Source: an optimization exercise on an open RTL-to-GDS flow (aim: small area and a short achievable clock period). Production flows keep margins and buffers that such runs may drop. Only simulation tests tie the RTL to the original design; equivalence was not proved. Some runs may be left out. An edit can pass the tests and still lose a function that they never use.

File: design/flow/config.mk
export PLATFORM = sky130hd
export DESIGN_NAME = risc_v_superscalar
export DESIGN_NICKNAME = risc_v_superscalar
export VERILOG_FILES = /design/flow/design.v
export SDC_FILE = /design/flow/constraint.sdc
export NUM_CORES = 8
export LEC_CHECK = 0
export CAP_MARGIN = 20
export CORE_MARGIN = 2
export CORE_UTILIZATION = 35
export PLACE_DENSITY = 0.6
export SLEW_MARGIN = 20
File: design/flow/constraint.sdc
create_clock -name core_clock -period 95.0 [get_ports {clk}]
set_input_delay 19.0000 -clock core_clock [delete_from_list [all_inputs] [get_ports {clk}]]
set_output_delay 19.0000 -clock core_clock [all_outputs]
set_load 0.01 [all_outputs]
File: design/flow/design.v
package riscv_pkg;
typedef enum bit[6:0]{ 
    R_TYPE = 7'b0110011, 
    I_TYPE = 7'b0010011, 
    S_TYPE = 7'b0100011,
    B_TYPE = 7'b1100011, 
    J_TYPE = 7'b1101111, 
    U_TYPE = 7'b0010111, 
    JALR   = 7'b1100111,
    LW     = 7'b0000011,
    LUI    = 7'b0110111
} Opcode_enum;
typedef struct packed {
   logic [31:0] rs1_data;  
   logic [31:0] rs2_data;  
   logic rs1_data_valid;   
   logic rs2_data_valid;  
   logic [5:0] rs1_tag;    
   logic [5:0] rs2_tag;   
   logic [5:0] rd_tag;     
} queue_data;
typedef struct packed {
   queue_data common_data;
   logic [6:0] opcode;
   logic [2:0] func3;
   logic [6:0] func7;
} int_queue_data;
typedef struct packed {
	queue_data common_data;
	logic [31:0] imm;
	logic load_or_store_signal;
	logic [2:0] func3;
} lw_sw_queue_data;
typedef struct packed {
   logic [31:0]  cdb_data;
   logic [5:0]   cdb_tag;
   logic         cdb_valid;
   logic         cdb_branch;
   logic         cdb_branch_taken;
} cdb_bus;
typedef struct packed {
    logic          issueque_ready;
    logic [31:0]   issueque_rs_data;
    logic [31:0]   issueque_rt_data;
    logic [5:0]    issueque_rd_tag;
    logic [6:0]    issueque_opcode;
    logic [2:0]    func3;
    logic [6:0]    func7;
    logic          issueblk_done;     
} int_issue_data_exec_unit;
typedef struct packed {
    logic          issueque_ready;
    logic [31:0]   issueque_rs_data;
    logic [31:0]   issueque_rt_data;
    logic [5:0]    issueque_rd_tag;
    logic [2:0]    issueque_opcode;
    logic          issueblk_done;     
} int_data_exec_unit;
typedef struct packed {
   logic        valid;
   logic [2:0]  opcode;
   logic [5:0]  rd_tag;
   logic [5:0]  rs_tag;
   logic [31:0] rs_data;
   logic        rs_val;
   logic [5:0]  rt_tag;
   logic [31:0] rt_data;
   logic        rt_val;
} entry_issue_queue_t;
typedef struct packed {
   logic        valid;
   logic [6:0]  opcode;
   logic [2:0]  func3;
   logic [6:0]  func7;
   logic [5:0]  rd_tag;
   logic [5:0]  rs_tag;
   logic [31:0] rs_data;
   logic        rs_val;
   logic [5:0]  rt_tag;
   logic [31:0] rt_data;
   logic        rt_val;
} entry_int_issue_queue_t;
typedef struct packed {
   logic        valid;
   lw_sw_queue_data lw_sw_data;
} entry_issue_mem_queue_t;
typedef struct packed {
    logic          issueque_ready;
    logic [31:0]   issueque_rs_data;
    logic [31:0]   issueque_imm;
    logic [31:0]   issueque_rt_data;
    logic [5:0]    issueque_rd_tag;
    logic     		 issueque_opcode;
    logic          issueblk_done;     
} mem_data_exec_unit;
endpackage
module mux4_1 #(
    parameter int WIDTH = 32
)(
    input  logic [WIDTH-1:0] Data0,  
    input  logic [WIDTH-1:0] Data1,  
    input  logic [WIDTH-1:0] Data2,  
    input  logic [WIDTH-1:0] Data3,  
    input  logic [1:0]       sel,    
    output logic [WIDTH-1:0] Data_o  
);
    always_comb begin
        unique case (sel)
            2'b00:   Data_o = Data0;
            2'b01:   Data_o = Data1;
            2'b10:   Data_o = Data2;
            2'b11:   Data_o = Data3;
            default: Data_o = Data0;  
        endcase
    end
endmodule
module pc #(
    parameter int WIDTH = 32
)(
    input  logic              clk,
    input  logic              rst,
    input  logic              enable,
    input  logic [WIDTH-1:0]  Data_i,
    output logic [WIDTH-1:0]  Data_o
);
    always_ff @(posedge clk or posedge rst) begin
        if (rst)
            Data_o <= 32'h400_000;   
        else if (enable)
            Data_o <= Data_i;
		  else Data_o <= Data_o;
    end
endmodule
module fifo_ifq #(parameter CACHE_LINE_WIDTH=128, FIFO_DEPTH=4)(
input logic 								clk,
input logic 								rst,
input logic [CACHE_LINE_WIDTH-1:0] 	Data_in,
input logic									flush,
input logic [1:0]							Jmp_Branch_Bits_2_3,
input logic 								fifo_write_en,
input logic									read_instruction,
output logic								fifo_full,
output logic								fifo_empty,
output logic [CACHE_LINE_WIDTH-1:0] Data_out,
output logic [4:0]						wp,rp
);
logic [CACHE_LINE_WIDTH-1:0] fifo_mem[FIFO_DEPTH];
always_ff @(posedge clk or posedge rst) begin
   if (rst) begin
      wp <= 'b0;
      for (int i = 0; i < FIFO_DEPTH; i++)
         fifo_mem[i] <= '0;
   end 
	else if (flush) begin
      wp <= 'h4;
      fifo_mem[0] <= Data_in;
      for (int i = 1; i < FIFO_DEPTH; i++)
         fifo_mem[i] <= '0;
   end 
	else if (fifo_write_en && !fifo_full) begin
      fifo_mem[wp[3:2]] <= Data_in;
      wp <= wp + 'h4;
   end
end
always_ff @(posedge clk or posedge rst) begin
   if (rst) begin
		rp <= 'b0;
   end
	else if(flush) begin
		rp[4:2] <= 'b0;
		rp[1:0] <= Jmp_Branch_Bits_2_3;
	 end
	else if(rp[4:2] == 'b0)
		rp <= rp + 1'b1;
	else if (read_instruction && !fifo_empty)
		rp <= rp + 1'b1;
	else if (!read_instruction)
		rp <= rp;	
end
assign fifo_empty = (wp[4:2] == rp[4:2]);
always_comb begin
    if (flush)
        fifo_full = 1'b0;
	 else if (rst)
		  fifo_full = 1'b0;
    else
        fifo_full = (((wp[3:2] + 2'd1) & 2'd3) == rp[3:2]);
end 
assign Data_out = fifo_mem[rp[3:2]];
endmodule
module i_cache #(parameter DATA_WIDTH=32, CACHE_LINE_WIDTH=128, CACHE_DEPTH=64)(
input logic [DATA_WIDTH-1:0] 			PC_in,
input logic [CACHE_LINE_WIDTH-1:0]	line_in,
input logic 								rd_en,
input logic 								abort,
output logic [CACHE_LINE_WIDTH-1:0] D_out,
output logic								d_out_valid
);
always_comb begin
	if (rd_en && !abort)
	begin
		D_out  = line_in;		 
		d_out_valid = 1'b1;
	end
	else
	begin
		D_out = 'b0;
		d_out_valid = 1'b0;
	end
end
endmodule
module ifq #(parameter DATA_WIDTH=32, CACHE_LINE_WIDTH=128, FIFO_DEPTH=4)(
input logic 							clk,
input logic 							rst,
input logic [CACHE_LINE_WIDTH-1:0] 	    D_out,
input logic								d_out_valid,
input logic 							rd_en,
input logic [DATA_WIDTH-1:0]			Jmp_branch_address,
input logic 							jmp_branch_valid,
input logic                             branch_nt_next_inst,
input logic                             branch_signal,
output logic [DATA_WIDTH-1:0]			PC_in, 								
output logic [DATA_WIDTH-1:0]			PC_out, 		
output logic [DATA_WIDTH-1:0]			Instr,
output logic 							rd_en_o,
output logic							abort,
output logic 							empty 		
);
logic [CACHE_LINE_WIDTH-1:0] FIFO_out;		 
logic [4:0]   rp,wp;			 
logic [DATA_WIDTH-1:0] IFQ_mux_2_bypass_mux;  
logic [DATA_WIDTH-1:0] IFQ_mux_1st_instr;  
logic [DATA_WIDTH-1:0] IFQ_mux_1st_or_FIFO_inst; 
logic [DATA_WIDTH-1:0] PC_in_Plus_16;
logic [DATA_WIDTH-1:0] PC_in_reg;
logic 					  fifo_full;
logic [DATA_WIDTH-1:0] PC_out_i_w;
logic [DATA_WIDTH-1:0] IFQ_after_bnt;
logic [DATA_WIDTH-1:0] IFQ_bnt;
assign PC_in = jmp_branch_valid ? Jmp_branch_address : PC_in_reg;
assign PC_in_Plus_16 = PC_in + 'h10;
pc #(.WIDTH(DATA_WIDTH))program_counter_fetch(.clk(clk), .rst(rst), .enable(~fifo_full), .Data_i(PC_in_Plus_16), .Data_o(PC_in_reg));
assign PC_out_i_w = jmp_branch_valid ? Jmp_branch_address : (PC_out + 'h4);
pc #(.WIDTH(DATA_WIDTH))program_counter_out(.clk(clk), .rst(rst), .enable((rd_en | jmp_branch_valid)), .Data_i(PC_out_i_w), .Data_o(PC_out));
fifo_ifq #(.CACHE_LINE_WIDTH(CACHE_LINE_WIDTH), .FIFO_DEPTH(FIFO_DEPTH)) ifq_FIFO(
.clk(clk),
.rst(rst),
.Data_in(D_out),							 
.flush(jmp_branch_valid),
.Jmp_Branch_Bits_2_3(Jmp_branch_address[3:2]),
.fifo_write_en(d_out_valid && rd_en),
.read_instruction(rd_en),
.fifo_full(fifo_full),
.fifo_empty(empty),
.Data_out(FIFO_out),
.rp(rp), .wp(wp)
);
mux4_1 #(.WIDTH(32)) mux_ifq_output (
.Data0(FIFO_out[31:0]), 
.Data1(FIFO_out[63:32]), 
.Data2(FIFO_out[95:64]),
.Data3(FIFO_out[127:96]), 
.sel(rp[1:0]),  
.Data_o(IFQ_mux_2_bypass_mux) 
);
mux4_1 #(.WIDTH(32)) mux_1st_instr (
.Data0(D_out[31:0]), 
.Data1(D_out[63:32]), 
.Data2(D_out[95:64]),
.Data3(D_out[127:96]), 
.sel(rp[1:0]),  
.Data_o(IFQ_mux_1st_instr) 
);
mux4_1 #(.WIDTH(32)) mux_bnt_instr (
.Data0(FIFO_out[31:0]), 
.Data1(FIFO_out[63:32]), 
.Data2(FIFO_out[95:64]),
.Data3(FIFO_out[127:96]), 
.sel(rp[1:0] + 'h1),  
.Data_o(IFQ_bnt) 
);
always_comb begin 
    IFQ_mux_1st_or_FIFO_inst = 'b0;
    if(empty && d_out_valid)
        IFQ_mux_1st_or_FIFO_inst = IFQ_mux_1st_instr;
    else
        IFQ_mux_1st_or_FIFO_inst = IFQ_mux_2_bypass_mux;
end
always_comb begin 
    IFQ_after_bnt = 'b0;
    if(branch_nt_next_inst && jmp_branch_valid == 1'b1)
        IFQ_after_bnt = IFQ_bnt;
    else if(branch_nt_next_inst && jmp_branch_valid == 1'b0)
        IFQ_after_bnt = IFQ_mux_1st_or_FIFO_inst;
    else if(branch_nt_next_inst == 'b0 && jmp_branch_valid == 1'b1)
        IFQ_after_bnt = IFQ_bnt;
    else
        IFQ_after_bnt = IFQ_mux_1st_or_FIFO_inst;
end
assign Instr = IFQ_after_bnt;
assign rd_en_o = ~fifo_full;
assign abort = 1'b0;
endmodule
module decoder(
    input logic [31:0] Instruction,
    output logic [4:0] RS1,
    output logic [4:0] RS2,
    output logic [4:0] RD,
    output logic [6:0] Opcode,
    output logic [2:0] Func3,
    output logic [6:0] Func7,
	output logic rd_en
);
assign Opcode = Instruction[6:0];
assign RD = Instruction[11:7];
assign Func3 = Instruction[14:12];
assign RS1 = Instruction[19:15];
assign RS2 = Instruction[24:20];
assign Func7 = Instruction[31:25];
always_comb begin
	case(Opcode)
		riscv_pkg::R_TYPE, riscv_pkg::I_TYPE, riscv_pkg::U_TYPE, riscv_pkg::J_TYPE, riscv_pkg::LW: rd_en = (RD != 0) ? 1'b1:1'b0;
		default : rd_en = 1'b0;
	endcase
end
endmodule
module imm_gen (
    input  logic [31:0] Instruction_i,
    output logic [31:0] Imm_o
);
    always_comb begin
        unique case (Instruction_i[6:0])
            riscv_pkg::I_TYPE: Imm_o = {{20{Instruction_i[31]}}, Instruction_i[31:20]};
            riscv_pkg::B_TYPE: Imm_o = {{20{Instruction_i[31]}}, Instruction_i[7], Instruction_i[30:25], Instruction_i[11:8], 1'b0};
            riscv_pkg::S_TYPE: Imm_o = {{21{Instruction_i[31]}}, Instruction_i[30:25], Instruction_i[11:7]};
            riscv_pkg::J_TYPE: Imm_o = {{12{Instruction_i[31]}}, Instruction_i[19:12], Instruction_i[20], Instruction_i[30:21], 1'b0};
            riscv_pkg::U_TYPE: Imm_o = {Instruction_i[31:12], 12'b0};
            riscv_pkg::JALR :  Imm_o = {{20{Instruction_i[31]}}, Instruction_i[31:20]};
            riscv_pkg::LW   :  Imm_o = {{20{Instruction_i[31]}}, Instruction_i[31:20]};
            default: Imm_o = 32'h0;
        endcase
    end
endmodule
module addr_calc(
    input logic [31:0] PC,
	input logic [6:0] Opcode,
	input logic [31:0] Imm,
    output logic [31:0] Branch_jump_addr,
	output logic branch,
	output logic jump
);
always_comb begin
Branch_jump_addr = PC + Imm;
branch 			  = 1'b0;
jump 				  = 1'b0;
	case(Opcode)
		riscv_pkg::B_TYPE:
		begin
			branch 			  = 1'b1;
			jump 				  = 1'b0;
		end
		riscv_pkg::J_TYPE:
		begin
			branch 			  = 1'b0;
			jump 				  = 1'b1;
		end
		default:
		begin
			branch 			  = 1'b0;
			jump 				  = 1'b0;
		end
	endcase
end
endmodule
module tag_fifo #(parameter DEPTH=64, DATA_WIDTH=6)(
    input logic 								clk,
    input logic 								rst,
    input logic [DATA_WIDTH-1:0] 		cdb_tag_tf,
    input logic 								cdb_tag_tf_valid,
    input logic 								ren_tf,
    output logic [DATA_WIDTH-1:0] 		tagout_tf,
    output logic 								ff_tf,				 
    output logic 								ef_tf					 
);
logic [DATA_WIDTH-1:0] fifo[DEPTH];
logic [6:0] rp;
logic [6:0] wp;
always_ff @(posedge clk or posedge rst) begin
    if(rst) begin
        rp <= 7'b0000000;
        wp <= 7'b1000000;
        for (int i = 0; i < DEPTH; i++) begin
            fifo[i] <= i[DATA_WIDTH-1:0];
        end
    end
    else begin
        if (ren_tf)
            rp <= rp + 1'b1;
        if (!ff_tf && cdb_tag_tf_valid) begin
            fifo[wp[5:0]] <= cdb_tag_tf;
            wp <= wp + 1'b1;
        end
    end
end
assign tagout_tf = fifo[rp[5:0]];
assign ef_tf = (wp == rp);
assign ff_tf = ((wp[5:0] == rp[5:0]) & (wp[6] != rp[6]));
endmodule
module rst(
    input  logic                clk,
    input  logic                rst,
	 input logic [6:0]			  wdata0_rst,
     input logic [4:0]			  waddr0_rst,
	 input logic 				  wen0_rst,
	 input logic [6:0]			  wdata1_rst,
	 input logic [31:0] 		  wen1_rst,
	 input logic [4:0]			  rsaddr_rst,
	 output logic [5:0]			  rstag_rst,
	 output logic 				  rsvalid_rst,
	 input logic [4:0]			  rtaddr_rst,
	 output logic [5:0]			  rttag_rst,
	 output logic 				  rtvalid_rst,
	 input logic				  cdb_valid,
	 input logic [5:0] 			  cdb_tag_rst,
	 output logic [4:0] 		  rd_regfile_rst
);
logic [6:0] registers [0:31];
logic       cdb_hit;
always_comb begin
	rd_regfile_rst = 'b0;
	cdb_hit        = 1'b0;
	if(cdb_valid) begin
		for (int i = 1; i < 32; i++) begin
			if(registers[i][6] && registers[i][5:0] == cdb_tag_rst) begin
				rd_regfile_rst = i[4:0];
				cdb_hit        = 1'b1;
			end
		end
	end
end
always_ff @(posedge clk or posedge rst) begin
    if (rst) begin
        for (int i = 0; i < 32; i++)
            registers[i] <= 7'h0;
    end
	 else begin
        if (cdb_hit)
            registers[rd_regfile_rst] <= 7'h0;
        if (wen0_rst)
            registers[waddr0_rst] <= wdata0_rst;
    end
end
assign rstag_rst = registers[rsaddr_rst][5:0];
assign rsvalid_rst = registers[rsaddr_rst][6];
assign rttag_rst = registers[rtaddr_rst][5:0];
assign rtvalid_rst = registers[rtaddr_rst][6];
endmodule
module register_file #(
    parameter int ADDR  = 5,
    parameter int WIDTH = 32
)(
    input  logic                clk,
    input  logic                rst,
    input  logic [ADDR-1:0]     Read_reg1,
    input  logic [ADDR-1:0]     Read_reg2,
    input  logic [ADDR-1:0]     Write_reg,
    input  logic [WIDTH-1:0]    Write_Data,
    output logic [WIDTH-1:0]    Read_data1,
    output logic [WIDTH-1:0]    Read_data2
);
    logic [WIDTH-1:0] registers_out [0:(2**ADDR)-1];
    always_ff @(posedge clk or posedge rst) begin
        if (rst) begin
            integer i;
            for (i = 0; i < (2**ADDR); i++) begin
                registers_out[i] <= '0;
            end
            registers_out[2] <= 32'h7fffeffc;  
        end
        else if (Write_reg != 5'h0) begin
            registers_out[Write_reg] <= Write_Data;
        end
    end
assign Read_data1 = registers_out[Read_reg1];
assign Read_data2 = registers_out[Read_reg2];
endmodule
module pkg_dispatch(
    input logic [4:0]               	rs1_decoded, rs2_decoded,
	input logic [31:0]					rs1_data, rs2_data,
	input logic 						rs1_sel_cdb_or_regfile, rs2_sel_cdb_or_regfile,
	input logic [6:0]					Opcode,
	input logic [2:0]					Func3,
	input logic [6:0]					Func7,
	input logic [31:0]					Imm,
	input logic [6:0]					rs1_valid_plus_tag, rs2_valid_plus_tag,
	input logic [5:0]					rd_tag,
	input logic 						stall_branch,
	output riscv_pkg::int_queue_data 				dispatcher_2_int_queue,
	output riscv_pkg::lw_sw_queue_data 			dispatcher_2_lw_sw_queue,
	output riscv_pkg::queue_data					dispatcher_2_mult_or_div,
	output logic						en_div_dispatch,
	output logic 						en_mult_dispatch,
	output logic 						en_store_load_dispatch,
	output logic 					    en_int_dispatch
);
riscv_pkg::queue_data rsv_data_all;
always_comb begin
	rsv_data_all.rs1_data = rs1_data;
    rsv_data_all.rs2_data = rs2_data;
    rsv_data_all.rs1_tag = rs1_valid_plus_tag[5:0];
    rsv_data_all.rs2_tag = rs2_valid_plus_tag[5:0];
    rsv_data_all.rd_tag = rd_tag;
	if(rs1_decoded == 'b0)
		rsv_data_all.rs1_data_valid = 1'b1;
	else if (rs1_sel_cdb_or_regfile)
		rsv_data_all.rs1_data_valid = 1'b1;
	else
		rsv_data_all.rs1_data_valid = ~rs1_valid_plus_tag[6];
	if(rs2_decoded == 'b0)
		rsv_data_all.rs2_data_valid = 1'b1;
	else if (rs2_sel_cdb_or_regfile)
		rsv_data_all.rs2_data_valid = 1'b1;
	else
		rsv_data_all.rs2_data_valid = ~rs2_valid_plus_tag[6];
	if(!stall_branch) begin	
		case(Opcode)
			riscv_pkg::R_TYPE: begin
				if(Func3 == 'h4 && Func7 == 'h1)begin 
					en_div_dispatch 		= 1'b1;
					en_mult_dispatch 		= 1'b0;	 
					en_store_load_dispatch	= 1'b0;
					en_int_dispatch			= 1'b0;	
				end
				else if(Func3 == 'h0 && Func7 == 'h1)begin 
					en_div_dispatch 		= 1'b0;
					en_mult_dispatch 		= 1'b1;	 
					en_store_load_dispatch	= 1'b0;
					en_int_dispatch			= 1'b0;	
				end
				else begin 
					en_div_dispatch 		= 1'b0;
					en_mult_dispatch 		= 1'b0;	 
					en_store_load_dispatch	= 1'b0;
					en_int_dispatch			= 1'b1;	
				end			
			end
			riscv_pkg::I_TYPE, riscv_pkg::LUI: begin
				en_div_dispatch 		= 1'b0;
				en_mult_dispatch 		= 1'b0;	 
				en_store_load_dispatch	= 1'b0;
				en_int_dispatch			= 1'b1;	
				rsv_data_all.rs2_data_valid = 1'b1;
				rsv_data_all.rs2_data = Imm;
			end
			riscv_pkg::LW: begin
				en_div_dispatch 		= 1'b0;
				en_mult_dispatch 		= 1'b0;	 
				en_store_load_dispatch	= 1'b1;
				en_int_dispatch			= 1'b0;	
				rsv_data_all.rs2_data_valid = 1'b1;
			end
			riscv_pkg::S_TYPE: begin
				en_div_dispatch 		= 1'b0;
				en_mult_dispatch 		= 1'b0;	 
				en_store_load_dispatch	= 1'b1;
				en_int_dispatch			= 1'b0;	
			end
			riscv_pkg::J_TYPE: begin
				en_div_dispatch 		= 1'b0;
				en_mult_dispatch 		= 1'b0;	 
				en_store_load_dispatch	= 1'b0;
				en_int_dispatch			= 1'b0;	
			end
			riscv_pkg::JALR, riscv_pkg::B_TYPE, riscv_pkg::U_TYPE: begin    
				en_div_dispatch 		= 1'b0;
				en_mult_dispatch 		= 1'b0;	 
				en_store_load_dispatch	= 1'b0;
				en_int_dispatch			= 1'b1;	
			end
			default: begin   
				en_div_dispatch 		= 1'b0;
				en_mult_dispatch 		= 1'b0;	 
				en_store_load_dispatch	= 1'b0;
				en_int_dispatch			= 1'b0;	
			end
		endcase
	end
	else begin
		en_div_dispatch 		= 1'b0;
		en_mult_dispatch 		= 1'b0;	 
		en_store_load_dispatch	= 1'b0;
		en_int_dispatch			= 1'b0;	
	end
end
assign dispatcher_2_int_queue.common_data 	= rsv_data_all;
assign dispatcher_2_int_queue.opcode 		= Opcode;
assign dispatcher_2_int_queue.func3 		= Func3;
assign dispatcher_2_int_queue.func7		= Func7;
assign dispatcher_2_lw_sw_queue.common_data = rsv_data_all;
assign dispatcher_2_lw_sw_queue.func3		 = Func3;
assign dispatcher_2_lw_sw_queue.imm		 = Imm;
assign dispatcher_2_lw_sw_queue.load_or_store_signal = (Opcode == riscv_pkg::LW) ? 1'b0 : 1'b1;
assign dispatcher_2_mult_or_div = rsv_data_all;
endmodule
module dispatcher(
    input logic                		clk,
	 input logic 					rst,
	 input logic [31:0]			 	ifetch_pc_plus_four,
	 input logic [31:0]			 	ifetch_instruction,
	 input logic 					ifetch_empty_flag,
	 input logic [6:0]			    cdb_tag,
	 input logic 					cdb_valid,
	 input logic [31:0] 			cdb_data,
	 input logic 					cdb_branch,
	 input logic					cdb_branch_taken,  
	 output logic [31:0]			dispatch_jmp_branch_addr,
	 output logic 					dispatch_jump_branch,
	 output logic					dispatch_ren,	 
	 output logic					en_div_dispatch,
	 output logic 					en_mult_dispatch,
	 output logic 					en_store_load_dispatch,
	 output logic 					en_int_dispatch,
	 output riscv_pkg::int_queue_data 			dispatcher_2_int_queue,
	 output riscv_pkg::lw_sw_queue_data 		dispatcher_2_lw_sw_queue,
	 output riscv_pkg::queue_data				dispatcher_2_mult_or_div,
	 output logic 					branch_nt_next_inst,
	 output logic 					branch_signal,
	 input logic 					issueque_int_full,
	 input logic 					issueque_mem_full,
	 input logic 					issueque_mult_full,
	 input logic 					issueque_div_full
);
logic stall_branch;
logic [4:0]  instr_rs1_addr, instr_rs2_addr, instr_rd_addr;
logic [6:0]  instr_opcode;
logic [2:0]  instr_func3;
logic [6:0]  instr_func7;
logic 		 read_enable_w;		 
logic [31:0] Instruction_2_decode; 
logic [5:0]			rs1_tag_W;
logic 				rs1_valid_w;
logic [5:0]			rs2_tag_W;
logic 				rs2_valid_w;
logic [4:0]			rd_regfile_rst_w;
logic [31:0] Imm_o_w;
logic [31:0] Branch_jump_addr_w;
logic branch_signal_W, jump_signal_w;
logic [5:0] Tagout_tf_W;
logic ff_tf_w, et_tf_w;
logic sel_data_rs1, sel_data_rs2;
logic [31:0] rs1_data_dispatcher, rs2_data_dispatcher;
logic [31:0] RS1_regfile, RS2_regfile;
assign Instruction_2_decode = (ifetch_empty_flag || stall_branch) ? 32'b0 : ifetch_instruction;
decoder instruction_decode(
.Instruction(Instruction_2_decode),
.RS1(instr_rs1_addr), .RS2(instr_rs2_addr), .RD(instr_rd_addr),
.Opcode(instr_opcode), .Func3(instr_func3), .Func7(instr_func7),
.rd_en(read_enable_w)
);
imm_gen imm_gen_module (.Instruction_i(Instruction_2_decode), .Imm_o(Imm_o_w));
addr_calc jump_branch_calc(
.PC(ifetch_pc_plus_four), .Opcode(instr_opcode), .Imm(Imm_o_w),
.Branch_jump_addr(Branch_jump_addr_w), .branch(branch_signal_W), .jump(jump_signal_w) 
);
tag_fifo #(.DEPTH(64), .DATA_WIDTH(6))tag_fifo_module(
.clk(clk), .rst(rst),
.cdb_tag_tf(cdb_tag), .cdb_tag_tf_valid(cdb_valid),
.ren_tf(read_enable_w),
.tagout_tf(Tagout_tf_W),
.ff_tf(ff_tf_w), .ef_tf(et_tf_w)				
);
rst rst_module(
.clk(clk),
.rst(rst),
.wdata0_rst({1'b1,Tagout_tf_W}),  
.waddr0_rst(instr_rd_addr),		 
.wen0_rst(read_enable_w),
.wdata1_rst('b0),
.wen1_rst('b0),
.rsaddr_rst(instr_rs1_addr),		 
.rstag_rst(rs1_tag_W),
.rsvalid_rst(rs1_valid_w),
.rtaddr_rst(instr_rs2_addr),		 
.rttag_rst(rs2_tag_W),
.rtvalid_rst(rs2_valid_w),
.cdb_valid(cdb_valid),
.cdb_tag_rst(cdb_tag),
.rd_regfile_rst(rd_regfile_rst_w)
);
register_file #(.ADDR(5), .WIDTH(32))RegFile_module(
.clk(clk),
.rst(rst),
.Read_reg1(instr_rs1_addr),
.Read_reg2(instr_rs2_addr),
.Write_reg(rd_regfile_rst_w),
.Write_Data(cdb_data),
.Read_data1(RS1_regfile),
.Read_data2(RS2_regfile)
);
always_comb begin
    sel_data_rs1 = 1'b0;
    if (cdb_valid) begin
        if ((rs1_valid_w == 1'b1) && (rs1_tag_W == cdb_tag)) begin
            sel_data_rs1 = 1'b1;
        end
    end
end
assign rs1_data_dispatcher = sel_data_rs1 ? cdb_data : RS1_regfile;
always_comb begin
    sel_data_rs2 = 1'b0;
    if (cdb_valid) begin
        if ((rs2_valid_w == 1'b1) && (rs2_tag_W == cdb_tag)) begin
            sel_data_rs2 = 1'b1;
        end
    end
end
assign rs2_data_dispatcher = sel_data_rs2 ? cdb_data : RS2_regfile;
pkg_dispatch pkg_dispatch_module(
	.rs1_decoded(instr_rs1_addr), .rs2_decoded(instr_rs2_addr),
	.rs1_data(rs1_data_dispatcher), .rs2_data(rs2_data_dispatcher),
	.rs1_sel_cdb_or_regfile(sel_data_rs1), .rs2_sel_cdb_or_regfile(sel_data_rs2),
	.Opcode(instr_opcode), .Func3(instr_func3), .Func7(instr_func7), .Imm(Imm_o_w),
	.rs1_valid_plus_tag({rs1_valid_w,rs1_tag_W}), .rs2_valid_plus_tag({rs2_valid_w,rs2_tag_W}),
	.rd_tag(Tagout_tf_W),
	.stall_branch(stall_branch),
	.dispatcher_2_int_queue(dispatcher_2_int_queue),
	.dispatcher_2_lw_sw_queue(dispatcher_2_lw_sw_queue),
	.dispatcher_2_mult_or_div(dispatcher_2_mult_or_div),
	.en_div_dispatch(en_div_dispatch),
	.en_mult_dispatch(en_mult_dispatch),
	.en_store_load_dispatch(en_store_load_dispatch),
	.en_int_dispatch(en_int_dispatch)
);
always_ff @(posedge clk or posedge rst) begin
    if (rst) begin
        stall_branch <= 1'b0;
    end 
    else if (cdb_branch && dispatch_jump_branch) begin
        stall_branch <= 1'b0;
    end 
    else if (branch_signal_W) begin
        stall_branch <= 1'b1;
    end 
	else if (cdb_branch)
		stall_branch <= 1'b0;	
end
assign dispatch_ren = ~stall_branch | ~issueque_int_full | ~issueque_mem_full | ~issueque_mult_full | ~issueque_div_full;
logic [31:0] branch_target_q;
always_ff @(posedge clk or posedge rst) begin
	if(rst)
		branch_target_q <= 'b0;
	else if(branch_signal_W | jump_signal_w)
		branch_target_q <= Branch_jump_addr_w;
end
assign dispatch_jmp_branch_addr = branch_target_q;
always_ff @(posedge clk or posedge rst) begin
	if(rst)
		dispatch_jump_branch <= 1'b0;
	else if(jump_signal_w | cdb_branch_taken)
		dispatch_jump_branch <= 1'b1;
	else 
		dispatch_jump_branch <= 1'b0;
end
always_comb begin 
	branch_nt_next_inst = 'b0;
	if((cdb_branch == 1'b1) && (cdb_branch_taken == 1'b0))
		branch_nt_next_inst = 'b1;
	else 
		branch_nt_next_inst = 'b0;
end
assign branch_signal = branch_signal_W;
endmodule
module queue #(
    parameter DEPTH = 4
) (
    input  logic          clk,
    input  logic          reset,
    input  logic          dispatch_enable,   
    input  logic [31:0]   dispatch_rs_data,
    input  logic [5:0]    dispatch_rs_tag,
    input  logic          dispatch_rs_data_val,
    input  logic [31:0]   dispatch_rt_data,
    input  logic [5:0]    dispatch_rt_tag,
    input  logic          dispatch_rt_data_val,
    input  logic [3:0]    dispatch_opcode,
    input  logic [5:0]    dispatch_rd_tag,
    output logic          issueque_full,
    input  logic [5:0]    cdb_tag,
    input  logic [31:0]   cdb_data,
    input  logic          cdb_valid,
    output logic          issueque_ready,
    output logic [31:0]   issueque_rs_data,
    output logic [31:0]   issueque_rt_data,
    output logic [5:0]    issueque_rd_tag,
    output logic [2:0]    issueque_opcode,
    input  logic          issueblk_done     
);
riscv_pkg::entry_issue_queue_t new_entry;
localparam int EW = 88;     
logic [DEPTH-1:0][EW-1:0] slots;
logic [DEPTH-1:0][EW-1:0] queue_wake;
logic [DEPTH-1:0][EW-1:0] queue_pop;
logic [DEPTH-1:0][EW-1:0] queue_nxt;
riscv_pkg::entry_issue_queue_t wake_tmp;
riscv_pkg::entry_issue_queue_t tmp;
riscv_pkg::entry_issue_queue_t sel_tmp;
logic [DEPTH-1:0] instruction_ready;         
logic [DEPTH-1:0] slot_valid;
logic [2:0] shift_after_issue;
always_comb begin
	for (int i=0; i<DEPTH; i++) begin
		tmp = slots[i];
		slot_valid[i] = tmp.valid;
		instruction_ready[i] = tmp.valid && tmp.rs_val && tmp.rt_val;
	end
end
assign issueque_full = (&slot_valid) & !issueblk_done;
always_comb begin
	for (int i=0; i<DEPTH; i++) begin
		wake_tmp = slots[i];
		if (cdb_valid && wake_tmp.valid) begin    
			if (!wake_tmp.rs_val && wake_tmp.rs_tag == cdb_tag) begin   
				wake_tmp.rs_data = cdb_data;
				wake_tmp.rs_val  = 1'b1;
			end
			if (!wake_tmp.rt_val && wake_tmp.rt_tag == cdb_tag) begin  
				wake_tmp.rt_data = cdb_data;
				wake_tmp.rt_val  = 1'b1;
			end
		end
		queue_wake[i] = wake_tmp;
	end
	queue_pop = queue_wake;
	if (issueblk_done && issueque_ready) begin
		for (int i=0; i<DEPTH-1; i++) begin
			if (i >= shift_after_issue)
				queue_pop[i] = queue_wake[i+1];
		end
		queue_pop[DEPTH-1] = '0;
	end
	new_entry         = '0;
	new_entry.valid   = 1'b1;
	new_entry.rd_tag  = dispatch_rd_tag;
	new_entry.opcode  = dispatch_opcode[2:0];
	new_entry.rs_data = dispatch_rs_data;
	new_entry.rs_tag  = dispatch_rs_tag;
	new_entry.rs_val  = dispatch_rs_data_val;
	new_entry.rt_data = dispatch_rt_data;
	new_entry.rt_tag  = dispatch_rt_tag;
	new_entry.rt_val  = dispatch_rt_data_val;
	queue_nxt = queue_pop;
	if (dispatch_enable && !issueque_full) begin
		queue_nxt = {queue_pop[DEPTH-2:0], new_entry};
	end
end
always_ff @(posedge clk or posedge reset) begin
	if (reset)
		slots <= '0;
	else
		slots <= queue_nxt;
end
always_comb begin
	issueque_rs_data  = 'b0;
	issueque_rt_data  = 'b0;
	issueque_rd_tag   = 'b0;
	issueque_opcode   = 'b0;
	shift_after_issue = 'b0;
	for (int i=0; i<DEPTH; i++) begin
		sel_tmp = slots[i];
		if (instruction_ready[i]) begin
			issueque_rs_data  = sel_tmp.rs_data;
			issueque_rt_data  = sel_tmp.rt_data;
			issueque_rd_tag   = sel_tmp.rd_tag;
			issueque_opcode   = sel_tmp.opcode;
			shift_after_issue = i[2:0];
		end
	end
end
assign issueque_ready    = |instruction_ready;
endmodule
module integer_issue_queue #(
    parameter DEPTH = 4
) (
    input  logic          clk,
    input  logic          reset,
    input  logic          dispatch_enable,   
    input  logic [31:0]   dispatch_rs_data,
    input  logic [5:0]    dispatch_rs_tag,
    input  logic          dispatch_rs_data_val,
    input  logic [31:0]   dispatch_rt_data,
    input  logic [5:0]    dispatch_rt_tag,
    input  logic          dispatch_rt_data_val,
    input  logic [6:0]    dispatch_opcode,
    input  logic [2:0]    dispatch_func3,
    input  logic [6:0]    dispatch_func7,
    input  logic [5:0]    dispatch_rd_tag,
    output logic          issueque_full,
    input  logic [5:0]    cdb_tag,
    input  logic [31:0]   cdb_data,
    input  logic          cdb_valid,
    output logic          issueque_ready,
    output logic [31:0]   issueque_rs_data,
    output logic [31:0]   issueque_rt_data,
    output logic [5:0]    issueque_rd_tag,
    output logic [6:0]    issueque_opcode,
    output logic [2:0]    issueque_funct3,
    output logic [6:0]    issueque_funct7,
    input  logic          issueblk_done     
);
riscv_pkg::entry_int_issue_queue_t new_entry;
localparam int EW = 102;    
logic [DEPTH-1:0][EW-1:0] slots;
logic [DEPTH-1:0][EW-1:0] queue_wake;
logic [DEPTH-1:0][EW-1:0] queue_pop;
logic [DEPTH-1:0][EW-1:0] queue_nxt;
riscv_pkg::entry_int_issue_queue_t wake_tmp;
riscv_pkg::entry_int_issue_queue_t tmp;
riscv_pkg::entry_int_issue_queue_t sel_tmp;
logic [DEPTH-1:0] instruction_ready;         
logic [DEPTH-1:0] slot_valid;
logic [2:0] shift_after_issue;
always_comb begin
	for (int i=0; i<DEPTH; i++) begin
		tmp = slots[i];
		slot_valid[i] = tmp.valid;
		instruction_ready[i] = tmp.valid && tmp.rs_val && tmp.rt_val;
	end
end
assign issueque_full = (&slot_valid) & !issueblk_done;
always_comb begin
	for (int i=0; i<DEPTH; i++) begin
		wake_tmp = slots[i];
		if (cdb_valid && wake_tmp.valid) begin    
			if (!wake_tmp.rs_val && wake_tmp.rs_tag == cdb_tag) begin   
				wake_tmp.rs_data = cdb_data;
				wake_tmp.rs_val  = 1'b1;
			end
			if (!wake_tmp.rt_val && wake_tmp.rt_tag == cdb_tag) begin  
				wake_tmp.rt_data = cdb_data;
				wake_tmp.rt_val  = 1'b1;
			end
		end
		queue_wake[i] = wake_tmp;
	end
	queue_pop = queue_wake;
	if (issueblk_done && issueque_ready) begin
		for (int i=0; i<DEPTH-1; i++) begin
			if (i >= shift_after_issue)
				queue_pop[i] = queue_wake[i+1];
		end
		queue_pop[DEPTH-1] = '0;
	end
	new_entry         = '0;
	new_entry.valid   = 1'b1;
	new_entry.rd_tag  = dispatch_rd_tag;
	new_entry.opcode  = dispatch_opcode;
		new_entry.func3   = dispatch_func3;
		new_entry.func7   = dispatch_func7;
	new_entry.rs_data = dispatch_rs_data;
	new_entry.rs_tag  = dispatch_rs_tag;
	new_entry.rs_val  = dispatch_rs_data_val;
	new_entry.rt_data = dispatch_rt_data;
	new_entry.rt_tag  = dispatch_rt_tag;
	new_entry.rt_val  = dispatch_rt_data_val;
	queue_nxt = queue_pop;
	if (dispatch_enable && !issueque_full) begin
		queue_nxt = {queue_pop[DEPTH-2:0], new_entry};
	end
end
always_ff @(posedge clk or posedge reset) begin
	if (reset)
		slots <= '0;
	else
		slots <= queue_nxt;
end
always_comb begin
	issueque_rs_data  = 'b0;
	issueque_rt_data  = 'b0;
	issueque_rd_tag   = 'b0;
	issueque_opcode   = 'b0;
	issueque_funct3   = 'b0;
	issueque_funct7   = 'b0;
	shift_after_issue = 'b0;
	for (int i=0; i<DEPTH; i++) begin
		sel_tmp = slots[i];
		if (instruction_ready[i]) begin
			issueque_rs_data  = sel_tmp.rs_data;
			issueque_rt_data  = sel_tmp.rt_data;
			issueque_rd_tag   = sel_tmp.rd_tag;
			issueque_opcode   = sel_tmp.opcode;
			issueque_funct3   = sel_tmp.func3;
			issueque_funct7   = sel_tmp.func7;
			shift_after_issue = i[2:0];
		end
	end
end
assign issueque_ready    = |instruction_ready;
endmodule
module mem_issue_queue #(
    parameter DEPTH = 4
) (
    input  logic          clk,
    input  logic          reset,
	 input logic 				dispatch_enable,
	 input riscv_pkg::lw_sw_queue_data	  	  pkg_dispatch_lw_sw,
    output logic          issueque_full,
    input  logic [5:0]    cdb_tag,
    input  logic [31:0]   cdb_data,
    input  logic          cdb_valid,
    output logic          issueque_ready,
    output logic [31:0]   issueque_rs_data,
    output logic [31:0]   issueque_rt_data,
    output logic [31:0]   issueque_imm,
    output logic [5:0]    issueque_rd_tag,
    output logic 		  issueque_opcode,
    input  logic          issueblk_done
);
riscv_pkg::entry_issue_mem_queue_t new_entry;
localparam int EW = 121;    
logic [DEPTH-1:0][EW-1:0] slots;
logic [DEPTH-1:0][EW-1:0] queue_wake;
logic [DEPTH-1:0][EW-1:0] queue_nxt;
riscv_pkg::entry_issue_mem_queue_t oldest;
riscv_pkg::entry_issue_mem_queue_t wake_tmp;
riscv_pkg::entry_issue_mem_queue_t tmp;
logic [DEPTH-1:0] slot_valid;
logic [1:0] oldest_idx;      
always_comb begin
    oldest_idx = 'b0;
    for (int i = 0; i < DEPTH; i++) begin
        tmp = slots[i];
        slot_valid[i] = tmp.valid;
        if (tmp.valid)
            oldest_idx = i[1:0];
    end
end
assign oldest = slots[oldest_idx];
assign issueque_full = (&slot_valid) & !issueblk_done;
always_comb begin
    for (int i = 0; i < DEPTH; i++) begin
        wake_tmp = slots[i];
        if (cdb_valid && wake_tmp.valid) begin
            if (!wake_tmp.lw_sw_data.common_data.rs1_data_valid && wake_tmp.lw_sw_data.common_data.rs1_tag == cdb_tag) begin
                wake_tmp.lw_sw_data.common_data.rs1_data = cdb_data;
                wake_tmp.lw_sw_data.common_data.rs1_data_valid  = 1'b1;
            end
            if (!wake_tmp.lw_sw_data.common_data.rs2_data_valid && wake_tmp.lw_sw_data.common_data.rs2_tag == cdb_tag) begin
                wake_tmp.lw_sw_data.common_data.rs2_data = cdb_data;
                wake_tmp.lw_sw_data.common_data.rs2_data_valid  = 1'b1;
            end
        end
        if (issueblk_done && issueque_ready && i == oldest_idx)
            wake_tmp = '0;
        queue_wake[i] = wake_tmp;
    end
    new_entry.valid       = 1'b1;
    new_entry.lw_sw_data  = pkg_dispatch_lw_sw;
    queue_nxt = queue_wake;
    if (dispatch_enable && !issueque_full) begin
        queue_nxt = {queue_wake[DEPTH-2:0], new_entry};
    end
end
always_ff @(posedge clk or posedge reset) begin
    if (reset)
        slots <= '0;
    else
        slots <= queue_nxt;
end
assign issueque_ready    = oldest.valid && oldest.lw_sw_data.common_data.rs1_data_valid && oldest.lw_sw_data.common_data.rs2_data_valid;
assign issueque_rs_data  = oldest.lw_sw_data.common_data.rs1_data;
assign issueque_rt_data  = oldest.lw_sw_data.common_data.rs2_data;
assign issueque_rd_tag   = oldest.lw_sw_data.common_data.rd_tag;
assign issueque_opcode   = oldest.lw_sw_data.load_or_store_signal;
assign issueque_imm      = oldest.lw_sw_data.imm;
endmodule
module issue_unit(
	input logic clk,
	input logic rst,
    input logic ready_int,
    input logic ready_mult,
    input logic ready_div,
    input logic ready_mem,
    input logic div_exec_ready,
    output logic issue_int,
    output logic issue_mult,
    output logic issue_div,
    output logic issue_mem
);
logic lru;               
logic [6:0] CDB_reservation_reg;
always_ff @(posedge clk or posedge rst) begin
    if(rst)
        lru <= 1'b1;         
    else begin
        if(issue_int)
            lru <= 1'b0;
        else if (issue_mem)
            lru <= 1'b1;
    end
end
always_comb begin
    issue_int    = 1'b0;
    issue_mult  = 1'b0;
    issue_div    = 1'b0;
    issue_mem    = 1'b0;
    if(ready_div && div_exec_ready == 1'b0)
        issue_div = 1'b1;
    else if(ready_mult && !CDB_reservation_reg[4])
        issue_mult = 1'b1;
    else if((ready_int && ready_mem) && !CDB_reservation_reg[0]) begin
        if(lru)
            issue_int = 1'b1;
        else
            issue_mem = 1'b1;
    end
    else if(ready_int && !ready_mem && !CDB_reservation_reg[0])
        issue_int = 1'b1;
    else if(!ready_int && ready_mem && !CDB_reservation_reg[0])
        issue_mem = 1'b1;
end
always_ff @(posedge clk or posedge rst) begin
    if(rst)begin
        CDB_reservation_reg <= 'b0;
    end
    else begin
        CDB_reservation_reg <= {1'b0,CDB_reservation_reg[6:1]};
        if(issue_mult)
            CDB_reservation_reg[3] <= 1'b1;
        if(issue_div)
            CDB_reservation_reg[6] <= 1'b1;
    end
end
endmodule
module ALU #(
    parameter int LENGTH = 32
)(
    input  logic signed [LENGTH-1:0] A_i, 
    input  logic signed [LENGTH-1:0] B_i,
    input  logic [3:0]        ALU_Control,
    output logic              alu_zero,
    output logic signed [LENGTH-1:0] ALU_Result
);
    logic [LENGTH-1:0] temp_result;
    always_comb begin
        unique case (ALU_Control)
            4'h0 : temp_result = A_i + B_i;
            4'h1 : temp_result = A_i + (~B_i + 1'b1);
            4'h2 : temp_result = A_i * B_i;
            4'h3 : temp_result = A_i << B_i;
            4'h4 : temp_result = (A_i < B_i) ? {{LENGTH-1{1'b0}},1'b1} : {LENGTH{1'b0}};
            4'h5 : temp_result = A_i ^ B_i;
            4'h6 : temp_result = A_i >> B_i;
            4'h7 : temp_result = A_i | B_i;
            4'h8 : temp_result = A_i & B_i;
            4'h9 : temp_result = A_i << B_i[4:0];
            4'hA : temp_result = A_i >> B_i[4:0];
            default: temp_result = {LENGTH{1'b0}};
        endcase
    end
    assign alu_zero   = (temp_result == {LENGTH{1'b0}});
    assign ALU_Result = temp_result;
endmodule
module ALU_control (
    input  logic [6:0] Opcode, Funct7,
    input  logic [2:0] Funct3,
    output logic [3:0] ALU_op
);
always_comb begin
case (Opcode)
	riscv_pkg::R_TYPE: begin
	unique case ({Funct3, Funct7})
		 10'b000_0000000: ALU_op = 4'b0000;  
		 10'b000_0100000: ALU_op = 4'b0001;  
		 10'b000_0000001: ALU_op = 4'b0010;  
		 10'b001_0000000: ALU_op = 4'b0011;  
		 10'b010_0000000: ALU_op = 4'b0100;  
		 10'b011_0000000: ALU_op = 4'b0100;  
		 10'b100_0000000: ALU_op = 4'b0101;  
		 10'b101_0100000: ALU_op = 4'b0110;  
		 10'b101_0000000: ALU_op = 4'b0110;  
		 10'b110_0000000: ALU_op = 4'b0111;  
		 10'b111_0000000: ALU_op = 4'b1000;  
		 default:          ALU_op = 4'b0000;
	endcase
end
riscv_pkg::I_TYPE: begin
	unique case (Funct3)
		 3'b000: ALU_op = 4'b0000;  
		 3'b010: ALU_op = 4'b0100;  
		 3'b011: ALU_op = 4'b0100;  
		 3'b100: ALU_op = 4'b0101;  
		 3'b110: ALU_op = 4'b0111;  
		 3'b111: ALU_op = 4'b1000;  
		 3'b001: ALU_op = 4'b1001;  
		 3'b101: ALU_op = 4'b1010;  
		 default: ALU_op = 4'b0000;
	endcase
end
riscv_pkg::B_TYPE: begin
	unique case (Funct3)
		3'b000: ALU_op = 4'b0001;  
		3'b001: ALU_op = 4'b0001;  
		3'b100: ALU_op = 4'b0100;  
		3'b101: ALU_op = 4'b0100;   
		default: ALU_op = 4'b0000;
	endcase
end
default: ALU_op = 4'b0000;
endcase
end
endmodule
module int_exec_unit(
	input logic 		issue_int,
	input logic [6:0] 	Opcode,
	input logic [2:0] 	Funct3,
	input logic [6:0]   Funct7,
	input logic [31:0]	RS1, RS2,
	input logic [5:0]   RD_Tag,
	output riscv_pkg::cdb_bus		cdb_int_unit	
);
logic 			alu_zero_w;
logic [31:0]	ALU_Result_w; 
logic [3:0]		ALU_Opcode_w;
ALU_control alu_control_instance (
	.Opcode(Opcode), .Funct7(Funct7), .Funct3(Funct3),
   .ALU_op(ALU_Opcode_w)
);
ALU #(.LENGTH(32))alu_instance(
.A_i(RS1),	.B_i(RS2), .ALU_Control(ALU_Opcode_w),
.alu_zero(alu_zero_w),
.ALU_Result(ALU_Result_w)
);
always_comb begin
	cdb_int_unit.cdb_data = 'b0;
   	cdb_int_unit.cdb_tag = 'b0;
   	cdb_int_unit.cdb_valid = 'b0;
    cdb_int_unit.cdb_branch = 'b0;
    cdb_int_unit.cdb_branch_taken = 'b0;
	if(issue_int) begin
		cdb_int_unit.cdb_data	= ALU_Result_w;
		cdb_int_unit.cdb_tag	= RD_Tag;
		cdb_int_unit.cdb_valid	= 1'b1;
		cdb_int_unit.cdb_branch = 'b0;
		case (Opcode)
			riscv_pkg::B_TYPE: begin
				cdb_int_unit.cdb_branch = 1'b1;
				cdb_int_unit.cdb_valid	= 1'b0;
				cdb_int_unit.cdb_data	= 'b0;
				cdb_int_unit.cdb_tag	= 'b0;
				if(Funct3 == 'b0)
					cdb_int_unit.cdb_branch_taken = alu_zero_w ? 'b1 : 'b0;
				else if(Funct3 == 'b1)
					cdb_int_unit.cdb_branch_taken = alu_zero_w ? 'b0 : 'b1;
			end
			default: cdb_int_unit.cdb_branch = 'b0;
		endcase
	end
end
endmodule
module memory_master #(
    parameter int LENGTH = 32
)(
    input  logic [LENGTH-1:0] Address,
    input  logic [LENGTH-1:0] Write_Data,
    input  logic              write_en,
    input  logic [LENGTH-1:0] HRData1,
    input  logic [LENGTH-1:0] HRData2, 
    output logic [LENGTH-1:0] HWData,
    output logic [LENGTH-1:0] HAddress,
    output logic [LENGTH-1:0] Mem_Data,
    output logic              write_data_en
);
    logic [1:0] add_decoder, selector;
    always_comb begin
        if (Address >= 32'h10_010_000 && Address < 32'h10_040_000) begin
            if (Address >= 32'h10_010_020 && Address <= 32'h10_010_038) begin
                add_decoder = 2'b10;
            end
            else begin
                add_decoder = 2'b01;
            end
        end 
        else if (Address >= 32'h10_040_000 && Address < 32'h7fff_effc) begin
            add_decoder = 2'b11;
        end 
        else begin
            add_decoder = 2'b01;
        end
    end
    always_comb begin
        unique case (add_decoder)
            2'b01: begin   
                HAddress      = (Address + (~32'h10_010_000 + 1'b1)) >> 2'h2;
                HWData        = Write_Data;
                write_data_en = write_en;
                selector      = 2'b01;
            end	
            2'b10: begin   
                HAddress      = (Address + (~32'h10_010_020 + 1'b1)) >> 2'h2;
                HWData        = Write_Data;
                write_data_en = write_en;
                selector      = 2'b10;
            end	
            2'b11: begin   
                HAddress      = (Address - 32'h7fff_effc + 32'hD4) >> 2'h2; 
                HWData        = Write_Data;
                write_data_en = write_en;
                selector      = 2'b01;
            end			
            default: begin 
                HAddress      = Address;
                HWData        = Write_Data;
                write_data_en = 1'b0;
                selector      = 2'b00;
            end	
        endcase
    end		
    mux4_1 #(.WIDTH(LENGTH)) muxData (
        .Data0 (32'h0),
        .Data1 (HRData1),
        .Data2 (HRData2),      
        .Data3 (32'h0), 
        .sel   (selector),     
        .Data_o(Mem_Data)      
    );
endmodule
module single_port_ram #(
    parameter int DATA_WIDTH = 32,
    parameter int ADDR_WIDTH = 7
)(
    input  logic [DATA_WIDTH-1:0] data,
    input  logic [ADDR_WIDTH-1:0] addr,
    input  logic                  we,
    input  logic                  clk,
    input  logic                  rst,
    output logic [DATA_WIDTH-1:0] q
);
    logic [DATA_WIDTH-1:0] ram [2**ADDR_WIDTH-1:0];
    always_ff @(posedge clk or posedge rst) begin
        if (rst) begin
            for (int i = 0; i < 2**ADDR_WIDTH; i++)
                ram[i] <= '0;
        end
        else if (we) begin
            ram[addr] <= data;
        end
    end
    assign q = ram[addr];
endmodule
module mem_exec_unit(
    input riscv_pkg::mem_data_exec_unit  mem_data_exec_unit,
    input logic clk,
    input logic rst,
    output riscv_pkg::cdb_bus		cdb_mem_unit	
);
logic [31:0] Address_w;              
logic [31:0] Data_from_RAM;          
logic [31:0] HWData_w;               
logic [31:0] HAddress_w;             
logic [31:0] Mem_Data_w;
logic write_en_w;
assign Address_w = mem_data_exec_unit.issueque_rs_data + mem_data_exec_unit.issueque_imm;
memory_master #(.LENGTH(32)) memory_master_instance(
    .Address(Address_w),
    .Write_Data(mem_data_exec_unit.issueque_rt_data),
    .write_en(mem_data_exec_unit.issueque_opcode),  
    .HRData1(Data_from_RAM),
    .HRData2('b0),       
    .HWData(HWData_w),
    .HAddress(HAddress_w),
    .Mem_Data(Mem_Data_w),
    .write_data_en(write_en_w)
);
single_port_ram #(.DATA_WIDTH(32), .ADDR_WIDTH(5)) data_mem_instance (
.data(HWData_w), .addr(HAddress_w),
.we(write_en_w), .clk(clk), .rst(rst),
.q(Data_from_RAM) 
);
always_comb begin 
    cdb_mem_unit.cdb_data = 'b0;
   	cdb_mem_unit.cdb_tag = 'b0;
   	cdb_mem_unit.cdb_valid = 'b0;
    cdb_mem_unit.cdb_branch = 'b0;
    cdb_mem_unit.cdb_branch_taken = 'b0;
    if(mem_data_exec_unit.issueblk_done) begin
        if(mem_data_exec_unit.issueque_opcode == 1'b1) begin
            cdb_mem_unit.cdb_data = 'b0;
            cdb_mem_unit.cdb_tag = 'b0;
            cdb_mem_unit.cdb_valid = 'b0;
            cdb_mem_unit.cdb_branch = 'b0;
            cdb_mem_unit.cdb_branch_taken = 'b0;
        end
        else if(mem_data_exec_unit.issueque_opcode == 1'b0) begin
            cdb_mem_unit.cdb_data = Mem_Data_w;
            cdb_mem_unit.cdb_tag = mem_data_exec_unit.issueque_rd_tag;
            cdb_mem_unit.cdb_valid = 'b1;
            cdb_mem_unit.cdb_branch = 'b0;
            cdb_mem_unit.cdb_branch_taken = 'b0;
        end
    end
    else begin
        cdb_mem_unit.cdb_data = 'b0;
   	    cdb_mem_unit.cdb_tag = 'b0;
   	    cdb_mem_unit.cdb_valid = 'b0;
        cdb_mem_unit.cdb_branch = 'b0;
        cdb_mem_unit.cdb_branch_taken = 'b0;
    end
end
endmodule
module mult_exec_unit(
    input logic clk,
    input logic rst,
    input riscv_pkg::int_data_exec_unit    mult_data_exec_unit,
    output riscv_pkg::cdb_bus		cdb_mult_unit	 
);
riscv_pkg::cdb_bus cdb_mult_aux,cdb_mult_aux1,cdb_mult_aux2,cdb_mult_aux3;
always_comb begin 
    cdb_mult_aux.cdb_data = 'b0;
   	cdb_mult_aux.cdb_tag = 'b0;
   	cdb_mult_aux.cdb_valid = 'b0;
    cdb_mult_aux.cdb_branch = 'b0;
    cdb_mult_aux.cdb_branch_taken = 'b0;
    if(mult_data_exec_unit.issueblk_done) begin
        cdb_mult_aux.cdb_data = mult_data_exec_unit.issueque_rs_data * mult_data_exec_unit.issueque_rt_data;
        cdb_mult_aux.cdb_tag = mult_data_exec_unit.issueque_rd_tag;
        cdb_mult_aux.cdb_valid = 'b1;
        cdb_mult_aux.cdb_branch = 'b0;
        cdb_mult_aux.cdb_branch_taken = 'b0;
    end
    else begin
        cdb_mult_aux.cdb_data = 'b0;
        cdb_mult_aux.cdb_tag = 'b0;
        cdb_mult_aux.cdb_valid = 'b0;
        cdb_mult_aux.cdb_branch = 'b0;
        cdb_mult_aux.cdb_branch_taken = 'b0;
    end
end
always_ff @(posedge clk or posedge rst) begin
    if (rst)
        cdb_mult_aux1 <= 'b0;
    else
        cdb_mult_aux1 <= cdb_mult_aux;
end
always_ff @(posedge clk or posedge rst) begin
    if (rst)
        cdb_mult_aux2 <= 'b0;
    else
        cdb_mult_aux2 <= cdb_mult_aux1;
end
always_ff @(posedge clk or posedge rst) begin
    if (rst)
        cdb_mult_aux3 <= 'b0;
    else
        cdb_mult_aux3 <= cdb_mult_aux2;
end
always_ff @(posedge clk or posedge rst) begin
    if (rst)
        cdb_mult_unit <= 'b0;
    else
        cdb_mult_unit <= cdb_mult_aux3;
end
endmodule
module div_exec_unit(
    input logic clk,
    input logic rst,
    input riscv_pkg::int_data_exec_unit    div_data_exec_unit,
    output riscv_pkg::cdb_bus		cdb_div_unit,
    output logic        div_exec_unit_busy	 
);
riscv_pkg::cdb_bus cdb_div_aux,cdb_div_aux1,cdb_div_aux2,cdb_div_aux3, cdb_div_aux4, cdb_div_aux5, cdb_div_aux6;
logic busy_aux,busy_aux1,busy_aux2,busy_aux3,busy_aux4,busy_aux5,busy_aux6;
always_comb begin 
    cdb_div_aux.cdb_data = 'b0;
   	cdb_div_aux.cdb_tag = 'b0;
   	cdb_div_aux.cdb_valid = 'b0;
    cdb_div_aux.cdb_branch = 'b0;
    cdb_div_aux.cdb_branch_taken = 'b0;
    busy_aux = 1'b0;
    if(div_data_exec_unit.issueblk_done) begin
        cdb_div_aux.cdb_data = (div_data_exec_unit.issueque_rt_data == 32'd0) ? 32'hFFFF_FFFF :
                               div_data_exec_unit.issueque_rs_data / div_data_exec_unit.issueque_rt_data;
        cdb_div_aux.cdb_tag = div_data_exec_unit.issueque_rd_tag;
        cdb_div_aux.cdb_valid = 'b1;
        cdb_div_aux.cdb_branch = 'b0;
        cdb_div_aux.cdb_branch_taken = 'b0;
        busy_aux = 1'b1;
    end
    else begin
        cdb_div_aux.cdb_data = 'b0;
        cdb_div_aux.cdb_tag = 'b0;
        cdb_div_aux.cdb_valid = 'b0;
        cdb_div_aux.cdb_branch = 'b0;
        cdb_div_aux.cdb_branch_taken = 'b0;
        busy_aux = 1'b0;
    end
end
always_ff @(posedge clk or posedge rst) begin
    if (rst) begin
        cdb_div_aux1 <= 'b0;
        busy_aux1 <= 1'b0;
    end
    else begin
        cdb_div_aux1 <= cdb_div_aux;
        busy_aux1 <= busy_aux;
    end
end
always_ff @(posedge clk or posedge rst) begin
    if (rst) begin
        cdb_div_aux2 <= 'b0;
        busy_aux2 <= 1'b0;
    end
    else begin
        cdb_div_aux2 <= cdb_div_aux1;
        busy_aux2 <= busy_aux1;
    end
end
always_ff @(posedge clk or posedge rst) begin
    if (rst) begin
        cdb_div_aux3 <= 'b0;
        busy_aux3 <= 1'b0;
    end
    else begin
        cdb_div_aux3 <= cdb_div_aux2;
        busy_aux3 <= busy_aux2;
    end
end
always_ff @(posedge clk or posedge rst) begin
    if (rst)begin
        cdb_div_aux4 <= 'b0;
        busy_aux4 <= 1'b0;
    end
    else begin
        cdb_div_aux4 <= cdb_div_aux3;
        busy_aux4 <= busy_aux3;
    end
end
always_ff @(posedge clk or posedge rst) begin
    if (rst)begin
        cdb_div_aux5 <= 'b0;
        busy_aux5 <= 1'b0;
    end
    else begin
        cdb_div_aux5 <= cdb_div_aux4;
        busy_aux5 <= busy_aux4;
    end
end
always_ff @(posedge clk or posedge rst) begin
    if (rst)begin
        cdb_div_aux6 <= 'b0;
        busy_aux6 <= 1'b0;
    end
    else begin
        cdb_div_aux6 <= cdb_div_aux5;
        busy_aux6 <= busy_aux5;
    end
end
always_ff @(posedge clk or posedge rst) begin
    if (rst) begin
        cdb_div_unit <= 'b0;
        div_exec_unit_busy <= 1'b0;
    end
    else begin
        cdb_div_unit <= cdb_div_aux6;
        div_exec_unit_busy <= busy_aux6;
    end
end
endmodule
module cdb_logic(
	input logic clk,
	input logic rst,
    input logic issue_int,
    input logic issue_mem,
    input logic issue_div,
    input logic issue_mult,
    input riscv_pkg::cdb_bus     CDB_Int,
    input riscv_pkg::cdb_bus     CDB_Mem,
    input riscv_pkg::cdb_bus     CDB_Mult,
    input riscv_pkg::cdb_bus     CDB_Div,
    output riscv_pkg::cdb_bus    CDB_output  	
);
logic [2:0] cdb_rsv_inst_reg [6:0];
logic [2:0] cdb_sel;
always_ff @(posedge clk or posedge rst) begin
    if (rst) begin
        for (int i = 0; i < 7; i++) begin
            cdb_rsv_inst_reg[i] <= 3'b000;
        end
    end else begin
        for (int i = 0; i < 6; i++) begin
            cdb_rsv_inst_reg[i] <= cdb_rsv_inst_reg[i+1];
        end
        cdb_rsv_inst_reg[6] <= 3'b000;
        if(issue_mult)
            cdb_rsv_inst_reg[3] <= 'h3;
        if(issue_div)
            cdb_rsv_inst_reg[6] <= 'h4;
    end
end
always_comb begin
    if(issue_int)
        cdb_sel = 'h1;
    else if(issue_mem)
        cdb_sel = 'h2;
    else
        cdb_sel = cdb_rsv_inst_reg[0];
end
always_comb begin
    case(cdb_sel)
        'h1:
            CDB_output = CDB_Int;
        'h2:
            CDB_output = CDB_Mem;
        'h3:
            CDB_output = CDB_Mult;
        'h4:
            CDB_output = CDB_Div;
        default: CDB_output = '0;
    endcase
end
endmodule
module risc_v_superscalar(
	input logic clk,
	input logic rst,
	output logic [27:0]  imem_line_addr,	 
	input  logic [127:0] imem_line,		 
	output logic [31:0]  cdb_data,
	output logic [5:0]   cdb_tag,
	output logic         cdb_valid,
	output logic         cdb_branch,
	output logic         cdb_branch_taken
);
logic [31:0]       PC_in;			 
logic              rd_en_o;		 
logic 				 abort;			 
logic [127:0] 		 D_out;			 
logic              d_out_valid;	 
logic [31:0]       PC_out;			 
logic              rd_en;			 
logic [31:0]       Jmp_branch_address;		 
logic              jmp_branch_valid;		 
logic [31:0]       Instr;			 
logic              empty;			 
logic              branch_nt_next_inst;
logic              branch_signal;
logic					 en_div_dispatch;		 
logic 				 en_mult_dispatch;	 
logic 				 en_store_load_dispatch; 		 
logic 				 en_int_dispatch;		 
riscv_pkg::int_queue_data 	 dispatcher_2_int_queue;		 
riscv_pkg::lw_sw_queue_data 	 dispatcher_2_lw_sw_queue;		 
riscv_pkg::queue_data			 dispatcher_2_mult_or_div;		 
logic 				 int_queue_full;					 
logic 				 mult_queue_full;					 
logic 				 div_queue_full;	             
logic              mem_queue_full;               
riscv_pkg::cdb_bus 				CDB_Bus_w;		 
riscv_pkg::cdb_bus           CDB_Int_exec_w; 
riscv_pkg::cdb_bus           CDB_Mem_exec_w; 
riscv_pkg::cdb_bus           CDB_Mult_exec_w; 
riscv_pkg::cdb_bus           CDB_div_exec_w;  
logic [3:0]			ALU_Opcode;
riscv_pkg::int_issue_data_exec_unit int_data_queue_2_exec_unit;
riscv_pkg::int_data_exec_unit mult_data_queue_2_exec_unit;
riscv_pkg::int_data_exec_unit div_data_queue_2_exec_unit;
riscv_pkg::mem_data_exec_unit mem_data_queue_2_exec_unit;
logic             div_exec_unit_busy_w;
i_cache #(.DATA_WIDTH(32), .CACHE_LINE_WIDTH(128), .CACHE_DEPTH(64)) i_cache_instance (
	.PC_in({PC_in[31:4],4'b0}), 
   .line_in(imem_line),
   .rd_en(rd_en_o),
   .abort(abort),
   .D_out(D_out),
   .d_out_valid(d_out_valid)
);
ifq #(.DATA_WIDTH(32), .CACHE_LINE_WIDTH(128), .FIFO_DEPTH(4)) ifq_instance (
	.clk(clk),
   .rst(rst),
   .D_out(D_out),
   .d_out_valid(d_out_valid),
   .rd_en(rd_en),
   .Jmp_branch_address(Jmp_branch_address),
   .jmp_branch_valid(jmp_branch_valid),
   .branch_nt_next_inst(branch_nt_next_inst),
	.branch_signal(branch_signal),
   .PC_in(PC_in),
	.PC_out(PC_out),
   .Instr(Instr),
   .rd_en_o(rd_en_o),
   .abort(abort),
   .empty(empty)
);
dispatcher dispatcher_instance(
	.clk(clk),
	.rst(rst),
	.ifetch_pc_plus_four(PC_out),
	.ifetch_instruction(Instr),
	.ifetch_empty_flag(empty),
	.dispatch_jmp_branch_addr(Jmp_branch_address),
	.dispatch_jump_branch(jmp_branch_valid),
	.dispatch_ren(rd_en),	 
	.cdb_tag(CDB_Bus_w.cdb_tag),
	.cdb_valid(CDB_Bus_w.cdb_valid),
	.cdb_data(CDB_Bus_w.cdb_data),
	.cdb_branch(CDB_Bus_w.cdb_branch),
	.cdb_branch_taken(CDB_Bus_w.cdb_branch_taken),  
	.en_div_dispatch(en_div_dispatch),
	.en_mult_dispatch(en_mult_dispatch),
	.en_store_load_dispatch(en_store_load_dispatch),
	.en_int_dispatch(en_int_dispatch),
	.dispatcher_2_int_queue(dispatcher_2_int_queue),
	.dispatcher_2_lw_sw_queue(dispatcher_2_lw_sw_queue),
	.dispatcher_2_mult_or_div(dispatcher_2_mult_or_div),
   .branch_nt_next_inst(branch_nt_next_inst),	
   .branch_signal(branch_signal),
	.issueque_int_full(int_queue_full),
	.issueque_mem_full(mem_queue_full),
	.issueque_mult_full(mult_queue_full),
	.issueque_div_full(div_queue_full)
);
integer_issue_queue #(.DEPTH(4)) integer_queue_instance (
	.clk(clk),
	.reset(rst),
   .dispatch_enable(en_int_dispatch),   
   .dispatch_rs_data(dispatcher_2_int_queue.common_data.rs1_data),
   .dispatch_rs_tag(dispatcher_2_int_queue.common_data.rs1_tag),
   .dispatch_rs_data_val(dispatcher_2_int_queue.common_data.rs1_data_valid),
   .dispatch_rt_data(dispatcher_2_int_queue.common_data.rs2_data),
   .dispatch_rt_tag(dispatcher_2_int_queue.common_data.rs2_tag),
   .dispatch_rt_data_val(dispatcher_2_int_queue.common_data.rs2_data_valid),
   .dispatch_opcode(dispatcher_2_int_queue.opcode),
   .dispatch_func3(dispatcher_2_int_queue.func3),
   .dispatch_func7(dispatcher_2_int_queue.func7),
   .dispatch_rd_tag(dispatcher_2_int_queue.common_data.rd_tag),
   .issueque_full(int_queue_full),
   .cdb_tag(CDB_Bus_w.cdb_tag),
   .cdb_data(CDB_Bus_w.cdb_data),
   .cdb_valid(CDB_Bus_w.cdb_valid),
   .issueque_ready(int_data_queue_2_exec_unit.issueque_ready),
   .issueque_rs_data(int_data_queue_2_exec_unit.issueque_rs_data),
   .issueque_rt_data(int_data_queue_2_exec_unit.issueque_rt_data),
   .issueque_rd_tag(int_data_queue_2_exec_unit.issueque_rd_tag),
   .issueque_opcode(int_data_queue_2_exec_unit.issueque_opcode),
   .issueque_funct3(int_data_queue_2_exec_unit.func3),
   .issueque_funct7(int_data_queue_2_exec_unit.func7),
   .issueblk_done(int_data_queue_2_exec_unit.issueblk_done)     
);
queue #(.DEPTH(4)) mult_queue_instance (
	.clk(clk),
	.reset(rst),
   .dispatch_enable(en_mult_dispatch),   
   .dispatch_rs_data(dispatcher_2_mult_or_div.rs1_data),
   .dispatch_rs_tag(dispatcher_2_mult_or_div.rs1_tag),
   .dispatch_rs_data_val(dispatcher_2_mult_or_div.rs1_data_valid),
   .dispatch_rt_data(dispatcher_2_mult_or_div.rs2_data),
   .dispatch_rt_tag(dispatcher_2_mult_or_div.rs2_tag),
   .dispatch_rt_data_val(dispatcher_2_mult_or_div.rs2_data_valid),
   .dispatch_opcode('b0),
   .dispatch_rd_tag(dispatcher_2_mult_or_div.rd_tag),
   .issueque_full(mult_queue_full),
   .cdb_tag(CDB_Bus_w.cdb_tag),
   .cdb_data(CDB_Bus_w.cdb_data),
   .cdb_valid(CDB_Bus_w.cdb_valid),
   .issueque_ready(mult_data_queue_2_exec_unit.issueque_ready),
   .issueque_rs_data(mult_data_queue_2_exec_unit.issueque_rs_data),
   .issueque_rt_data(mult_data_queue_2_exec_unit.issueque_rt_data),
   .issueque_rd_tag(mult_data_queue_2_exec_unit.issueque_rd_tag),
   .issueque_opcode(mult_data_queue_2_exec_unit.issueque_opcode),
   .issueblk_done(mult_data_queue_2_exec_unit.issueblk_done)     
);
queue #(.DEPTH(4)) div_queue_instance (
	.clk(clk),
	.reset(rst),
   .dispatch_enable(en_div_dispatch),   
   .dispatch_rs_data(dispatcher_2_mult_or_div.rs1_data),
   .dispatch_rs_tag(dispatcher_2_mult_or_div.rs1_tag),
   .dispatch_rs_data_val(dispatcher_2_mult_or_div.rs1_data_valid),
   .dispatch_rt_data(dispatcher_2_mult_or_div.rs2_data),
   .dispatch_rt_tag(dispatcher_2_mult_or_div.rs2_tag),
   .dispatch_rt_data_val(dispatcher_2_mult_or_div.rs2_data_valid),
   .dispatch_opcode('b0),
   .dispatch_rd_tag(dispatcher_2_mult_or_div.rd_tag),
   .issueque_full(div_queue_full),
   .cdb_tag(CDB_Bus_w.cdb_tag),
   .cdb_data(CDB_Bus_w.cdb_data),
   .cdb_valid(CDB_Bus_w.cdb_valid),
   .issueque_ready(div_data_queue_2_exec_unit.issueque_ready),
   .issueque_rs_data(div_data_queue_2_exec_unit.issueque_rs_data),
   .issueque_rt_data(div_data_queue_2_exec_unit.issueque_rt_data),
   .issueque_rd_tag(div_data_queue_2_exec_unit.issueque_rd_tag),
   .issueque_opcode(div_data_queue_2_exec_unit.issueque_opcode),
   .issueblk_done(div_data_queue_2_exec_unit.issueblk_done)     
);
mem_issue_queue #(.DEPTH(4)) mem_queue_instance (
   .clk(clk),
   .reset(rst),
    .dispatch_enable(en_store_load_dispatch),
	 .pkg_dispatch_lw_sw(dispatcher_2_lw_sw_queue),
    .issueque_full(mem_queue_full),
   .cdb_tag(CDB_Bus_w.cdb_tag),
   .cdb_data(CDB_Bus_w.cdb_data),
   .cdb_valid(CDB_Bus_w.cdb_valid),
   .issueque_ready(mem_data_queue_2_exec_unit.issueque_ready),
   .issueque_rs_data(mem_data_queue_2_exec_unit.issueque_rs_data),
   .issueque_rt_data(mem_data_queue_2_exec_unit.issueque_rt_data),
   .issueque_imm(mem_data_queue_2_exec_unit.issueque_imm),
   .issueque_rd_tag(mem_data_queue_2_exec_unit.issueque_rd_tag),
   .issueque_opcode(mem_data_queue_2_exec_unit.issueque_opcode),
   .issueblk_done(mem_data_queue_2_exec_unit.issueblk_done)     
);
issue_unit issue_unit_instance(
   .clk(clk),
   .rst(rst),
    .ready_int(int_data_queue_2_exec_unit.issueque_ready),
    .ready_mult(mult_data_queue_2_exec_unit.issueque_ready),
    .ready_div(div_data_queue_2_exec_unit.issueque_ready),
    .ready_mem(mem_data_queue_2_exec_unit.issueque_ready),
    .div_exec_ready(div_exec_unit_busy_w),
    .issue_int(int_data_queue_2_exec_unit.issueblk_done),
    .issue_mult(mult_data_queue_2_exec_unit.issueblk_done),
    .issue_div(div_data_queue_2_exec_unit.issueblk_done),
    .issue_mem(mem_data_queue_2_exec_unit.issueblk_done)
);
int_exec_unit int_exec_unit_instance(
   .issue_int(int_data_queue_2_exec_unit.issueblk_done),
	.Opcode(int_data_queue_2_exec_unit.issueque_opcode),
	.Funct3(int_data_queue_2_exec_unit.func3),
   .Funct7(int_data_queue_2_exec_unit.func7),
	.RS1(int_data_queue_2_exec_unit.issueque_rs_data), 
   .RS2(int_data_queue_2_exec_unit.issueque_rt_data),
	.RD_Tag(int_data_queue_2_exec_unit.issueque_rd_tag),
	.cdb_int_unit(CDB_Int_exec_w)	
);	 
mem_exec_unit mem_exec_unit_instance(
   .mem_data_exec_unit(mem_data_queue_2_exec_unit),
   .clk(clk),
   .rst(rst),
   .cdb_mem_unit(CDB_Mem_exec_w)	
);
mult_exec_unit mult_exec_unit_instance(
   .clk(clk),
   .rst(rst),
   .mult_data_exec_unit(mult_data_queue_2_exec_unit),
   .cdb_mult_unit(CDB_Mult_exec_w)	 
);
div_exec_unit div_exec_unit_instance(
   .clk(clk),
   .rst(rst),
   .div_data_exec_unit(div_data_queue_2_exec_unit),
   .cdb_div_unit(CDB_div_exec_w),
   .div_exec_unit_busy(div_exec_unit_busy_w)	 
);
cdb_logic cdb_logic_feedback_instance(
   .clk(clk),
	.rst(rst),
   .issue_int(int_data_queue_2_exec_unit.issueblk_done),
   .issue_mult(mult_data_queue_2_exec_unit.issueblk_done),
   .issue_div(div_data_queue_2_exec_unit.issueblk_done),
   .issue_mem(mem_data_queue_2_exec_unit.issueblk_done),
   .CDB_Int(CDB_Int_exec_w),
   .CDB_Mem(CDB_Mem_exec_w),
   .CDB_Mult(CDB_Mult_exec_w),
   .CDB_Div(CDB_div_exec_w),
   .CDB_output(CDB_Bus_w)  	
);
assign imem_line_addr   = PC_in[31:4];
assign cdb_data         = CDB_Bus_w.cdb_data;
assign cdb_tag          = CDB_Bus_w.cdb_tag;
assign cdb_valid        = CDB_Bus_w.cdb_valid;
assign cdb_branch       = CDB_Bus_w.cdb_branch;
assign cdb_branch_taken = CDB_Bus_w.cdb_branch_taken;
endmodule
File: design/flow/run.sh
#!/bin/bash
# synth_recipe.tcl (not shown) runs the flow's synth.tcl, then flattens the netlist and writes it again
# the make line also repeats each setting of config.mk as NAME=value (left out here)
make -C /OpenROAD-flow-scripts/flow DESIGN_CONFIG=/design/flow/config.mk WORK_HOME=/design/flow/orfs CLKGATE_MAP_FILE= SYNTH_SCRIPT=/design/flow/synth_recipe.tcl finish
Figure 1. M1 wires (run 1).
Bar = 200 microns. Supply wires on this layer in grey. Cells faint in the background.
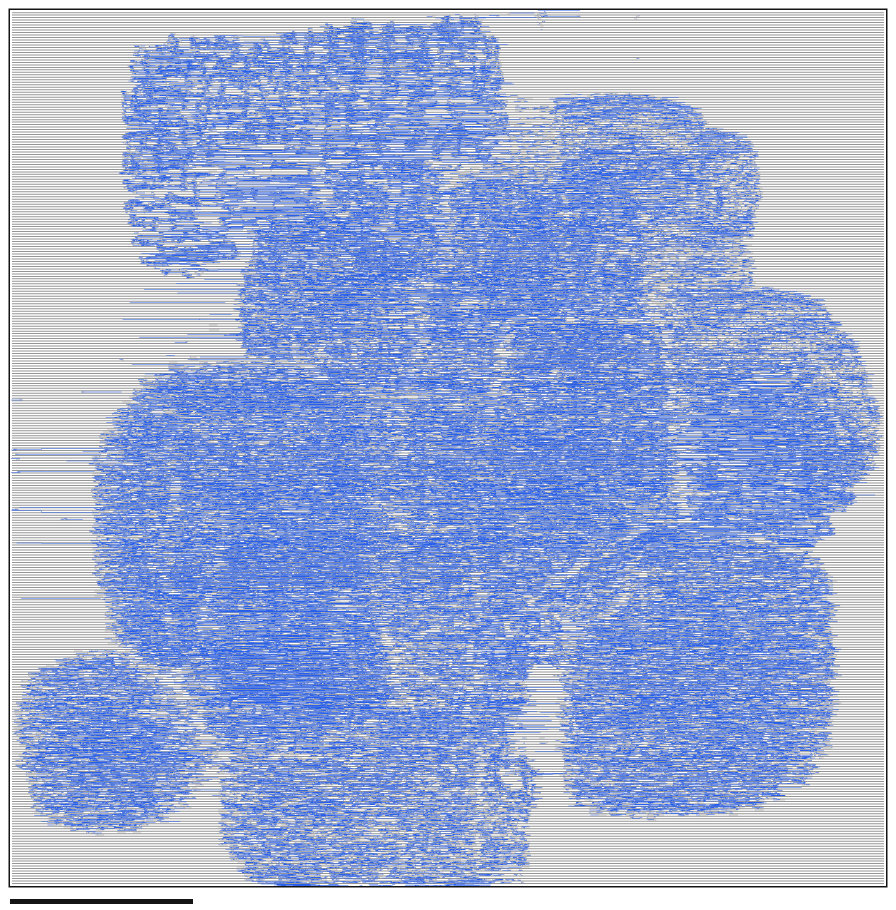
main direction = horizontal
wire length on this layer = 585 mm
longest straight run = 235 microns
share of all routed wire = 37%

Figure 2. The metal 2 layer (run 1).
Bar = 200 microns. Cells faint in the background.
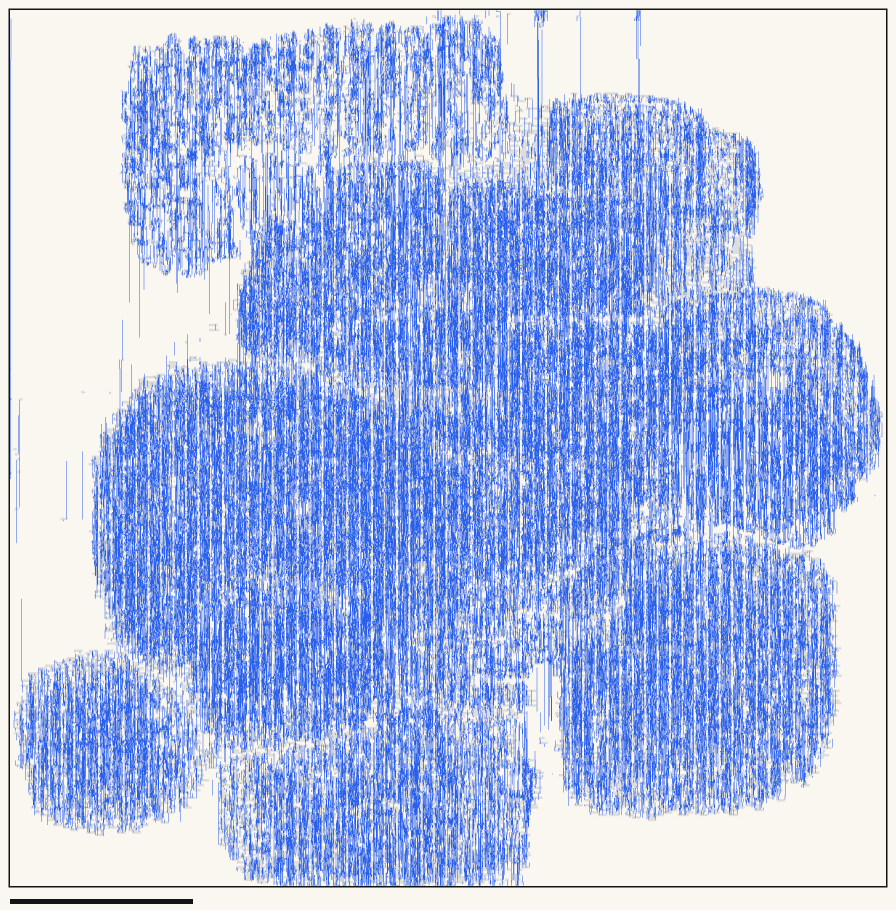
main direction = vertical
nets with wire on the layer = 30403

Figure 3. M3 wires (run 1).
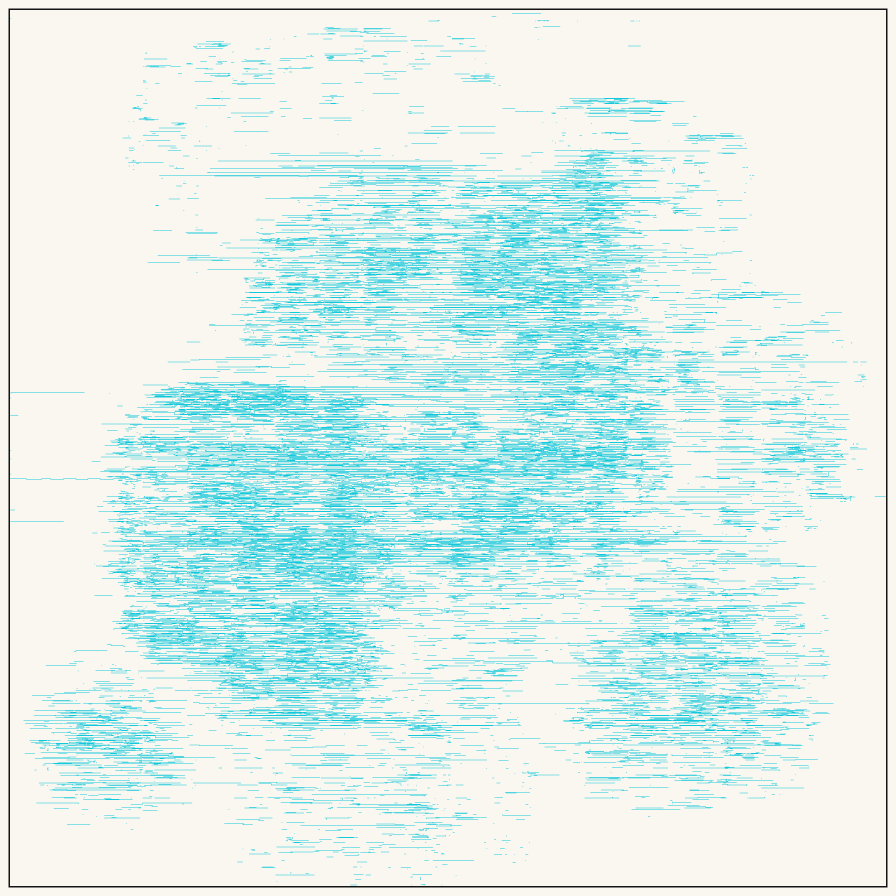
nets with wire on the layer = 3862
longest straight run = 361 microns

Figure 4. Met4 routing (run 1).
Supply wires on this layer in grey. Cells faint in the background.
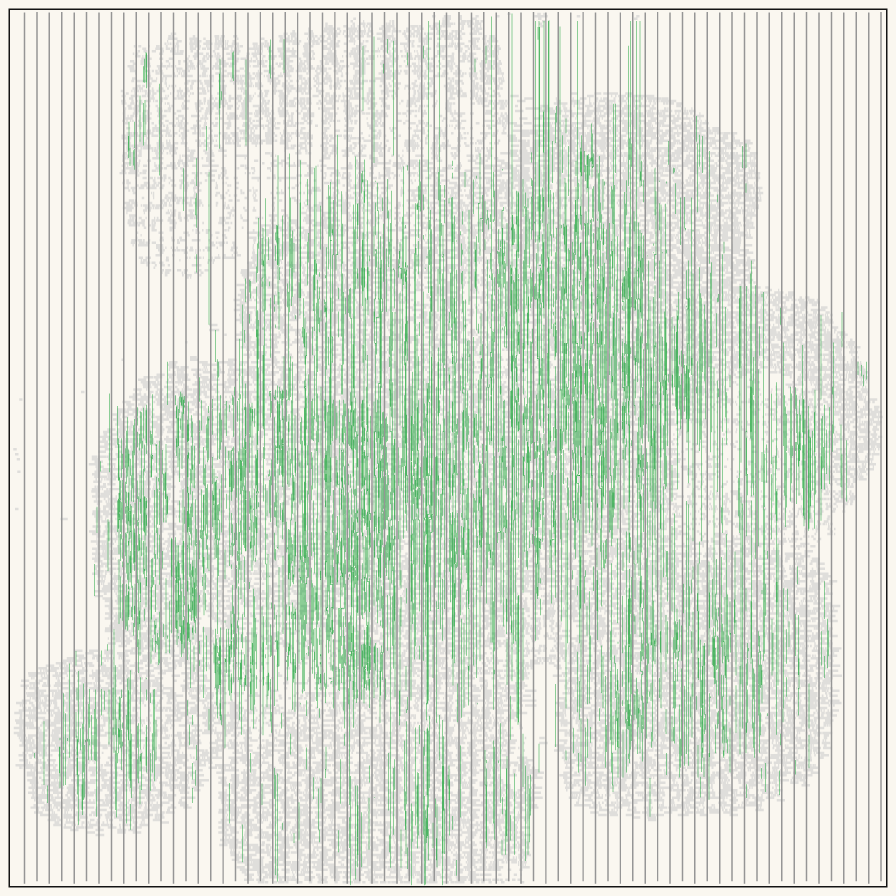
wire length on this layer = 135 mm
longest straight run = 403 microns
share of all routed wire = 8.6%
nets with wire on the layer = 1342

==> impl_metrics.py, run 1 <==
metrics = {
    "routing": {
        "maxUsedRoutingLayer": "met5",
        "routedWlPerCell_microns": 32.2,
    },
    "cts": {
        "clkLatencyLatePin_ns": 1.29,
        "clockRootBuffer": "clkbuf_16",
        "cts_max_path_buffers": 4,
        "cts_sinks": 5250,
    },
    "critical_path": {
        "crit_start": "div_queue_instance.slots[175]$_DFF_PP0_",
        "ff2ff_setup_slack_ns": 7.20,
        "critPathRequiredTime_ns": 96.06,
    },
    "min_path": {
        "min_path_type": "reg -> reg",
    },
    "placed_design": {
        "placed_area_sq_um": 342000,
        "numPortBuffers": 198,
    },
    "timing": {
        "timing.final.crit_share_pct": 92.4,
    },
    "die": {
        "die-area_sq_um": 917000,
    },
    "synthesis": {
        "syn_area_per_cell_sq_um": 8.86,
        "yosys_most_used_dff": "dfrtp_1",
        "synthCells": 35900,
        "synth_edf_count": 0,
        "synth_top_area_cell": "dfrtp_1",
        "synth_most_common_cell": "dfrtp_1",
    },
    "finish": {
        "final_common_cell": "dfrtp_1",
        "final_layout_size_suffix_gt1_share_pct": 12.0,
    },
    "status": {
        "outcome": "finished clean",
    },
    "global_routing": {
        "met2_usage_pct": 46.2,
    },
}
==> run 2: a larger rewrite; changed files in full <==
==> design/flow/design.v <==
package riscv_pkg;
typedef enum bit[6:0]{ 
    R_TYPE = 7'b0110011, 
    I_TYPE = 7'b0010011, 
    S_TYPE = 7'b0100011,
    B_TYPE = 7'b1100011, 
    J_TYPE = 7'b1101111, 
    U_TYPE = 7'b0010111, 
    JALR   = 7'b1100111,
    LW     = 7'b0000011,
    LUI    = 7'b0110111
} Opcode_enum;
typedef struct packed {
   logic [31:0] rs1_data;  
   logic [31:0] rs2_data;  
   logic rs1_data_valid;   
   logic rs2_data_valid;  
   logic [5:0] rs1_tag;    
   logic [5:0] rs2_tag;   
   logic [5:0] rd_tag;     
} queue_data;
typedef struct packed {
   queue_data common_data;
   logic [6:0] opcode;
   logic [2:0] func3;
   logic [6:0] func7;
} int_queue_data;
typedef struct packed {
	queue_data common_data;
	logic [31:0] imm;
	logic load_or_store_signal;
	logic [2:0] func3;
} lw_sw_queue_data;
typedef struct packed {
   logic [31:0]  cdb_data;
   logic [5:0]   cdb_tag;
   logic         cdb_valid;
   logic         cdb_branch;
   logic         cdb_branch_taken;
} cdb_bus;
typedef struct packed {
    logic          issueque_ready;
    logic [31:0]   issueque_rs_data;
    logic [31:0]   issueque_rt_data;
    logic [5:0]    issueque_rd_tag;
    logic [6:0]    issueque_opcode;
    logic [2:0]    func3;
    logic [6:0]    func7;
    logic          issueblk_done;     
} int_issue_data_exec_unit;
typedef struct packed {
    logic          issueque_ready;
    logic [31:0]   issueque_rs_data;
    logic [31:0]   issueque_rt_data;
    logic [5:0]    issueque_rd_tag;
    logic [2:0]    issueque_opcode;
    logic          issueblk_done;     
} int_data_exec_unit;
typedef struct packed {
   logic        valid;
   logic [2:0]  opcode;
   logic [5:0]  rd_tag;
   logic [5:0]  rs_tag;
   logic [31:0] rs_data;
   logic        rs_val;
   logic [5:0]  rt_tag;
   logic [31:0] rt_data;
   logic        rt_val;
} entry_issue_queue_t;
typedef struct packed {
   logic        valid;
   logic [6:0]  opcode;
   logic [2:0]  func3;
   logic [6:0]  func7;
   logic [5:0]  rd_tag;
   logic [5:0]  rs_tag;
   logic [31:0] rs_data;
   logic        rs_val;
   logic [5:0]  rt_tag;
   logic [31:0] rt_data;
   logic        rt_val;
} entry_int_issue_queue_t;
typedef struct packed {
   logic        valid;
   lw_sw_queue_data lw_sw_data;
} entry_issue_mem_queue_t;
typedef struct packed {
    logic          issueque_ready;
    logic [31:0]   issueque_rs_data;
    logic [31:0]   issueque_imm;
    logic [31:0]   issueque_rt_data;
    logic [5:0]    issueque_rd_tag;
    logic     		 issueque_opcode;
    logic          issueblk_done;     
} mem_data_exec_unit;
endpackage
module sq #(
    parameter int OPW = 4
) (
    input  logic           clk,
    input  logic           rst_q,       
    input  logic           ins,         
    input  logic [OPW-1:0] n_op,
    input  logic [5:0]     n_rd,
    input  logic           n_v1,
    input  logic [31:0]    n_d1,
    input  logic           n_v2,
    input  logic [31:0]    n_d2,
    input  logic           cdb_valid,
    input  logic [5:0]     cdb_tag,
    input  logic [31:0]    cdb_data,
    input  logic           issue,       
    output logic           ready_c,
    output logic           full,
    output logic           ready_n,
    output logic [OPW-1:0] op_n,
    output logic [5:0]     rd_n,
    output logic [31:0]    a_n,
    output logic [31:0]    b_n
);
logic [3:0]            v, ve, vw, vp, vn;
logic [3:0][OPW-1:0]   op, opp, opn;
logic [3:0][5:0]       rd, rdp, rdn;
logic [3:0]            v1, v2, v1w, v2w, v1p, v2p, v1n, v2n;
logic [3:0][31:0]      d1, d2, d1w, d2w, d1p, d2p, d1n, d2n;
logic [3:0]            rdy, rdyn;
logic [1:0]            sel, seln;
assign ve = rst_q ? 4'b0 : v;
always_comb begin
    for (int i = 0; i < 4; i++)
        rdy[i] = ve[i] & v1[i] & v2[i];
    sel = 2'd0;
    for (int i = 0; i < 4; i++)
        if (rdy[i]) sel = i[1:0];
end
assign ready_c = |rdy;
assign full    = (&ve) & ~issue;
always_comb begin
    for (int i = 0; i < 4; i++) begin
        v1w[i] = v1[i];
        d1w[i] = d1[i];
        v2w[i] = v2[i];
        d2w[i] = d2[i];
        if (cdb_valid && !v1[i] && d1[i][5:0] == cdb_tag) begin
            v1w[i] = 1'b1;
            d1w[i] = cdb_data;
        end
        if (cdb_valid && !v2[i] && d2[i][5:0] == cdb_tag) begin
            v2w[i] = 1'b1;
            d2w[i] = cdb_data;
        end
    end
    vw = ve;
    vp = vw; opp = op; rdp = rd; v1p = v1w; v2p = v2w; d1p = d1w; d2p = d2w;
    if (issue) begin
        for (int i = 0; i < 3; i++) begin
            if (i >= sel) begin
                vp[i] = vw[i+1]; opp[i] = op[i+1]; rdp[i] = rd[i+1];
                v1p[i] = v1w[i+1]; v2p[i] = v2w[i+1]; d1p[i] = d1w[i+1]; d2p[i] = d2w[i+1];
            end
        end
        vp[3] = 1'b0;
    end
    vn = vp; opn = opp; rdn = rdp; v1n = v1p; v2n = v2p; d1n = d1p; d2n = d2p;
    if (ins && !full) begin
        for (int i = 1; i < 4; i++) begin
            vn[i] = vp[i-1]; opn[i] = opp[i-1]; rdn[i] = rdp[i-1];
            v1n[i] = v1p[i-1]; v2n[i] = v2p[i-1]; d1n[i] = d1p[i-1]; d2n[i] = d2p[i-1];
        end
        vn[0] = 1'b1; opn[0] = n_op; rdn[0] = n_rd;
        v1n[0] = n_v1; v2n[0] = n_v2; d1n[0] = n_d1; d2n[0] = n_d2;
    end
end
always_ff @(posedge clk) begin
    v <= vn; op <= opn; rd <= rdn; v1 <= v1n; v2 <= v2n; d1 <= d1n; d2 <= d2n;
end
always_comb begin
    for (int i = 0; i < 4; i++)
        rdyn[i] = vn[i] & v1n[i] & v2n[i];
    seln = 2'd0;
    for (int i = 0; i < 4; i++)
        if (rdyn[i]) seln = i[1:0];
end
assign ready_n = |rdyn;
assign op_n    = opn[seln];
assign rd_n    = rdn[seln];
assign a_n     = d1n[seln];
assign b_n     = d2n[seln];
endmodule
module mq (
    input  logic        clk,
    input  logic        rst_q,
    input  logic        ins,
    input  logic        n_st,
    input  logic [5:0]  n_rd,
    input  logic        n_v1,
    input  logic [5:0]  n_t1,
    input  logic [31:0] n_d1,
    input  logic        n_v2,
    input  logic [5:0]  n_t2,
    input  logic [31:0] n_d2,
    input  logic [11:0] n_imm,
    input  logic        cdb_valid,
    input  logic [5:0]  cdb_tag,
    input  logic [31:0] cdb_data,
    input  logic        issue,
    output logic        ready_c,
    output logic        full,
    output logic        ready_n,
    output logic        valid_n,     
    output logic        st_n,
    output logic [5:0]  rd_n,
    output logic [31:0] rs_n,
    output logic [31:0] rt_n,
    output logic [11:0] imm_n
);
logic [3:0]        v, ve, vw, vn, st, stn;
logic [3:0][5:0]   rd, rdn, t1, t1n, t2, t2n;
logic [3:0]        v1, v2, v1w, v2w, v1n, v2n;
logic [3:0][31:0]  d1, d2, d1w, d2w, d1n, d2n;
logic [3:0][11:0]  imm, immn;
logic [1:0]        old, oldn;
assign ve = rst_q ? 4'b0 : v;
always_comb begin
    old = 2'd0;
    for (int i = 0; i < 4; i++)
        if (ve[i]) old = i[1:0];
end
assign ready_c = ve[old] & v1[old] & v2[old];
assign full    = (&ve) & ~issue;
always_comb begin
    for (int i = 0; i < 4; i++) begin
        v1w[i] = v1[i];
        d1w[i] = d1[i];
        v2w[i] = v2[i];
        d2w[i] = d2[i];
        if (cdb_valid && !v1[i] && t1[i] == cdb_tag) begin
            v1w[i] = 1'b1;
            d1w[i] = cdb_data;
        end
        if (cdb_valid && !v2[i] && t2[i] == cdb_tag) begin
            v2w[i] = 1'b1;
            d2w[i] = cdb_data;
        end
    end
    vw = ve;
    if (issue)
        vw[old] = 1'b0;
    vn = vw; stn = st; rdn = rd; t1n = t1; t2n = t2; v1n = v1w; v2n = v2w; d1n = d1w; d2n = d2w; immn = imm;
    if (ins && !full) begin
        for (int i = 1; i < 4; i++) begin
            vn[i] = vw[i-1]; stn[i] = st[i-1]; rdn[i] = rd[i-1]; t1n[i] = t1[i-1]; t2n[i] = t2[i-1];
            v1n[i] = v1w[i-1]; v2n[i] = v2w[i-1]; d1n[i] = d1w[i-1]; d2n[i] = d2w[i-1]; immn[i] = imm[i-1];
        end
        vn[0] = 1'b1; stn[0] = n_st; rdn[0] = n_rd; t1n[0] = n_t1; t2n[0] = n_t2;
        v1n[0] = n_v1; v2n[0] = n_v2; d1n[0] = n_d1; d2n[0] = n_d2; immn[0] = n_imm;
    end
end
always_ff @(posedge clk) begin
    v <= vn; st <= stn; rd <= rdn; t1 <= t1n; t2 <= t2n;
    v1 <= v1n; v2 <= v2n; d1 <= d1n; d2 <= d2n; imm <= immn;
end
always_comb begin
    oldn = 2'd0;
    for (int i = 0; i < 4; i++)
        if (vn[i]) oldn = i[1:0];
end
assign valid_n = |vn;
assign ready_n = vn[oldn] & v1n[oldn] & v2n[oldn];
assign st_n    = stn[oldn];
assign rd_n    = rdn[oldn];
assign rs_n    = d1n[oldn];
assign rt_n    = d2n[oldn];
assign imm_n   = immn[oldn];
endmodule
module mulp (
    input  logic        clk,
    input  logic [31:0] a,
    input  logic [31:0] b,
    input  logic [5:0]  tag,
    output logic [31:0] p,
    output logic [5:0]  pt
);
logic [31:0] ma, mb, p1, p2;
logic [5:0]  mt, t1, t2;
always_ff @(posedge clk) begin
    ma <= a;
    mb <= b;
    mt <= tag;
    p1 <= ma * mb;
    t1 <= mt;
    p2 <= p1;
    t2 <= t1;
    p  <= p2;
    pt <= t2;
end
endmodule
module divp #(
    parameter logic [31:0] BND = (32'd1 << 5) | (32'd1 << 10) | (32'd1 << 15) |
                                 (32'd1 << 19) | (32'd1 << 23) | (32'd1 << 27)
) (
    input  logic        clk,
    input  logic [31:0] a,       
    input  logic [31:0] b,       
    input  logic [5:0]  tag,
    output logic [31:0] q,
    output logic [5:0]  qt
);
logic [31:0] n0, d0;
logic [5:0]  t0;
always_ff @(posedge clk) begin
    n0 <= a;
    d0 <= b;
    t0 <= tag;
end
for (genvar j = 1; j <= 32; j++) begin : st
    logic [j-1:0] rc, ro;        
    logic [31:0]  nqc, nqo;      
    logic [31:0]  dd;            
    logic [31:0]  dout;
    logic [5:0]   tin, tout;
    logic [j-1:0] tt;
    logic         hz, ge;
    logic [31:0]  nqi;
    if (j == 1) begin : first
        assign nqi = n0;
        assign dd  = d0;
        assign tin = t0;
        assign tt  = nqi[31];
    end else begin : next
        assign nqi = st[j-1].nqo;
        assign dd  = st[j-1].dout;
        assign tin = st[j-1].tout;
        assign tt  = {st[j-1].ro, nqi[31]};
    end
    if (j < 32) begin : hzc
        assign hz = ~|dd[31:j];
    end else begin : hzl
        assign hz = 1'b1;
    end
    assign ge  = hz & (tt >= dd[j-1:0]);
    assign rc  = ge ? (tt - dd[j-1:0]) : tt;
    assign nqc = {nqi[30:0], ge};
    if (BND[j-1]) begin : rg
        always_ff @(posedge clk) begin
            ro   <= rc;
            nqo  <= nqc;
            dout <= dd;
            tout <= tin;
        end
    end else begin : cb
        assign ro   = rc;
        assign nqo  = nqc;
        assign dout = dd;
        assign tout = tin;
    end
end
assign q  = st[32].nqo;
assign qt = st[32].tout;
endmodule
module risc_v_superscalar(
	input logic clk,
	input logic rst,
	output logic [27:0]  imem_line_addr,	 
	input  logic [127:0] imem_line,		 
	output logic [31:0]  cdb_data,
	output logic [5:0]   cdb_tag,
	output logic         cdb_valid,
	output logic         cdb_branch,
	output logic         cdb_branch_taken
);
localparam logic [6:0] OP_R    = 7'b0110011;
localparam logic [6:0] OP_I    = 7'b0010011;
localparam logic [6:0] OP_S    = 7'b0100011;
localparam logic [6:0] OP_B    = 7'b1100011;
localparam logic [6:0] OP_J    = 7'b1101111;
localparam logic [6:0] OP_U    = 7'b0010111;
localparam logic [6:0] OP_JALR = 7'b1100111;
localparam logic [6:0] OP_LW   = 7'b0000011;
localparam logic [6:0] OP_LUI  = 7'b0110111;
localparam logic [3:0] A_ADD  = 4'd0;
localparam logic [3:0] A_SUB  = 4'd1;
localparam logic [3:0] A_SLT  = 4'd2;
localparam logic [3:0] A_XOR  = 4'd3;
localparam logic [3:0] A_OR   = 4'd4;
localparam logic [3:0] A_AND  = 4'd5;
localparam logic [3:0] A_SLL  = 4'd6;    
localparam logic [3:0] A_SRL  = 4'd7;
localparam logic [3:0] A_SLLI = 4'd8;    
localparam logic [3:0] A_SRLI = 4'd9;
localparam logic [3:0] A_BEQ  = 4'd10;
localparam logic [3:0] A_BNE  = 4'd11;
localparam logic [3:0] A_BNO  = 4'd12;   
logic rst_q;    
always_ff @(posedge clk)
	rst_q <= rst;
logic [31:0] cq_data, cn_data;
logic [5:0]  cq_tag, cn_tag;
logic        cq_valid, cn_valid, cq_branch, cn_branch, cq_taken, cn_taken;
logic [31:0] pcq, pcq_n;    
always_ff @(posedge clk or posedge rst) begin
	if (rst) begin
		cq_data  <= '0;
		cq_tag   <= '0;
		cq_valid <= 1'b0;
		cq_branch <= 1'b0;
		cq_taken <= 1'b0;
		pcq      <= 32'h400000;
	end else begin
		cq_data  <= cn_data;
		cq_tag   <= cn_tag;
		cq_valid <= cn_valid;
		cq_branch <= cn_branch;
		cq_taken <= cn_taken;
		pcq      <= pcq_n;
	end
end
assign imem_line_addr   = pcq[31:4];
assign cdb_data         = cq_data;
assign cdb_tag          = cq_tag;
assign cdb_valid        = cq_valid;
assign cdb_branch       = cq_branch;
assign cdb_branch_taken = cq_taken;
logic [31:0] pco, pco_e, pco_n;           
logic [2:0]  wpl, wpl_e, wpl_n;           
logic [4:0]  rp, rp_e, rp_n;              
logic [3:0]  fz, fz_e, fz_n;              
logic [3:0][127:0] fm;                    
logic        jmp, jmp_e, jmp_n;           
logic        stall, stall_e, stall_n;     
logic [31:0] tgt, tgt_n;                  
logic [6:0]  tf_rp, tf_rp_e, tf_rp_n, tf_wp, tf_wp_e, tf_wp_n;
logic        tf_aw, tf_aw_e, tf_aw_n;     
logic [63:0][5:0] tf_mem;
logic [31:1] rv, rv_e, rv_n;              
logic [31:1][5:0] rt;
logic [31:1] rfw, rfw_e, rfw_n;           
logic [31:1][31:0] rf;
logic        lru, lru_e, lru_n;
logic [4:1]  mv, mv_e, mv_n;              
logic [7:1]  dv, dv_e, dv_n;              
logic [31:0] ramw, ramw_e, ramw_n;        
logic [31:0][31:0] ram;
logic        we_q, we_e, we_n;            
logic [4:0]  wa_q, wa_n;
logic [31:0] wd_q, wd_n;
assign pco_e   = rst_q ? 32'h400000 : pco;
assign wpl_e   = rst_q ? 3'd0 : wpl;
assign rp_e    = rst_q ? 5'd0 : rp;
assign fz_e    = rst_q ? 4'hf : fz;
assign jmp_e   = ~rst_q & jmp;
assign stall_e = ~rst_q & stall;
assign tf_rp_e = rst_q ? 7'd0 : tf_rp;
assign tf_wp_e = rst_q ? 7'd64 : tf_wp;
assign tf_aw_e = ~rst_q & tf_aw;
assign rv_e    = rst_q ? '0 : rv;
assign rfw_e   = rst_q ? '0 : rfw;
assign lru_e   = rst_q | lru;
assign mv_e    = rst_q ? '0 : mv;
assign dv_e    = rst_q ? '0 : dv;
assign ramw_e  = rst_q ? '0 : ramw;
assign we_e    = ~rst_q & we_q;
always_ff @(posedge clk) begin
	pco   <= pco_n;
	wpl   <= wpl_n;
	rp    <= rp_n;
	fz    <= fz_n;
	jmp   <= jmp_n;
	stall <= stall_n;
	tgt   <= tgt_n;
	tf_rp <= tf_rp_n;
	tf_wp <= tf_wp_n;
	tf_aw <= tf_aw_n;
	rv    <= rv_n;
	rfw   <= rfw_n;
	lru   <= lru_n;
	mv    <= mv_n;
	dv    <= dv_n;
	ramw  <= ramw_n;
	we_q  <= we_n;
	wa_q  <= wa_n;
	wd_q  <= wd_n;
end
logic iq_ins, xq_ins, dq_ins, mq_ins;
logic iq_rc, xq_rc, dq_rc, mq_rc;        
logic iq_full, xq_full, dq_full, mq_full;
logic iq_rn, xq_rn, dq_rn, mq_rn;        
logic is_int, is_mem, is_mult, is_div;   
logic in_int, in_mem, in_mult, in_div;   
logic        full, empty, rd_en, wr;
logic [127:0] line;
logic [1:0]  widx;
logic [31:0] instr, i2d;
assign full  = jmp_e ? 1'b0 : ((wpl_e[1:0] + 2'd1) == rp_e[3:2]);
assign empty = (wpl_e == rp_e[4:2]);
assign rd_en = ~stall_e | ~iq_full | ~mq_full | ~xq_full | ~dq_full;
assign wr    = ~full & rd_en;
assign line  = fz_e[rp_e[3:2]] ? 128'b0 : fm[rp_e[3:2]];
assign widx  = jmp_e ? (rp_e[1:0] + 2'd1) : rp_e[1:0];
assign instr = line[widx*32 +: 32];
assign i2d   = (empty | stall_e) ? 32'b0 : instr;
always_comb begin
	wpl_n = wpl_e;
	fz_n  = fz_e;
	if (jmp_e) begin
		wpl_n = 3'd1;
		fz_n  = 4'b1110;
	end else if (wr) begin
		wpl_n = wpl_e + 3'd1;
		fz_n[wpl_e[1:0]] = 1'b0;
	end
	if (jmp_e)
		rp_n = {3'b000, tgt[3:2]};
	else if (rp_e[4:2] == 3'd0 || (rd_en && !empty))
		rp_n = rp_e + 5'd1;
	else
		rp_n = rp_e;
	pco_n = jmp_e ? tgt : (rd_en ? pco_e + 32'd4 : pco_e);
end
always_ff @(posedge clk) begin
	for (int k = 0; k < 4; k++)
		if (jmp_e ? (k == 0) : (wr && wpl_e[1:0] == k[1:0]))
			fm[k] <= imem_line;
end
logic [6:0]  opc, f7;
logic [4:0]  rd, rs1, rs2;
logic [2:0]  f3;
logic        o_r, o_i, o_s, o_b, o_j, o_u, o_jalr, o_lw, o_lui;
logic        rd_en_dec;
logic [31:0] imm, bj;
assign opc = i2d[6:0];
assign rd  = i2d[11:7];
assign f3  = i2d[14:12];
assign rs1 = i2d[19:15];
assign rs2 = i2d[24:20];
assign f7  = i2d[31:25];
assign o_r    = opc == OP_R;
assign o_i    = opc == OP_I;
assign o_s    = opc == OP_S;
assign o_b    = opc == OP_B;
assign o_j    = opc == OP_J;
assign o_u    = opc == OP_U;
assign o_jalr = opc == OP_JALR;
assign o_lw   = opc == OP_LW;
assign o_lui  = opc == OP_LUI;
assign rd_en_dec = (o_r | o_i | o_u | o_j | o_lw) & (rd != 5'd0);
always_comb begin
	if (o_i | o_jalr | o_lw) imm = {{20{i2d[31]}}, i2d[31:20]};
	else if (o_b)            imm = {{20{i2d[31]}}, i2d[7], i2d[30:25], i2d[11:8], 1'b0};
	else if (o_s)            imm = {{21{i2d[31]}}, i2d[30:25], i2d[11:7]};
	else if (o_j)            imm = {{12{i2d[31]}}, i2d[19:12], i2d[20], i2d[30:21], 1'b0};
	else if (o_u)            imm = {i2d[31:12], 12'b0};
	else                     imm = 32'b0;
end
assign bj = pco_e + imm;
assign jmp_n   = o_j | cq_taken;
assign tgt_n   = (o_b | o_j) ? bj : tgt;
always_comb begin
	if (cq_branch && jmp_e) stall_n = 1'b0;
	else if (o_b)           stall_n = 1'b1;
	else if (cq_branch)     stall_n = 1'b0;
	else                    stall_n = stall_e;
end
assign pcq_n = jmp_n ? tgt_n : (pcq + (full ? 32'd0 : 32'd16));
logic [5:0] tagout;
logic       tf_ow, tf_ff, tf_we;
assign tf_ow  = tf_aw_e | (tf_rp_e[5:0] < tf_wp_e[5:0]);
assign tagout = tf_ow ? tf_mem[tf_rp_e[5:0]] : tf_rp_e[5:0];
assign tf_ff  = (tf_wp_e[5:0] == tf_rp_e[5:0]) & (tf_wp_e[6] ^ tf_rp_e[6]);
assign tf_we  = ~tf_ff & cq_valid;
assign tf_rp_n = tf_rp_e + {6'd0, rd_en_dec};
assign tf_wp_n = tf_wp_e + {6'd0, tf_we};
assign tf_aw_n = tf_aw_e | (tf_we & (tf_wp_e[5:0] == 6'd63));
always_ff @(posedge clk)
	if (tf_we)
		tf_mem[tf_wp_e[5:0]] <= cq_tag;
logic [31:1] hit, hp;
logic        v1, v2;
logic [5:0]  t1, t2;
logic [31:0] r1, r2;
logic        sel1, sel2, val1, val2;
logic [31:0] d1, d2;
always_comb begin
	for (int i = 1; i < 32; i++)
		hit[i] = cq_valid & rv_e[i] & (rt[i] == cq_tag);
	hp = '0;
	for (int i = 1; i < 32; i++)
		if (hit[i]) hp = 31'd1 << (i - 1);
	for (int i = 1; i < 32; i++) begin
		rv_n[i]  = (rd_en_dec && rd == i[4:0]) | (rv_e[i] & ~hp[i]);
		rfw_n[i] = rfw_e[i] | hp[i];
	end
end
always_ff @(posedge clk) begin
	for (int i = 1; i < 32; i++) begin
		if (rd_en_dec && rd == i[4:0])
			rt[i] <= tagout;
		if (hp[i])
			rf[i] <= cq_data;
	end
end
logic [31:0]       rv_x, rfw_x;
logic [31:0][5:0]  rt_x;
logic [31:0][31:0] rf_x;
assign rv_x  = {rv_e, 1'b0};
assign rfw_x = {rfw_e, 1'b0};
assign rt_x  = {rt, 6'd0};
assign rf_x  = {rf, 32'd0};
assign v1 = rv_x[rs1];
assign v2 = rv_x[rs2];
assign t1 = rt_x[rs1];
assign t2 = rt_x[rs2];
assign r1 = rfw_x[rs1] ? rf_x[rs1] : ((rs1 == 5'd2) ? 32'h7fffeffc : 32'd0);
assign r2 = rfw_x[rs2] ? rf_x[rs2] : ((rs2 == 5'd2) ? 32'h7fffeffc : 32'd0);
assign sel1 = cq_valid & v1 & (t1 == cq_tag);
assign sel2 = cq_valid & v2 & (t2 == cq_tag);
assign d1   = sel1 ? cq_data : r1;
assign d2   = sel2 ? cq_data : r2;
assign val1 = ~v1 | sel1;
assign val2 = ~v2 | sel2;
logic [3:0]  aop;
logic [31:0] q1, q2;       
logic        iv2;
logic [31:0] id2;
always_comb begin
	aop = A_ADD;
	if (o_r) begin
		case ({f3, f7})
			10'b000_0100000: aop = A_SUB;
			10'b001_0000000: aop = A_SLL;
			10'b010_0000000: aop = A_SLT;
			10'b011_0000000: aop = A_SLT;
			10'b100_0000000: aop = A_XOR;
			10'b101_0100000: aop = A_SRL;
			10'b101_0000000: aop = A_SRL;
			10'b110_0000000: aop = A_OR;
			10'b111_0000000: aop = A_AND;
			default:         aop = A_ADD;
		endcase
	end else if (o_i) begin
		case (f3)
			3'b010, 3'b011: aop = A_SLT;
			3'b100:         aop = A_XOR;
			3'b110:         aop = A_OR;
			3'b111:         aop = A_AND;
			3'b001:         aop = A_SLLI;
			3'b101:         aop = A_SRLI;
			default:        aop = A_ADD;
		endcase
	end else if (o_b) begin
		case (f3)
			3'b000:  aop = A_BEQ;
			3'b001:  aop = A_BNE;
			default: aop = A_BNO;
		endcase
	end
end
assign q1  = val1 ? d1 : {26'd0, t1};
assign q2  = val2 ? d2 : {26'd0, t2};
assign iv2 = (o_i | o_lui) ? 1'b1 : val2;
assign id2 = (o_i | o_lui) ? imm : q2;
assign iq_ins = o_r ? !((f3 == 3'd4 || f3 == 3'd0) && f7 == 7'd1) : (o_i | o_lui | o_jalr | o_b | o_u);
assign xq_ins = o_r & (f3 == 3'd0) & (f7 == 7'd1);
assign dq_ins = o_r & (f3 == 3'd4) & (f7 == 7'd1);
assign mq_ins = o_lw | o_s;
logic [3:0]  iq_op;
logic [5:0]  iq_rd, xq_rd, dq_rd, mq_rd;
logic [31:0] iq_a, iq_b, xq_a, xq_b, dq_a, dq_b, mq_rs, mq_rt;
logic [11:0] mq_imm;
logic        mq_vn, mq_st;
logic        xq_op_unused, dq_op_unused;
sq #(.OPW(4)) int_q (
	.clk(clk), .rst_q(rst_q), .ins(iq_ins),
	.n_op(aop), .n_rd(tagout), .n_v1(val1), .n_d1(q1), .n_v2(iv2), .n_d2(id2),
	.cdb_valid(cq_valid), .cdb_tag(cq_tag), .cdb_data(cq_data),
	.issue(is_int), .ready_c(iq_rc), .full(iq_full),
	.ready_n(iq_rn), .op_n(iq_op), .rd_n(iq_rd), .a_n(iq_a), .b_n(iq_b)
);
sq #(.OPW(1)) mult_q (
	.clk(clk), .rst_q(rst_q), .ins(xq_ins),
	.n_op(1'b0), .n_rd(tagout), .n_v1(val1), .n_d1(q1), .n_v2(val2), .n_d2(q2),
	.cdb_valid(cq_valid), .cdb_tag(cq_tag), .cdb_data(cq_data),
	.issue(is_mult), .ready_c(xq_rc), .full(xq_full),
	.ready_n(xq_rn), .op_n(xq_op_unused), .rd_n(xq_rd), .a_n(xq_a), .b_n(xq_b)
);
sq #(.OPW(1)) div_queue (
	.clk(clk), .rst_q(rst_q), .ins(dq_ins),
	.n_op(1'b0), .n_rd(tagout), .n_v1(val1), .n_d1(q1), .n_v2(val2), .n_d2(q2),
	.cdb_valid(cq_valid), .cdb_tag(cq_tag), .cdb_data(cq_data),
	.issue(is_div), .ready_c(dq_rc), .full(dq_full),
	.ready_n(dq_rn), .op_n(dq_op_unused), .rd_n(dq_rd), .a_n(dq_a), .b_n(dq_b)
);
mq mem_q (
	.clk(clk), .rst_q(rst_q), .ins(mq_ins),
	.n_st(~o_lw), .n_rd(tagout), .n_v1(val1), .n_t1(t1), .n_d1(d1),
	.n_v2(o_lw | val2), .n_t2(t2), .n_d2(d2), .n_imm(imm[11:0]),
	.cdb_valid(cq_valid), .cdb_tag(cq_tag), .cdb_data(cq_data),
	.issue(is_mem), .ready_c(mq_rc), .full(mq_full),
	.ready_n(mq_rn), .valid_n(mq_vn), .st_n(mq_st), .rd_n(mq_rd),
	.rs_n(mq_rs), .rt_n(mq_rt), .imm_n(mq_imm)
);
always_comb begin
	is_int = 1'b0; is_mem = 1'b0; is_mult = 1'b0; is_div = 1'b0;
	if (dq_rc && !dv_e[7])
		is_div = 1'b1;
	else if (xq_rc && !dv_e[3])
		is_mult = 1'b1;
	else if (!(mv_e[4] | dv_e[7])) begin
		if (iq_rc && (lru_e || !mq_rc))
			is_int = 1'b1;
		else if (mq_rc)
			is_mem = 1'b1;
	end
end
assign lru_n = is_int ? 1'b0 : (is_mem ? 1'b1 : lru_e);
assign mv_n  = {mv_e[3:1], is_mult};
assign dv_n  = {dv_e[6:1], is_div};
always_comb begin
	in_int = 1'b0; in_mem = 1'b0; in_mult = 1'b0; in_div = 1'b0;
	if (dq_rn && !dv_e[6])
		in_div = 1'b1;
	else if (xq_rn && !dv_e[2])
		in_mult = 1'b1;
	else if (!(mv_e[3] | dv_e[6])) begin
		if (iq_rn && (lru_n || !mq_rn))
			in_int = 1'b1;
		else if (mq_rn)
			in_mem = 1'b1;
	end
end
logic [31:0] alu;
logic        beq, btaken;
always_comb begin
	case (iq_op)
		A_SUB:   alu = iq_a - iq_b;
		A_SLT:   alu = {31'd0, (iq_a[31] != iq_b[31]) ? iq_a[31] : (iq_a < iq_b)};
		A_XOR:   alu = iq_a ^ iq_b;
		A_OR:    alu = iq_a | iq_b;
		A_AND:   alu = iq_a & iq_b;
		A_SLL:   alu = (|iq_b[31:5]) ? 32'd0 : (iq_a << iq_b[4:0]);
		A_SRL:   alu = (|iq_b[31:5]) ? 32'd0 : (iq_a >> iq_b[4:0]);
		A_SLLI:  alu = iq_a << iq_b[4:0];
		A_SRLI:  alu = iq_a >> iq_b[4:0];
		default: alu = iq_a + iq_b;
	endcase
end
assign beq    = (iq_a == iq_b);
assign btaken = (iq_op == A_BEQ) ? beq : ((iq_op == A_BNE) ? ~beq : 1'b0);
wire   ibr    = (iq_op == A_BEQ) | (iq_op == A_BNE) | (iq_op == A_BNO);
logic [31:0] maddr;
logic        m_in1, m_gpio, m_stack;
logic [4:0]  ma;
logic [31:0] mdata;
assign maddr   = mq_rs + {{20{mq_imm[11]}}, mq_imm};
assign m_in1   = (maddr >= 32'h10010000) && (maddr < 32'h10040000);
assign m_gpio  = m_in1 && (maddr >= 32'h10010020) && (maddr <= 32'h10010038);
assign m_stack = !m_in1 && (maddr >= 32'h10040000) && (maddr < 32'h7fffeffc);
assign ma      = maddr[6:2] - (m_gpio ? 5'd8 : (m_stack ? 5'd10 : 5'd0));
always_ff @(posedge clk)
	if (we_e)
		ram[wa_q] <= wd_q;
always_comb begin
	ramw_n = ramw_e;
	if (we_e)
		ramw_n[wa_q] = 1'b1;
end
assign we_n = mq_vn & mq_st;
assign wa_n = ma;
assign wd_n = mq_rt;
always_comb begin
	if (we_e && wa_q == ma)
		mdata = wd_q;
	else if (ramw_e[ma])
		mdata = ram[ma];
	else
		mdata = 32'd0;
	if (m_gpio)
		mdata = 32'd0;
end
logic [31:0] mul_res, div_res;
logic [5:0]  mul_t, div_t;
mulp mul_unit (.clk(clk), .a(xq_a), .b(xq_b), .tag(xq_rd), .p(mul_res), .pt(mul_t));
divp div_unit (.clk(clk), .a(dq_a), .b(dq_b), .tag(dq_rd), .q(div_res), .qt(div_t));
always_comb begin
	cn_data = 32'd0; cn_tag = 6'd0; cn_valid = 1'b0; cn_branch = 1'b0; cn_taken = 1'b0;
	if (in_int) begin
		if (ibr) begin
			cn_branch = 1'b1;
			cn_taken  = btaken;
		end else begin
			cn_data  = alu;
			cn_tag   = iq_rd;
			cn_valid = 1'b1;
		end
	end else if (in_mem) begin
		if (!mq_st) begin
			cn_data  = mdata;
			cn_tag   = mq_rd;
			cn_valid = 1'b1;
		end
	end else if (mv_e[3]) begin
		cn_data  = mul_res;
		cn_tag   = mul_t;
		cn_valid = 1'b1;
	end else if (dv_e[6]) begin
		cn_data  = div_res;
		cn_tag   = div_t;
		cn_valid = 1'b1;
	end
end
endmodule
Figure 5. M1 wires (run 2).
Bar = 200 microns. Supply wires on this layer in grey. Cells faint in the background.
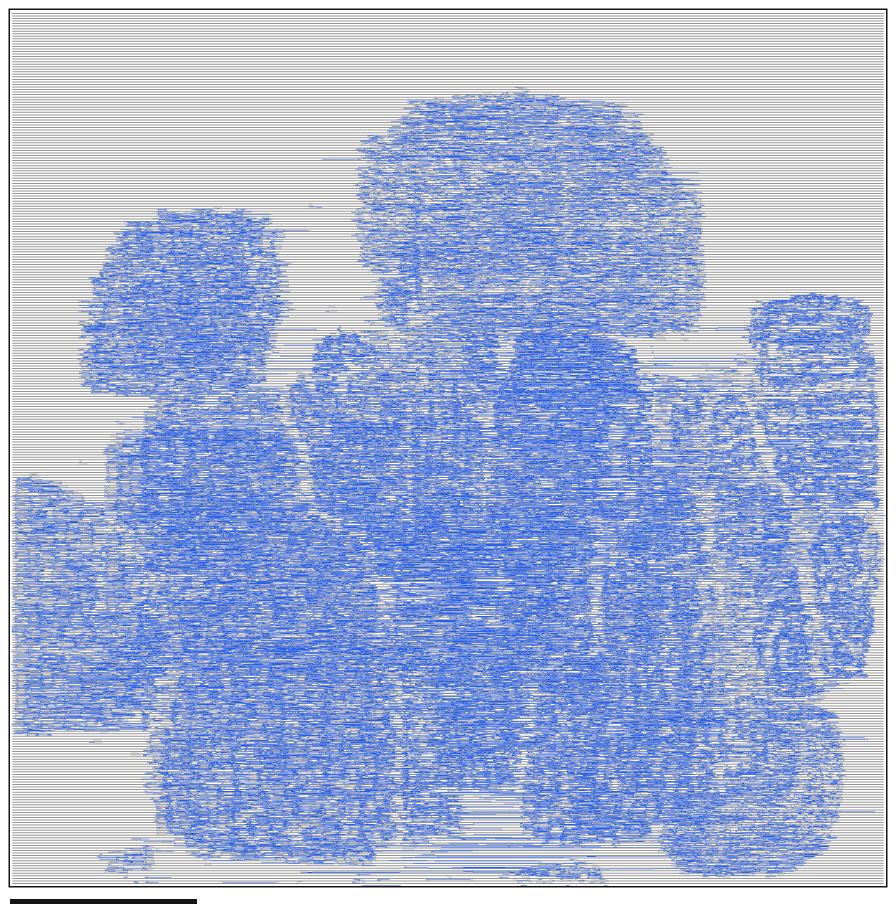
longest straight run = 174 microns
main direction = horizontal

Figure 6. Met4 routing (run 2).
Supply wires on this layer in grey. Cells faint in the background.
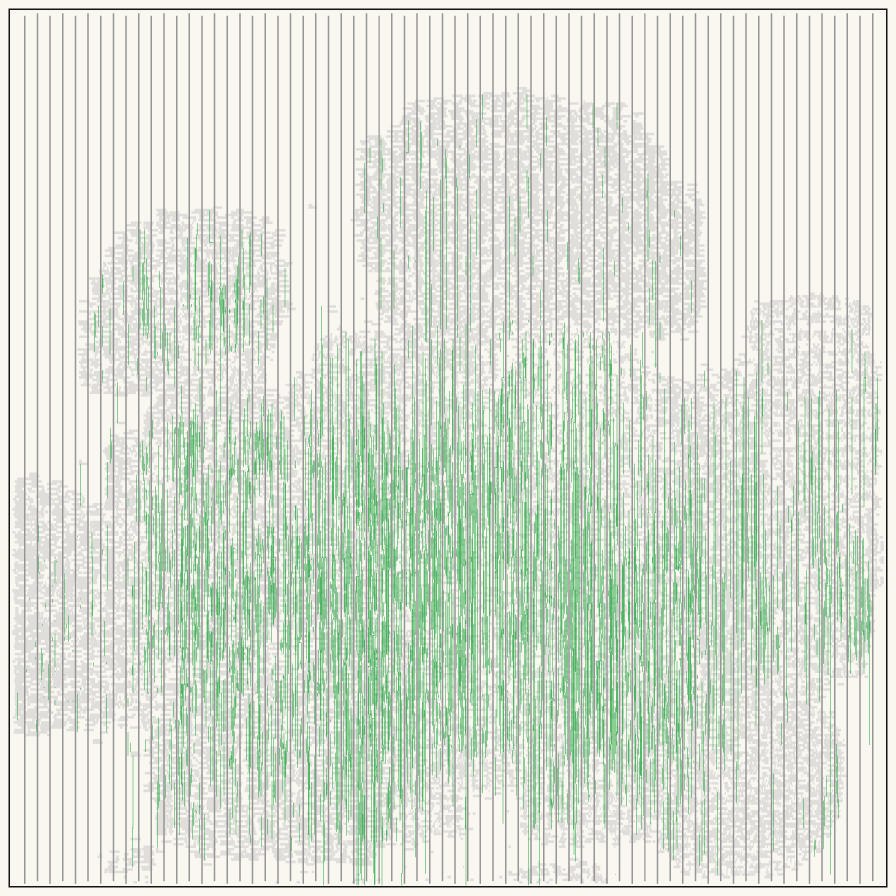
longest straight run = 356 microns
share of all routed wire = 9.0%

==> impl_metrics.py, run 2 <==
metrics = {
    "die": {
        "die-area_sq_um": 882000,
        "ios": 199,
    },
    "finish": {
        "stdcell_count": 41600,
        "final_layout_size_suffix_gt1_share_pct": 14.6,
        "buffers": 1095,
        "final_common_cell": "nand2_1",
        "area_growth_pct": 12.1,
        "clock_buffers": 784,
    },
    "routing": {
        "drtPass1Iterations": 10,
        "maxUsedRoutingLayer": "met5",
        "routedWlPerCell_microns": 32.3,
    },
    "critical_path": {
        "start_kind": "flop",
        "cp_cell_sequence": "buf_4, clkdlybuf4s50_1",
        "r2r_end": "cq_data[0]$_DFF_PP0_",
        "crit_start": "cq_data[4]$_DFF_PP0_",
        "cp-end-kind": "output port",
        "ff2ff_setup_slack_ns": 74.47,
        "critPathRequiredTime_ns": 76.00,
    },
    "global_routing": {
        "grtUsageTotal_pct": 28.8,
        "grt_pass1_vias": 248000,
        "grt_max_degree": 197,
        "grt_pass1_wl_mm": 1860,
        "met2_usage_pct": 41.8,
    },
    "placed_design": {
        "gp_congestion": 1.04,
        "placed_area_sq_um": 322000,
        "numPortBuffers": 198,
    },
    "cts": {
        "clockRootBuffer": "clkbuf_16",
        "cts_max_path_buffers": 4,
        "clkTransAtPathRegs_ns": 0.06,
        "clkLatencyLatePin_ns": 1.26,
        "post_cts_resized": 0,
        "cts_sinks": 5468,
    },
    "synthesis": {
        "yosys_most_used_dff": "edfxtp_1",
        "synthCells": 29800,
        "synth.net_count": 31200,
        "synthAdderAreaFrac_pct": 6.36,
        "synth_most_common_cell": "nand2_1",
        "synth_top_area_cell": "edfxtp_1",
        "syn_area_per_cell_sq_um": 10.3,
        "synth_edf_count": 3150,
    },
    "status": {
        "outcome": "finished clean",
    },
    "timing": {
        "worst_slack_ns": 72.82,
        "timing.final.crit_share_pct": 23.3,
        "setup_tns_ns": 0,
    },
    "min_path": {
        "min_path_type": "reg -> reg",
        "hold_depth": 0,
        "hold_path_end": "mul_unit.p[25]$_DFF_P_",
    },
}
--- run 3 (changed files replaced; the others as in run 2) ---
==> design/flow/design.v <==
package riscv_pkg;
typedef enum bit[6:0]{ 
    R_TYPE = 7'b0110011, 
    I_TYPE = 7'b0010011, 
    S_TYPE = 7'b0100011,
    B_TYPE = 7'b1100011, 
    J_TYPE = 7'b1101111, 
    U_TYPE = 7'b0010111, 
    JALR   = 7'b1100111,
    LW     = 7'b0000011,
    LUI    = 7'b0110111
} Opcode_enum;
typedef struct packed {
   logic [31:0] rs1_data;  
   logic [31:0] rs2_data;  
   logic rs1_data_valid;   
   logic rs2_data_valid;  
   logic [5:0] rs1_tag;    
   logic [5:0] rs2_tag;   
   logic [5:0] rd_tag;     
} queue_data;
typedef struct packed {
   queue_data common_data;
   logic [6:0] opcode;
   logic [2:0] func3;
   logic [6:0] func7;
} int_queue_data;
typedef struct packed {
	queue_data common_data;
	logic [31:0] imm;
	logic load_or_store_signal;
	logic [2:0] func3;
} lw_sw_queue_data;
typedef struct packed {
   logic [31:0]  cdb_data;
   logic [5:0]   cdb_tag;
   logic         cdb_valid;
   logic         cdb_branch;
   logic         cdb_branch_taken;
} cdb_bus;
typedef struct packed {
    logic          issueque_ready;
    logic [31:0]   issueque_rs_data;
    logic [31:0]   issueque_rt_data;
    logic [5:0]    issueque_rd_tag;
    logic [6:0]    issueque_opcode;
    logic [2:0]    func3;
    logic [6:0]    func7;
    logic          issueblk_done;     
} int_issue_data_exec_unit;
typedef struct packed {
    logic          issueque_ready;
    logic [31:0]   issueque_rs_data;
    logic [31:0]   issueque_rt_data;
    logic [5:0]    issueque_rd_tag;
    logic [2:0]    issueque_opcode;
    logic          issueblk_done;     
} int_data_exec_unit;
typedef struct packed {
   logic        valid;
   logic [2:0]  opcode;
   logic [5:0]  rd_tag;
   logic [5:0]  rs_tag;
   logic [31:0] rs_data;
   logic        rs_val;
   logic [5:0]  rt_tag;
   logic [31:0] rt_data;
   logic        rt_val;
} entry_issue_queue_t;
typedef struct packed {
   logic        valid;
   logic [6:0]  opcode;
   logic [2:0]  func3;
   logic [6:0]  func7;
   logic [5:0]  rd_tag;
   logic [5:0]  rs_tag;
   logic [31:0] rs_data;
   logic        rs_val;
   logic [5:0]  rt_tag;
   logic [31:0] rt_data;
   logic        rt_val;
} entry_int_issue_queue_t;
typedef struct packed {
   logic        valid;
   lw_sw_queue_data lw_sw_data;
} entry_issue_mem_queue_t;
typedef struct packed {
    logic          issueque_ready;
    logic [31:0]   issueque_rs_data;
    logic [31:0]   issueque_imm;
    logic [31:0]   issueque_rt_data;
    logic [5:0]    issueque_rd_tag;
    logic     		 issueque_opcode;
    logic          issueblk_done;     
} mem_data_exec_unit;
endpackage
module fetchq (
	input  logic         clk,
	input  logic         rst_q,       
	input  logic         flush,       
	input  logic         wr,          
	input  logic [127:0] din,
	input  logic         nl,          
	input  logic [1:0]   rw,          
	output logic [31:0]  instr
);
logic [1:0]        pw, pr;
logic [2:0][127:0] fm;
logic [2:0]        wen;
logic [127:0]      line;
for (genvar k = 0; k < 3; k++) begin : ent
	assign wen[k] = (rst_q | flush) ? (k == 0) : (wr && pw == k);
	always_ff @(posedge clk)
		if (wen[k])
			fm[k] <= din;
end
always_ff @(posedge clk) begin
	pw <= (rst_q | flush) ? 2'd1 : (wr ? ((pw == 2'd2) ? 2'd0 : pw + 2'd1) : pw);
	pr <= (rst_q | flush) ? 2'd0 : (nl ? ((pr == 2'd2) ? 2'd0 : pr + 2'd1) : pr);
end
assign line  = (pr == 2'd0) ? fm[0] : ((pr == 2'd1) ? fm[1] : fm[2]);
assign instr = line[rw*32 +: 32];
endmodule
module tagf (
	input  logic       clk,
	input  logic       rst_q,       
	input  logic       rd,          
	input  logic       wv,          
	input  logic [5:0] wtag,
	output logic [5:0] tagout
);
logic [6:0] rp, wp;
logic       aw;                     
logic [63:0][5:0] mem;
logic [63:0] wen, oh;
logic       ow, ff, we;
assign ff = (wp[5:0] == rp[5:0]) & (wp[6] ^ rp[6]);
assign we = ~ff & wv;
for (genvar i = 0; i < 64; i++) begin : slot
	assign wen[i] = we & (wp[5:0] == i);
	always_ff @(posedge clk)
		if (wen[i])
			mem[i] <= wtag;
	assign oh[i] = (rp[5:0] == i);
end
assign ow = aw | (rp[5:0] < wp[5:0]);
always_comb begin
	tagout = 6'd0;
	for (int i = 0; i < 64; i++)
		tagout = tagout | (mem[i] & {6{oh[i]}});
	if (!ow)
		tagout = rp[5:0];
end
always_ff @(posedge clk) begin
	rp <= rst_q ? 7'd0  : rp + {6'd0, rd};
	wp <= rst_q ? 7'd64 : wp + {6'd0, we};
	aw <= ~rst_q & (aw | (we & (wp[5:0] == 6'd63)));
end
endmodule
module rstab (
	input  logic        clk,
	input  logic        rst_q,
	input  logic [4:0]  rs1, rs2,
	input  logic        ren,         
	input  logic [4:0]  rd,
	input  logic [5:0]  ntag,
	input  logic        cv,
	input  logic [5:0]  ctag,
	output logic        v1, v2,
	output logic [5:0]  t1, t2,
	output logic [31:1] hp           
);
logic [31:1]       rv;
logic [31:1][5:0]  rt;
logic [31:1]       hit, wen;
logic [31:0]       rv_x;
logic [31:0][5:0]  rt_x;
always_comb begin
	for (int i = 1; i < 32; i++)
		hit[i] = cv & rv[i] & (rt[i] == ctag);
	hp = '0;
	for (int i = 1; i < 32; i++)
		if (hit[i]) hp = 31'd1 << (i - 1);
end
for (genvar i = 1; i < 32; i++) begin : reg_
	assign wen[i] = ren & (rd == i);
	always_ff @(posedge clk) begin
		rv[i] <= ~rst_q & (wen[i] | (rv[i] & ~hp[i]));
		if (wen[i])
			rt[i] <= ntag;
	end
end
assign rv_x = {rv, 1'b0};
assign rt_x = {rt, 6'd0};
assign v1 = rv_x[rs1];
assign v2 = rv_x[rs2];
assign t1 = rt_x[rs1];
assign t2 = rt_x[rs2];
endmodule
module regf (
	input  logic        clk,
	input  logic        rst_q,
	input  logic [4:0]  rs1, rs2,
	input  logic [31:1] we,
	input  logic [31:0] wd,
	output logic [31:0] r1, r2
);
logic [31:1]       w;
logic [31:1][31:0] rf;
logic [31:1]       o1, o2;
for (genvar i = 1; i < 32; i++) begin : word
	always_ff @(posedge clk) begin
		w[i] <= ~rst_q & (w[i] | we[i]);
		if (we[i])
			rf[i] <= wd;
	end
	assign o1[i] = (rs1 == i) & w[i];
	assign o2[i] = (rs2 == i) & w[i];
end
always_comb begin
	r1 = ((rs1 == 5'd2) && !w[2]) ? 32'h7fffeffc : 32'd0;
	r2 = ((rs2 == 5'd2) && !w[2]) ? 32'h7fffeffc : 32'd0;
	for (int i = 1; i < 32; i++) begin
		r1 = r1 | (rf[i] & {32{o1[i]}});
		r2 = r2 | (rf[i] & {32{o2[i]}});
	end
end
endmodule
module sq #(
    parameter int OPW = 4
) (
    input  logic           clk,
    input  logic           rst_q,       
    input  logic           ins,         
    input  logic [OPW-1:0] n_op,
    input  logic [5:0]     n_rd,
    input  logic           n_v1,
    input  logic [31:0]    n_d1,
    input  logic           n_v2,
    input  logic [31:0]    n_d2,
    input  logic           cdb_valid,
    input  logic [5:0]     cdb_tag,
    input  logic [31:0]    cdb_data,
    input  logic           issue,       
    output logic           ready_c,
    output logic           full,
    output logic           ready_n,
    output logic [OPW-1:0] op_n,
    output logic [5:0]     rd_n,
    output logic [31:0]    a_n,
    output logic [31:0]    b_n
);
logic [3:0]            v, vw, vp, vn;
logic [3:0][OPW-1:0]   op, opp, opn;
logic [3:0][5:0]       rd, rdp, rdn;
logic [3:0]            v1, v2, v1w, v2w, v1p, v2p, v1n, v2n;
logic [3:0][31:0]      d1, d2, d1w, d2w, d1p, d2p, d1n, d2n;
logic [3:0]            rdy, rdyn;
logic [1:0]            sel, seln;
always_comb begin
    for (int i = 0; i < 4; i++)
        rdy[i] = v[i] & v1[i] & v2[i];
    sel = 2'd0;
    for (int i = 0; i < 4; i++)
        if (rdy[i]) sel = i[1:0];
end
assign ready_c = |rdy;
assign full    = (&v) & ~issue;
always_comb begin
    for (int i = 0; i < 4; i++) begin
        v1w[i] = v1[i];
        d1w[i] = d1[i];
        v2w[i] = v2[i];
        d2w[i] = d2[i];
        if (cdb_valid && !v1[i] && d1[i][5:0] == cdb_tag) begin
            v1w[i] = 1'b1;
            d1w[i] = cdb_data;
        end
        if (cdb_valid && !v2[i] && d2[i][5:0] == cdb_tag) begin
            v2w[i] = 1'b1;
            d2w[i] = cdb_data;
        end
    end
    vw = v;
    vp = vw; opp = op; rdp = rd; v1p = v1w; v2p = v2w; d1p = d1w; d2p = d2w;
    if (issue) begin
        for (int i = 0; i < 3; i++) begin
            if (i >= sel) begin
                vp[i] = vw[i+1]; opp[i] = op[i+1]; rdp[i] = rd[i+1];
                v1p[i] = v1w[i+1]; v2p[i] = v2w[i+1]; d1p[i] = d1w[i+1]; d2p[i] = d2w[i+1];
            end
        end
        vp[3] = 1'b0;
    end
    vn = vp; opn = opp; rdn = rdp; v1n = v1p; v2n = v2p; d1n = d1p; d2n = d2p;
    if (ins && !full) begin
        for (int i = 1; i < 4; i++) begin
            vn[i] = vp[i-1]; opn[i] = opp[i-1]; rdn[i] = rdp[i-1];
            v1n[i] = v1p[i-1]; v2n[i] = v2p[i-1]; d1n[i] = d1p[i-1]; d2n[i] = d2p[i-1];
        end
        vn[0] = 1'b1; opn[0] = n_op; rdn[0] = n_rd;
        v1n[0] = n_v1; v2n[0] = n_v2; d1n[0] = n_d1; d2n[0] = n_d2;
    end
end
always_ff @(posedge clk) begin
    v <= rst_q ? 4'b0 : vn; op <= opn; rd <= rdn; v1 <= v1n; v2 <= v2n; d1 <= d1n; d2 <= d2n;
end
always_comb begin
    for (int i = 0; i < 4; i++)
        rdyn[i] = vn[i] & v1n[i] & v2n[i];
    seln = 2'd0;
    for (int i = 0; i < 4; i++)
        if (rdyn[i]) seln = i[1:0];
end
assign ready_n = |rdyn;
assign op_n    = opn[seln];
assign rd_n    = rdn[seln];
assign a_n     = d1n[seln];
assign b_n     = d2n[seln];
endmodule
module mq (
    input  logic        clk,
    input  logic        rst_q,
    input  logic        ins,
    input  logic        n_st,
    input  logic [5:0]  n_rd,
    input  logic        n_v1,
    input  logic [5:0]  n_t1,
    input  logic [31:0] n_d1,
    input  logic        n_v2,
    input  logic [5:0]  n_t2,
    input  logic [31:0] n_d2,
    input  logic [11:0] n_imm,
    input  logic        cdb_valid,
    input  logic [5:0]  cdb_tag,
    input  logic [31:0] cdb_data,
    input  logic        issue,
    output logic        ready_c,
    output logic        full,
    output logic        ready_n,
    output logic        valid_n,     
    output logic        st_n,
    output logic [5:0]  rd_n,
    output logic [31:0] rs_n,
    output logic [31:0] rt_n,
    output logic [11:0] imm_n
);
logic [3:0]        v, vw, vn, st, stn;
logic [3:0][5:0]   rd, rdn, t1, t1n, t2, t2n;
logic [3:0]        v1, v2, v1w, v2w, v1n, v2n;
logic [3:0][31:0]  d1, d2, d1w, d2w, d1n, d2n;
logic [3:0][11:0]  imm, immn;
logic [1:0]        old, oldn;
always_comb begin
    old = 2'd0;
    for (int i = 0; i < 4; i++)
        if (v[i]) old = i[1:0];
end
assign ready_c = v[old] & v1[old] & v2[old];
assign full    = (&v) & ~issue;
always_comb begin
    for (int i = 0; i < 4; i++) begin
        v1w[i] = v1[i];
        d1w[i] = d1[i];
        v2w[i] = v2[i];
        d2w[i] = d2[i];
        if (cdb_valid && !v1[i] && t1[i] == cdb_tag) begin
            v1w[i] = 1'b1;
            d1w[i] = cdb_data;
        end
        if (cdb_valid && !v2[i] && t2[i] == cdb_tag) begin
            v2w[i] = 1'b1;
            d2w[i] = cdb_data;
        end
    end
    vw = v;
    if (issue)
        vw[old] = 1'b0;
    vn = vw; stn = st; rdn = rd; t1n = t1; t2n = t2; v1n = v1w; v2n = v2w; d1n = d1w; d2n = d2w; immn = imm;
    if (ins && !full) begin
        for (int i = 1; i < 4; i++) begin
            vn[i] = vw[i-1]; stn[i] = st[i-1]; rdn[i] = rd[i-1]; t1n[i] = t1[i-1]; t2n[i] = t2[i-1];
            v1n[i] = v1w[i-1]; v2n[i] = v2w[i-1]; d1n[i] = d1w[i-1]; d2n[i] = d2w[i-1]; immn[i] = imm[i-1];
        end
        vn[0] = 1'b1; stn[0] = n_st; rdn[0] = n_rd; t1n[0] = n_t1; t2n[0] = n_t2;
        v1n[0] = n_v1; v2n[0] = n_v2; d1n[0] = n_d1; d2n[0] = n_d2; immn[0] = n_imm;
    end
end
always_ff @(posedge clk) begin
    v <= rst_q ? 4'b0 : vn; st <= stn; rd <= rdn; t1 <= t1n; t2 <= t2n;
    v1 <= v1n; v2 <= v2n; d1 <= d1n; d2 <= d2n; imm <= immn;
end
always_comb begin
    oldn = 2'd0;
    for (int i = 0; i < 4; i++)
        if (vn[i]) oldn = i[1:0];
end
assign valid_n = |vn;
assign ready_n = vn[oldn] & v1n[oldn] & v2n[oldn];
assign st_n    = stn[oldn];
assign rd_n    = rdn[oldn];
assign rs_n    = d1n[oldn];
assign rt_n    = d2n[oldn];
assign imm_n   = immn[oldn];
endmodule
module alu (
	input  logic [3:0]  op,
	input  logic [31:0] a, b,
	output logic [31:0] y,
	output logic        br,
	output logic        taken
);
localparam logic [3:0] A_SUB  = 4'd1;
localparam logic [3:0] A_SLT  = 4'd2;
localparam logic [3:0] A_XOR  = 4'd3;
localparam logic [3:0] A_OR   = 4'd4;
localparam logic [3:0] A_AND  = 4'd5;
localparam logic [3:0] A_SLL  = 4'd6;
localparam logic [3:0] A_SRL  = 4'd7;
localparam logic [3:0] A_SLLI = 4'd8;
localparam logic [3:0] A_SRLI = 4'd9;
localparam logic [3:0] A_BEQ  = 4'd10;
localparam logic [3:0] A_BNE  = 4'd11;
localparam logic [3:0] A_BNO  = 4'd12;
logic        sub, left, zero_sh;
logic [31:0] s, sa, sr, sl;
logic        lt;
assign sub  = (op == A_SUB) | (op == A_SLT);
assign s    = a + (sub ? ~b : b) + {31'd0, sub};
assign lt   = (a[31] != b[31]) ? a[31] : s[31];
assign left = (op == A_SLL) | (op == A_SLLI);
assign zero_sh = ((op == A_SLL) | (op == A_SRL)) & (|b[31:5]);
always_comb begin
	for (int i = 0; i < 32; i++) sa[i] = left ? a[31-i] : a[i];
	sr = sa >> b[4:0];
	for (int i = 0; i < 32; i++) sl[i] = left ? sr[31-i] : sr[i];
	case (op)
		A_SLT:   y = {31'd0, lt};
		A_XOR:   y = a ^ b;
		A_OR:    y = a | b;
		A_AND:   y = a & b;
		A_SLL, A_SRL, A_SLLI, A_SRLI: y = zero_sh ? 32'd0 : sl;
		default: y = s;
	endcase
end
assign br    = (op == A_BEQ) | (op == A_BNE) | (op == A_BNO);
assign taken = (op == A_BEQ) ? (a == b) : ((op == A_BNE) ? (a != b) : 1'b0);
endmodule
module dmem (
	input  logic        clk,
	input  logic        rst_q,
	input  logic        we,
	input  logic [4:0]  wa,
	input  logic [31:0] wd,
	input  logic [4:0]  ra,
	output logic [31:0] rdata
);
logic [31:0]       w, wen, oh;
logic [31:0][31:0] ram;
for (genvar i = 0; i < 32; i++) begin : word
	assign wen[i] = we & (wa == i);
	always_ff @(posedge clk) begin
		w[i] <= ~rst_q & (w[i] | wen[i]);
		if (wen[i])
			ram[i] <= wd;
	end
end
always_comb begin
	for (int i = 0; i < 32; i++)
		oh[i] = (ra == i[4:0]) & w[i];
	rdata = 32'd0;
	for (int i = 0; i < 32; i++)
		rdata = rdata | (ram[i] & {32{oh[i]}});
	if (we && wa == ra)
		rdata = wd;
end
endmodule
module mulp (
    input  logic        clk,
    input  logic [31:0] a,
    input  logic [31:0] b,
    input  logic [5:0]  tag,
    output logic [31:0] p,
    output logic [5:0]  pt
);
logic [31:0] ma, mb, p1, p2;
logic [5:0]  mt, t1, t2;
logic [31:0] prod;
mulc core (.a(ma), .b(mb), .p(prod));
always_ff @(posedge clk) begin
    ma <= a;
    mb <= b;
    mt <= tag;
    p1 <= prod;
    t1 <= mt;
    p2 <= p1;
    t2 <= t1;
    p  <= p2;
    pt <= t2;
end
endmodule
module mulc (input logic [31:0] a, b, output logic [31:0] p);
logic [15:0] one, two, neg;
logic [15:0][31:0] row;
always_comb begin
	for (int i = 0; i < 16; i++) begin
		logic bm1, b0, b1;
		bm1 = (i == 0) ? 1'b0 : b[2*i-1];
		b0  = b[2*i];
		b1  = b[2*i+1];
		one[i] = b0 ^ bm1;
		two[i] = (b1 & ~b0 & ~bm1) | (~b1 & b0 & bm1);
		neg[i] = b1 & ~(b0 & bm1);
		row[i] = '0;
		for (int j = 0; j < 32 - 2*i; j++)
			row[i][j + 2*i] = ((one[i] & a[j]) | (two[i] & ((j == 0) ? 1'b0 : a[j-1]))) ^ neg[i];
	end
	p = 32'd0;
	for (int i = 0; i < 16; i++)
		p = p + row[i] + ({31'd0, neg[i]} << (2*i));
end
endmodule
module divp #(
    parameter logic [31:0] BND = (32'd1 << 2)  | (32'd1 << 9)  | (32'd1 << 14) | (32'd1 << 18) |
                                 (32'd1 << 22) | (32'd1 << 25) | (32'd1 << 28)
) (
    input  logic        clk,
    input  logic [31:0] a,       
    input  logic [31:0] b,       
    input  logic [5:0]  tag,
    output logic [31:0] q,
    output logic [5:0]  qt
);
for (genvar j = 1; j <= 32; j++) begin : st
    logic [j-1:0] rc, ro;        
    logic [31:0]  nqc, nqo;      
    logic [31:0]  dd;            
    logic [31:0]  dout;
    logic [5:0]   tin, tout;
    logic [j-1:0] tt;
    logic [j:0]   sb;
    logic         hz, ge;
    logic [31:0]  nqi;
    if (j == 1) begin : first
        assign nqi = a;
        assign dd  = b;
        assign tin = tag;
        assign tt  = nqi[31];
    end else begin : next
        assign nqi = st[j-1].nqo;
        assign dd  = st[j-1].dout;
        assign tin = st[j-1].tout;
        assign tt  = {st[j-1].ro, nqi[31]};
    end
    if (j < 32) begin : hzc
        assign hz = ~|dd[31:j];
    end else begin : hzl
        assign hz = 1'b1;
    end
    assign sb  = {1'b0, tt} - {1'b0, dd[j-1:0]};
    assign ge  = hz & ~sb[j];
    assign rc  = ge ? sb[j-1:0] : tt;
    assign nqc = {nqi[30:0], ge};
    if (BND[j-1]) begin : rg
        always_ff @(posedge clk) begin
            ro   <= rc;
            nqo  <= nqc;
            dout <= dd;
            tout <= tin;
        end
    end else begin : cb
        assign ro   = rc;
        assign nqo  = nqc;
        assign dout = dd;
        assign tout = tin;
    end
end
assign q  = st[32].nqo;
assign qt = st[32].tout;
endmodule
module risc_v_superscalar(
	input logic clk,
	input logic rst,
	output logic [27:0]  imem_line_addr,	 
	input  logic [127:0] imem_line,		 
	output logic [31:0]  cdb_data,
	output logic [5:0]   cdb_tag,
	output logic         cdb_valid,
	output logic         cdb_branch,
	output logic         cdb_branch_taken
);
localparam logic [6:0] OP_R    = 7'b0110011;
localparam logic [6:0] OP_I    = 7'b0010011;
localparam logic [6:0] OP_S    = 7'b0100011;
localparam logic [6:0] OP_B    = 7'b1100011;
localparam logic [6:0] OP_J    = 7'b1101111;
localparam logic [6:0] OP_U    = 7'b0010111;
localparam logic [6:0] OP_JALR = 7'b1100111;
localparam logic [6:0] OP_LW   = 7'b0000011;
localparam logic [6:0] OP_LUI  = 7'b0110111;
localparam logic [3:0] A_ADD  = 4'd0;
localparam logic [3:0] A_SUB  = 4'd1;
localparam logic [3:0] A_SLT  = 4'd2;
localparam logic [3:0] A_XOR  = 4'd3;
localparam logic [3:0] A_OR   = 4'd4;
localparam logic [3:0] A_AND  = 4'd5;
localparam logic [3:0] A_SLL  = 4'd6;    
localparam logic [3:0] A_SRL  = 4'd7;
localparam logic [3:0] A_SLLI = 4'd8;    
localparam logic [3:0] A_SRLI = 4'd9;
localparam logic [3:0] A_BEQ  = 4'd10;
localparam logic [3:0] A_BNE  = 4'd11;
localparam logic [3:0] A_BNO  = 4'd12;   
logic rst_q;    
always_ff @(posedge clk)
	rst_q <= rst;
logic [31:0] cp_data, cq_data, cn_data;
logic [5:0]  cp_tag, cq_tag, cn_tag;
logic        cp_valid, cq_valid, cn_valid, cp_branch, cq_branch, cn_branch, cp_taken, cq_taken, cn_taken;
logic [31:0] pcq, pcq_n;    
always_ff @(posedge clk or posedge rst) begin
	if (rst) begin
		cp_data   <= '0;
		cp_tag    <= '0;
		cp_valid  <= 1'b0;
		cp_branch <= 1'b0;
		cp_taken  <= 1'b0;
		pcq       <= 32'h400000;
	end else begin
		cp_data   <= rst_q ? 32'd0 : cn_data;
		cp_tag    <= rst_q ? 6'd0 : cn_tag;
		cp_valid  <= ~rst_q & cn_valid;
		cp_branch <= ~rst_q & cn_branch;
		cp_taken  <= ~rst_q & cn_taken;
		pcq       <= rst_q ? 32'h400010 : pcq_n;
	end
end
always_ff @(posedge clk) begin
	cq_data   <= rst_q ? 32'd0 : cn_data;
	cq_tag    <= rst_q ? 6'd0 : cn_tag;
	cq_valid  <= ~rst_q & cn_valid;
	cq_branch <= ~rst_q & cn_branch;
	cq_taken  <= ~rst_q & cn_taken;
end
assign imem_line_addr   = pcq[31:4];
assign cdb_data         = cp_data;
assign cdb_tag          = cp_tag;
assign cdb_valid        = cp_valid;
assign cdb_branch       = cp_branch;
assign cdb_branch_taken = cp_taken;
logic [31:0] pco, pco_n;                  
logic [2:0]  wpl, wpl_n;                  
logic [4:0]  rp, rp_n;                    
logic        jmp, jmp_n;                  
logic        stall, stall_n;              
logic [31:0] tgt, tgt_n;                  
logic        lru, lru_n;
logic [4:1]  mv, mv_n;                    
logic [7:1]  dv, dv_n;                    
logic        we_q, we_n;                  
logic [4:0]  wa_q, wa_n;
logic [31:0] wd_q, wd_n;
always_ff @(posedge clk) begin
	pco   <= rst_q ? 32'h400004 : pco_n;
	wpl   <= rst_q ? 3'd1 : wpl_n;
	rp    <= rst_q ? 5'd1 : rp_n;
	jmp   <= ~rst_q & jmp_n;
	stall <= ~rst_q & stall_n;
	tgt   <= tgt_n;
	lru   <= rst_q | lru_n;
	mv    <= rst_q ? 4'd0 : mv_n;
	dv    <= rst_q ? 7'd0 : dv_n;
	we_q  <= ~rst_q & we_n;
	wa_q  <= wa_n;
	wd_q  <= wd_n;
end
logic iq_ins, xq_ins, dq_ins, mq_ins;
logic iq_rc, xq_rc, dq_rc, mq_rc;        
logic iq_full, xq_full, dq_full, mq_full;
logic iq_rn, xq_rn, dq_rn, mq_rn;        
logic is_int, is_mem, is_mult, is_div;   
logic in_int, in_mem, in_mult, in_div;   
logic        full, empty, rd_en, wr;
logic [1:0]  widx;
logic [31:0] instr, i2d;
assign full  = jmp ? 1'b0 : ((wpl[1:0] + 2'd1) == rp[3:2]);
assign empty = (wpl == rp[4:2]);
assign rd_en = ~stall | ~iq_full | ~mq_full | ~xq_full | ~dq_full;
assign wr    = ~full & rd_en;
assign widx  = jmp ? (rp[1:0] + 2'd1) : rp[1:0];
fetchq fetch_lines (
	.clk(clk), .rst_q(rst_q), .flush(jmp), .wr(wr), .din(imem_line),
	.nl(rp_n[4:2] != rp[4:2]), .rw(widx), .instr(instr)
);
assign i2d   = (empty | stall) ? 32'b0 : instr;
always_comb begin
	wpl_n = wpl;
	if (jmp)
		wpl_n = 3'd1;
	else if (wr)
		wpl_n = wpl + 3'd1;
	if (jmp)
		rp_n = {3'b000, tgt[3:2]};
	else if (rp[4:2] == 3'd0 || (rd_en && !empty))
		rp_n = rp + 5'd1;
	else
		rp_n = rp;
	pco_n = jmp ? tgt : (rd_en ? pco + 32'd4 : pco);
end
logic [6:0]  opc, f7;
logic [4:0]  rd, rs1, rs2;
logic [2:0]  f3;
logic        o_r, o_i, o_s, o_b, o_j, o_u, o_jalr, o_lw, o_lui;
logic        rd_en_dec;
logic [31:0] imm, bj;
assign opc = i2d[6:0];
assign rd  = i2d[11:7];
assign f3  = i2d[14:12];
assign rs1 = i2d[19:15];
assign rs2 = i2d[24:20];
assign f7  = i2d[31:25];
assign o_r    = opc == OP_R;
assign o_i    = opc == OP_I;
assign o_s    = opc == OP_S;
assign o_b    = opc == OP_B;
assign o_j    = opc == OP_J;
assign o_u    = opc == OP_U;
assign o_jalr = opc == OP_JALR;
assign o_lw   = opc == OP_LW;
assign o_lui  = opc == OP_LUI;
assign rd_en_dec = (o_r | o_i | o_u | o_j | o_lw) & (rd != 5'd0);
always_comb begin
	if (o_i | o_jalr | o_lw) imm = {{20{i2d[31]}}, i2d[31:20]};
	else if (o_b)            imm = {{20{i2d[31]}}, i2d[7], i2d[30:25], i2d[11:8], 1'b0};
	else if (o_s)            imm = {{21{i2d[31]}}, i2d[30:25], i2d[11:7]};
	else if (o_j)            imm = {{12{i2d[31]}}, i2d[19:12], i2d[20], i2d[30:21], 1'b0};
	else if (o_u)            imm = {i2d[31:12], 12'b0};
	else                     imm = 32'b0;
end
assign bj = pco + imm;
assign jmp_n   = o_j | cq_taken;
assign tgt_n   = (o_b | o_j) ? bj : tgt;
always_comb begin
	if (cq_branch && jmp) stall_n = 1'b0;
	else if (o_b)           stall_n = 1'b1;
	else if (cq_branch)     stall_n = 1'b0;
	else                    stall_n = stall;
end
assign pcq_n = jmp_n ? tgt_n : (pcq + (full ? 32'd0 : 32'd16));
logic [5:0] tagout;
tagf tag_fifo (.clk(clk), .rst_q(rst_q), .rd(rd_en_dec), .wv(cq_valid), .wtag(cq_tag), .tagout(tagout));
logic        v1, v2;
logic [5:0]  t1, t2;
logic [31:0] r1, r2;
logic [31:1] hp;
logic        sel1, sel2, val1, val2;
logic [31:0] d1, d2;
rstab status_table (
	.clk(clk), .rst_q(rst_q), .rs1(rs1), .rs2(rs2), .ren(rd_en_dec), .rd(rd), .ntag(tagout),
	.cv(cq_valid), .ctag(cq_tag), .v1(v1), .v2(v2), .t1(t1), .t2(t2), .hp(hp)
);
regf reg_file (.clk(clk), .rst_q(rst_q), .rs1(rs1), .rs2(rs2), .we(hp), .wd(cq_data), .r1(r1), .r2(r2));
assign sel1 = cq_valid & v1 & (t1 == cq_tag);
assign sel2 = cq_valid & v2 & (t2 == cq_tag);
assign d1   = sel1 ? cq_data : r1;
assign d2   = sel2 ? cq_data : r2;
assign val1 = ~v1 | sel1;
assign val2 = ~v2 | sel2;
logic [3:0]  aop;
logic [31:0] q1, q2;       
logic        iv2;
logic [31:0] id2;
always_comb begin
	aop = A_ADD;
	if (o_r) begin
		case ({f3, f7})
			10'b000_0100000: aop = A_SUB;
			10'b001_0000000: aop = A_SLL;
			10'b010_0000000: aop = A_SLT;
			10'b011_0000000: aop = A_SLT;
			10'b100_0000000: aop = A_XOR;
			10'b101_0100000: aop = A_SRL;
			10'b101_0000000: aop = A_SRL;
			10'b110_0000000: aop = A_OR;
			10'b111_0000000: aop = A_AND;
			default:         aop = A_ADD;
		endcase
	end else if (o_i) begin
		case (f3)
			3'b010, 3'b011: aop = A_SLT;
			3'b100:         aop = A_XOR;
			3'b110:         aop = A_OR;
			3'b111:         aop = A_AND;
			3'b001:         aop = A_SLLI;
			3'b101:         aop = A_SRLI;
			default:        aop = A_ADD;
		endcase
	end else if (o_b) begin
		case (f3)
			3'b000:  aop = A_BEQ;
			3'b001:  aop = A_BNE;
			default: aop = A_BNO;
		endcase
	end
end
assign q1  = val1 ? d1 : {26'd0, t1};
assign q2  = val2 ? d2 : {26'd0, t2};
assign iv2 = (o_i | o_lui) ? 1'b1 : val2;
assign id2 = (o_i | o_lui) ? imm : q2;
assign iq_ins = o_r ? !((f3 == 3'd4 || f3 == 3'd0) && f7 == 7'd1) : (o_i | o_lui | o_jalr | o_b | o_u);
assign xq_ins = o_r & (f3 == 3'd0) & (f7 == 7'd1);
assign dq_ins = o_r & (f3 == 3'd4) & (f7 == 7'd1);
assign mq_ins = o_lw | o_s;
logic [3:0]  iq_op;
logic [5:0]  iq_rd, xq_rd, dq_rd, mq_rd;
logic [31:0] iq_a, iq_b, xq_a, xq_b, dq_a, dq_b, mq_rs, mq_rt;
logic [11:0] mq_imm;
logic        mq_vn, mq_st;
logic        xq_op_unused, dq_op_unused;
sq #(.OPW(4)) int_q (
	.clk(clk), .rst_q(rst_q), .ins(iq_ins),
	.n_op(aop), .n_rd(tagout), .n_v1(val1), .n_d1(q1), .n_v2(iv2), .n_d2(id2),
	.cdb_valid(cq_valid), .cdb_tag(cq_tag), .cdb_data(cq_data),
	.issue(is_int), .ready_c(iq_rc), .full(iq_full),
	.ready_n(iq_rn), .op_n(iq_op), .rd_n(iq_rd), .a_n(iq_a), .b_n(iq_b)
);
sq #(.OPW(1)) mult_q (
	.clk(clk), .rst_q(rst_q), .ins(xq_ins),
	.n_op(1'b0), .n_rd(tagout), .n_v1(val1), .n_d1(q1), .n_v2(val2), .n_d2(q2),
	.cdb_valid(cq_valid), .cdb_tag(cq_tag), .cdb_data(cq_data),
	.issue(is_mult), .ready_c(xq_rc), .full(xq_full),
	.ready_n(xq_rn), .op_n(xq_op_unused), .rd_n(xq_rd), .a_n(xq_a), .b_n(xq_b)
);
sq #(.OPW(1)) div_queue (
	.clk(clk), .rst_q(rst_q), .ins(dq_ins),
	.n_op(1'b0), .n_rd(tagout), .n_v1(val1), .n_d1(q1), .n_v2(val2), .n_d2(q2),
	.cdb_valid(cq_valid), .cdb_tag(cq_tag), .cdb_data(cq_data),
	.issue(is_div), .ready_c(dq_rc), .full(dq_full),
	.ready_n(dq_rn), .op_n(dq_op_unused), .rd_n(dq_rd), .a_n(dq_a), .b_n(dq_b)
);
mq mem_q (
	.clk(clk), .rst_q(rst_q), .ins(mq_ins),
	.n_st(~o_lw), .n_rd(tagout), .n_v1(val1), .n_t1(t1), .n_d1(d1),
	.n_v2(o_lw | val2), .n_t2(t2), .n_d2(d2), .n_imm(imm[11:0]),
	.cdb_valid(cq_valid), .cdb_tag(cq_tag), .cdb_data(cq_data),
	.issue(is_mem), .ready_c(mq_rc), .full(mq_full),
	.ready_n(mq_rn), .valid_n(mq_vn), .st_n(mq_st), .rd_n(mq_rd),
	.rs_n(mq_rs), .rt_n(mq_rt), .imm_n(mq_imm)
);
always_comb begin
	is_int = 1'b0; is_mem = 1'b0; is_mult = 1'b0; is_div = 1'b0;
	if (dq_rc && !dv[7])
		is_div = 1'b1;
	else if (xq_rc && !dv[3])
		is_mult = 1'b1;
	else if (!(mv[4] | dv[7])) begin
		if (iq_rc && (lru || !mq_rc))
			is_int = 1'b1;
		else if (mq_rc)
			is_mem = 1'b1;
	end
end
assign lru_n = is_int ? 1'b0 : (is_mem ? 1'b1 : lru);
assign mv_n  = {mv[3:1], is_mult};
assign dv_n  = {dv[6:1], is_div};
always_comb begin
	in_int = 1'b0; in_mem = 1'b0; in_mult = 1'b0; in_div = 1'b0;
	if (dq_rn && !dv[6])
		in_div = 1'b1;
	else if (xq_rn && !dv[2])
		in_mult = 1'b1;
	else if (!(mv[3] | dv[6])) begin
		if (iq_rn && (lru_n || !mq_rn))
			in_int = 1'b1;
		else if (mq_rn)
			in_mem = 1'b1;
	end
end
logic [31:0] alu_y;
logic        ibr, btaken;
alu int_alu (.op(iq_op), .a(iq_a), .b(iq_b), .y(alu_y), .br(ibr), .taken(btaken));
logic [31:0] maddr;
logic        m_in1, m_gpio, m_stack;
logic [4:0]  ma;
logic [31:0] mdata;
assign maddr   = mq_rs + {{20{mq_imm[11]}}, mq_imm};
assign m_in1   = (maddr >= 32'h10010000) && (maddr < 32'h10040000);
assign m_gpio  = m_in1 && (maddr >= 32'h10010020) && (maddr <= 32'h10010038);
assign m_stack = !m_in1 && (maddr >= 32'h10040000) && (maddr < 32'h7fffeffc);
assign ma      = maddr[6:2] - (m_gpio ? 5'd8 : (m_stack ? 5'd10 : 5'd0));
logic [31:0] ram_q;
dmem data_mem (.clk(clk), .rst_q(rst_q), .we(we_q), .wa(wa_q), .wd(wd_q), .ra(ma), .rdata(ram_q));
assign we_n  = mq_vn & mq_st;
assign wa_n  = ma;
assign wd_n  = mq_rt;
assign mdata = m_gpio ? 32'd0 : ram_q;
logic [31:0] mul_res, div_res;
logic [5:0]  mul_t, div_t;
mulp mul_unit (.clk(clk), .a(xq_a), .b(xq_b), .tag(xq_rd), .p(mul_res), .pt(mul_t));
divp div_unit (.clk(clk), .a(dq_a), .b(dq_b), .tag(dq_rd), .q(div_res), .qt(div_t));
always_comb begin
	cn_data = 32'd0; cn_tag = 6'd0; cn_valid = 1'b0; cn_branch = 1'b0; cn_taken = 1'b0;
	if (in_int) begin
		if (ibr) begin
			cn_branch = 1'b1;
			cn_taken  = btaken;
		end else begin
			cn_data  = alu_y;
			cn_tag   = iq_rd;
			cn_valid = 1'b1;
		end
	end else if (in_mem) begin
		if (!mq_st) begin
			cn_data  = mdata;
			cn_tag   = mq_rd;
			cn_valid = 1'b1;
		end
	end else if (mv[3]) begin
		cn_data  = mul_res;
		cn_tag   = mul_t;
		cn_valid = 1'b1;
	end else if (dv[6]) begin
		cn_data  = div_res;
		cn_tag   = div_t;
		cn_valid = 1'b1;
	end
end
endmodule
==> design/flow/config.mk <==
export PLATFORM = sky130hd
export DESIGN_NAME = risc_v_superscalar
export DESIGN_NICKNAME = risc_v_superscalar
export VERILOG_FILES = /design/flow/design.v
export SDC_FILE = /design/flow/constraint.sdc
export NUM_CORES = 8
export LEC_CHECK = 0
export CAP_MARGIN = 20
export CORE_MARGIN = 2
export CORE_UTILIZATION = 45
export CTS_CLUSTER_DIAMETER = 150
export CTS_CLUSTER_SIZE = 25
export PLACE_DENSITY = 0.65
export SLEW_MARGIN = 20
Figure 7. Met4 routing (run 3).
Supply wires on this layer in grey. Cells faint in the background.
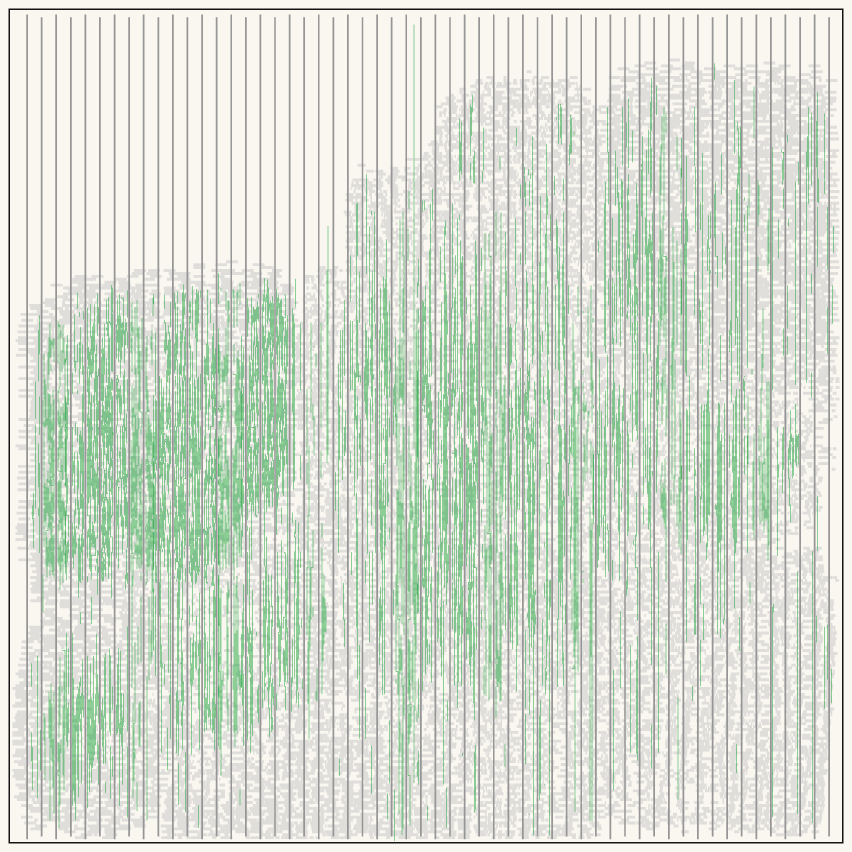
longest straight run = 394 microns
wire length on this layer = 99.4 mm
main direction = vertical

Figure 8. The metal 2 layer (run 3).
Bar = 200 microns. Cells faint in the background.
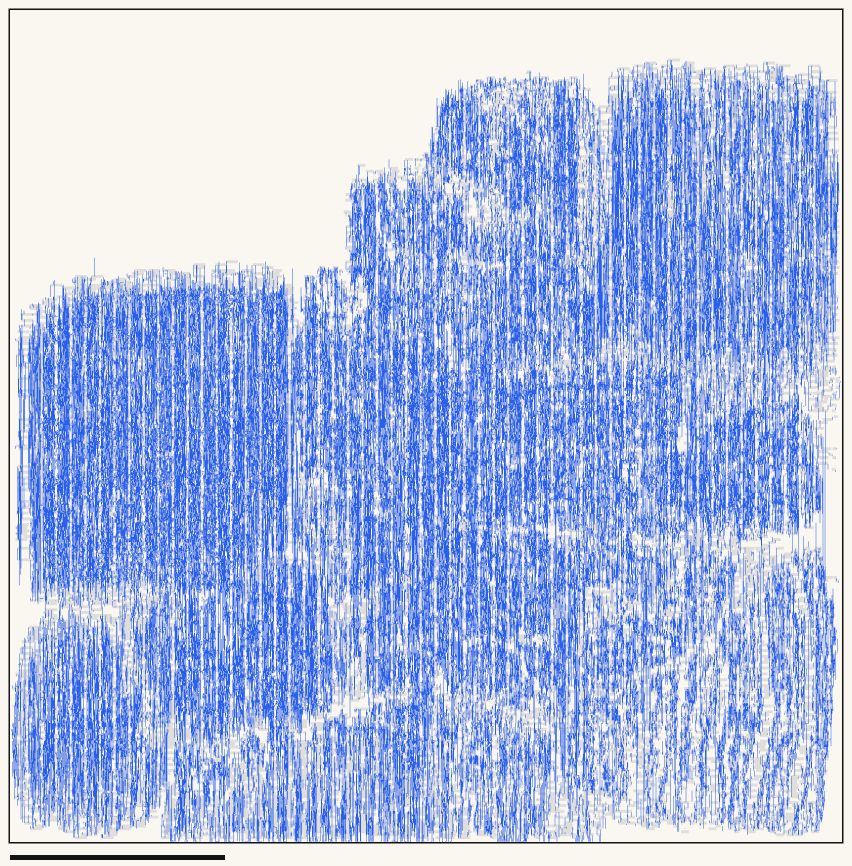
longest straight run = 209 microns
nets with wire on the layer = 21852
share of all routed wire = 41%

==> impl_metrics.py, run 3 <==
metrics = {
    "synthesis": {
        "synth_top_area_cell": "edfxtp_1",
        "synth.net_count": 26800,
        "synthCells": 25600,
        "synth_edf_count": 3022,
        "syn_area_per_cell_sq_um": 10.4,
    },
    "global_routing": {
        "grt_max_degree": 155,
        "grt_pass1_vias": 208000,
        "grtUsageTotal_pct": 35.8,
        "grt_pass1_wl_mm": 1560,
    },
    "cts": {
        "clockRootBuffer": "clkbuf_16",
        "clkLatencyLatePin_ns": 1.13,
        "cts_max_path_buffers": 4,
        "cts_sinks": 5401,
        "post_cts_resized": 0,
    },
    "status": {
        "outcome": "finished clean",
    },
    "finish": {
        "final_layout_size_suffix_gt1_share_pct": 8.48,
        "area_growth_pct": 7.74,
        "stdcell_count": 33300,
        "clock_buffers": 390,
        "final_common_cell": "edfxtp_1",
    },
    "critical_path": {
        "cp-end-kind": "output port",
        "crit_start": "pcq[22]$_DFF_PP1_",
        "ff2ff_setup_slack_ns": 75.36,
        "cp_cell_sequence": "clkdlybuf4s50_1",
        "critPathRequiredTime_ns": 76.00,
    },
    "min_path": {
        "hold_depth": 0,
    },
    "placed_design": {
        "placed_area_sq_um": 280000,
    },
    "timing": {
        "setup_tns_ns": 0,
    },
}
==> inputs of run 4 (changes only) <==
--- a/design/flow/design.v
+++ b/design/flow/design.v
@@ -251,10 +251,10 @@
     output logic [31:0]    b_n
 );
-logic [3:0]            v, vw, vp, vn;
-logic [3:0][OPW-1:0]   op, opp, opn;
-logic [3:0][5:0]       rd, rdp, rdn;
-logic [3:0]            v1, v2, v1w, v2w, v1p, v2p, v1n, v2n;
-logic [3:0][31:0]      d1, d2, d1w, d2w, d1p, d2p, d1n, d2n;
-logic [3:0]            rdy, rdyn;
+logic [3:0]            v, vp, vn;
+logic [3:0][OPW-1:0]   op, opn;
+logic [3:0][5:0]       rd, rdn;
+logic [3:0]            v1, v2, v1w, v2w, v1n, v2n;
+logic [3:0][31:0]      d1, d2, d1w, d2w, d1n, d2n;
+logic [3:0]            rdy, rdyn, sh;
 logic [1:0]            sel, seln;
 always_comb begin
@@ -282,21 +282,20 @@
         end
     end
-    vw = v;
-    vp = vw; opp = op; rdp = rd; v1p = v1w; v2p = v2w; d1p = d1w; d2p = d2w;
-    if (issue) begin
-        for (int i = 0; i < 3; i++) begin
-            if (i >= sel) begin
-                vp[i] = vw[i+1]; opp[i] = op[i+1]; rdp[i] = rd[i+1];
-                v1p[i] = v1w[i+1]; v2p[i] = v2w[i+1]; d1p[i] = d1w[i+1]; d2p[i] = d2w[i+1];
-            end
-        end
-        vp[3] = 1'b0;
-    end
-    vn = vp; opn = opp; rdn = rdp; v1n = v1p; v2n = v2p; d1n = d1p; d2n = d2p;
+    vp = v;
+    if (issue)
+        vp[sel] = 1'b0;
+    sh = 4'b0;
     if (ins && !full) begin
-        for (int i = 1; i < 4; i++) begin
-            vn[i] = vp[i-1]; opn[i] = opp[i-1]; rdn[i] = rdp[i-1];
-            v1n[i] = v1p[i-1]; v2n[i] = v2p[i-1]; d1n[i] = d1p[i-1]; d2n[i] = d2p[i-1];
+        sh[0] = 1'b1;
+        for (int i = 1; i < 4; i++)
+            sh[i] = sh[i-1] & vp[i-1];
+    end
+    vn = vp; opn = op; rdn = rd; v1n = v1w; v2n = v2w; d1n = d1w; d2n = d2w;
+    for (int i = 1; i < 4; i++)
+        if (sh[i]) begin
+            vn[i] = vp[i-1]; opn[i] = op[i-1]; rdn[i] = rd[i-1];
+            v1n[i] = v1w[i-1]; v2n[i] = v2w[i-1]; d1n[i] = d1w[i-1]; d2n[i] = d2w[i-1];
         end
+    if (sh[0]) begin
         vn[0] = 1'b1; opn[0] = n_op; rdn[0] = n_rd;
         v1n[0] = n_v1; v2n[0] = n_v2; d1n[0] = n_d1; d2n[0] = n_d2;
@@ -522,5 +521,5 @@
 endmodule
 module divp #(
-    parameter logic [31:0] BND = (32'd1 << 2)  | (32'd1 << 9)  | (32'd1 << 14) | (32'd1 << 18) |
+    parameter logic [31:0] BND = (32'd1 << 5)  | (32'd1 << 11) | (32'd1 << 15) | (32'd1 << 19) |
                                  (32'd1 << 22) | (32'd1 << 25) | (32'd1 << 28)
 ) (
@@ -619,4 +618,5 @@
 logic        cp_valid, cq_valid, cn_valid, cp_branch, cq_branch, cn_branch, cp_taken, cq_taken, cn_taken;
 logic [31:0] pcq, pcq_n;    
+logic [31:0] pcx;           
 always_ff @(posedge clk or posedge rst) begin
 	if (rst) begin
@@ -626,5 +626,5 @@
 		cp_branch <= 1'b0;
 		cp_taken  <= 1'b0;
-		pcq       <= 32'h400000;
+		pcx       <= 32'd0;
 	end else begin
 		cp_data   <= rst_q ? 32'd0 : cn_data;
@@ -633,5 +633,5 @@
 		cp_branch <= ~rst_q & cn_branch;
 		cp_taken  <= ~rst_q & cn_taken;
-		pcq       <= rst_q ? 32'h400010 : pcq_n;
+		pcx       <= rst_q ? 32'h000010 : (pcq_n ^ 32'h400000);
 	end
 end
@@ -643,4 +643,5 @@
 	cq_taken  <= ~rst_q & cn_taken;
 end
+assign pcq              = pcx ^ 32'h400000;
 assign imem_line_addr   = pcq[31:4];
 assign cdb_data         = cp_data;
==> design/flow/flow/run.sh (new file) <==
#!/bin/bash
# Layout flow: the standard flow (standard.sh runs the standard synthesis,
# floorplan, power grid, placement, CTS, routing and finish) with two ORFS
# variables set on its make command line:
#  - BUFFER_PORTS_ARGS: the port buffers are buf_4 cells (buffer_ports picks a
#    clkdlybuf4s50 delay cell otherwise, about 0.8 ns on every output path);
#  - SETUP_SLACK_MARGIN: timing repair (after CTS and after global routing)
#    works on every path longer than 20 ns. The constraints stay the design's
#    (95 ns clock, the same input and output delays).
# make's output goes to standard.log; each ORFS step keeps its own log under
# orfs/logs.
set -euo pipefail
bash standard.sh "BUFFER_PORTS_ARGS=-buffer_cell sky130_fd_sc_hd__buf_4" SETUP_SLACK_MARGIN=75 finish > standard.log 2>&1
==> design/flow/standard.sh (new file) <==
#!/bin/bash
# synth_recipe.tcl (not shown) runs the flow's synth.tcl, then flattens the netlist and writes it again
# the make line also repeats each setting of config.mk as NAME=value (left out here)
make -C /OpenROAD-flow-scripts/flow DESIGN_CONFIG=/design/flow/config.mk WORK_HOME=/design/flow/orfs CLKGATE_MAP_FILE= SYNTH_SCRIPT=/design/flow/synth_recipe.tcl "${@:-finish}"
--- a/design/flow/config.mk
+++ b/design/flow/config.mk
@@ -6,9 +6,9 @@
 export NUM_CORES = 8
 export LEC_CHECK = 0
-export CAP_MARGIN = 20
+export CAP_MARGIN = 30
 export CORE_MARGIN = 2
 export CORE_UTILIZATION = 45
-export CTS_CLUSTER_DIAMETER = 150
-export CTS_CLUSTER_SIZE = 25
+export CTS_CLUSTER_DIAMETER = 100
+export CTS_CLUSTER_SIZE = 20
 export PLACE_DENSITY = 0.65
-export SLEW_MARGIN = 20
+export SLEW_MARGIN = 30
removed: design/flow/run.sh
Figure 9. M3 wires (run 4).
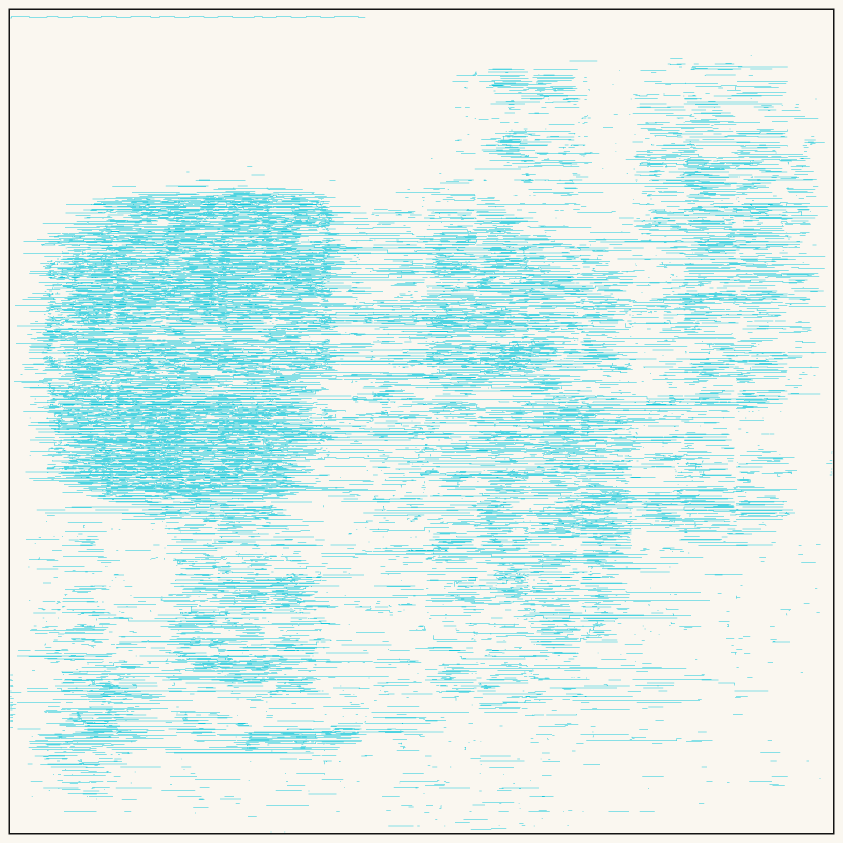
longest straight run = 339 microns
wire length on this layer = 166 mm
nets with wire on the layer = 3215

Figure 10. Placement view (run 4).
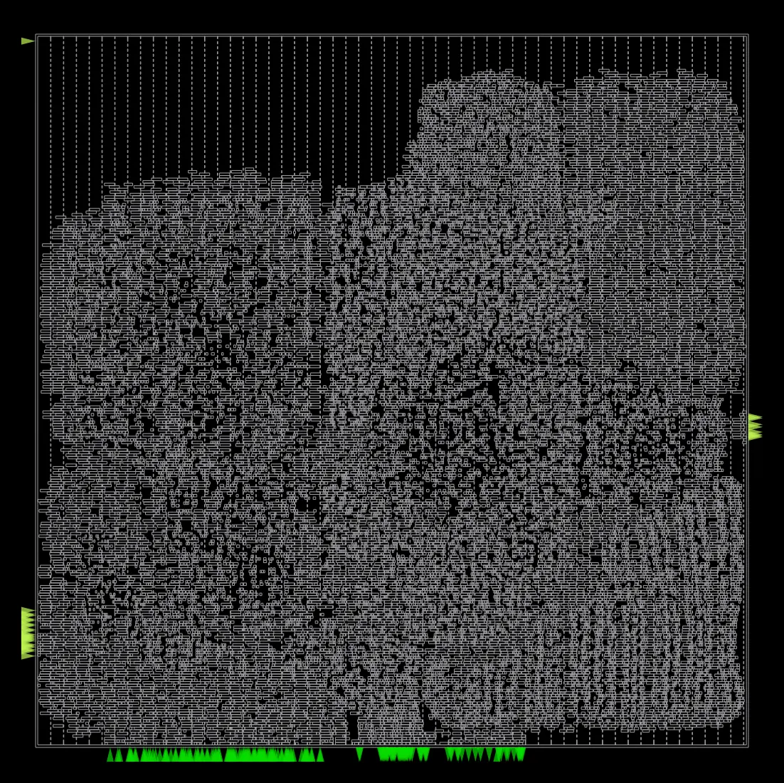
# Taps: 7755
sequential share of cell area: 48.6%

==> impl_metrics.py, run 4 <==
metrics = {
    "finish": {
        "largest_register_ff_count": 1024,
        "clock_buffers": 469,
        "multi_input_gates": 16900,
        "regArea_sq_um": 139000,
        "final_layout_size_suffix_gt1_share_pct": 11.0,
        "stdcell_count": 32900,
        "final_common_cell": "edfxtp_1",
        "area_growth_pct": 9.40,
    },
    "timing": {
        "clock-skew-final_ns": 0.151,
        "setup_tns_ns": 0,
        "worst_slack_ns": 74.37,
        "grt_setup_unrepaired": "yes",
    },
    "global_routing": {
        "grtUsageTotal_pct": 38.9,
        "met2_usage_pct": 56.3,
        "antenna_found_initial": 174,
        "grt_busiest_layer": "met2",
        "grt_max_degree": 126,
        "grt_pass1_wl_mm": 1630,
        "use_met1_pct": 46.4,
        "grt_pass1_vias": 207000,
    },
    "synthesis": {
        "ys_top_cells_by_count": "3022 x edfxtp_1, 2694 x nor2_1, 2317 x dfxtp_1",
        "synth_edf_count": 3022,
        "synthCells": 24900,
        "ys_warn_count": 13,
        "syn_area_per_cell_sq_um": 10.5,
        "synthMuxAreaShare_pct": 3.94,
    },
    "cts": {
        "clkLatencyLatePin_ns": 1.13,
        "clockRootBuffer": "clkbuf_16",
        "post_cts_resized": 69,
        "cts_max_path_buffers": 4,
        "cts_sinks": 5408,
        "h-tree-depth": 5,
    },
    "critical_path": {
        "r2r_end": "div_unit.st[20].ro[13]$_DFF_P_",
        "cp_top_family": "flip-flops",
        "cp-end-kind": "output port",
        "cp_cell_sequence": "inv_2, buf_6",
        "critPathRequiredTime_ns": 76.00,
        "worstSetupPathDepth": 2,
        "ff2ff_setup_slack_ns": 77.27,
        "crit_start": "pcx[22]$_DFF_PP0_",
    },
    "placed_design": {
        "placed_area_sq_um": 276000,
    },
    "status": {
        "outcome": "finished clean",
    },
    "min_path": {
        "hold_depth": 0,
        "hold_path_end": "mul_unit.p[0]$_DFF_P_",
    },
    "die": {
        "die-area_sq_um": 588000,
    },
    "routing": {
        "maxUsedRoutingLayer": "met5",
    },
}
==> inputs of run 5 (changes only) <==
--- a/design/flow/design.v
+++ b/design/flow/design.v
@@ -668,5 +668,4 @@
 	jmp   <= ~rst_q & jmp_n;
 	stall <= ~rst_q & stall_n;
-	tgt   <= tgt_n;
 	lru   <= rst_q | lru_n;
 	mv    <= rst_q ? 4'd0 : mv_n;
@@ -742,4 +741,7 @@
 assign jmp_n   = o_j | cq_taken;
 assign tgt_n   = (o_b | o_j) ? bj : tgt;
+always_ff @(posedge clk)
+	if (o_b | o_j)
+		tgt <= bj;
 always_comb begin
 	if (cq_branch && jmp) stall_n = 1'b0;
==> design/flow/flow/run.sh (replaced) <==
#!/bin/bash
# Layout flow. Every step is the standard flow (standard.sh), with these changes:
#  1. Synthesis: the standard synthesis runs first (synth_standard.log). Then the same
#     synthesis runs again in orfs_area/ with one file changed in a copy of ORFS's scripts:
#     abc_speed.script is replaced by abc_map.script, which maps the logic for area, without
#     ABC's buffering and gate sizing towards a delay target (timing repair in the layout sizes
#     the gates that need it). match_regs.py checks that both netlists have the same registers
#     (the same Q nets, each in the same cell type) and names them as the standard synthesis
#     does; only then does this netlist replace the standard one. Otherwise the standard netlist
#     is kept.
#  2. Layout (standard.log): the port buffers are buf_4 cells (buffer_ports picks a clkdlybuf4s50
#     delay cell otherwise), and timing repair (after CTS and after global routing) works on every
#     path longer than 20 ns. The constraints stay the design's (95 ns clock, same I/O delays).
# Each tool's output goes to the logs named above and ORFS's own logs under orfs*/logs.
set -euo pipefail
W=$PWD
R=$W/orfs/results/$FLOW_PLATFORM/risc_v_superscalar/base
RA=$W/orfs_area/results/$FLOW_PLATFORM/risc_v_superscalar/base

bash standard.sh synth > synth_standard.log 2>&1
cp "$R/1_2_yosys.v" netlist_standard.v

rm -rf scripts_area
cp -r "$FLOW_HOME/scripts" scripts_area
cp flow/abc_map.script scripts_area/abc_speed.script
sed -e "s#WORK_HOME=[^ ]*#WORK_HOME=$W/orfs_area SCRIPTS_DIR=$W/scripts_area#" standard.sh > synth_area.sh
if bash synth_area.sh synth > synth_area.log 2>&1 &&
   python3 flow/match_regs.py netlist_standard.v "$RA/1_2_yosys.v" netlist_area.v > match_regs.log 2>&1; then
  cp netlist_area.v "$R/1_2_yosys.v"
  rm -f "$R/1_synth.odb" "$R/1_synth.sdc"
  echo "area netlist used" >> match_regs.log
else
  echo "standard netlist kept" >> match_regs.log
fi

bash standard.sh "BUFFER_PORTS_ARGS=-buffer_cell sky130_fd_sc_hd__buf_4" SETUP_SLACK_MARGIN=75 finish > standard.log 2>&1
==> design/flow/flow/abc_map.script (new file) <==
strash
&get -n
&fraig -x
&put
scorr
dc2
strash
&get -n
&dch -f
&nf
&put
==> design/flow/flow/match_regs.py (new file) <==
#!/usr/bin/env python3
"""Name the registers of a second synthesis of the same design as the standard synthesis names them.

usage: match_regs.py STANDARD.v OTHER.v OUT.v

Both netlists are Yosys-written, flattened, mapped to sky130 cells. A register is an instance of a
flip-flop cell (sky130_fd_sc_hd__df*, edf*, sdf*); it is identified by the net on its Q pin. The
script exits with status 1, writing nothing, unless both netlists have the same registers: the same
Q nets, each in the same cell type, and nothing but Q as a register output. Otherwise it writes
OTHER.v to OUT.v with each register instance renamed to the standard netlist's name for it (any
other instance that would clash with such a name gets a new name).
"""
import re
import sys

INST = re.compile(r'^(\s*)(sky130_fd_sc_hd__\w+)\s+(\\\S+|[A-Za-z_][\w$]*)\s*\(\s*$')
PIN = re.compile(r'\.(\w+)\(\s*(.*?)\s*\)')
FLOP = re.compile(r'^sky130_fd_sc_hd__(e?df|sdf)\w*$')


def parse(path):
    lines = open(path).read().split('\n')
    insts = []   # (line index, cell, name, {pin: net})
    i = 0
    while i < len(lines):
        m = INST.match(lines[i])
        if m:
            cell, name = m.group(2), m.group(3)
            j = i
            body = []
            while not lines[j].rstrip().endswith(');'):
                j += 1
                body.append(lines[j])
            pins = dict(PIN.findall(' '.join(body)))
            insts.append((i, cell, name, pins))
            i = j + 1
        else:
            i += 1
    return lines, insts


def regs(insts, path):
    out = {}
    for _, cell, name, pins in insts:
        if FLOP.match(cell):
            outs = [p for p in pins if p in ('Q', 'Q_N')]
            if outs != ['Q']:
                sys.exit(f'{path}: register {name} ({cell}) does not drive exactly its Q pin')
            q = pins['Q']
            if q in out:
                sys.exit(f'{path}: two registers on net {q}')
            out[q] = (name, cell)
    return out


def main():
    std_path, oth_path, out_path = sys.argv[1:4]
    _, std_insts = parse(std_path)
    oth_lines, oth_insts = parse(oth_path)
    std = regs(std_insts, std_path)
    oth = regs(oth_insts, oth_path)
    if set(std) != set(oth):
        sys.exit(f'register Q nets differ: {len(std)} vs {len(oth)}, '
                 f'{sorted(set(std) ^ set(oth))[:10]}')
    for q in std:
        if std[q][1] != oth[q][1]:
            sys.exit(f'register on {q}: cell {std[q][1]} vs {oth[q][1]}')
    wanted = {oth[q][0]: std[q][0] for q in std}          # other name -> standard name
    reg_names = set(wanted.values())
    used = {name for _, _, name, _ in oth_insts}
    renames = {}
    for _, cell, name, _ in oth_insts:
        if name in wanted:
            renames[name] = wanted[name]
        elif name in reg_names:
            k = 0
            while f'{name}_m{k}' in used or f'{name}_m{k}' in reg_names:
                k += 1
            renames[name] = f'{name}_m{k}'
            used.add(renames[name])
    if len(set(renames.values())) != len(renames):
        sys.exit('renaming would give two instances one name')

    def fmt(n):
        return n + ' ' if n.startswith('\\') else n

    for idx, cell, name, _ in oth_insts:
        if name in renames:
            ind = INST.match(oth_lines[idx]).group(1)
            oth_lines[idx] = f'{ind}{cell} {fmt(renames[name])} ('
    open(out_path, 'w').write('\n'.join(oth_lines))
    print(f'{len(std)} registers matched, {sum(1 for n in renames if n in wanted and renames[n] != n)} '
          f'renamed, {sum(1 for n in renames if n not in wanted)} other instances renamed')


main()
--- a/design/flow/config.mk
+++ b/design/flow/config.mk
@@ -8,7 +8,7 @@
 export CAP_MARGIN = 30
 export CORE_MARGIN = 2
-export CORE_UTILIZATION = 45
+export CORE_UTILIZATION = 40
 export CTS_CLUSTER_DIAMETER = 100
 export CTS_CLUSTER_SIZE = 20
-export PLACE_DENSITY = 0.65
+export PLACE_DENSITY = 0.6
 export SLEW_MARGIN = 30
Figure 11. The metal 2 layer (run 5).
Bar = 200 microns. Cells faint in the background.
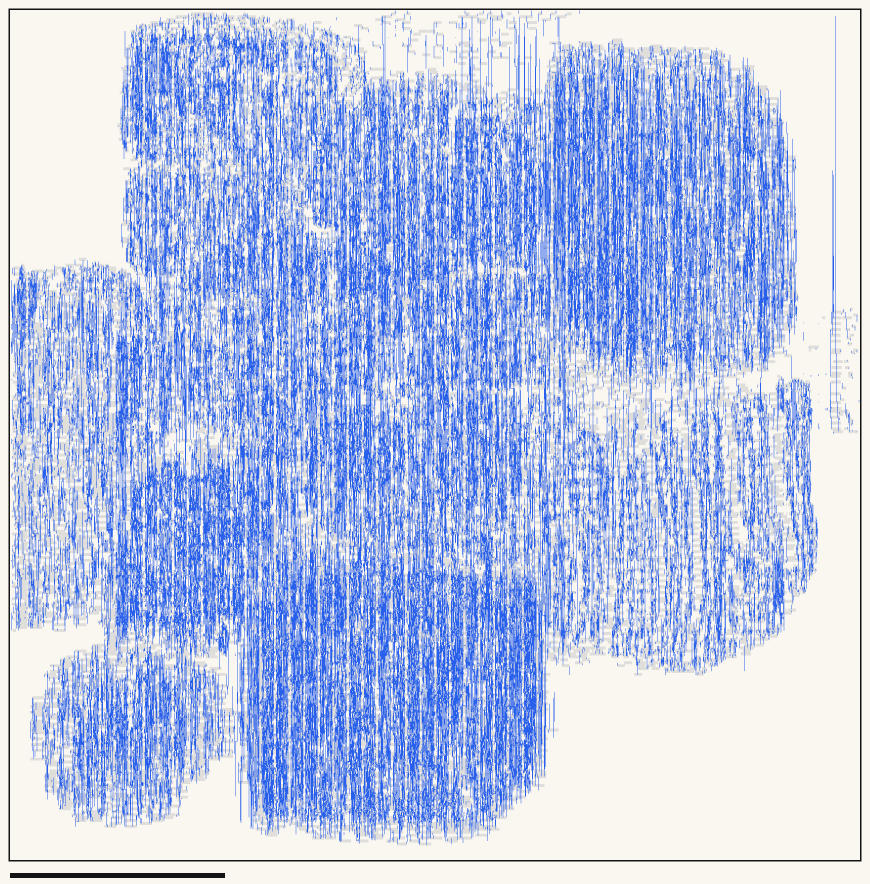
main direction = vertical
nets with wire on the layer = 19607
longest straight run = 314 microns
share of all routed wire = 42%

Figure 12. Placement view (run 5).
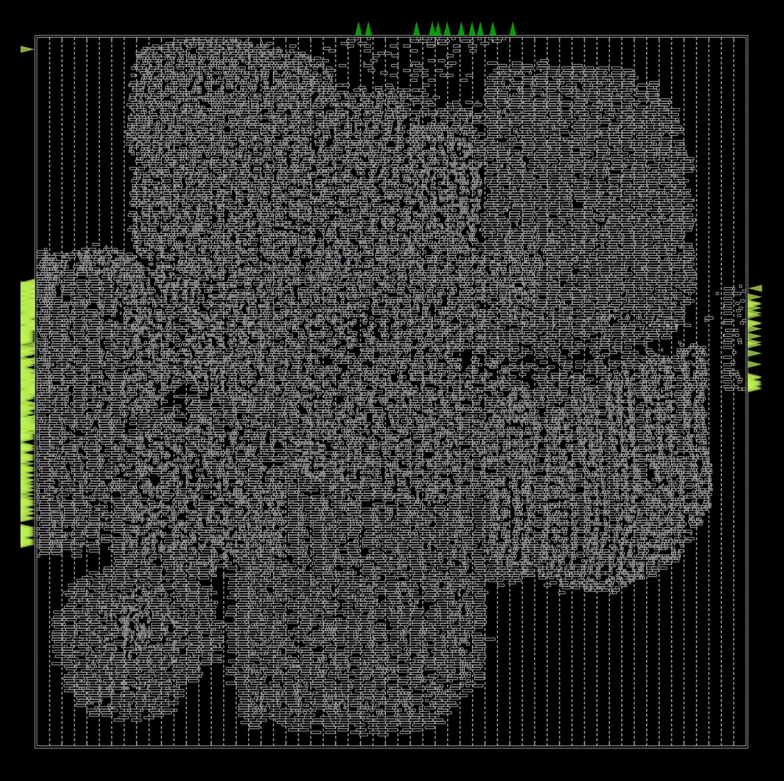
sequential share of cell area: 50.3%
Core Footprint: 618000 sq um
Seq cells: 5408

==> impl_metrics.py, run 5 <==
metrics = {
    "finish": {
        "area_growth_pct": 11.7,
        "largest_register_ff_count": 1024,
        "final_cell_mix": "3022 x edfxtp_1, 2242 x dfxtp_1, 1697 x nand2_1",
        "final_layout_size_suffix_gt1_share_pct": 7.84,
        "regArea_sq_um": 139000,
        "stdcell_count": 30900,
        "final_common_cell": "edfxtp_1",
        "multi_input_gates": 15000,
        "fin_nets": 23600,
        "clock_buffers": 448,
    },
    "synthesis": {
        "ys_warn_count": 13,
        "synthCells": 21300,
        "syn_area_per_cell_sq_um": 11.7,
    },
    "cts": {
        "cts_sinks": 5408,
        "clockRootBuffer": "clkbuf_16",
        "clkLatencyLatePin_ns": 1.10,
        "holdBufCountCts": 0,
        "post_cts_resized": 72,
        "h-tree-depth": 5,
    },
    "global_routing": {
        "use_met1_pct": 39.5,
        "grt_pass1_vias": 187000,
        "grt_busiest_layer": "met2",
        "grt_pass1_wl_mm": 1370,
        "met2_usage_pct": 44.0,
        "grt_max_degree": 130,
        "antenna_found_initial": 135,
        "grtUsageTotal_pct": 29.9,
    },
    "critical_path": {
        "cp_cell_sequence": "buf_6",
        "critPathRequiredTime_ns": 76.00,
        "ff2ff_setup_slack_ns": 76.29,
        "r2r_end": "div_unit.st[6].ro[1]$_DFF_P_",
        "endpoint": "imem_line_addr[2]",
        "start_kind": "flop",
        "cp-end-kind": "output port",
        "reg2reg_from": "rp[0]$_SDFFE_PP1P_",
        "worstSetupPathDepth": 1,
        "cp_top_family": "flip-flops",
        "crit_start": "pcx[6]$_DFF_PP0_",
    },
    "die": {
        "die-area_sq_um": 626000,
        "tap_cells": 8148,
    },
    "timing": {
        "grt_setup_unrepaired": "yes",
        "setup_tns_ns": 0,
        "clock-skew-final_ns": 0.140,
        "worst_slack_ns": 74.41,
    },
    "placed_design": {
        "placed_area_sq_um": 266000,
    },
    "status": {
        "outcome": "finished clean",
    },
    "routing": {
        "ant_nets": 0,
        "maxUsedRoutingLayer": "met5",
    },
    "min_path": {
        "hold_path_end": "div_unit.st[23].nqo[12]$_DFF_P_",
        "hold_depth": 0,
    },
}
==> inputs of run 6 (changes only) <==
--- a/design/flow/flow/run.sh
+++ b/design/flow/flow/run.sh
@@ -3,10 +3,10 @@
 #  1. Synthesis: the standard synthesis runs first (synth_standard.log). Then the same
 #     synthesis runs again in orfs_area/ with one file changed in a copy of ORFS's scripts:
-#     abc_speed.script is replaced by abc_map.script, which maps the logic for area, without
-#     ABC's buffering and gate sizing towards a delay target (timing repair in the layout sizes
-#     the gates that need it). match_regs.py checks that both netlists have the same registers
-#     (the same Q nets, each in the same cell type) and names them as the standard synthesis
-#     does; only then does this netlist replace the standard one. Otherwise the standard netlist
-#     is kept.
+#     abc_speed.script is replaced by abc_map.script, which is the same ABC script without its
+#     last steps (buffering and gate sizing towards ABC's delay target) and with area recovery
+#     in its last mapping; the layout's timing repair sizes the gates that need it.
+#     match_regs.py checks that both netlists have the same registers (the same Q nets, each in
+#     the same cell type) and names them as the standard synthesis does; only then does this
+#     netlist replace the standard one. Otherwise the standard netlist is kept.
 #  2. Layout (standard.log): the port buffers are buf_4 cells (buffer_ports picks a clkdlybuf4s50
 #     delay cell otherwise), and timing repair (after CTS and after global routing) works on every
==> design/flow/flow/abc_map.script (replaced) <==
&get -n
&st
&dch
&nf
&st
&syn2
&if -g -K 6
&synch2
&nf
&st
&syn2
&if -g -K 6
&synch2
&nf
&st
&syn2
&if -g -K 6
&synch2
&nf
&st
&syn2
&if -g -K 6
&synch2
&nf
&st
&syn2
&if -g -K 6
&synch2
&nf -R 1000
&put
Figure 13. M3 wires (run 6).
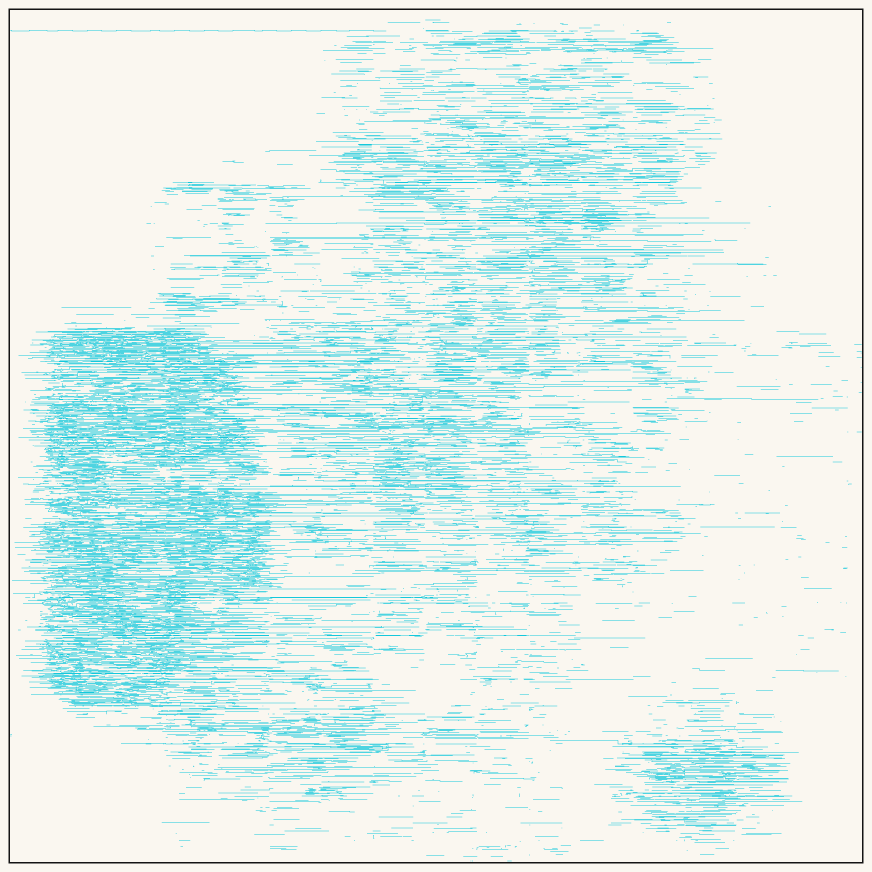
longest straight run = 295 microns
main direction = horizontal
share of all routed wire = 14%
wire length on this layer = 151 mm

Figure 14. Met4 routing (run 6).
Supply wires on this layer in grey. Cells faint in the background.
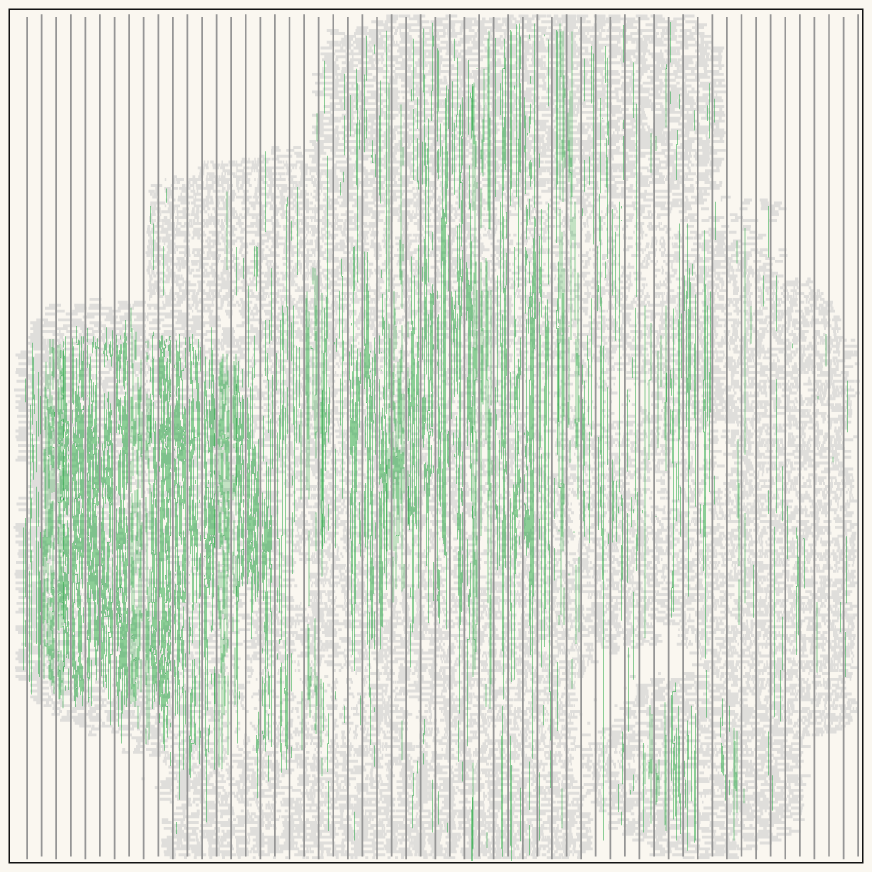
nets with wire on the layer = 954
main direction = vertical
share of all routed wire = 8.2%

==> impl_metrics.py, run 6 <==
metrics = {
    "status": {
        "outcome": "complete, but fails checks",
        "so_faults": "antenna violations",
    },
    "global_routing": {
        "grt_pass1_vias": 195000,
        "antenna_found_initial": 152,
        "grt_busiest_layer": "met2",
    },
    "timing": {
        "setup_tns_ns": 0,
        "clock-skew-final_ns": 0.0986,
    },
    "critical_path": {
        "cp_cell_sequence": "buf_6",
        "ff2ff_setup_slack_ns": 75.93,
        "worstSetupPathDepth": 1,
        "r2r_end": "cp_data[9]$_DFF_PP0_",
        "reg2reg_from": "jmp$_DFF_P_",
        "start_kind": "flop",
        "cp-end-kind": "output port",
    },
    "cts": {
        "clkLatencyLatePin_ns": 1.11,
        "clockRootBuffer": "clkbuf_16",
        "post_cts_resized": 72,
        "holdBufCountCts": 0,
        "h-tree-depth": 5,
    },
    "min_path": {
        "hold_path_end": "mul_unit.t1[3]$_DFF_P_",
        "hold_depth": 0,
    },
    "finish": {
        "final_cell_mix": "3022 x edfxtp_1, 2441 x nor2_1, 2244 x nand2_1",
        "multi_input_gates": 16300,
        "fin_nets": 25100,
        "final_common_cell": "edfxtp_1",
        "area_growth_pct": 12.2,
        "stdcell_count": 32500,
    },
    "placed_design": {
        "placed_area_sq_um": 269000,
    },
    "die": {
        "die-area_sq_um": 629000,
        "tap_cells": 8293,
    },
    "synthesis": {
        "syn_area_per_cell_sq_um": 11.0,
        "synthCells": 22500,
    },
    "routing": {
        "ant_nets": 2,
    },
}
==> inputs of run 7 (changes only) <==
--- a/design/flow/design.v
+++ b/design/flow/design.v
@@ -614,40 +614,33 @@
 always_ff @(posedge clk)
 	rst_q <= rst;
-logic [31:0] cp_data, cq_data, cn_data;
-logic [5:0]  cp_tag, cq_tag, cn_tag;
-logic        cp_valid, cq_valid, cn_valid, cp_branch, cq_branch, cn_branch, cp_taken, cq_taken, cn_taken;
+logic [31:0] cq_data, cn_data;
+logic [5:0]  cq_tag, cn_tag;
+logic        cq_valid, cn_valid, cq_branch, cn_branch, cq_taken, cn_taken;
 logic [31:0] pcq, pcq_n;    
 logic [31:0] pcx;           
 always_ff @(posedge clk or posedge rst) begin
 	if (rst) begin
-		cp_data   <= '0;
-		cp_tag    <= '0;
-		cp_valid  <= 1'b0;
-		cp_branch <= 1'b0;
-		cp_taken  <= 1'b0;
+		cq_data   <= '0;
+		cq_tag    <= '0;
+		cq_valid  <= 1'b0;
+		cq_branch <= 1'b0;
+		cq_taken  <= 1'b0;
 		pcx       <= 32'd0;
 	end else begin
-		cp_data   <= rst_q ? 32'd0 : cn_data;
-		cp_tag    <= rst_q ? 6'd0 : cn_tag;
-		cp_valid  <= ~rst_q & cn_valid;
-		cp_branch <= ~rst_q & cn_branch;
-		cp_taken  <= ~rst_q & cn_taken;
+		cq_data   <= rst_q ? 32'd0 : cn_data;
+		cq_tag    <= rst_q ? 6'd0 : cn_tag;
+		cq_valid  <= ~rst_q & cn_valid;
+		cq_branch <= ~rst_q & cn_branch;
+		cq_taken  <= ~rst_q & cn_taken;
 		pcx       <= rst_q ? 32'h000010 : (pcq_n ^ 32'h400000);
 	end
 end
-always_ff @(posedge clk) begin
-	cq_data   <= rst_q ? 32'd0 : cn_data;
-	cq_tag    <= rst_q ? 6'd0 : cn_tag;
-	cq_valid  <= ~rst_q & cn_valid;
-	cq_branch <= ~rst_q & cn_branch;
-	cq_taken  <= ~rst_q & cn_taken;
-end
 assign pcq              = pcx ^ 32'h400000;
 assign imem_line_addr   = pcq[31:4];
-assign cdb_data         = cp_data;
-assign cdb_tag          = cp_tag;
-assign cdb_valid        = cp_valid;
-assign cdb_branch       = cp_branch;
-assign cdb_branch_taken = cp_taken;
+assign cdb_data         = cq_data;
+assign cdb_tag          = cq_tag;
+assign cdb_valid        = cq_valid;
+assign cdb_branch       = cq_branch;
+assign cdb_branch_taken = cq_taken;
 logic [31:0] pco, pco_n;                  
 logic [2:0]  wpl, wpl_n;                  
Figure 15. M1 wires (run 7).
Bar = 200 microns. Supply wires on this layer in grey. Cells faint in the background.
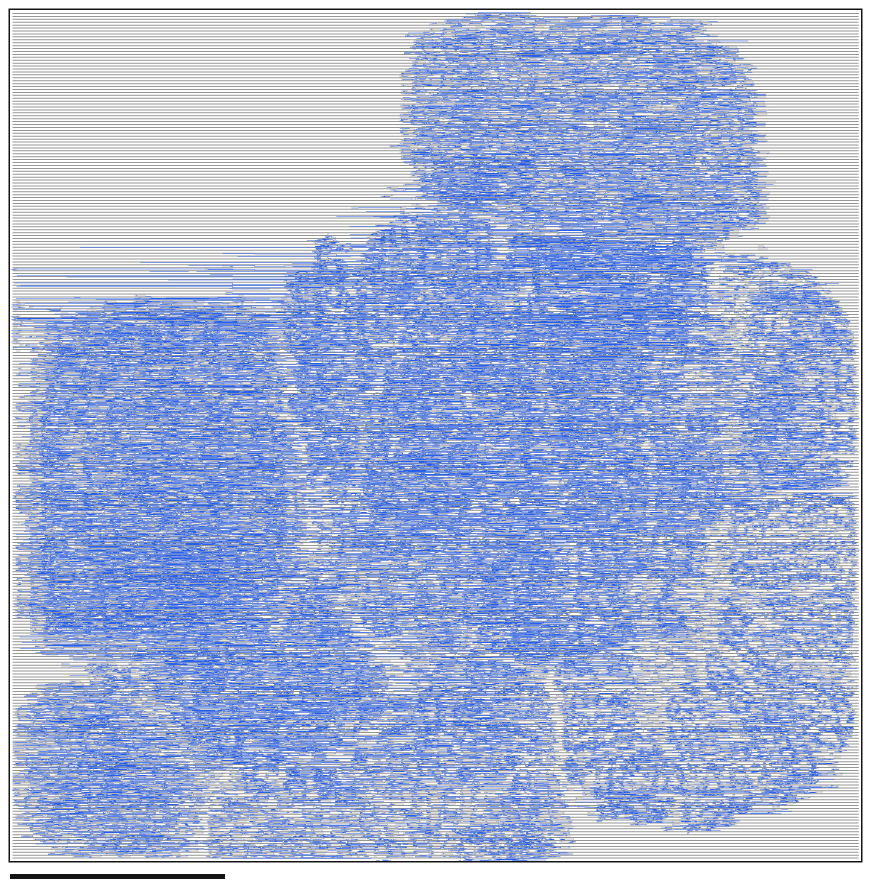
share of all routed wire = 37%
wire length on this layer = 408 mm
longest straight run = 245 microns

Figure 16. Placement view (run 7).
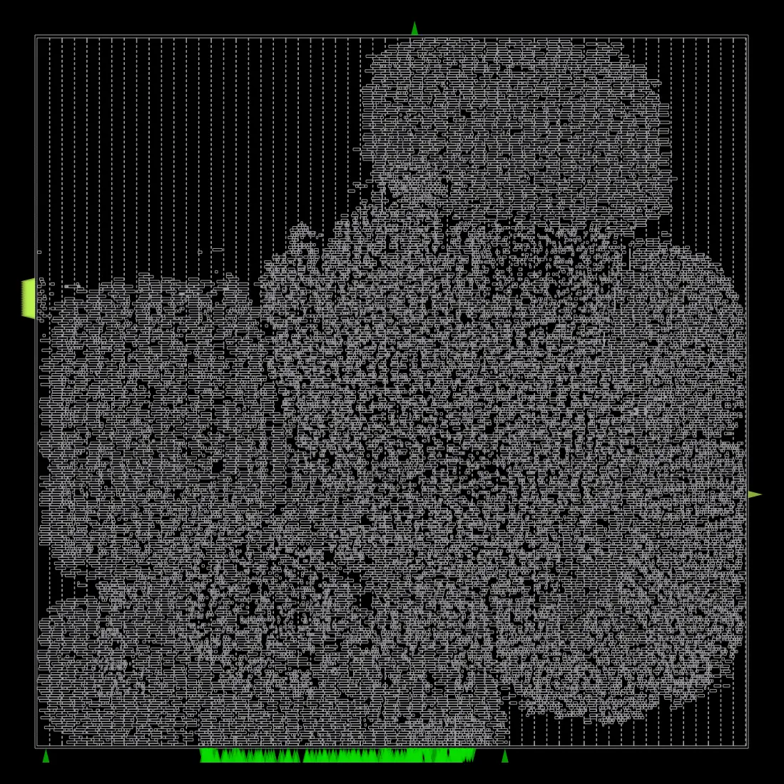
# Taps: 8293
Final Instance Count excl. Fillers: 32600

==> impl_metrics.py, run 7 <==
metrics = {
    "finish": {
        "area_growth_pct": 13.0,
        "fin_nets": 25100,
        "final_cell_mix": "3022 x edfxtp_1, 2816 x nor2_1, 2244 x dfxtp_1",
        "multi_input_gates": 16300,
        "final_common_cell": "edfxtp_1",
    },
    "cts": {
        "cts_tree": "yes",
        "clockRootBuffer": "clkbuf_16",
        "h-tree-depth": 5,
        "holdBufCountCts": 0,
    },
    "critical_path": {
        "reg2reg_from": "jmp$_DFF_P_",
        "start_kind": "flop",
        "ff2ff_setup_slack_ns": 76.06,
        "r2r_end": "cq_data[23]$_DFF_PP0_",
        "cp_cell_sequence": "buf_6",
        "worstSetupPathDepth": 1,
    },
    "placed_design": {
        "numPortBuffers": 198,
        "post-place-ws_ns": 74.32,
        "placed_area_sq_um": 269000,
    },
    "min_path": {
        "hold_depth": 0,
        "hold_path_end": "div_unit.st[16].nqo[8]$_DFF_P_",
    },
    "routing": {
        "ant_nets": 0,
        "routedWlPerCell_microns": 33.7,
    },
    "synthesis": {
        "ys_warn_count": 13,
        "synthCells": 22500,
        "syn_area_per_cell_sq_um": 11.0,
    },
    "global_routing": {
        "grt_busiest_layer": "met2",
        "use_met1_pct": 43.0,
        "antenna_found_initial": 148,
    },
    "die": {
        "dieWidth_microns": 792,
        "die-area_sq_um": 627000,
    },
    "status": {
        "outcome": "finished clean",
    },
}
==> inputs of run 8 (changes only) <==
--- a/design/flow/design.v
+++ b/design/flow/design.v
@@ -614,33 +614,40 @@
 always_ff @(posedge clk)
 	rst_q <= rst;
-logic [31:0] cq_data, cn_data;
-logic [5:0]  cq_tag, cn_tag;
-logic        cq_valid, cn_valid, cq_branch, cn_branch, cq_taken, cn_taken;
+logic [31:0] cp_data, cq_data, cn_data;
+logic [5:0]  cp_tag, cq_tag, cn_tag;
+logic        cp_valid, cq_valid, cn_valid, cp_branch, cq_branch, cn_branch, cp_taken, cq_taken, cn_taken;
 logic [31:0] pcq, pcq_n;    
 logic [31:0] pcx;           
 always_ff @(posedge clk or posedge rst) begin
 	if (rst) begin
-		cq_data   <= '0;
-		cq_tag    <= '0;
-		cq_valid  <= 1'b0;
-		cq_branch <= 1'b0;
-		cq_taken  <= 1'b0;
+		cp_data   <= '0;
+		cp_tag    <= '0;
+		cp_valid  <= 1'b0;
+		cp_branch <= 1'b0;
+		cp_taken  <= 1'b0;
 		pcx       <= 32'd0;
 	end else begin
-		cq_data   <= rst_q ? 32'd0 : cn_data;
-		cq_tag    <= rst_q ? 6'd0 : cn_tag;
-		cq_valid  <= ~rst_q & cn_valid;
-		cq_branch <= ~rst_q & cn_branch;
-		cq_taken  <= ~rst_q & cn_taken;
+		cp_data   <= rst_q ? 32'd0 : cn_data;
+		cp_tag    <= rst_q ? 6'd0 : cn_tag;
+		cp_valid  <= ~rst_q & cn_valid;
+		cp_branch <= ~rst_q & cn_branch;
+		cp_taken  <= ~rst_q & cn_taken;
 		pcx       <= rst_q ? 32'h000010 : (pcq_n ^ 32'h400000);
 	end
 end
+always_ff @(posedge clk) begin
+	cq_data   <= rst_q ? 32'd0 : cn_data;
+	cq_tag    <= rst_q ? 6'd0 : cn_tag;
+	cq_valid  <= ~rst_q & cn_valid;
+	cq_branch <= ~rst_q & cn_branch;
+	cq_taken  <= ~rst_q & cn_taken;
+end
 assign pcq              = pcx ^ 32'h400000;
 assign imem_line_addr   = pcq[31:4];
-assign cdb_data         = cq_data;
-assign cdb_tag          = cq_tag;
-assign cdb_valid        = cq_valid;
-assign cdb_branch       = cq_branch;
-assign cdb_branch_taken = cq_taken;
+assign cdb_data         = cp_data;
+assign cdb_tag          = cp_tag;
+assign cdb_valid        = cp_valid;
+assign cdb_branch       = cp_branch;
+assign cdb_branch_taken = cp_taken;
 logic [31:0] pco, pco_n;                  
 logic [2:0]  wpl, wpl_n;                  
==> design/flow/flow/run.sh (replaced) <==
#!/bin/bash
# Layout flow. Every step is the standard flow (standard.sh), with these changes:
#  1. Synthesis: the standard synthesis runs first (synth_standard.log). Then the design is
#     synthesized again in orfs_area/ with ORFS's synthesis, each module on its own
#     (SYNTH_HIERARCHICAL 1, flattened at the end by synth_recipe.tcl), and with one file changed
#     in a copy of ORFS's scripts: abc_speed.script is replaced by abc_map.script, an ABC script
#     that maps for area (no buffering or gate sizing towards ABC's delay target; the layout's
#     timing repair sizes the gates that need it). match_regs.py checks that both netlists have
#     the same registers (the same names up to Yosys's cell-type tag, each in the same cell type)
#     and gives them the standard synthesis's names; only then does this netlist replace the
#     standard one. Otherwise the standard netlist is kept.
#  2. Layout (standard.log): the port buffers are buf_4 cells (buffer_ports picks a clkdlybuf4s50
#     delay cell otherwise), and timing repair (after CTS and after global routing) works on every
#     path longer than 20 ns. The constraints stay the design's (95 ns clock, same I/O delays).
# Each tool's output goes to the logs named above and ORFS's own logs under orfs*/logs.
set -euo pipefail
W=$PWD
R=$W/orfs/results/$FLOW_PLATFORM/risc_v_superscalar/base
RA=$W/orfs_area/results/$FLOW_PLATFORM/risc_v_superscalar/base

bash standard.sh synth > synth_standard.log 2>&1
cp "$R/1_2_yosys.v" netlist_standard.v

rm -rf scripts_area
cp -r "$FLOW_HOME/scripts" scripts_area
cp flow/abc_map.script scripts_area/abc_speed.script
sed -e "s#WORK_HOME=[^ ]*#WORK_HOME=$W/orfs_area SCRIPTS_DIR=$W/scripts_area SYNTH_HIERARCHICAL=1#" standard.sh > synth_area.sh
if bash synth_area.sh synth > synth_area.log 2>&1 &&
   python3 flow/match_regs.py netlist_standard.v "$RA/1_2_yosys.v" netlist_area.v > match_regs.log 2>&1; then
  cp netlist_area.v "$R/1_2_yosys.v"
  rm -f "$R/1_synth.odb" "$R/1_synth.sdc"
  echo "area netlist used" >> match_regs.log
else
  echo "standard netlist kept" >> match_regs.log
fi

bash standard.sh "BUFFER_PORTS_ARGS=-buffer_cell sky130_fd_sc_hd__buf_4" SETUP_SLACK_MARGIN=75 finish > standard.log 2>&1
==> design/flow/flow/abc_map.script (replaced) <==
strash
&get -n
&fraig -x
&put
scorr
dc2
strash
&get -n
&syn4
&dch -f
&nf -R 1000 -p
&put
--- a/design/flow/flow/match_regs.py
+++ b/design/flow/flow/match_regs.py
@@ -5,7 +5,8 @@
 
 Both netlists are Yosys-written, flattened, mapped to sky130 cells. A register is an instance of a
-flip-flop cell (sky130_fd_sc_hd__df*, edf*, sdf*); it is identified by the net on its Q pin. The
+flip-flop cell (sky130_fd_sc_hd__df*, edf*, sdf*); it is identified by its instance name without
+Yosys's cell-type tag ($_..._), or by the net on its Q pin when Yosys named it by number. The
 script exits with status 1, writing nothing, unless both netlists have the same registers: the same
-Q nets, each in the same cell type, and nothing but Q as a register output. Otherwise it writes
+identities, each in the same cell type, and nothing but Q as a register output. Otherwise it writes
 OTHER.v to OUT.v with each register instance renamed to the standard netlist's name for it (any
 other instance that would clash with such a name gets a new name).
@@ -40,4 +41,12 @@
 
 
+def key(name, q):
+    """A register's identity: its instance name without Yosys's cell-type tag ($_..._), or, for an
+    instance Yosys named by number, its Q net."""
+    if name.startswith('_'):
+        return 'Q:' + q
+    return re.sub(r'\$_[A-Z0-9_]+_\s*$', '', name.rstrip())
+
+
 def regs(insts, path):
     out = {}
@@ -47,8 +56,8 @@
             if outs != ['Q']:
                 sys.exit(f'{path}: register {name} ({cell}) does not drive exactly its Q pin')
-            q = pins['Q']
-            if q in out:
-                sys.exit(f'{path}: two registers on net {q}')
-            out[q] = (name, cell)
+            k = key(name, pins['Q'])
+            if k in out:
+                sys.exit(f'{path}: two registers with key {k}')
+            out[k] = (name, cell)
     return out
 
@@ -61,9 +70,9 @@
     oth = regs(oth_insts, oth_path)
     if set(std) != set(oth):
-        sys.exit(f'register Q nets differ: {len(std)} vs {len(oth)}, '
+        sys.exit(f'register names differ: {len(std)} vs {len(oth)}, '
                  f'{sorted(set(std) ^ set(oth))[:10]}')
     for q in std:
         if std[q][1] != oth[q][1]:
-            sys.exit(f'register on {q}: cell {std[q][1]} vs {oth[q][1]}')
+            sys.exit(f'register {q}: cell {std[q][1]} vs {oth[q][1]}')
     wanted = {oth[q][0]: std[q][0] for q in std}          # other name -> standard name
     reg_names = set(wanted.values())
Figure 17. M3 wires (run 8).
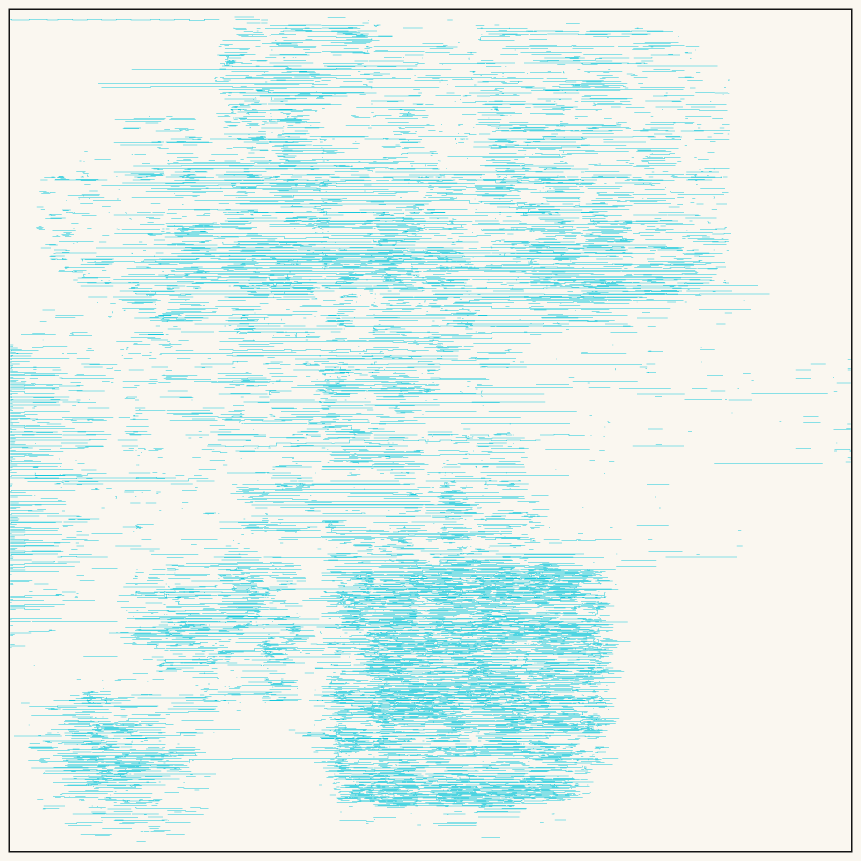
main direction = horizontal
share of all routed wire = 14%
longest straight run = 342 microns

Figure 18. Placement view (run 8).
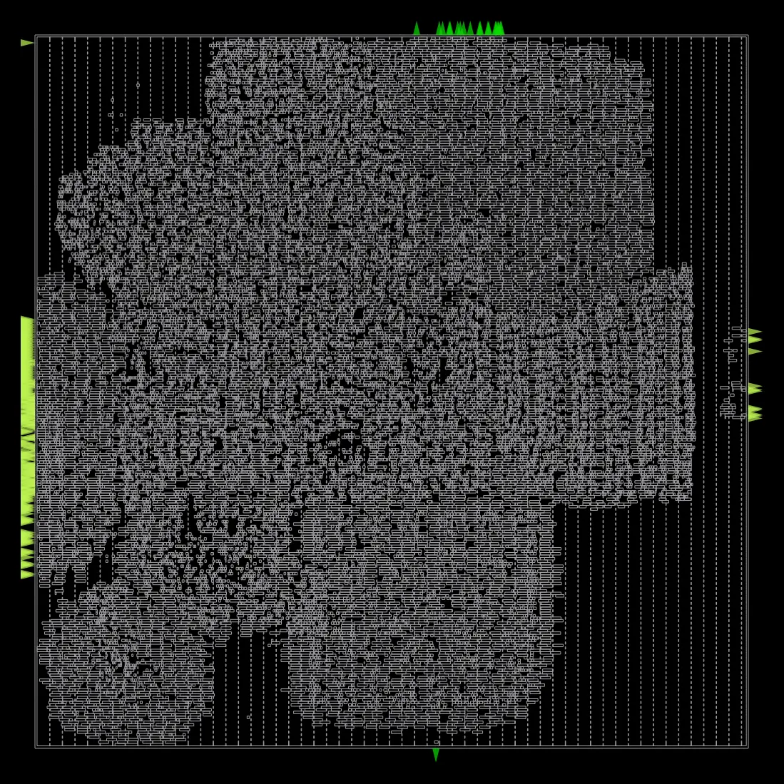
Final Instance Count excl. Fillers: 30800
Layout fillers: 55900

==> impl_metrics.py, run 8 <==
metrics = {
    "critical_path": {
        "cp_cell_sequence": "buf_6",
        "endpoint": "cdb_data[6]",
        "ff2ff_path_depth": 73,
        "ff2ff_setup_slack_ns": 76.30,
        "worstSetupPathDepth": 1,
        "start_kind": "flop",
        "crit_slowest_cell": "dfrtp_2",
        "cp_max_fo": 1,
        "max_stage_delay_ns": 0.60,
        "reg2reg_from": "jmp$_DFF_P_",
        "r2r_end": "cp_data[14]$_DFF_PP0_",
    },
    "timing": {
        "setup_tns_ns": 0,
        "worst_slack_ns": 74.25,
    },
    "die": {
        "tap_cells": 8064,
        "ios": 199,
        "die-area_sq_um": 613000,
        "dieWidth_microns": 783,
    },
    "finish": {
        "multi_input_gates": 15000,
        "final_common_cell": "edfxtp_1",
        "final_cell_area_sq_um": 270000,
        "area_growth_pct": 11.4,
        "utilization_pct": 44.6,
        "final_cell_mix": "3022 x edfxtp_1, 2305 x nand2_1, 2245 x dfxtp_1",
        "n_antenna_cell": 79,
        "fin_nets": 23600,
        "multi_input_area_share_pct": 37.5,
    },
    "status": {
        "outcome": "finished clean",
    },
    "global_routing": {
        "antenna_found_initial": 137,
        "grt_max_degree": 178,
        "grt_use_met3_pct": 9.97,
        "use_met1_pct": 40.5,
        "grt_busiest_layer": "met2",
    },
    "cts": {
        "cts_tree": "yes",
        "holdBufCountCts": 0,
        "clkTransAtPathRegs_ns": 0.09,
        "clockRootBuffer": "clkbuf_16",
        "h-tree-depth": 5,
    },
    "routing": {
        "ant_nets": 0,
        "met1_length_mm": 373,
        "routedWlPerCell_microns": 32.1,
    },
    "min_path": {
        "hold_depth": 0,
        "hold_path_end": "div_unit.st[26].nqo[8]$_DFF_P_",
    },
    "placed_design": {
        "post-place-ws_ns": 74.56,
        "numPortBuffers": 198,
        "placed_area_sq_um": 260000,
    },
    "synthesis": {
        "ys_warn_count": 13,
        "syn_area_per_cell_sq_um": 11.4,
        "synthCells": 21300,
    },
}
==> inputs of run 9 (changes only) <==
--- a/design/flow/flow/run.sh
+++ b/design/flow/flow/run.sh
@@ -12,5 +12,6 @@
 #  2. Layout (standard.log): the port buffers are buf_4 cells (buffer_ports picks a clkdlybuf4s50
 #     delay cell otherwise), and timing repair (after CTS and after global routing) works on every
-#     path longer than 20 ns. The constraints stay the design's (95 ns clock, same I/O delays).
+#     path longer than 20 ns, and antenna repair after detailed routing may take up to 10 rounds
+#     (ORFS's default is 5). The constraints stay the design's (95 ns clock, same I/O delays).
 # Each tool's output goes to the logs named above and ORFS's own logs under orfs*/logs.
 set -euo pipefail
@@ -35,3 +36,3 @@
 fi
 
-bash standard.sh "BUFFER_PORTS_ARGS=-buffer_cell sky130_fd_sc_hd__buf_4" SETUP_SLACK_MARGIN=75 finish > standard.log 2>&1
+bash standard.sh "BUFFER_PORTS_ARGS=-buffer_cell sky130_fd_sc_hd__buf_4" SETUP_SLACK_MARGIN=75 MAX_REPAIR_ANTENNAS_ITER_DRT=10 finish > standard.log 2>&1
--- a/design/flow/config.mk
+++ b/design/flow/config.mk
@@ -9,6 +9,6 @@
 export CORE_MARGIN = 2
 export CORE_UTILIZATION = 40
-export CTS_CLUSTER_DIAMETER = 100
-export CTS_CLUSTER_SIZE = 20
+export CTS_CLUSTER_DIAMETER = 120
+export CTS_CLUSTER_SIZE = 22
 export PLACE_DENSITY = 0.6
 export SLEW_MARGIN = 30
Figure 19. Placement view (run 9).
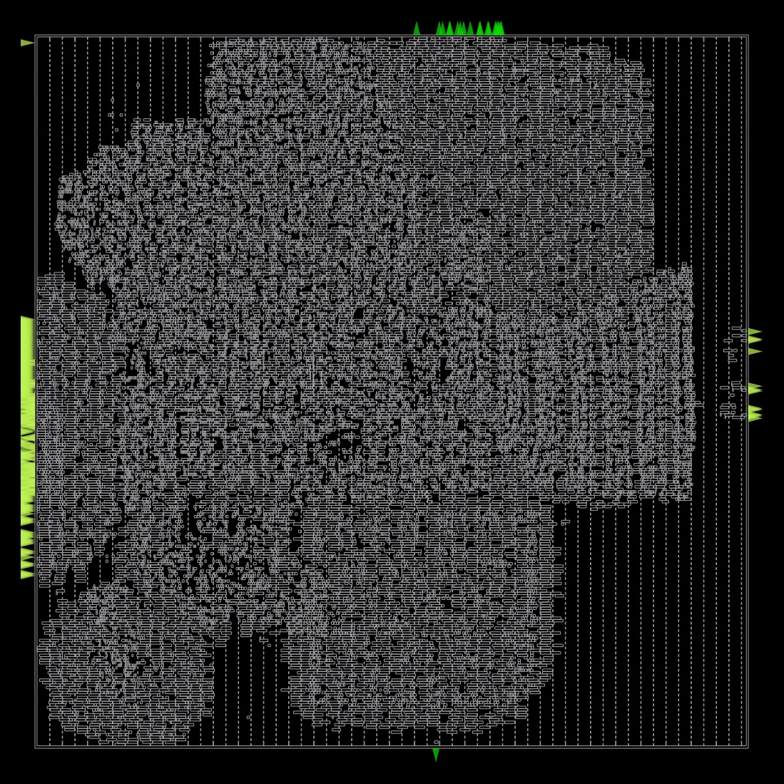
Core Footprint: 605000 sq um
Layout fillers: 56000
# Taps: 8064
Final Instance Count excl. Fillers: 30700

Figure 20. M3 wires (run 9).
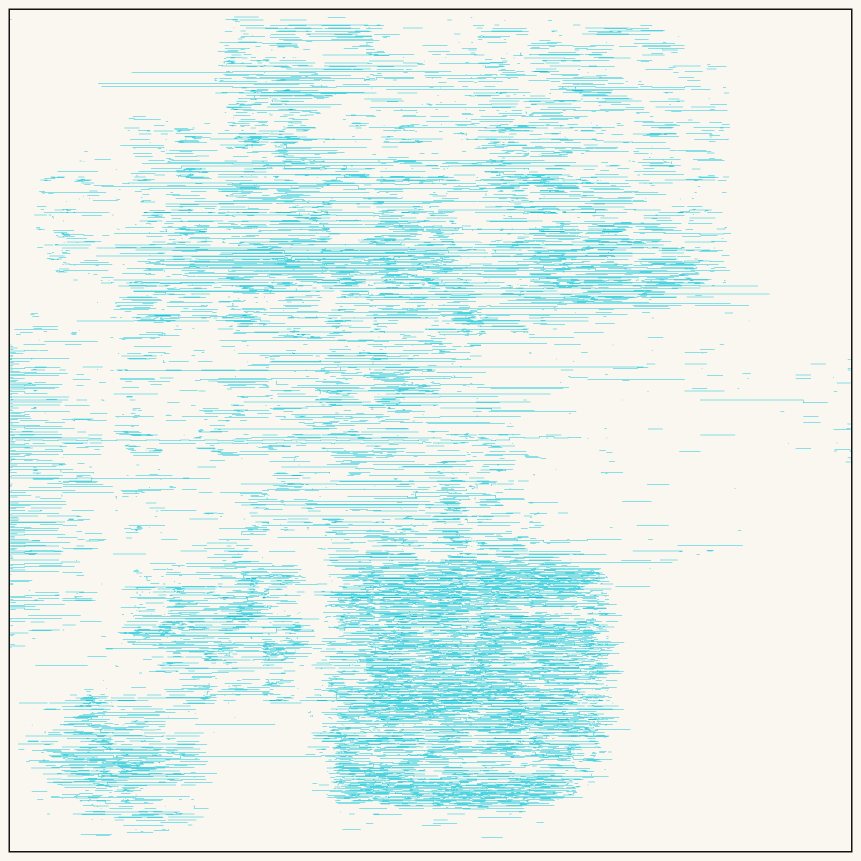
wire length on this layer = 136 mm
nets with wire on the layer = 2836
main direction = horizontal
longest straight run = 340 microns
share of all routed wire = 14%

==> impl_metrics.py, run 9 <==
metrics = {
    "critical_path": {
        "crit_slowest_cell": "dfrtp_2",
        "endpoint": "cdb_data[6]",
        "max_stage_delay_ns": 0.60,
        "start_kind": "flop",
        "cp_cell_sequence": "buf_6",
        "r2r_end": "cp_data[14]$_DFF_PP0_",
        "worstSetupPathDepth": 1,
        "ff2ff_setup_slack_ns": 76.21,
        "reg2reg_from": "jmp$_DFF_P_",
        "cp_max_fo": 1,
        "ff2ff_path_depth": 73,
    },
    "cts": {
        "h-tree-depth": 5,
        "clkTransAtPathRegs_ns": 0.10,
    },
    "die": {
        "dieWidth_microns": 783,
        "ios": 199,
        "die-area_sq_um": 613000,
    },
    "global_routing": {
        "use_met1_pct": 40.6,
        "antenna_found_initial": 121,
        "grt_busiest_layer": "met2",
        "grt_use_met3_pct": 9.93,
    },
    "finish": {
        "multi_input_gates": 15000,
        "fin_nets": 23600,
        "utilization_pct": 44.5,
        "n_antenna_cell": 74,
        "multi_input_area_share_pct": 37.6,
        "final_cell_area_sq_um": 270000,
    },
    "status": {
        "outcome": "finished clean",
    },
    "timing": {
        "worst_slack_ns": 74.26,
        "setup_tns_ns": 0,
    },
    "placed_design": {
        "numPortBuffers": 198,
        "placed_area_sq_um": 260000,
        "post-place-ws_ns": 74.56,
    },
    "min_path": {
        "hold_depth": 0,
    },
    "synthesis": {
        "ys_warn_count": 13,
    },
    "routing": {
        "ant_nets": 0,
    },
}
==> inputs of run 10 (changes only) <==
--- a/design/flow/config.mk
+++ b/design/flow/config.mk
@@ -8,7 +8,7 @@
 export CAP_MARGIN = 30
 export CORE_MARGIN = 2
-export CORE_UTILIZATION = 40
+export CORE_UTILIZATION = 50
 export CTS_CLUSTER_DIAMETER = 120
 export CTS_CLUSTER_SIZE = 22
-export PLACE_DENSITY = 0.6
+export PLACE_DENSITY = 0.66
 export SLEW_MARGIN = 30
Figure 21. The metal 2 layer (run 10).
Bar = 200 microns. Cells faint in the background.
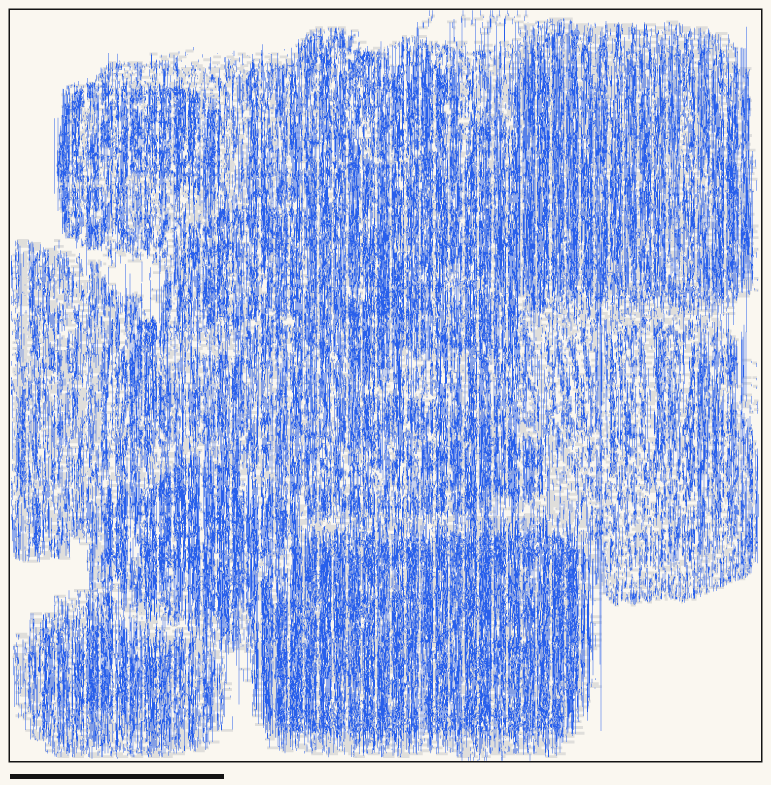
share of all routed wire = 41%
nets with wire on the layer = 19197
main direction = vertical
wire length on this layer = 391 mm

Figure 22. Met4 routing (run 10).
Supply wires on this layer in grey. Cells faint in the background.
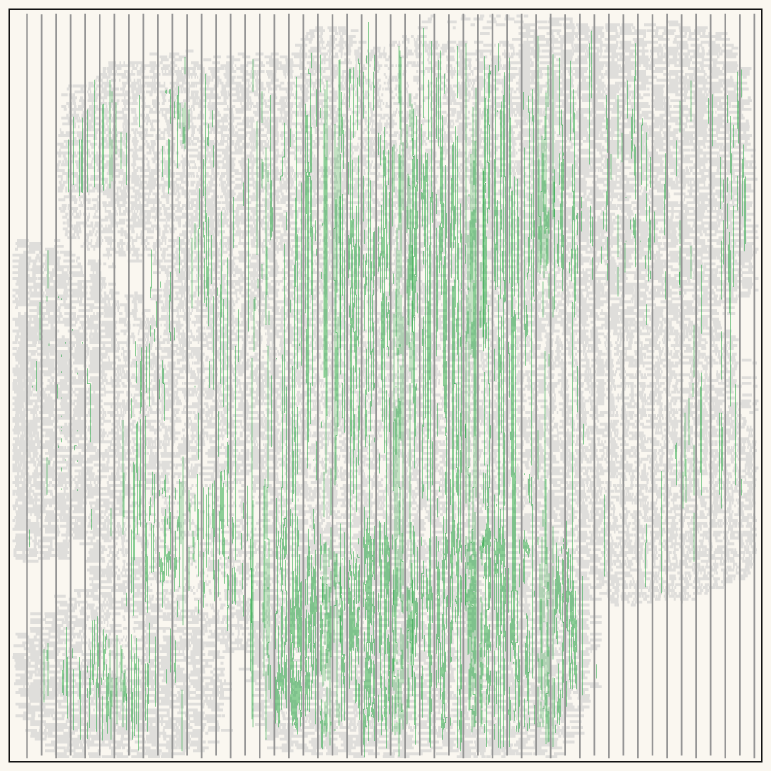
main direction = vertical
longest straight run = 513 microns
wire length on this layer = 69.9 mm
share of all routed wire = 7.4%
nets with wire on the layer = 787

==> impl_metrics.py, run 10 <==
metrics = {
    "status": {
        "outcome": "finished clean",
    },
    "global_routing": {
        "use_met1_pct": 49.2,
        "grt_use_met3_pct": 12.2,
        "grt_busiest_layer": "met2",
        "antenna_found_initial": 99,
    },
    "placed_design": {
        "placed_area_sq_um": 258000,
        "post-place-ws_ns": 74.66,
        "numPortBuffers": 198,
    },
    "finish": {
        "clk_share_pct": 3.18,
        "fin_nets": 23600,
        "utilization_pct": 55.4,
        "multi_input_gates": 15000,
        "final_cell_area_sq_um": 267000,
        "stdcell_count": 29100,
        "multi_input_area_share_pct": 37.9,
        "n_antenna_cell": 88,
        "dominant_cells": "registers",
        "n_fill_cell": 40900,
    },
    "cts": {
        "clockRootBuffer": "clkbuf_16",
        "clkTransAtPathRegs_ns": 0.09,
        "h-tree-depth": 5,
    },
    "critical_path": {
        "reg2reg_from": "jmp$_DFF_P_",
        "ff2ff_path_depth": 68,
        "cp_max_fo": 2,
        "r2r_end": "cq_data[31]$_DFF_P_",
        "start_kind": "flop",
        "max_stage_delay_ns": 0.38,
        "cp_cell_sequence": "clkinv_2, buf_6",
        "crit_slowest_cell": "dfrtp_1",
        "worstSetupPathDepth": 2,
    },
    "die": {
        "ios": 199,
        "tap_cells": 6425,
        "core_area_sq_um": 483000,
        "die-area_sq_um": 491000,
    },
    "min_path": {
        "min_path_type": "reg -> reg",
        "hold_depth": 0,
    },
    "synthesis": {
        "syn_area_sq_um": 243000,
        "ys_warn_count": 13,
    },
    "routing": {
        "initialDrtViolationCount": 35500,
        "ant_nets": 0,
    },
    "timing": {
        "worst_slack_ns": 74.43,
        "setup_tns_ns": 0,
    },
}
==> inputs of run 11 (changes only) <==
--- a/design/flow/flow/run.sh
+++ b/design/flow/flow/run.sh
@@ -10,8 +10,10 @@
 #     and gives them the standard synthesis's names; only then does this netlist replace the
 #     standard one. Otherwise the standard netlist is kept.
-#  2. Layout (standard.log): the port buffers are buf_4 cells (buffer_ports picks a clkdlybuf4s50
+#  2. Layout (standard_place.log up to placement, standard.log after it): the port buffers are buf_4 cells (buffer_ports picks a clkdlybuf4s50
 #     delay cell otherwise), and timing repair (after CTS and after global routing) works on every
 #     path longer than 20 ns, and antenna repair after detailed routing may take up to 10 rounds
 #     (ORFS's default is 5). The constraints stay the design's (95 ns clock, same I/O delays).
+#  3. After placement, place_outputs.tcl (place_outputs.log) moves each CDB port register, which
+#     drives only its port's buffer, next to that buffer and legalizes the placement again.
 # Each tool's output goes to the logs named above and ORFS's own logs under orfs*/logs.
 set -euo pipefail
@@ -36,3 +38,6 @@
 fi
 
-bash standard.sh "BUFFER_PORTS_ARGS=-buffer_cell sky130_fd_sc_hd__buf_4" SETUP_SLACK_MARGIN=75 MAX_REPAIR_ANTENNAS_ITER_DRT=10 finish > standard.log 2>&1
+ARGS=("BUFFER_PORTS_ARGS=-buffer_cell sky130_fd_sc_hd__buf_4" SETUP_SLACK_MARGIN=75 MAX_REPAIR_ANTENNAS_ITER_DRT=10)
+bash standard.sh "${ARGS[@]}" place > standard_place.log 2>&1
+PLACE_ODB="$R/3_place.odb" openroad -no_init -exit flow/place_outputs.tcl > place_outputs.log 2>&1
+bash standard.sh "${ARGS[@]}" finish > standard.log 2>&1
==> design/flow/flow/place_outputs.tcl (new file) <==
# Moves each register that drives only an output port's buffer (the CDB port registers cp_*)
# next to that buffer, then legalizes the placement. Reads and writes the ODB named by
# $::env(PLACE_ODB).
read_db $::env(PLACE_ODB)
set block [ord::get_db_block]
set n 0
foreach inst [$block getInsts] {
  if {![string match "cp_*" [$inst getName]]} continue
  set loads {}
  foreach it [$inst getITerms] {
    if {[[$it getMTerm] getName] ne "Q"} continue
    foreach it2 [[$it getNet] getITerms] {
      if {[$it2 isInputSignal]} { lappend loads [$it2 getInst] }
    }
  }
  if {[llength $loads] != 1 || ![string match "output*" [[lindex $loads 0] getName]]} continue
  set loc [[lindex $loads 0] getLocation]
  $inst setLocation [lindex $loc 0] [lindex $loc 1]
  incr n
}
puts "moved $n port registers"
detailed_placement
check_placement
write_db $::env(PLACE_ODB)
--- a/design/flow/config.mk
+++ b/design/flow/config.mk
@@ -8,7 +8,7 @@
 export CAP_MARGIN = 30
 export CORE_MARGIN = 2
-export CORE_UTILIZATION = 50
+export CORE_UTILIZATION = 40
 export CTS_CLUSTER_DIAMETER = 120
 export CTS_CLUSTER_SIZE = 22
-export PLACE_DENSITY = 0.66
+export PLACE_DENSITY = 0.6
 export SLEW_MARGIN = 30
Figure 23. M3 wires (run 11).
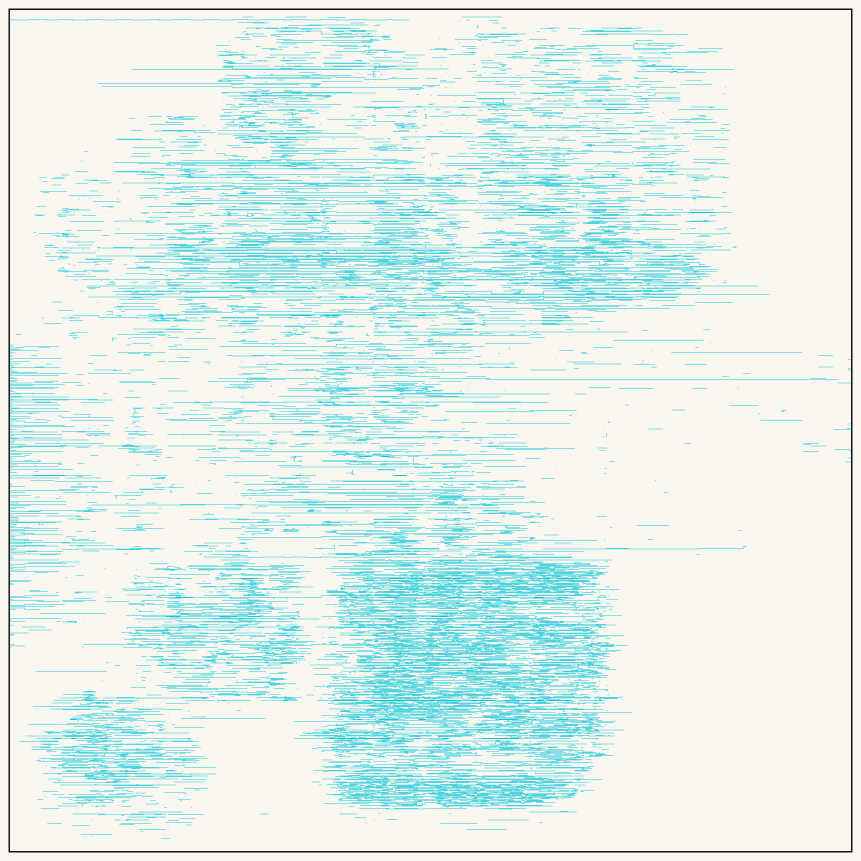
wire length on this layer = 137 mm
main direction = horizontal
nets with wire on the layer = 2872

Figure 24. M1 wires (run 11).
Bar = 200 microns. Supply wires on this layer in grey. Cells faint in the background.
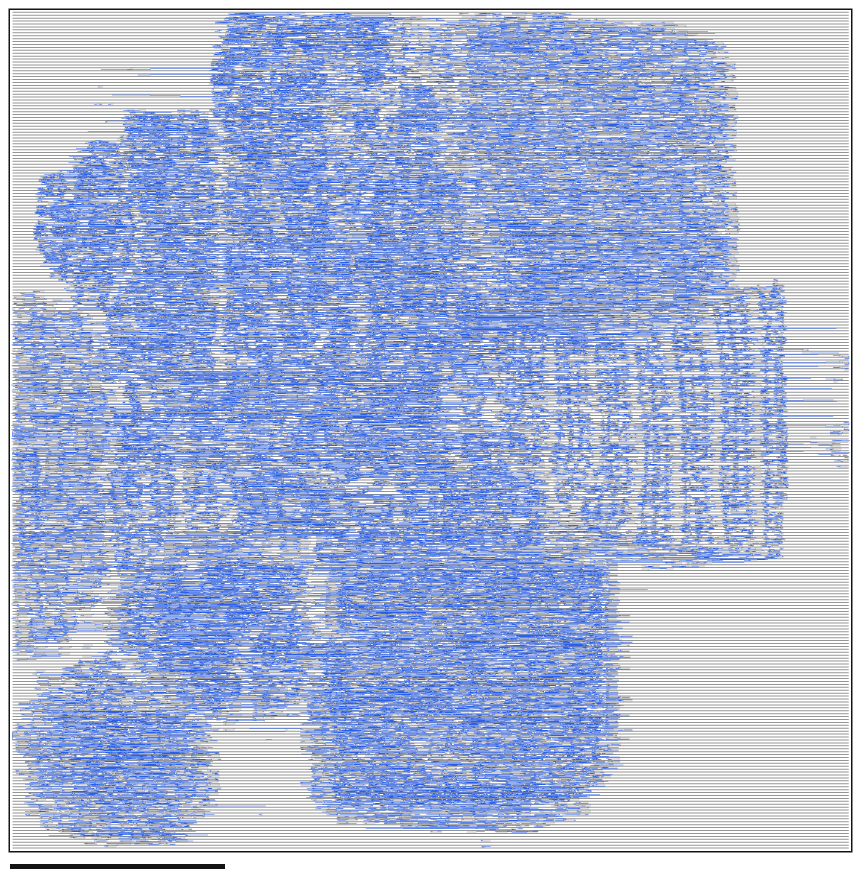
main direction = horizontal
share of all routed wire = 38%

==> impl_metrics.py, run 11 <==
metrics = {
    "timing": {
        "fmax_mhz": 48.6,
        "setup_tns_ns": 0,
        "worst_slack_ns": 74.42,
    },
    "min_path": {
        "hold_path_startpoint": "div_unit.st[23].nqo[14]$_DFF_P_",
        "min_path_type": "reg -> reg",
    },
    "critical_path": {
        "start_kind": "flop",
        "worstSetupPathDepth": 1,
        "max_stage_delay_ns": 0.43,
        "cp_cell_sequence": "buf_6",
        "ff2ff_path_depth": 73,
        "cp_max_fo": 2,
        "reg2reg_from": "jmp$_DFF_P_",
        "r2r_end": "cq_data[6]$_DFF_P_",
        "crit_slowest_cell": "dfrtp_2",
    },
    "cts": {
        "h-tree-depth": 5,
        "clockRootBuffer": "clkbuf_16",
        "clkTransAtPathRegs_ns": 0.08,
    },
    "finish": {
        "dominant_cells": "registers",
        "n_fill_cell": 56000,
        "n_antenna_cell": 77,
        "utilization_pct": 44.5,
        "stdcell_count": 30700,
        "final_cell_area_sq_um": 269000,
        "clk_share_pct": 3.07,
        "fin_nets": 23600,
        "multi_input_gates": 15000,
    },
    "routing": {
        "ant_nets": 0,
        "initialDrtViolationCount": 31900,
    },
    "placed_design": {
        "placed_area_sq_um": 260000,
        "numPortBuffers": 198,
        "post-place-ws_ns": 74.56,
    },
    "global_routing": {
        "use_met1_pct": 40.5,
        "grt_use_met3_pct": 10.1,
        "grt_busiest_layer": "met2",
    },
    "synthesis": {
        "syn_area_sq_um": 243000,
    },
    "die": {
        "core_area_sq_um": 605000,
        "die-area_sq_um": 613000,
        "tap_cells": 8064,
    },
    "status": {
        "outcome": "finished clean",
    },
}
==> inputs of run 12 (changes only) <==
--- a/design/flow/config.mk
+++ b/design/flow/config.mk
@@ -8,7 +8,7 @@
 export CAP_MARGIN = 30
 export CORE_MARGIN = 2
-export CORE_UTILIZATION = 40
+export CORE_UTILIZATION = 50
 export CTS_CLUSTER_DIAMETER = 120
 export CTS_CLUSTER_SIZE = 22
-export PLACE_DENSITY = 0.6
+export PLACE_DENSITY = 0.66
 export SLEW_MARGIN = 30
Figure 25. The metal 2 layer (run 12).
Bar = 200 microns. Cells faint in the background.
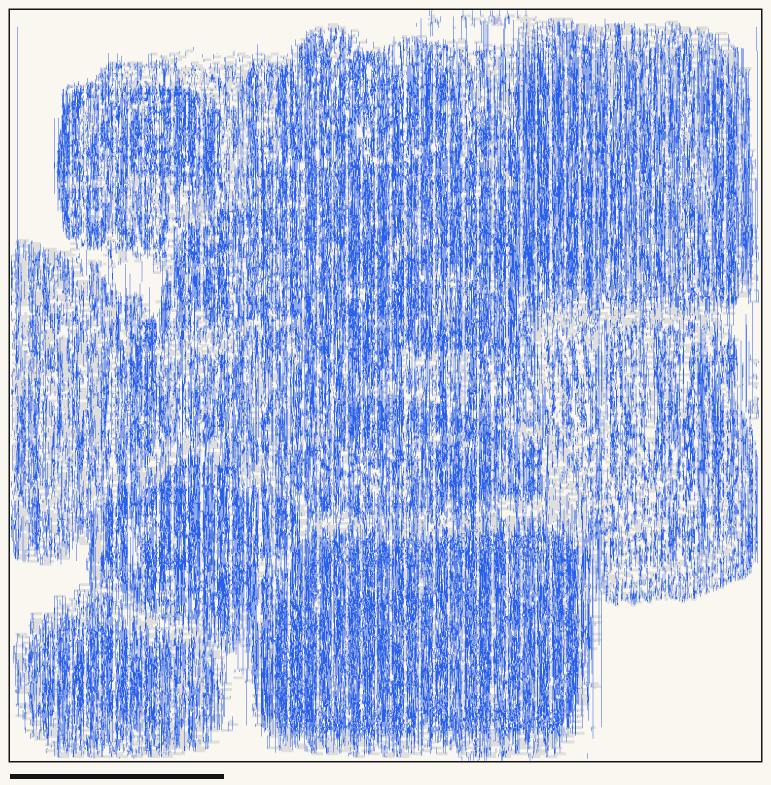
share of all routed wire = 41%
wire length on this layer = 392 mm

Figure 26. Placement view (run 12).
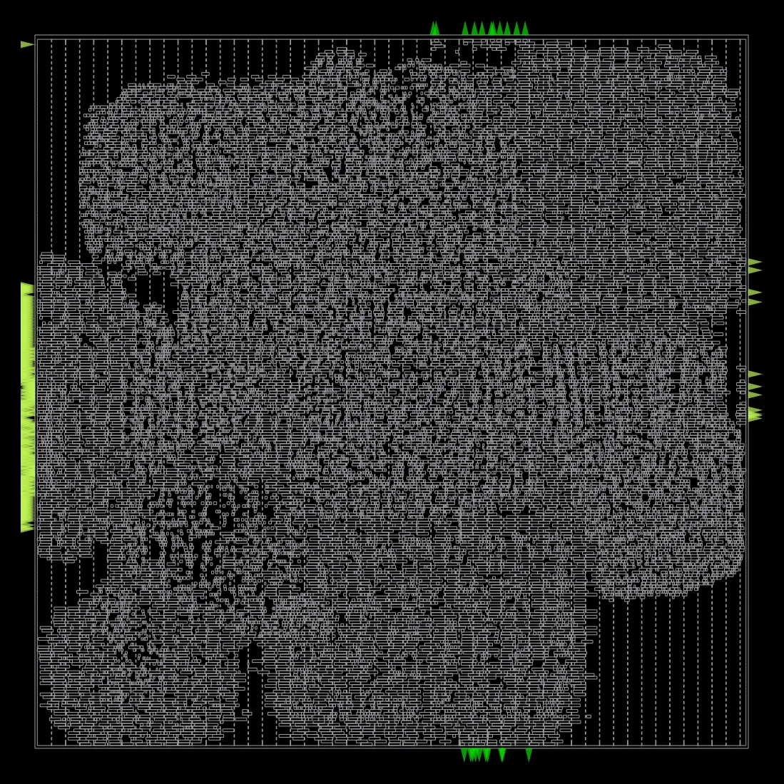
sequential share of cell area: 52.0%
# Taps: 6425
Final Instance Count excl. Fillers: 29100
Core Footprint: 483000 sq um
utilization after layout: 55.4%

==> impl_metrics.py, run 12 <==
metrics = {
    "status": {
        "outcome": "finished clean",
    },
    "timing": {
        "setup_tns_ns": 0,
        "fmax_mhz": 48.6,
        "worst_slack_ns": 74.43,
    },
    "critical_path": {
        "start_kind": "flop",
        "cp_cell_sequence": "buf_6",
        "worstSetupPathDepth": 1,
        "reg2reg_from": "jmp$_DFF_P_",
        "crit_slowest_cell": "dfrtp_1",
        "cp.arrival_ns": 1.57,
        "max_stage_delay_ns": 0.40,
        "crit_type": "reg -> out",
        "cp_max_fo": 1,
        "ff2ff_path_depth": 68,
        "r2r_end": "cq_data[31]$_DFF_P_",
    },
    "global_routing": {
        "use_met1_pct": 49.2,
        "grt_pass1_vias": 186000,
        "grt_use_met3_pct": 12.1,
        "grt_busiest_layer": "met2",
        "antenna_found_initial": 109,
    },
    "finish": {
        "fin_nets": 23600,
        "final_cell_area_sq_um": 268000,
        "multi_input_gates": 15000,
        "n_fill_cell": 40800,
        "n_antenna_cell": 87,
        "multiInputGateArea_sq_um": 101000,
        "largest_register_ff_count": 1024,
        "dominant_cells": "registers",
        "clk_share_pct": 3.21,
    },
    "placed_design": {
        "post-place-ws_ns": 74.66,
        "numPortBuffers": 198,
        "placed_area_sq_um": 258000,
    },
    "min_path": {
        "min_path_type": "reg -> reg",
        "hold_path_startpoint": "div_unit.st[26].nqo[1]$_DFF_P_",
    },
    "die": {
        "die-area_sq_um": 491000,
    },
    "cts": {
        "clockRootBuffer": "clkbuf_16",
        "h-tree-depth": 5,
        "post_cts_resized": 69,
        "clkLatencyLatePin_ns": 1.08,
        "clkTransAtPathRegs_ns": 0.09,
    },
    "routing": {
        "via_per_inst": 6.85,
        "ant_nets": 0,
        "initialDrtViolationCount": 36100,
    },
    "synthesis": {
        "syn_area_sq_um": 243000,
    },
}

## Gallery

The metal 2 layer.
Bar = 200 microns. Cells faint in the background.
panel A
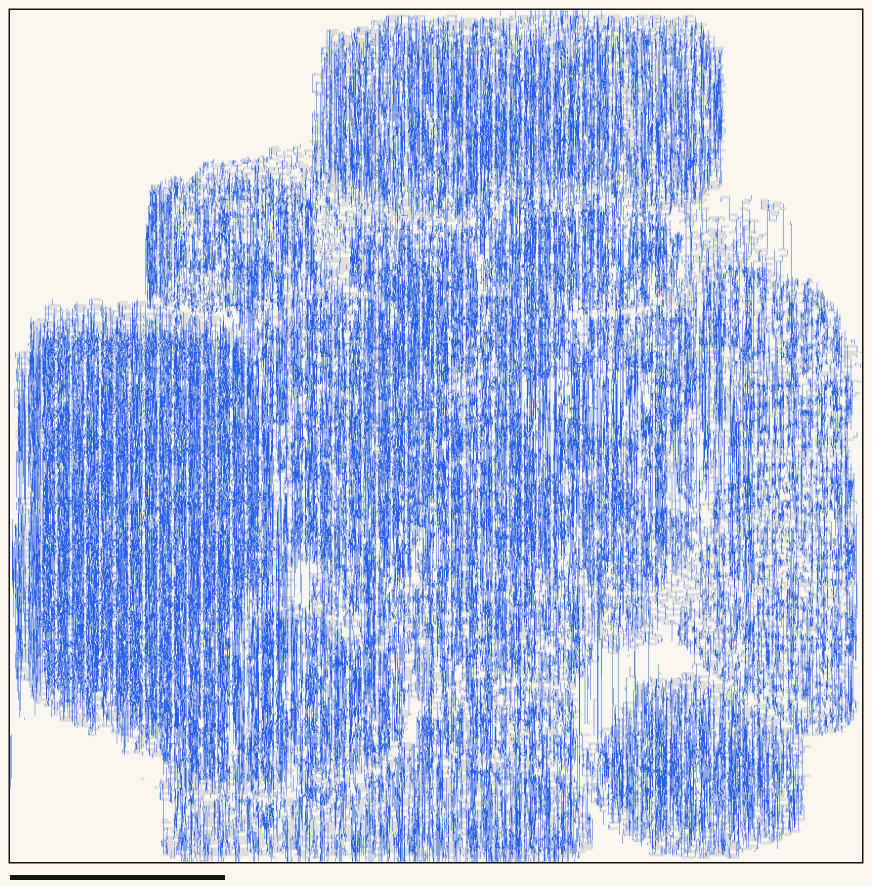
panel B
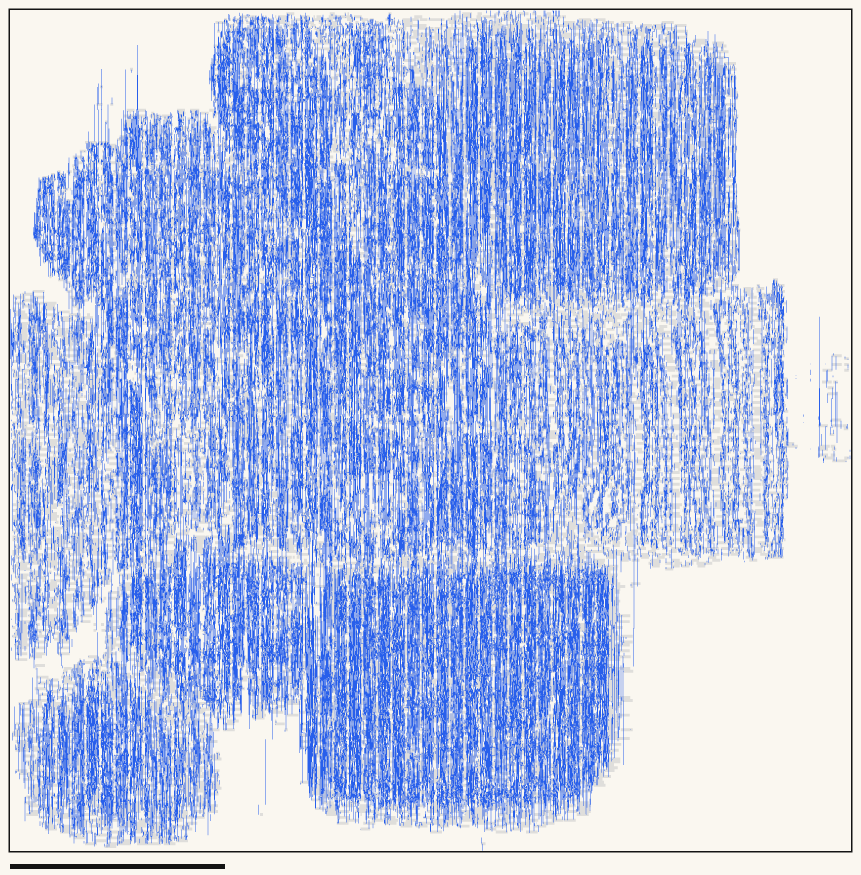
panel C
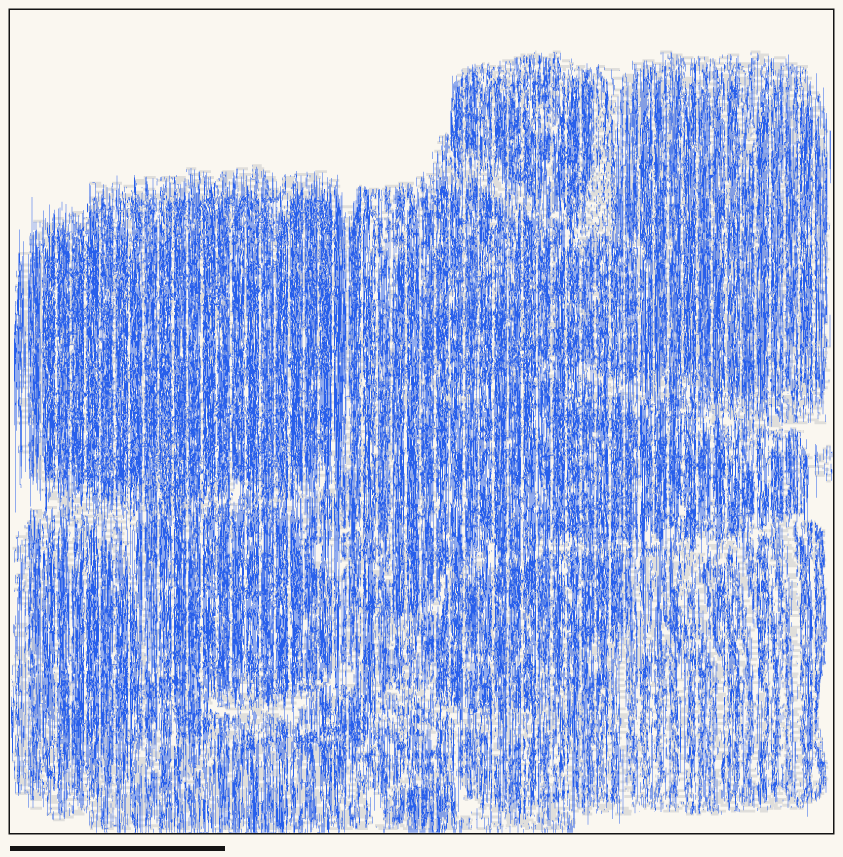
panel D
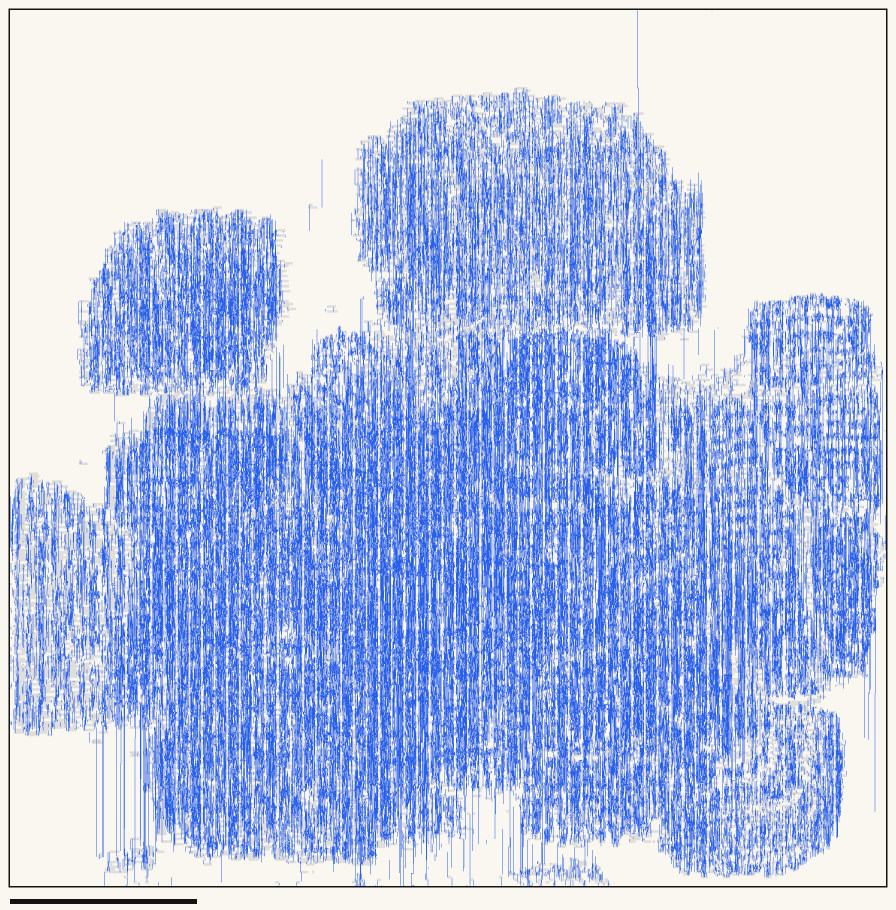
panel E
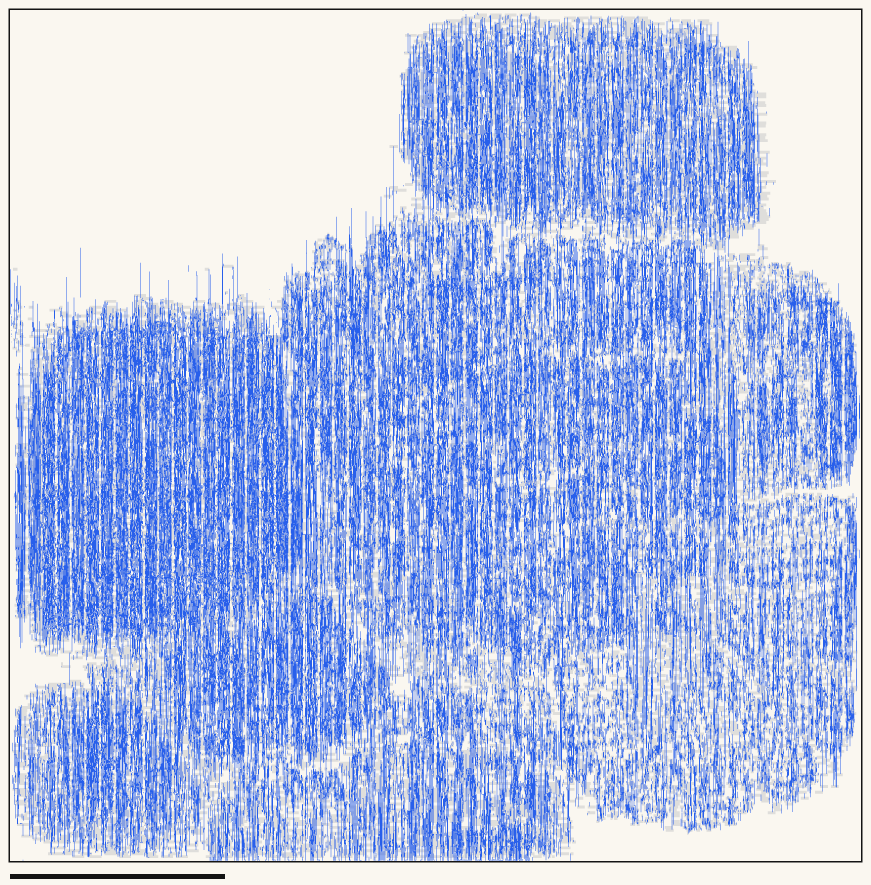
Of these, largest die: panel D
| picture | from |
|---|---|
| panel D | run 2 |
| panel E | run 7 |
| panel B | run 9 |
| panel A | run 6 |
| panel C | run 4 |

Key to panel B:
main direction = vertical
nets with wire on the layer = 19304
share of all routed wire = 42%
longest straight run = 163 microns
wire length on this layer = 412 mm


==> screenshots <==
M3 wires.
(a)
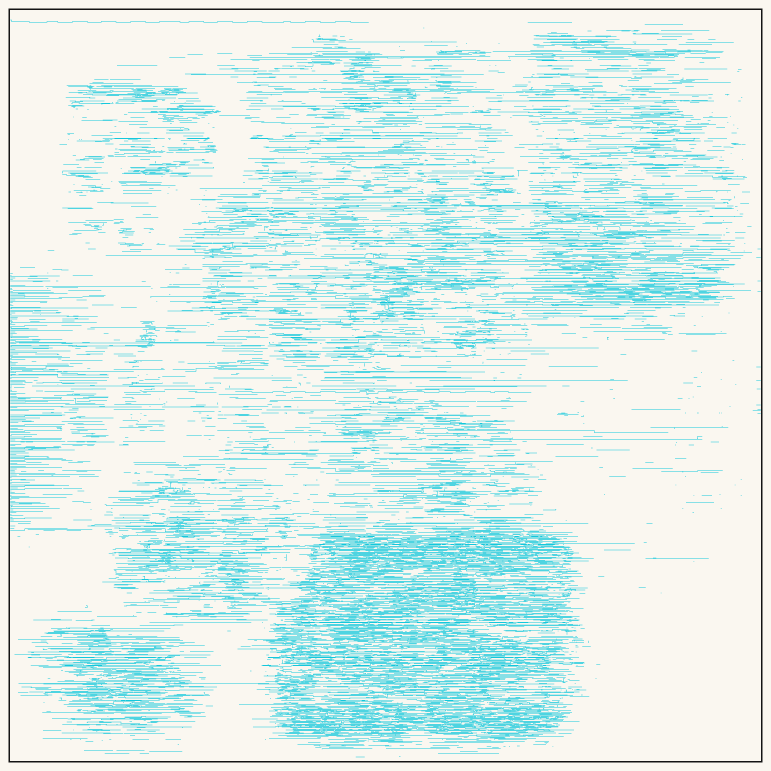
(b)
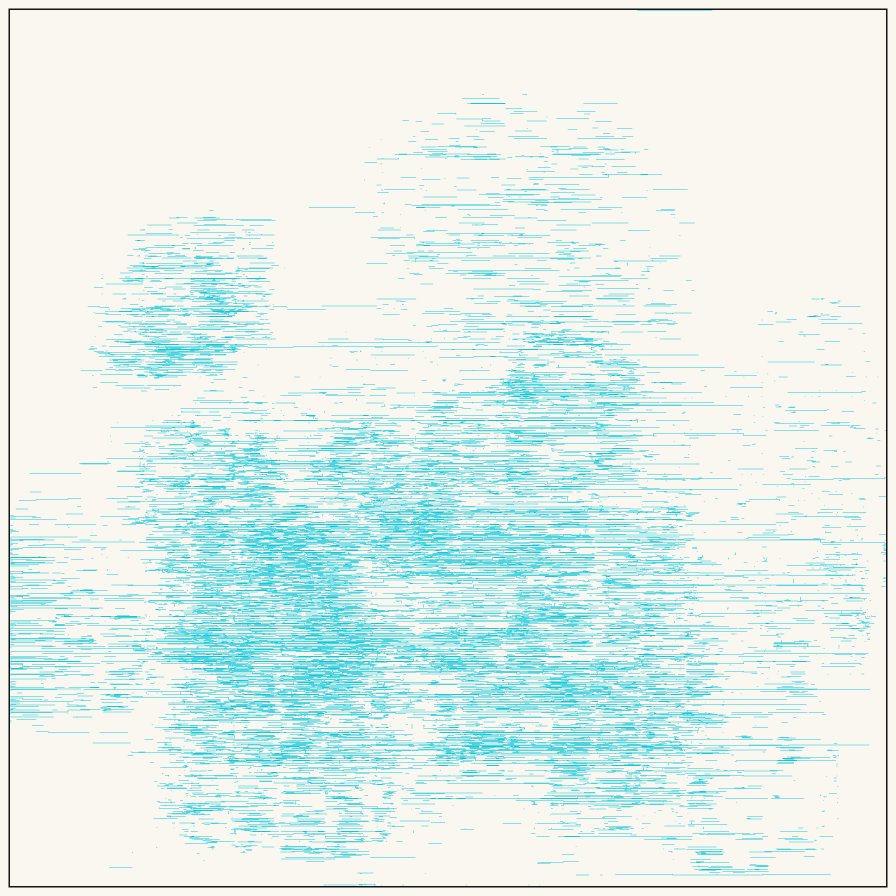
(c)
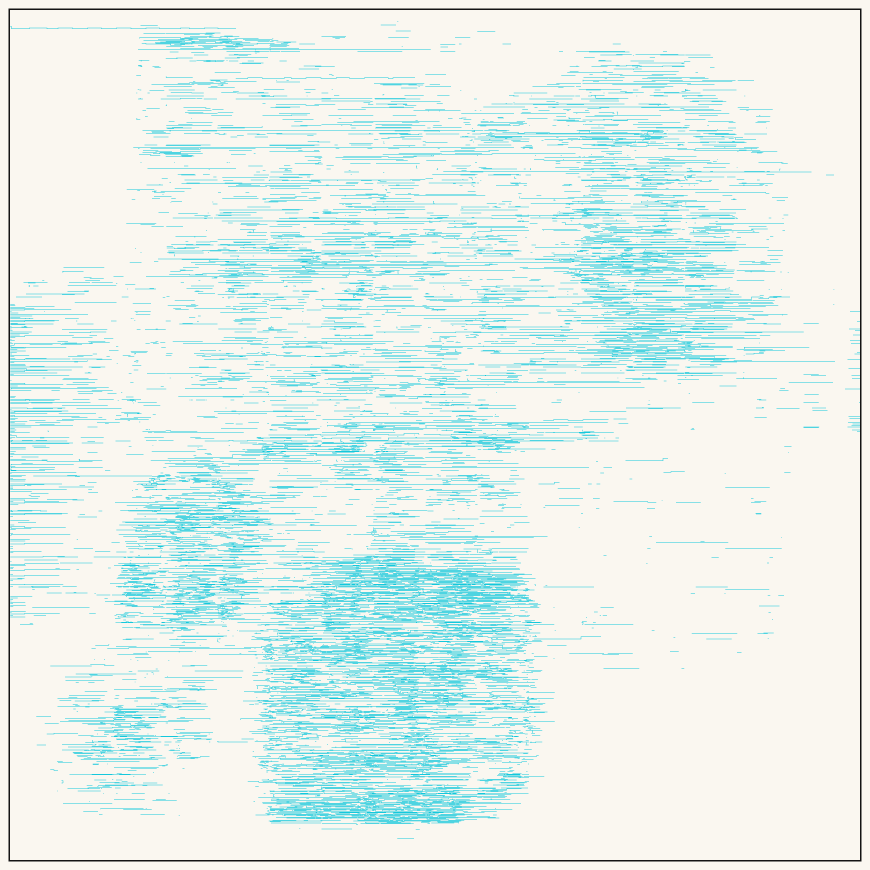
(d)
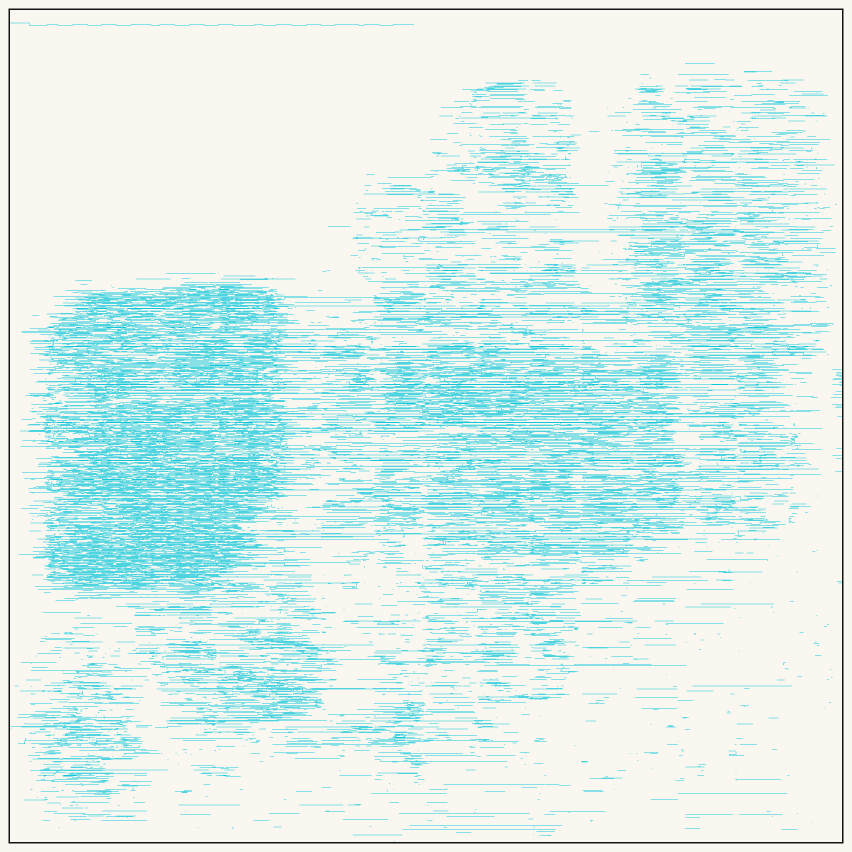
run 3 -> (d)
run 2 -> (b)
run 10 -> (a)
run 5 -> (c)

[what the ideal ports hide]
The results above use ideal ports. As a check the final layouts listed here were re-extracted and re-timed, cells and wires unchanged. Step 1 assumes that a clkbuf_16 drives the clock port and a buf_2 every other input. Step 2 times the ports against the registers' clock, not the clock port: input delays grow and output delays shrink by t, the midpoint of the rising clock arrivals with the driver on. Three values: no drivers, after step 1, after step 2; two values: the first two.
| run | shift t [ns] | setup slack, ns | worst setup path at the end | latest minus earliest clock arrival (ns) |
|---|---|---|---|---|
| run 1 | 1.335 | 7.200 / 7.200 / 7.200 | register to register | 0.129 / 0.129 |
| run 2 | 1.320 | 72.821 / 72.713 / 73.526 | input, reset recovery | 0.123 / 0.123 |
| run 3 | 1.184 | 73.801 / 73.668 / 74.460 | input, reset recovery | 0.162 / 0.162 |
| run 4 | 1.189 | 74.371 / 74.234 / 75.170 | input, reset recovery | 0.153 / 0.154 |
| run 5 | 1.177 | 74.410 / 74.265 / 74.635 | input, reset recovery | 0.145 / 0.145 |
| run 6 | 1.197 | 74.299 / 74.160 / 74.785 | input, reset recovery | 0.103 / 0.104 |
| run 7 | 1.218 | 74.109 / 73.951 / 74.220 | input, reset recovery | 0.189 / 0.188 |
| run 8 | 1.163 | 74.253 / 74.099 / 74.557 | input, reset recovery | 0.157 / 0.157 |
| run 9 | 1.131 | 74.257 / 74.119 / 74.563 | input, reset recovery | 0.134 / 0.135 |
| run 10 | 1.130 | 74.431 / 74.307 / 74.647 | input, reset recovery | 0.132 / 0.132 |
| run 11 | 1.164 | 74.416 / 74.272 / 74.488 | input, reset recovery | 0.101 / 0.102 |
| run 12 | 1.134 | 74.434 / 74.309 / 74.660 | input, reset recovery | 0.147 / 0.148 |
Setup slack includes reset recovery checks.
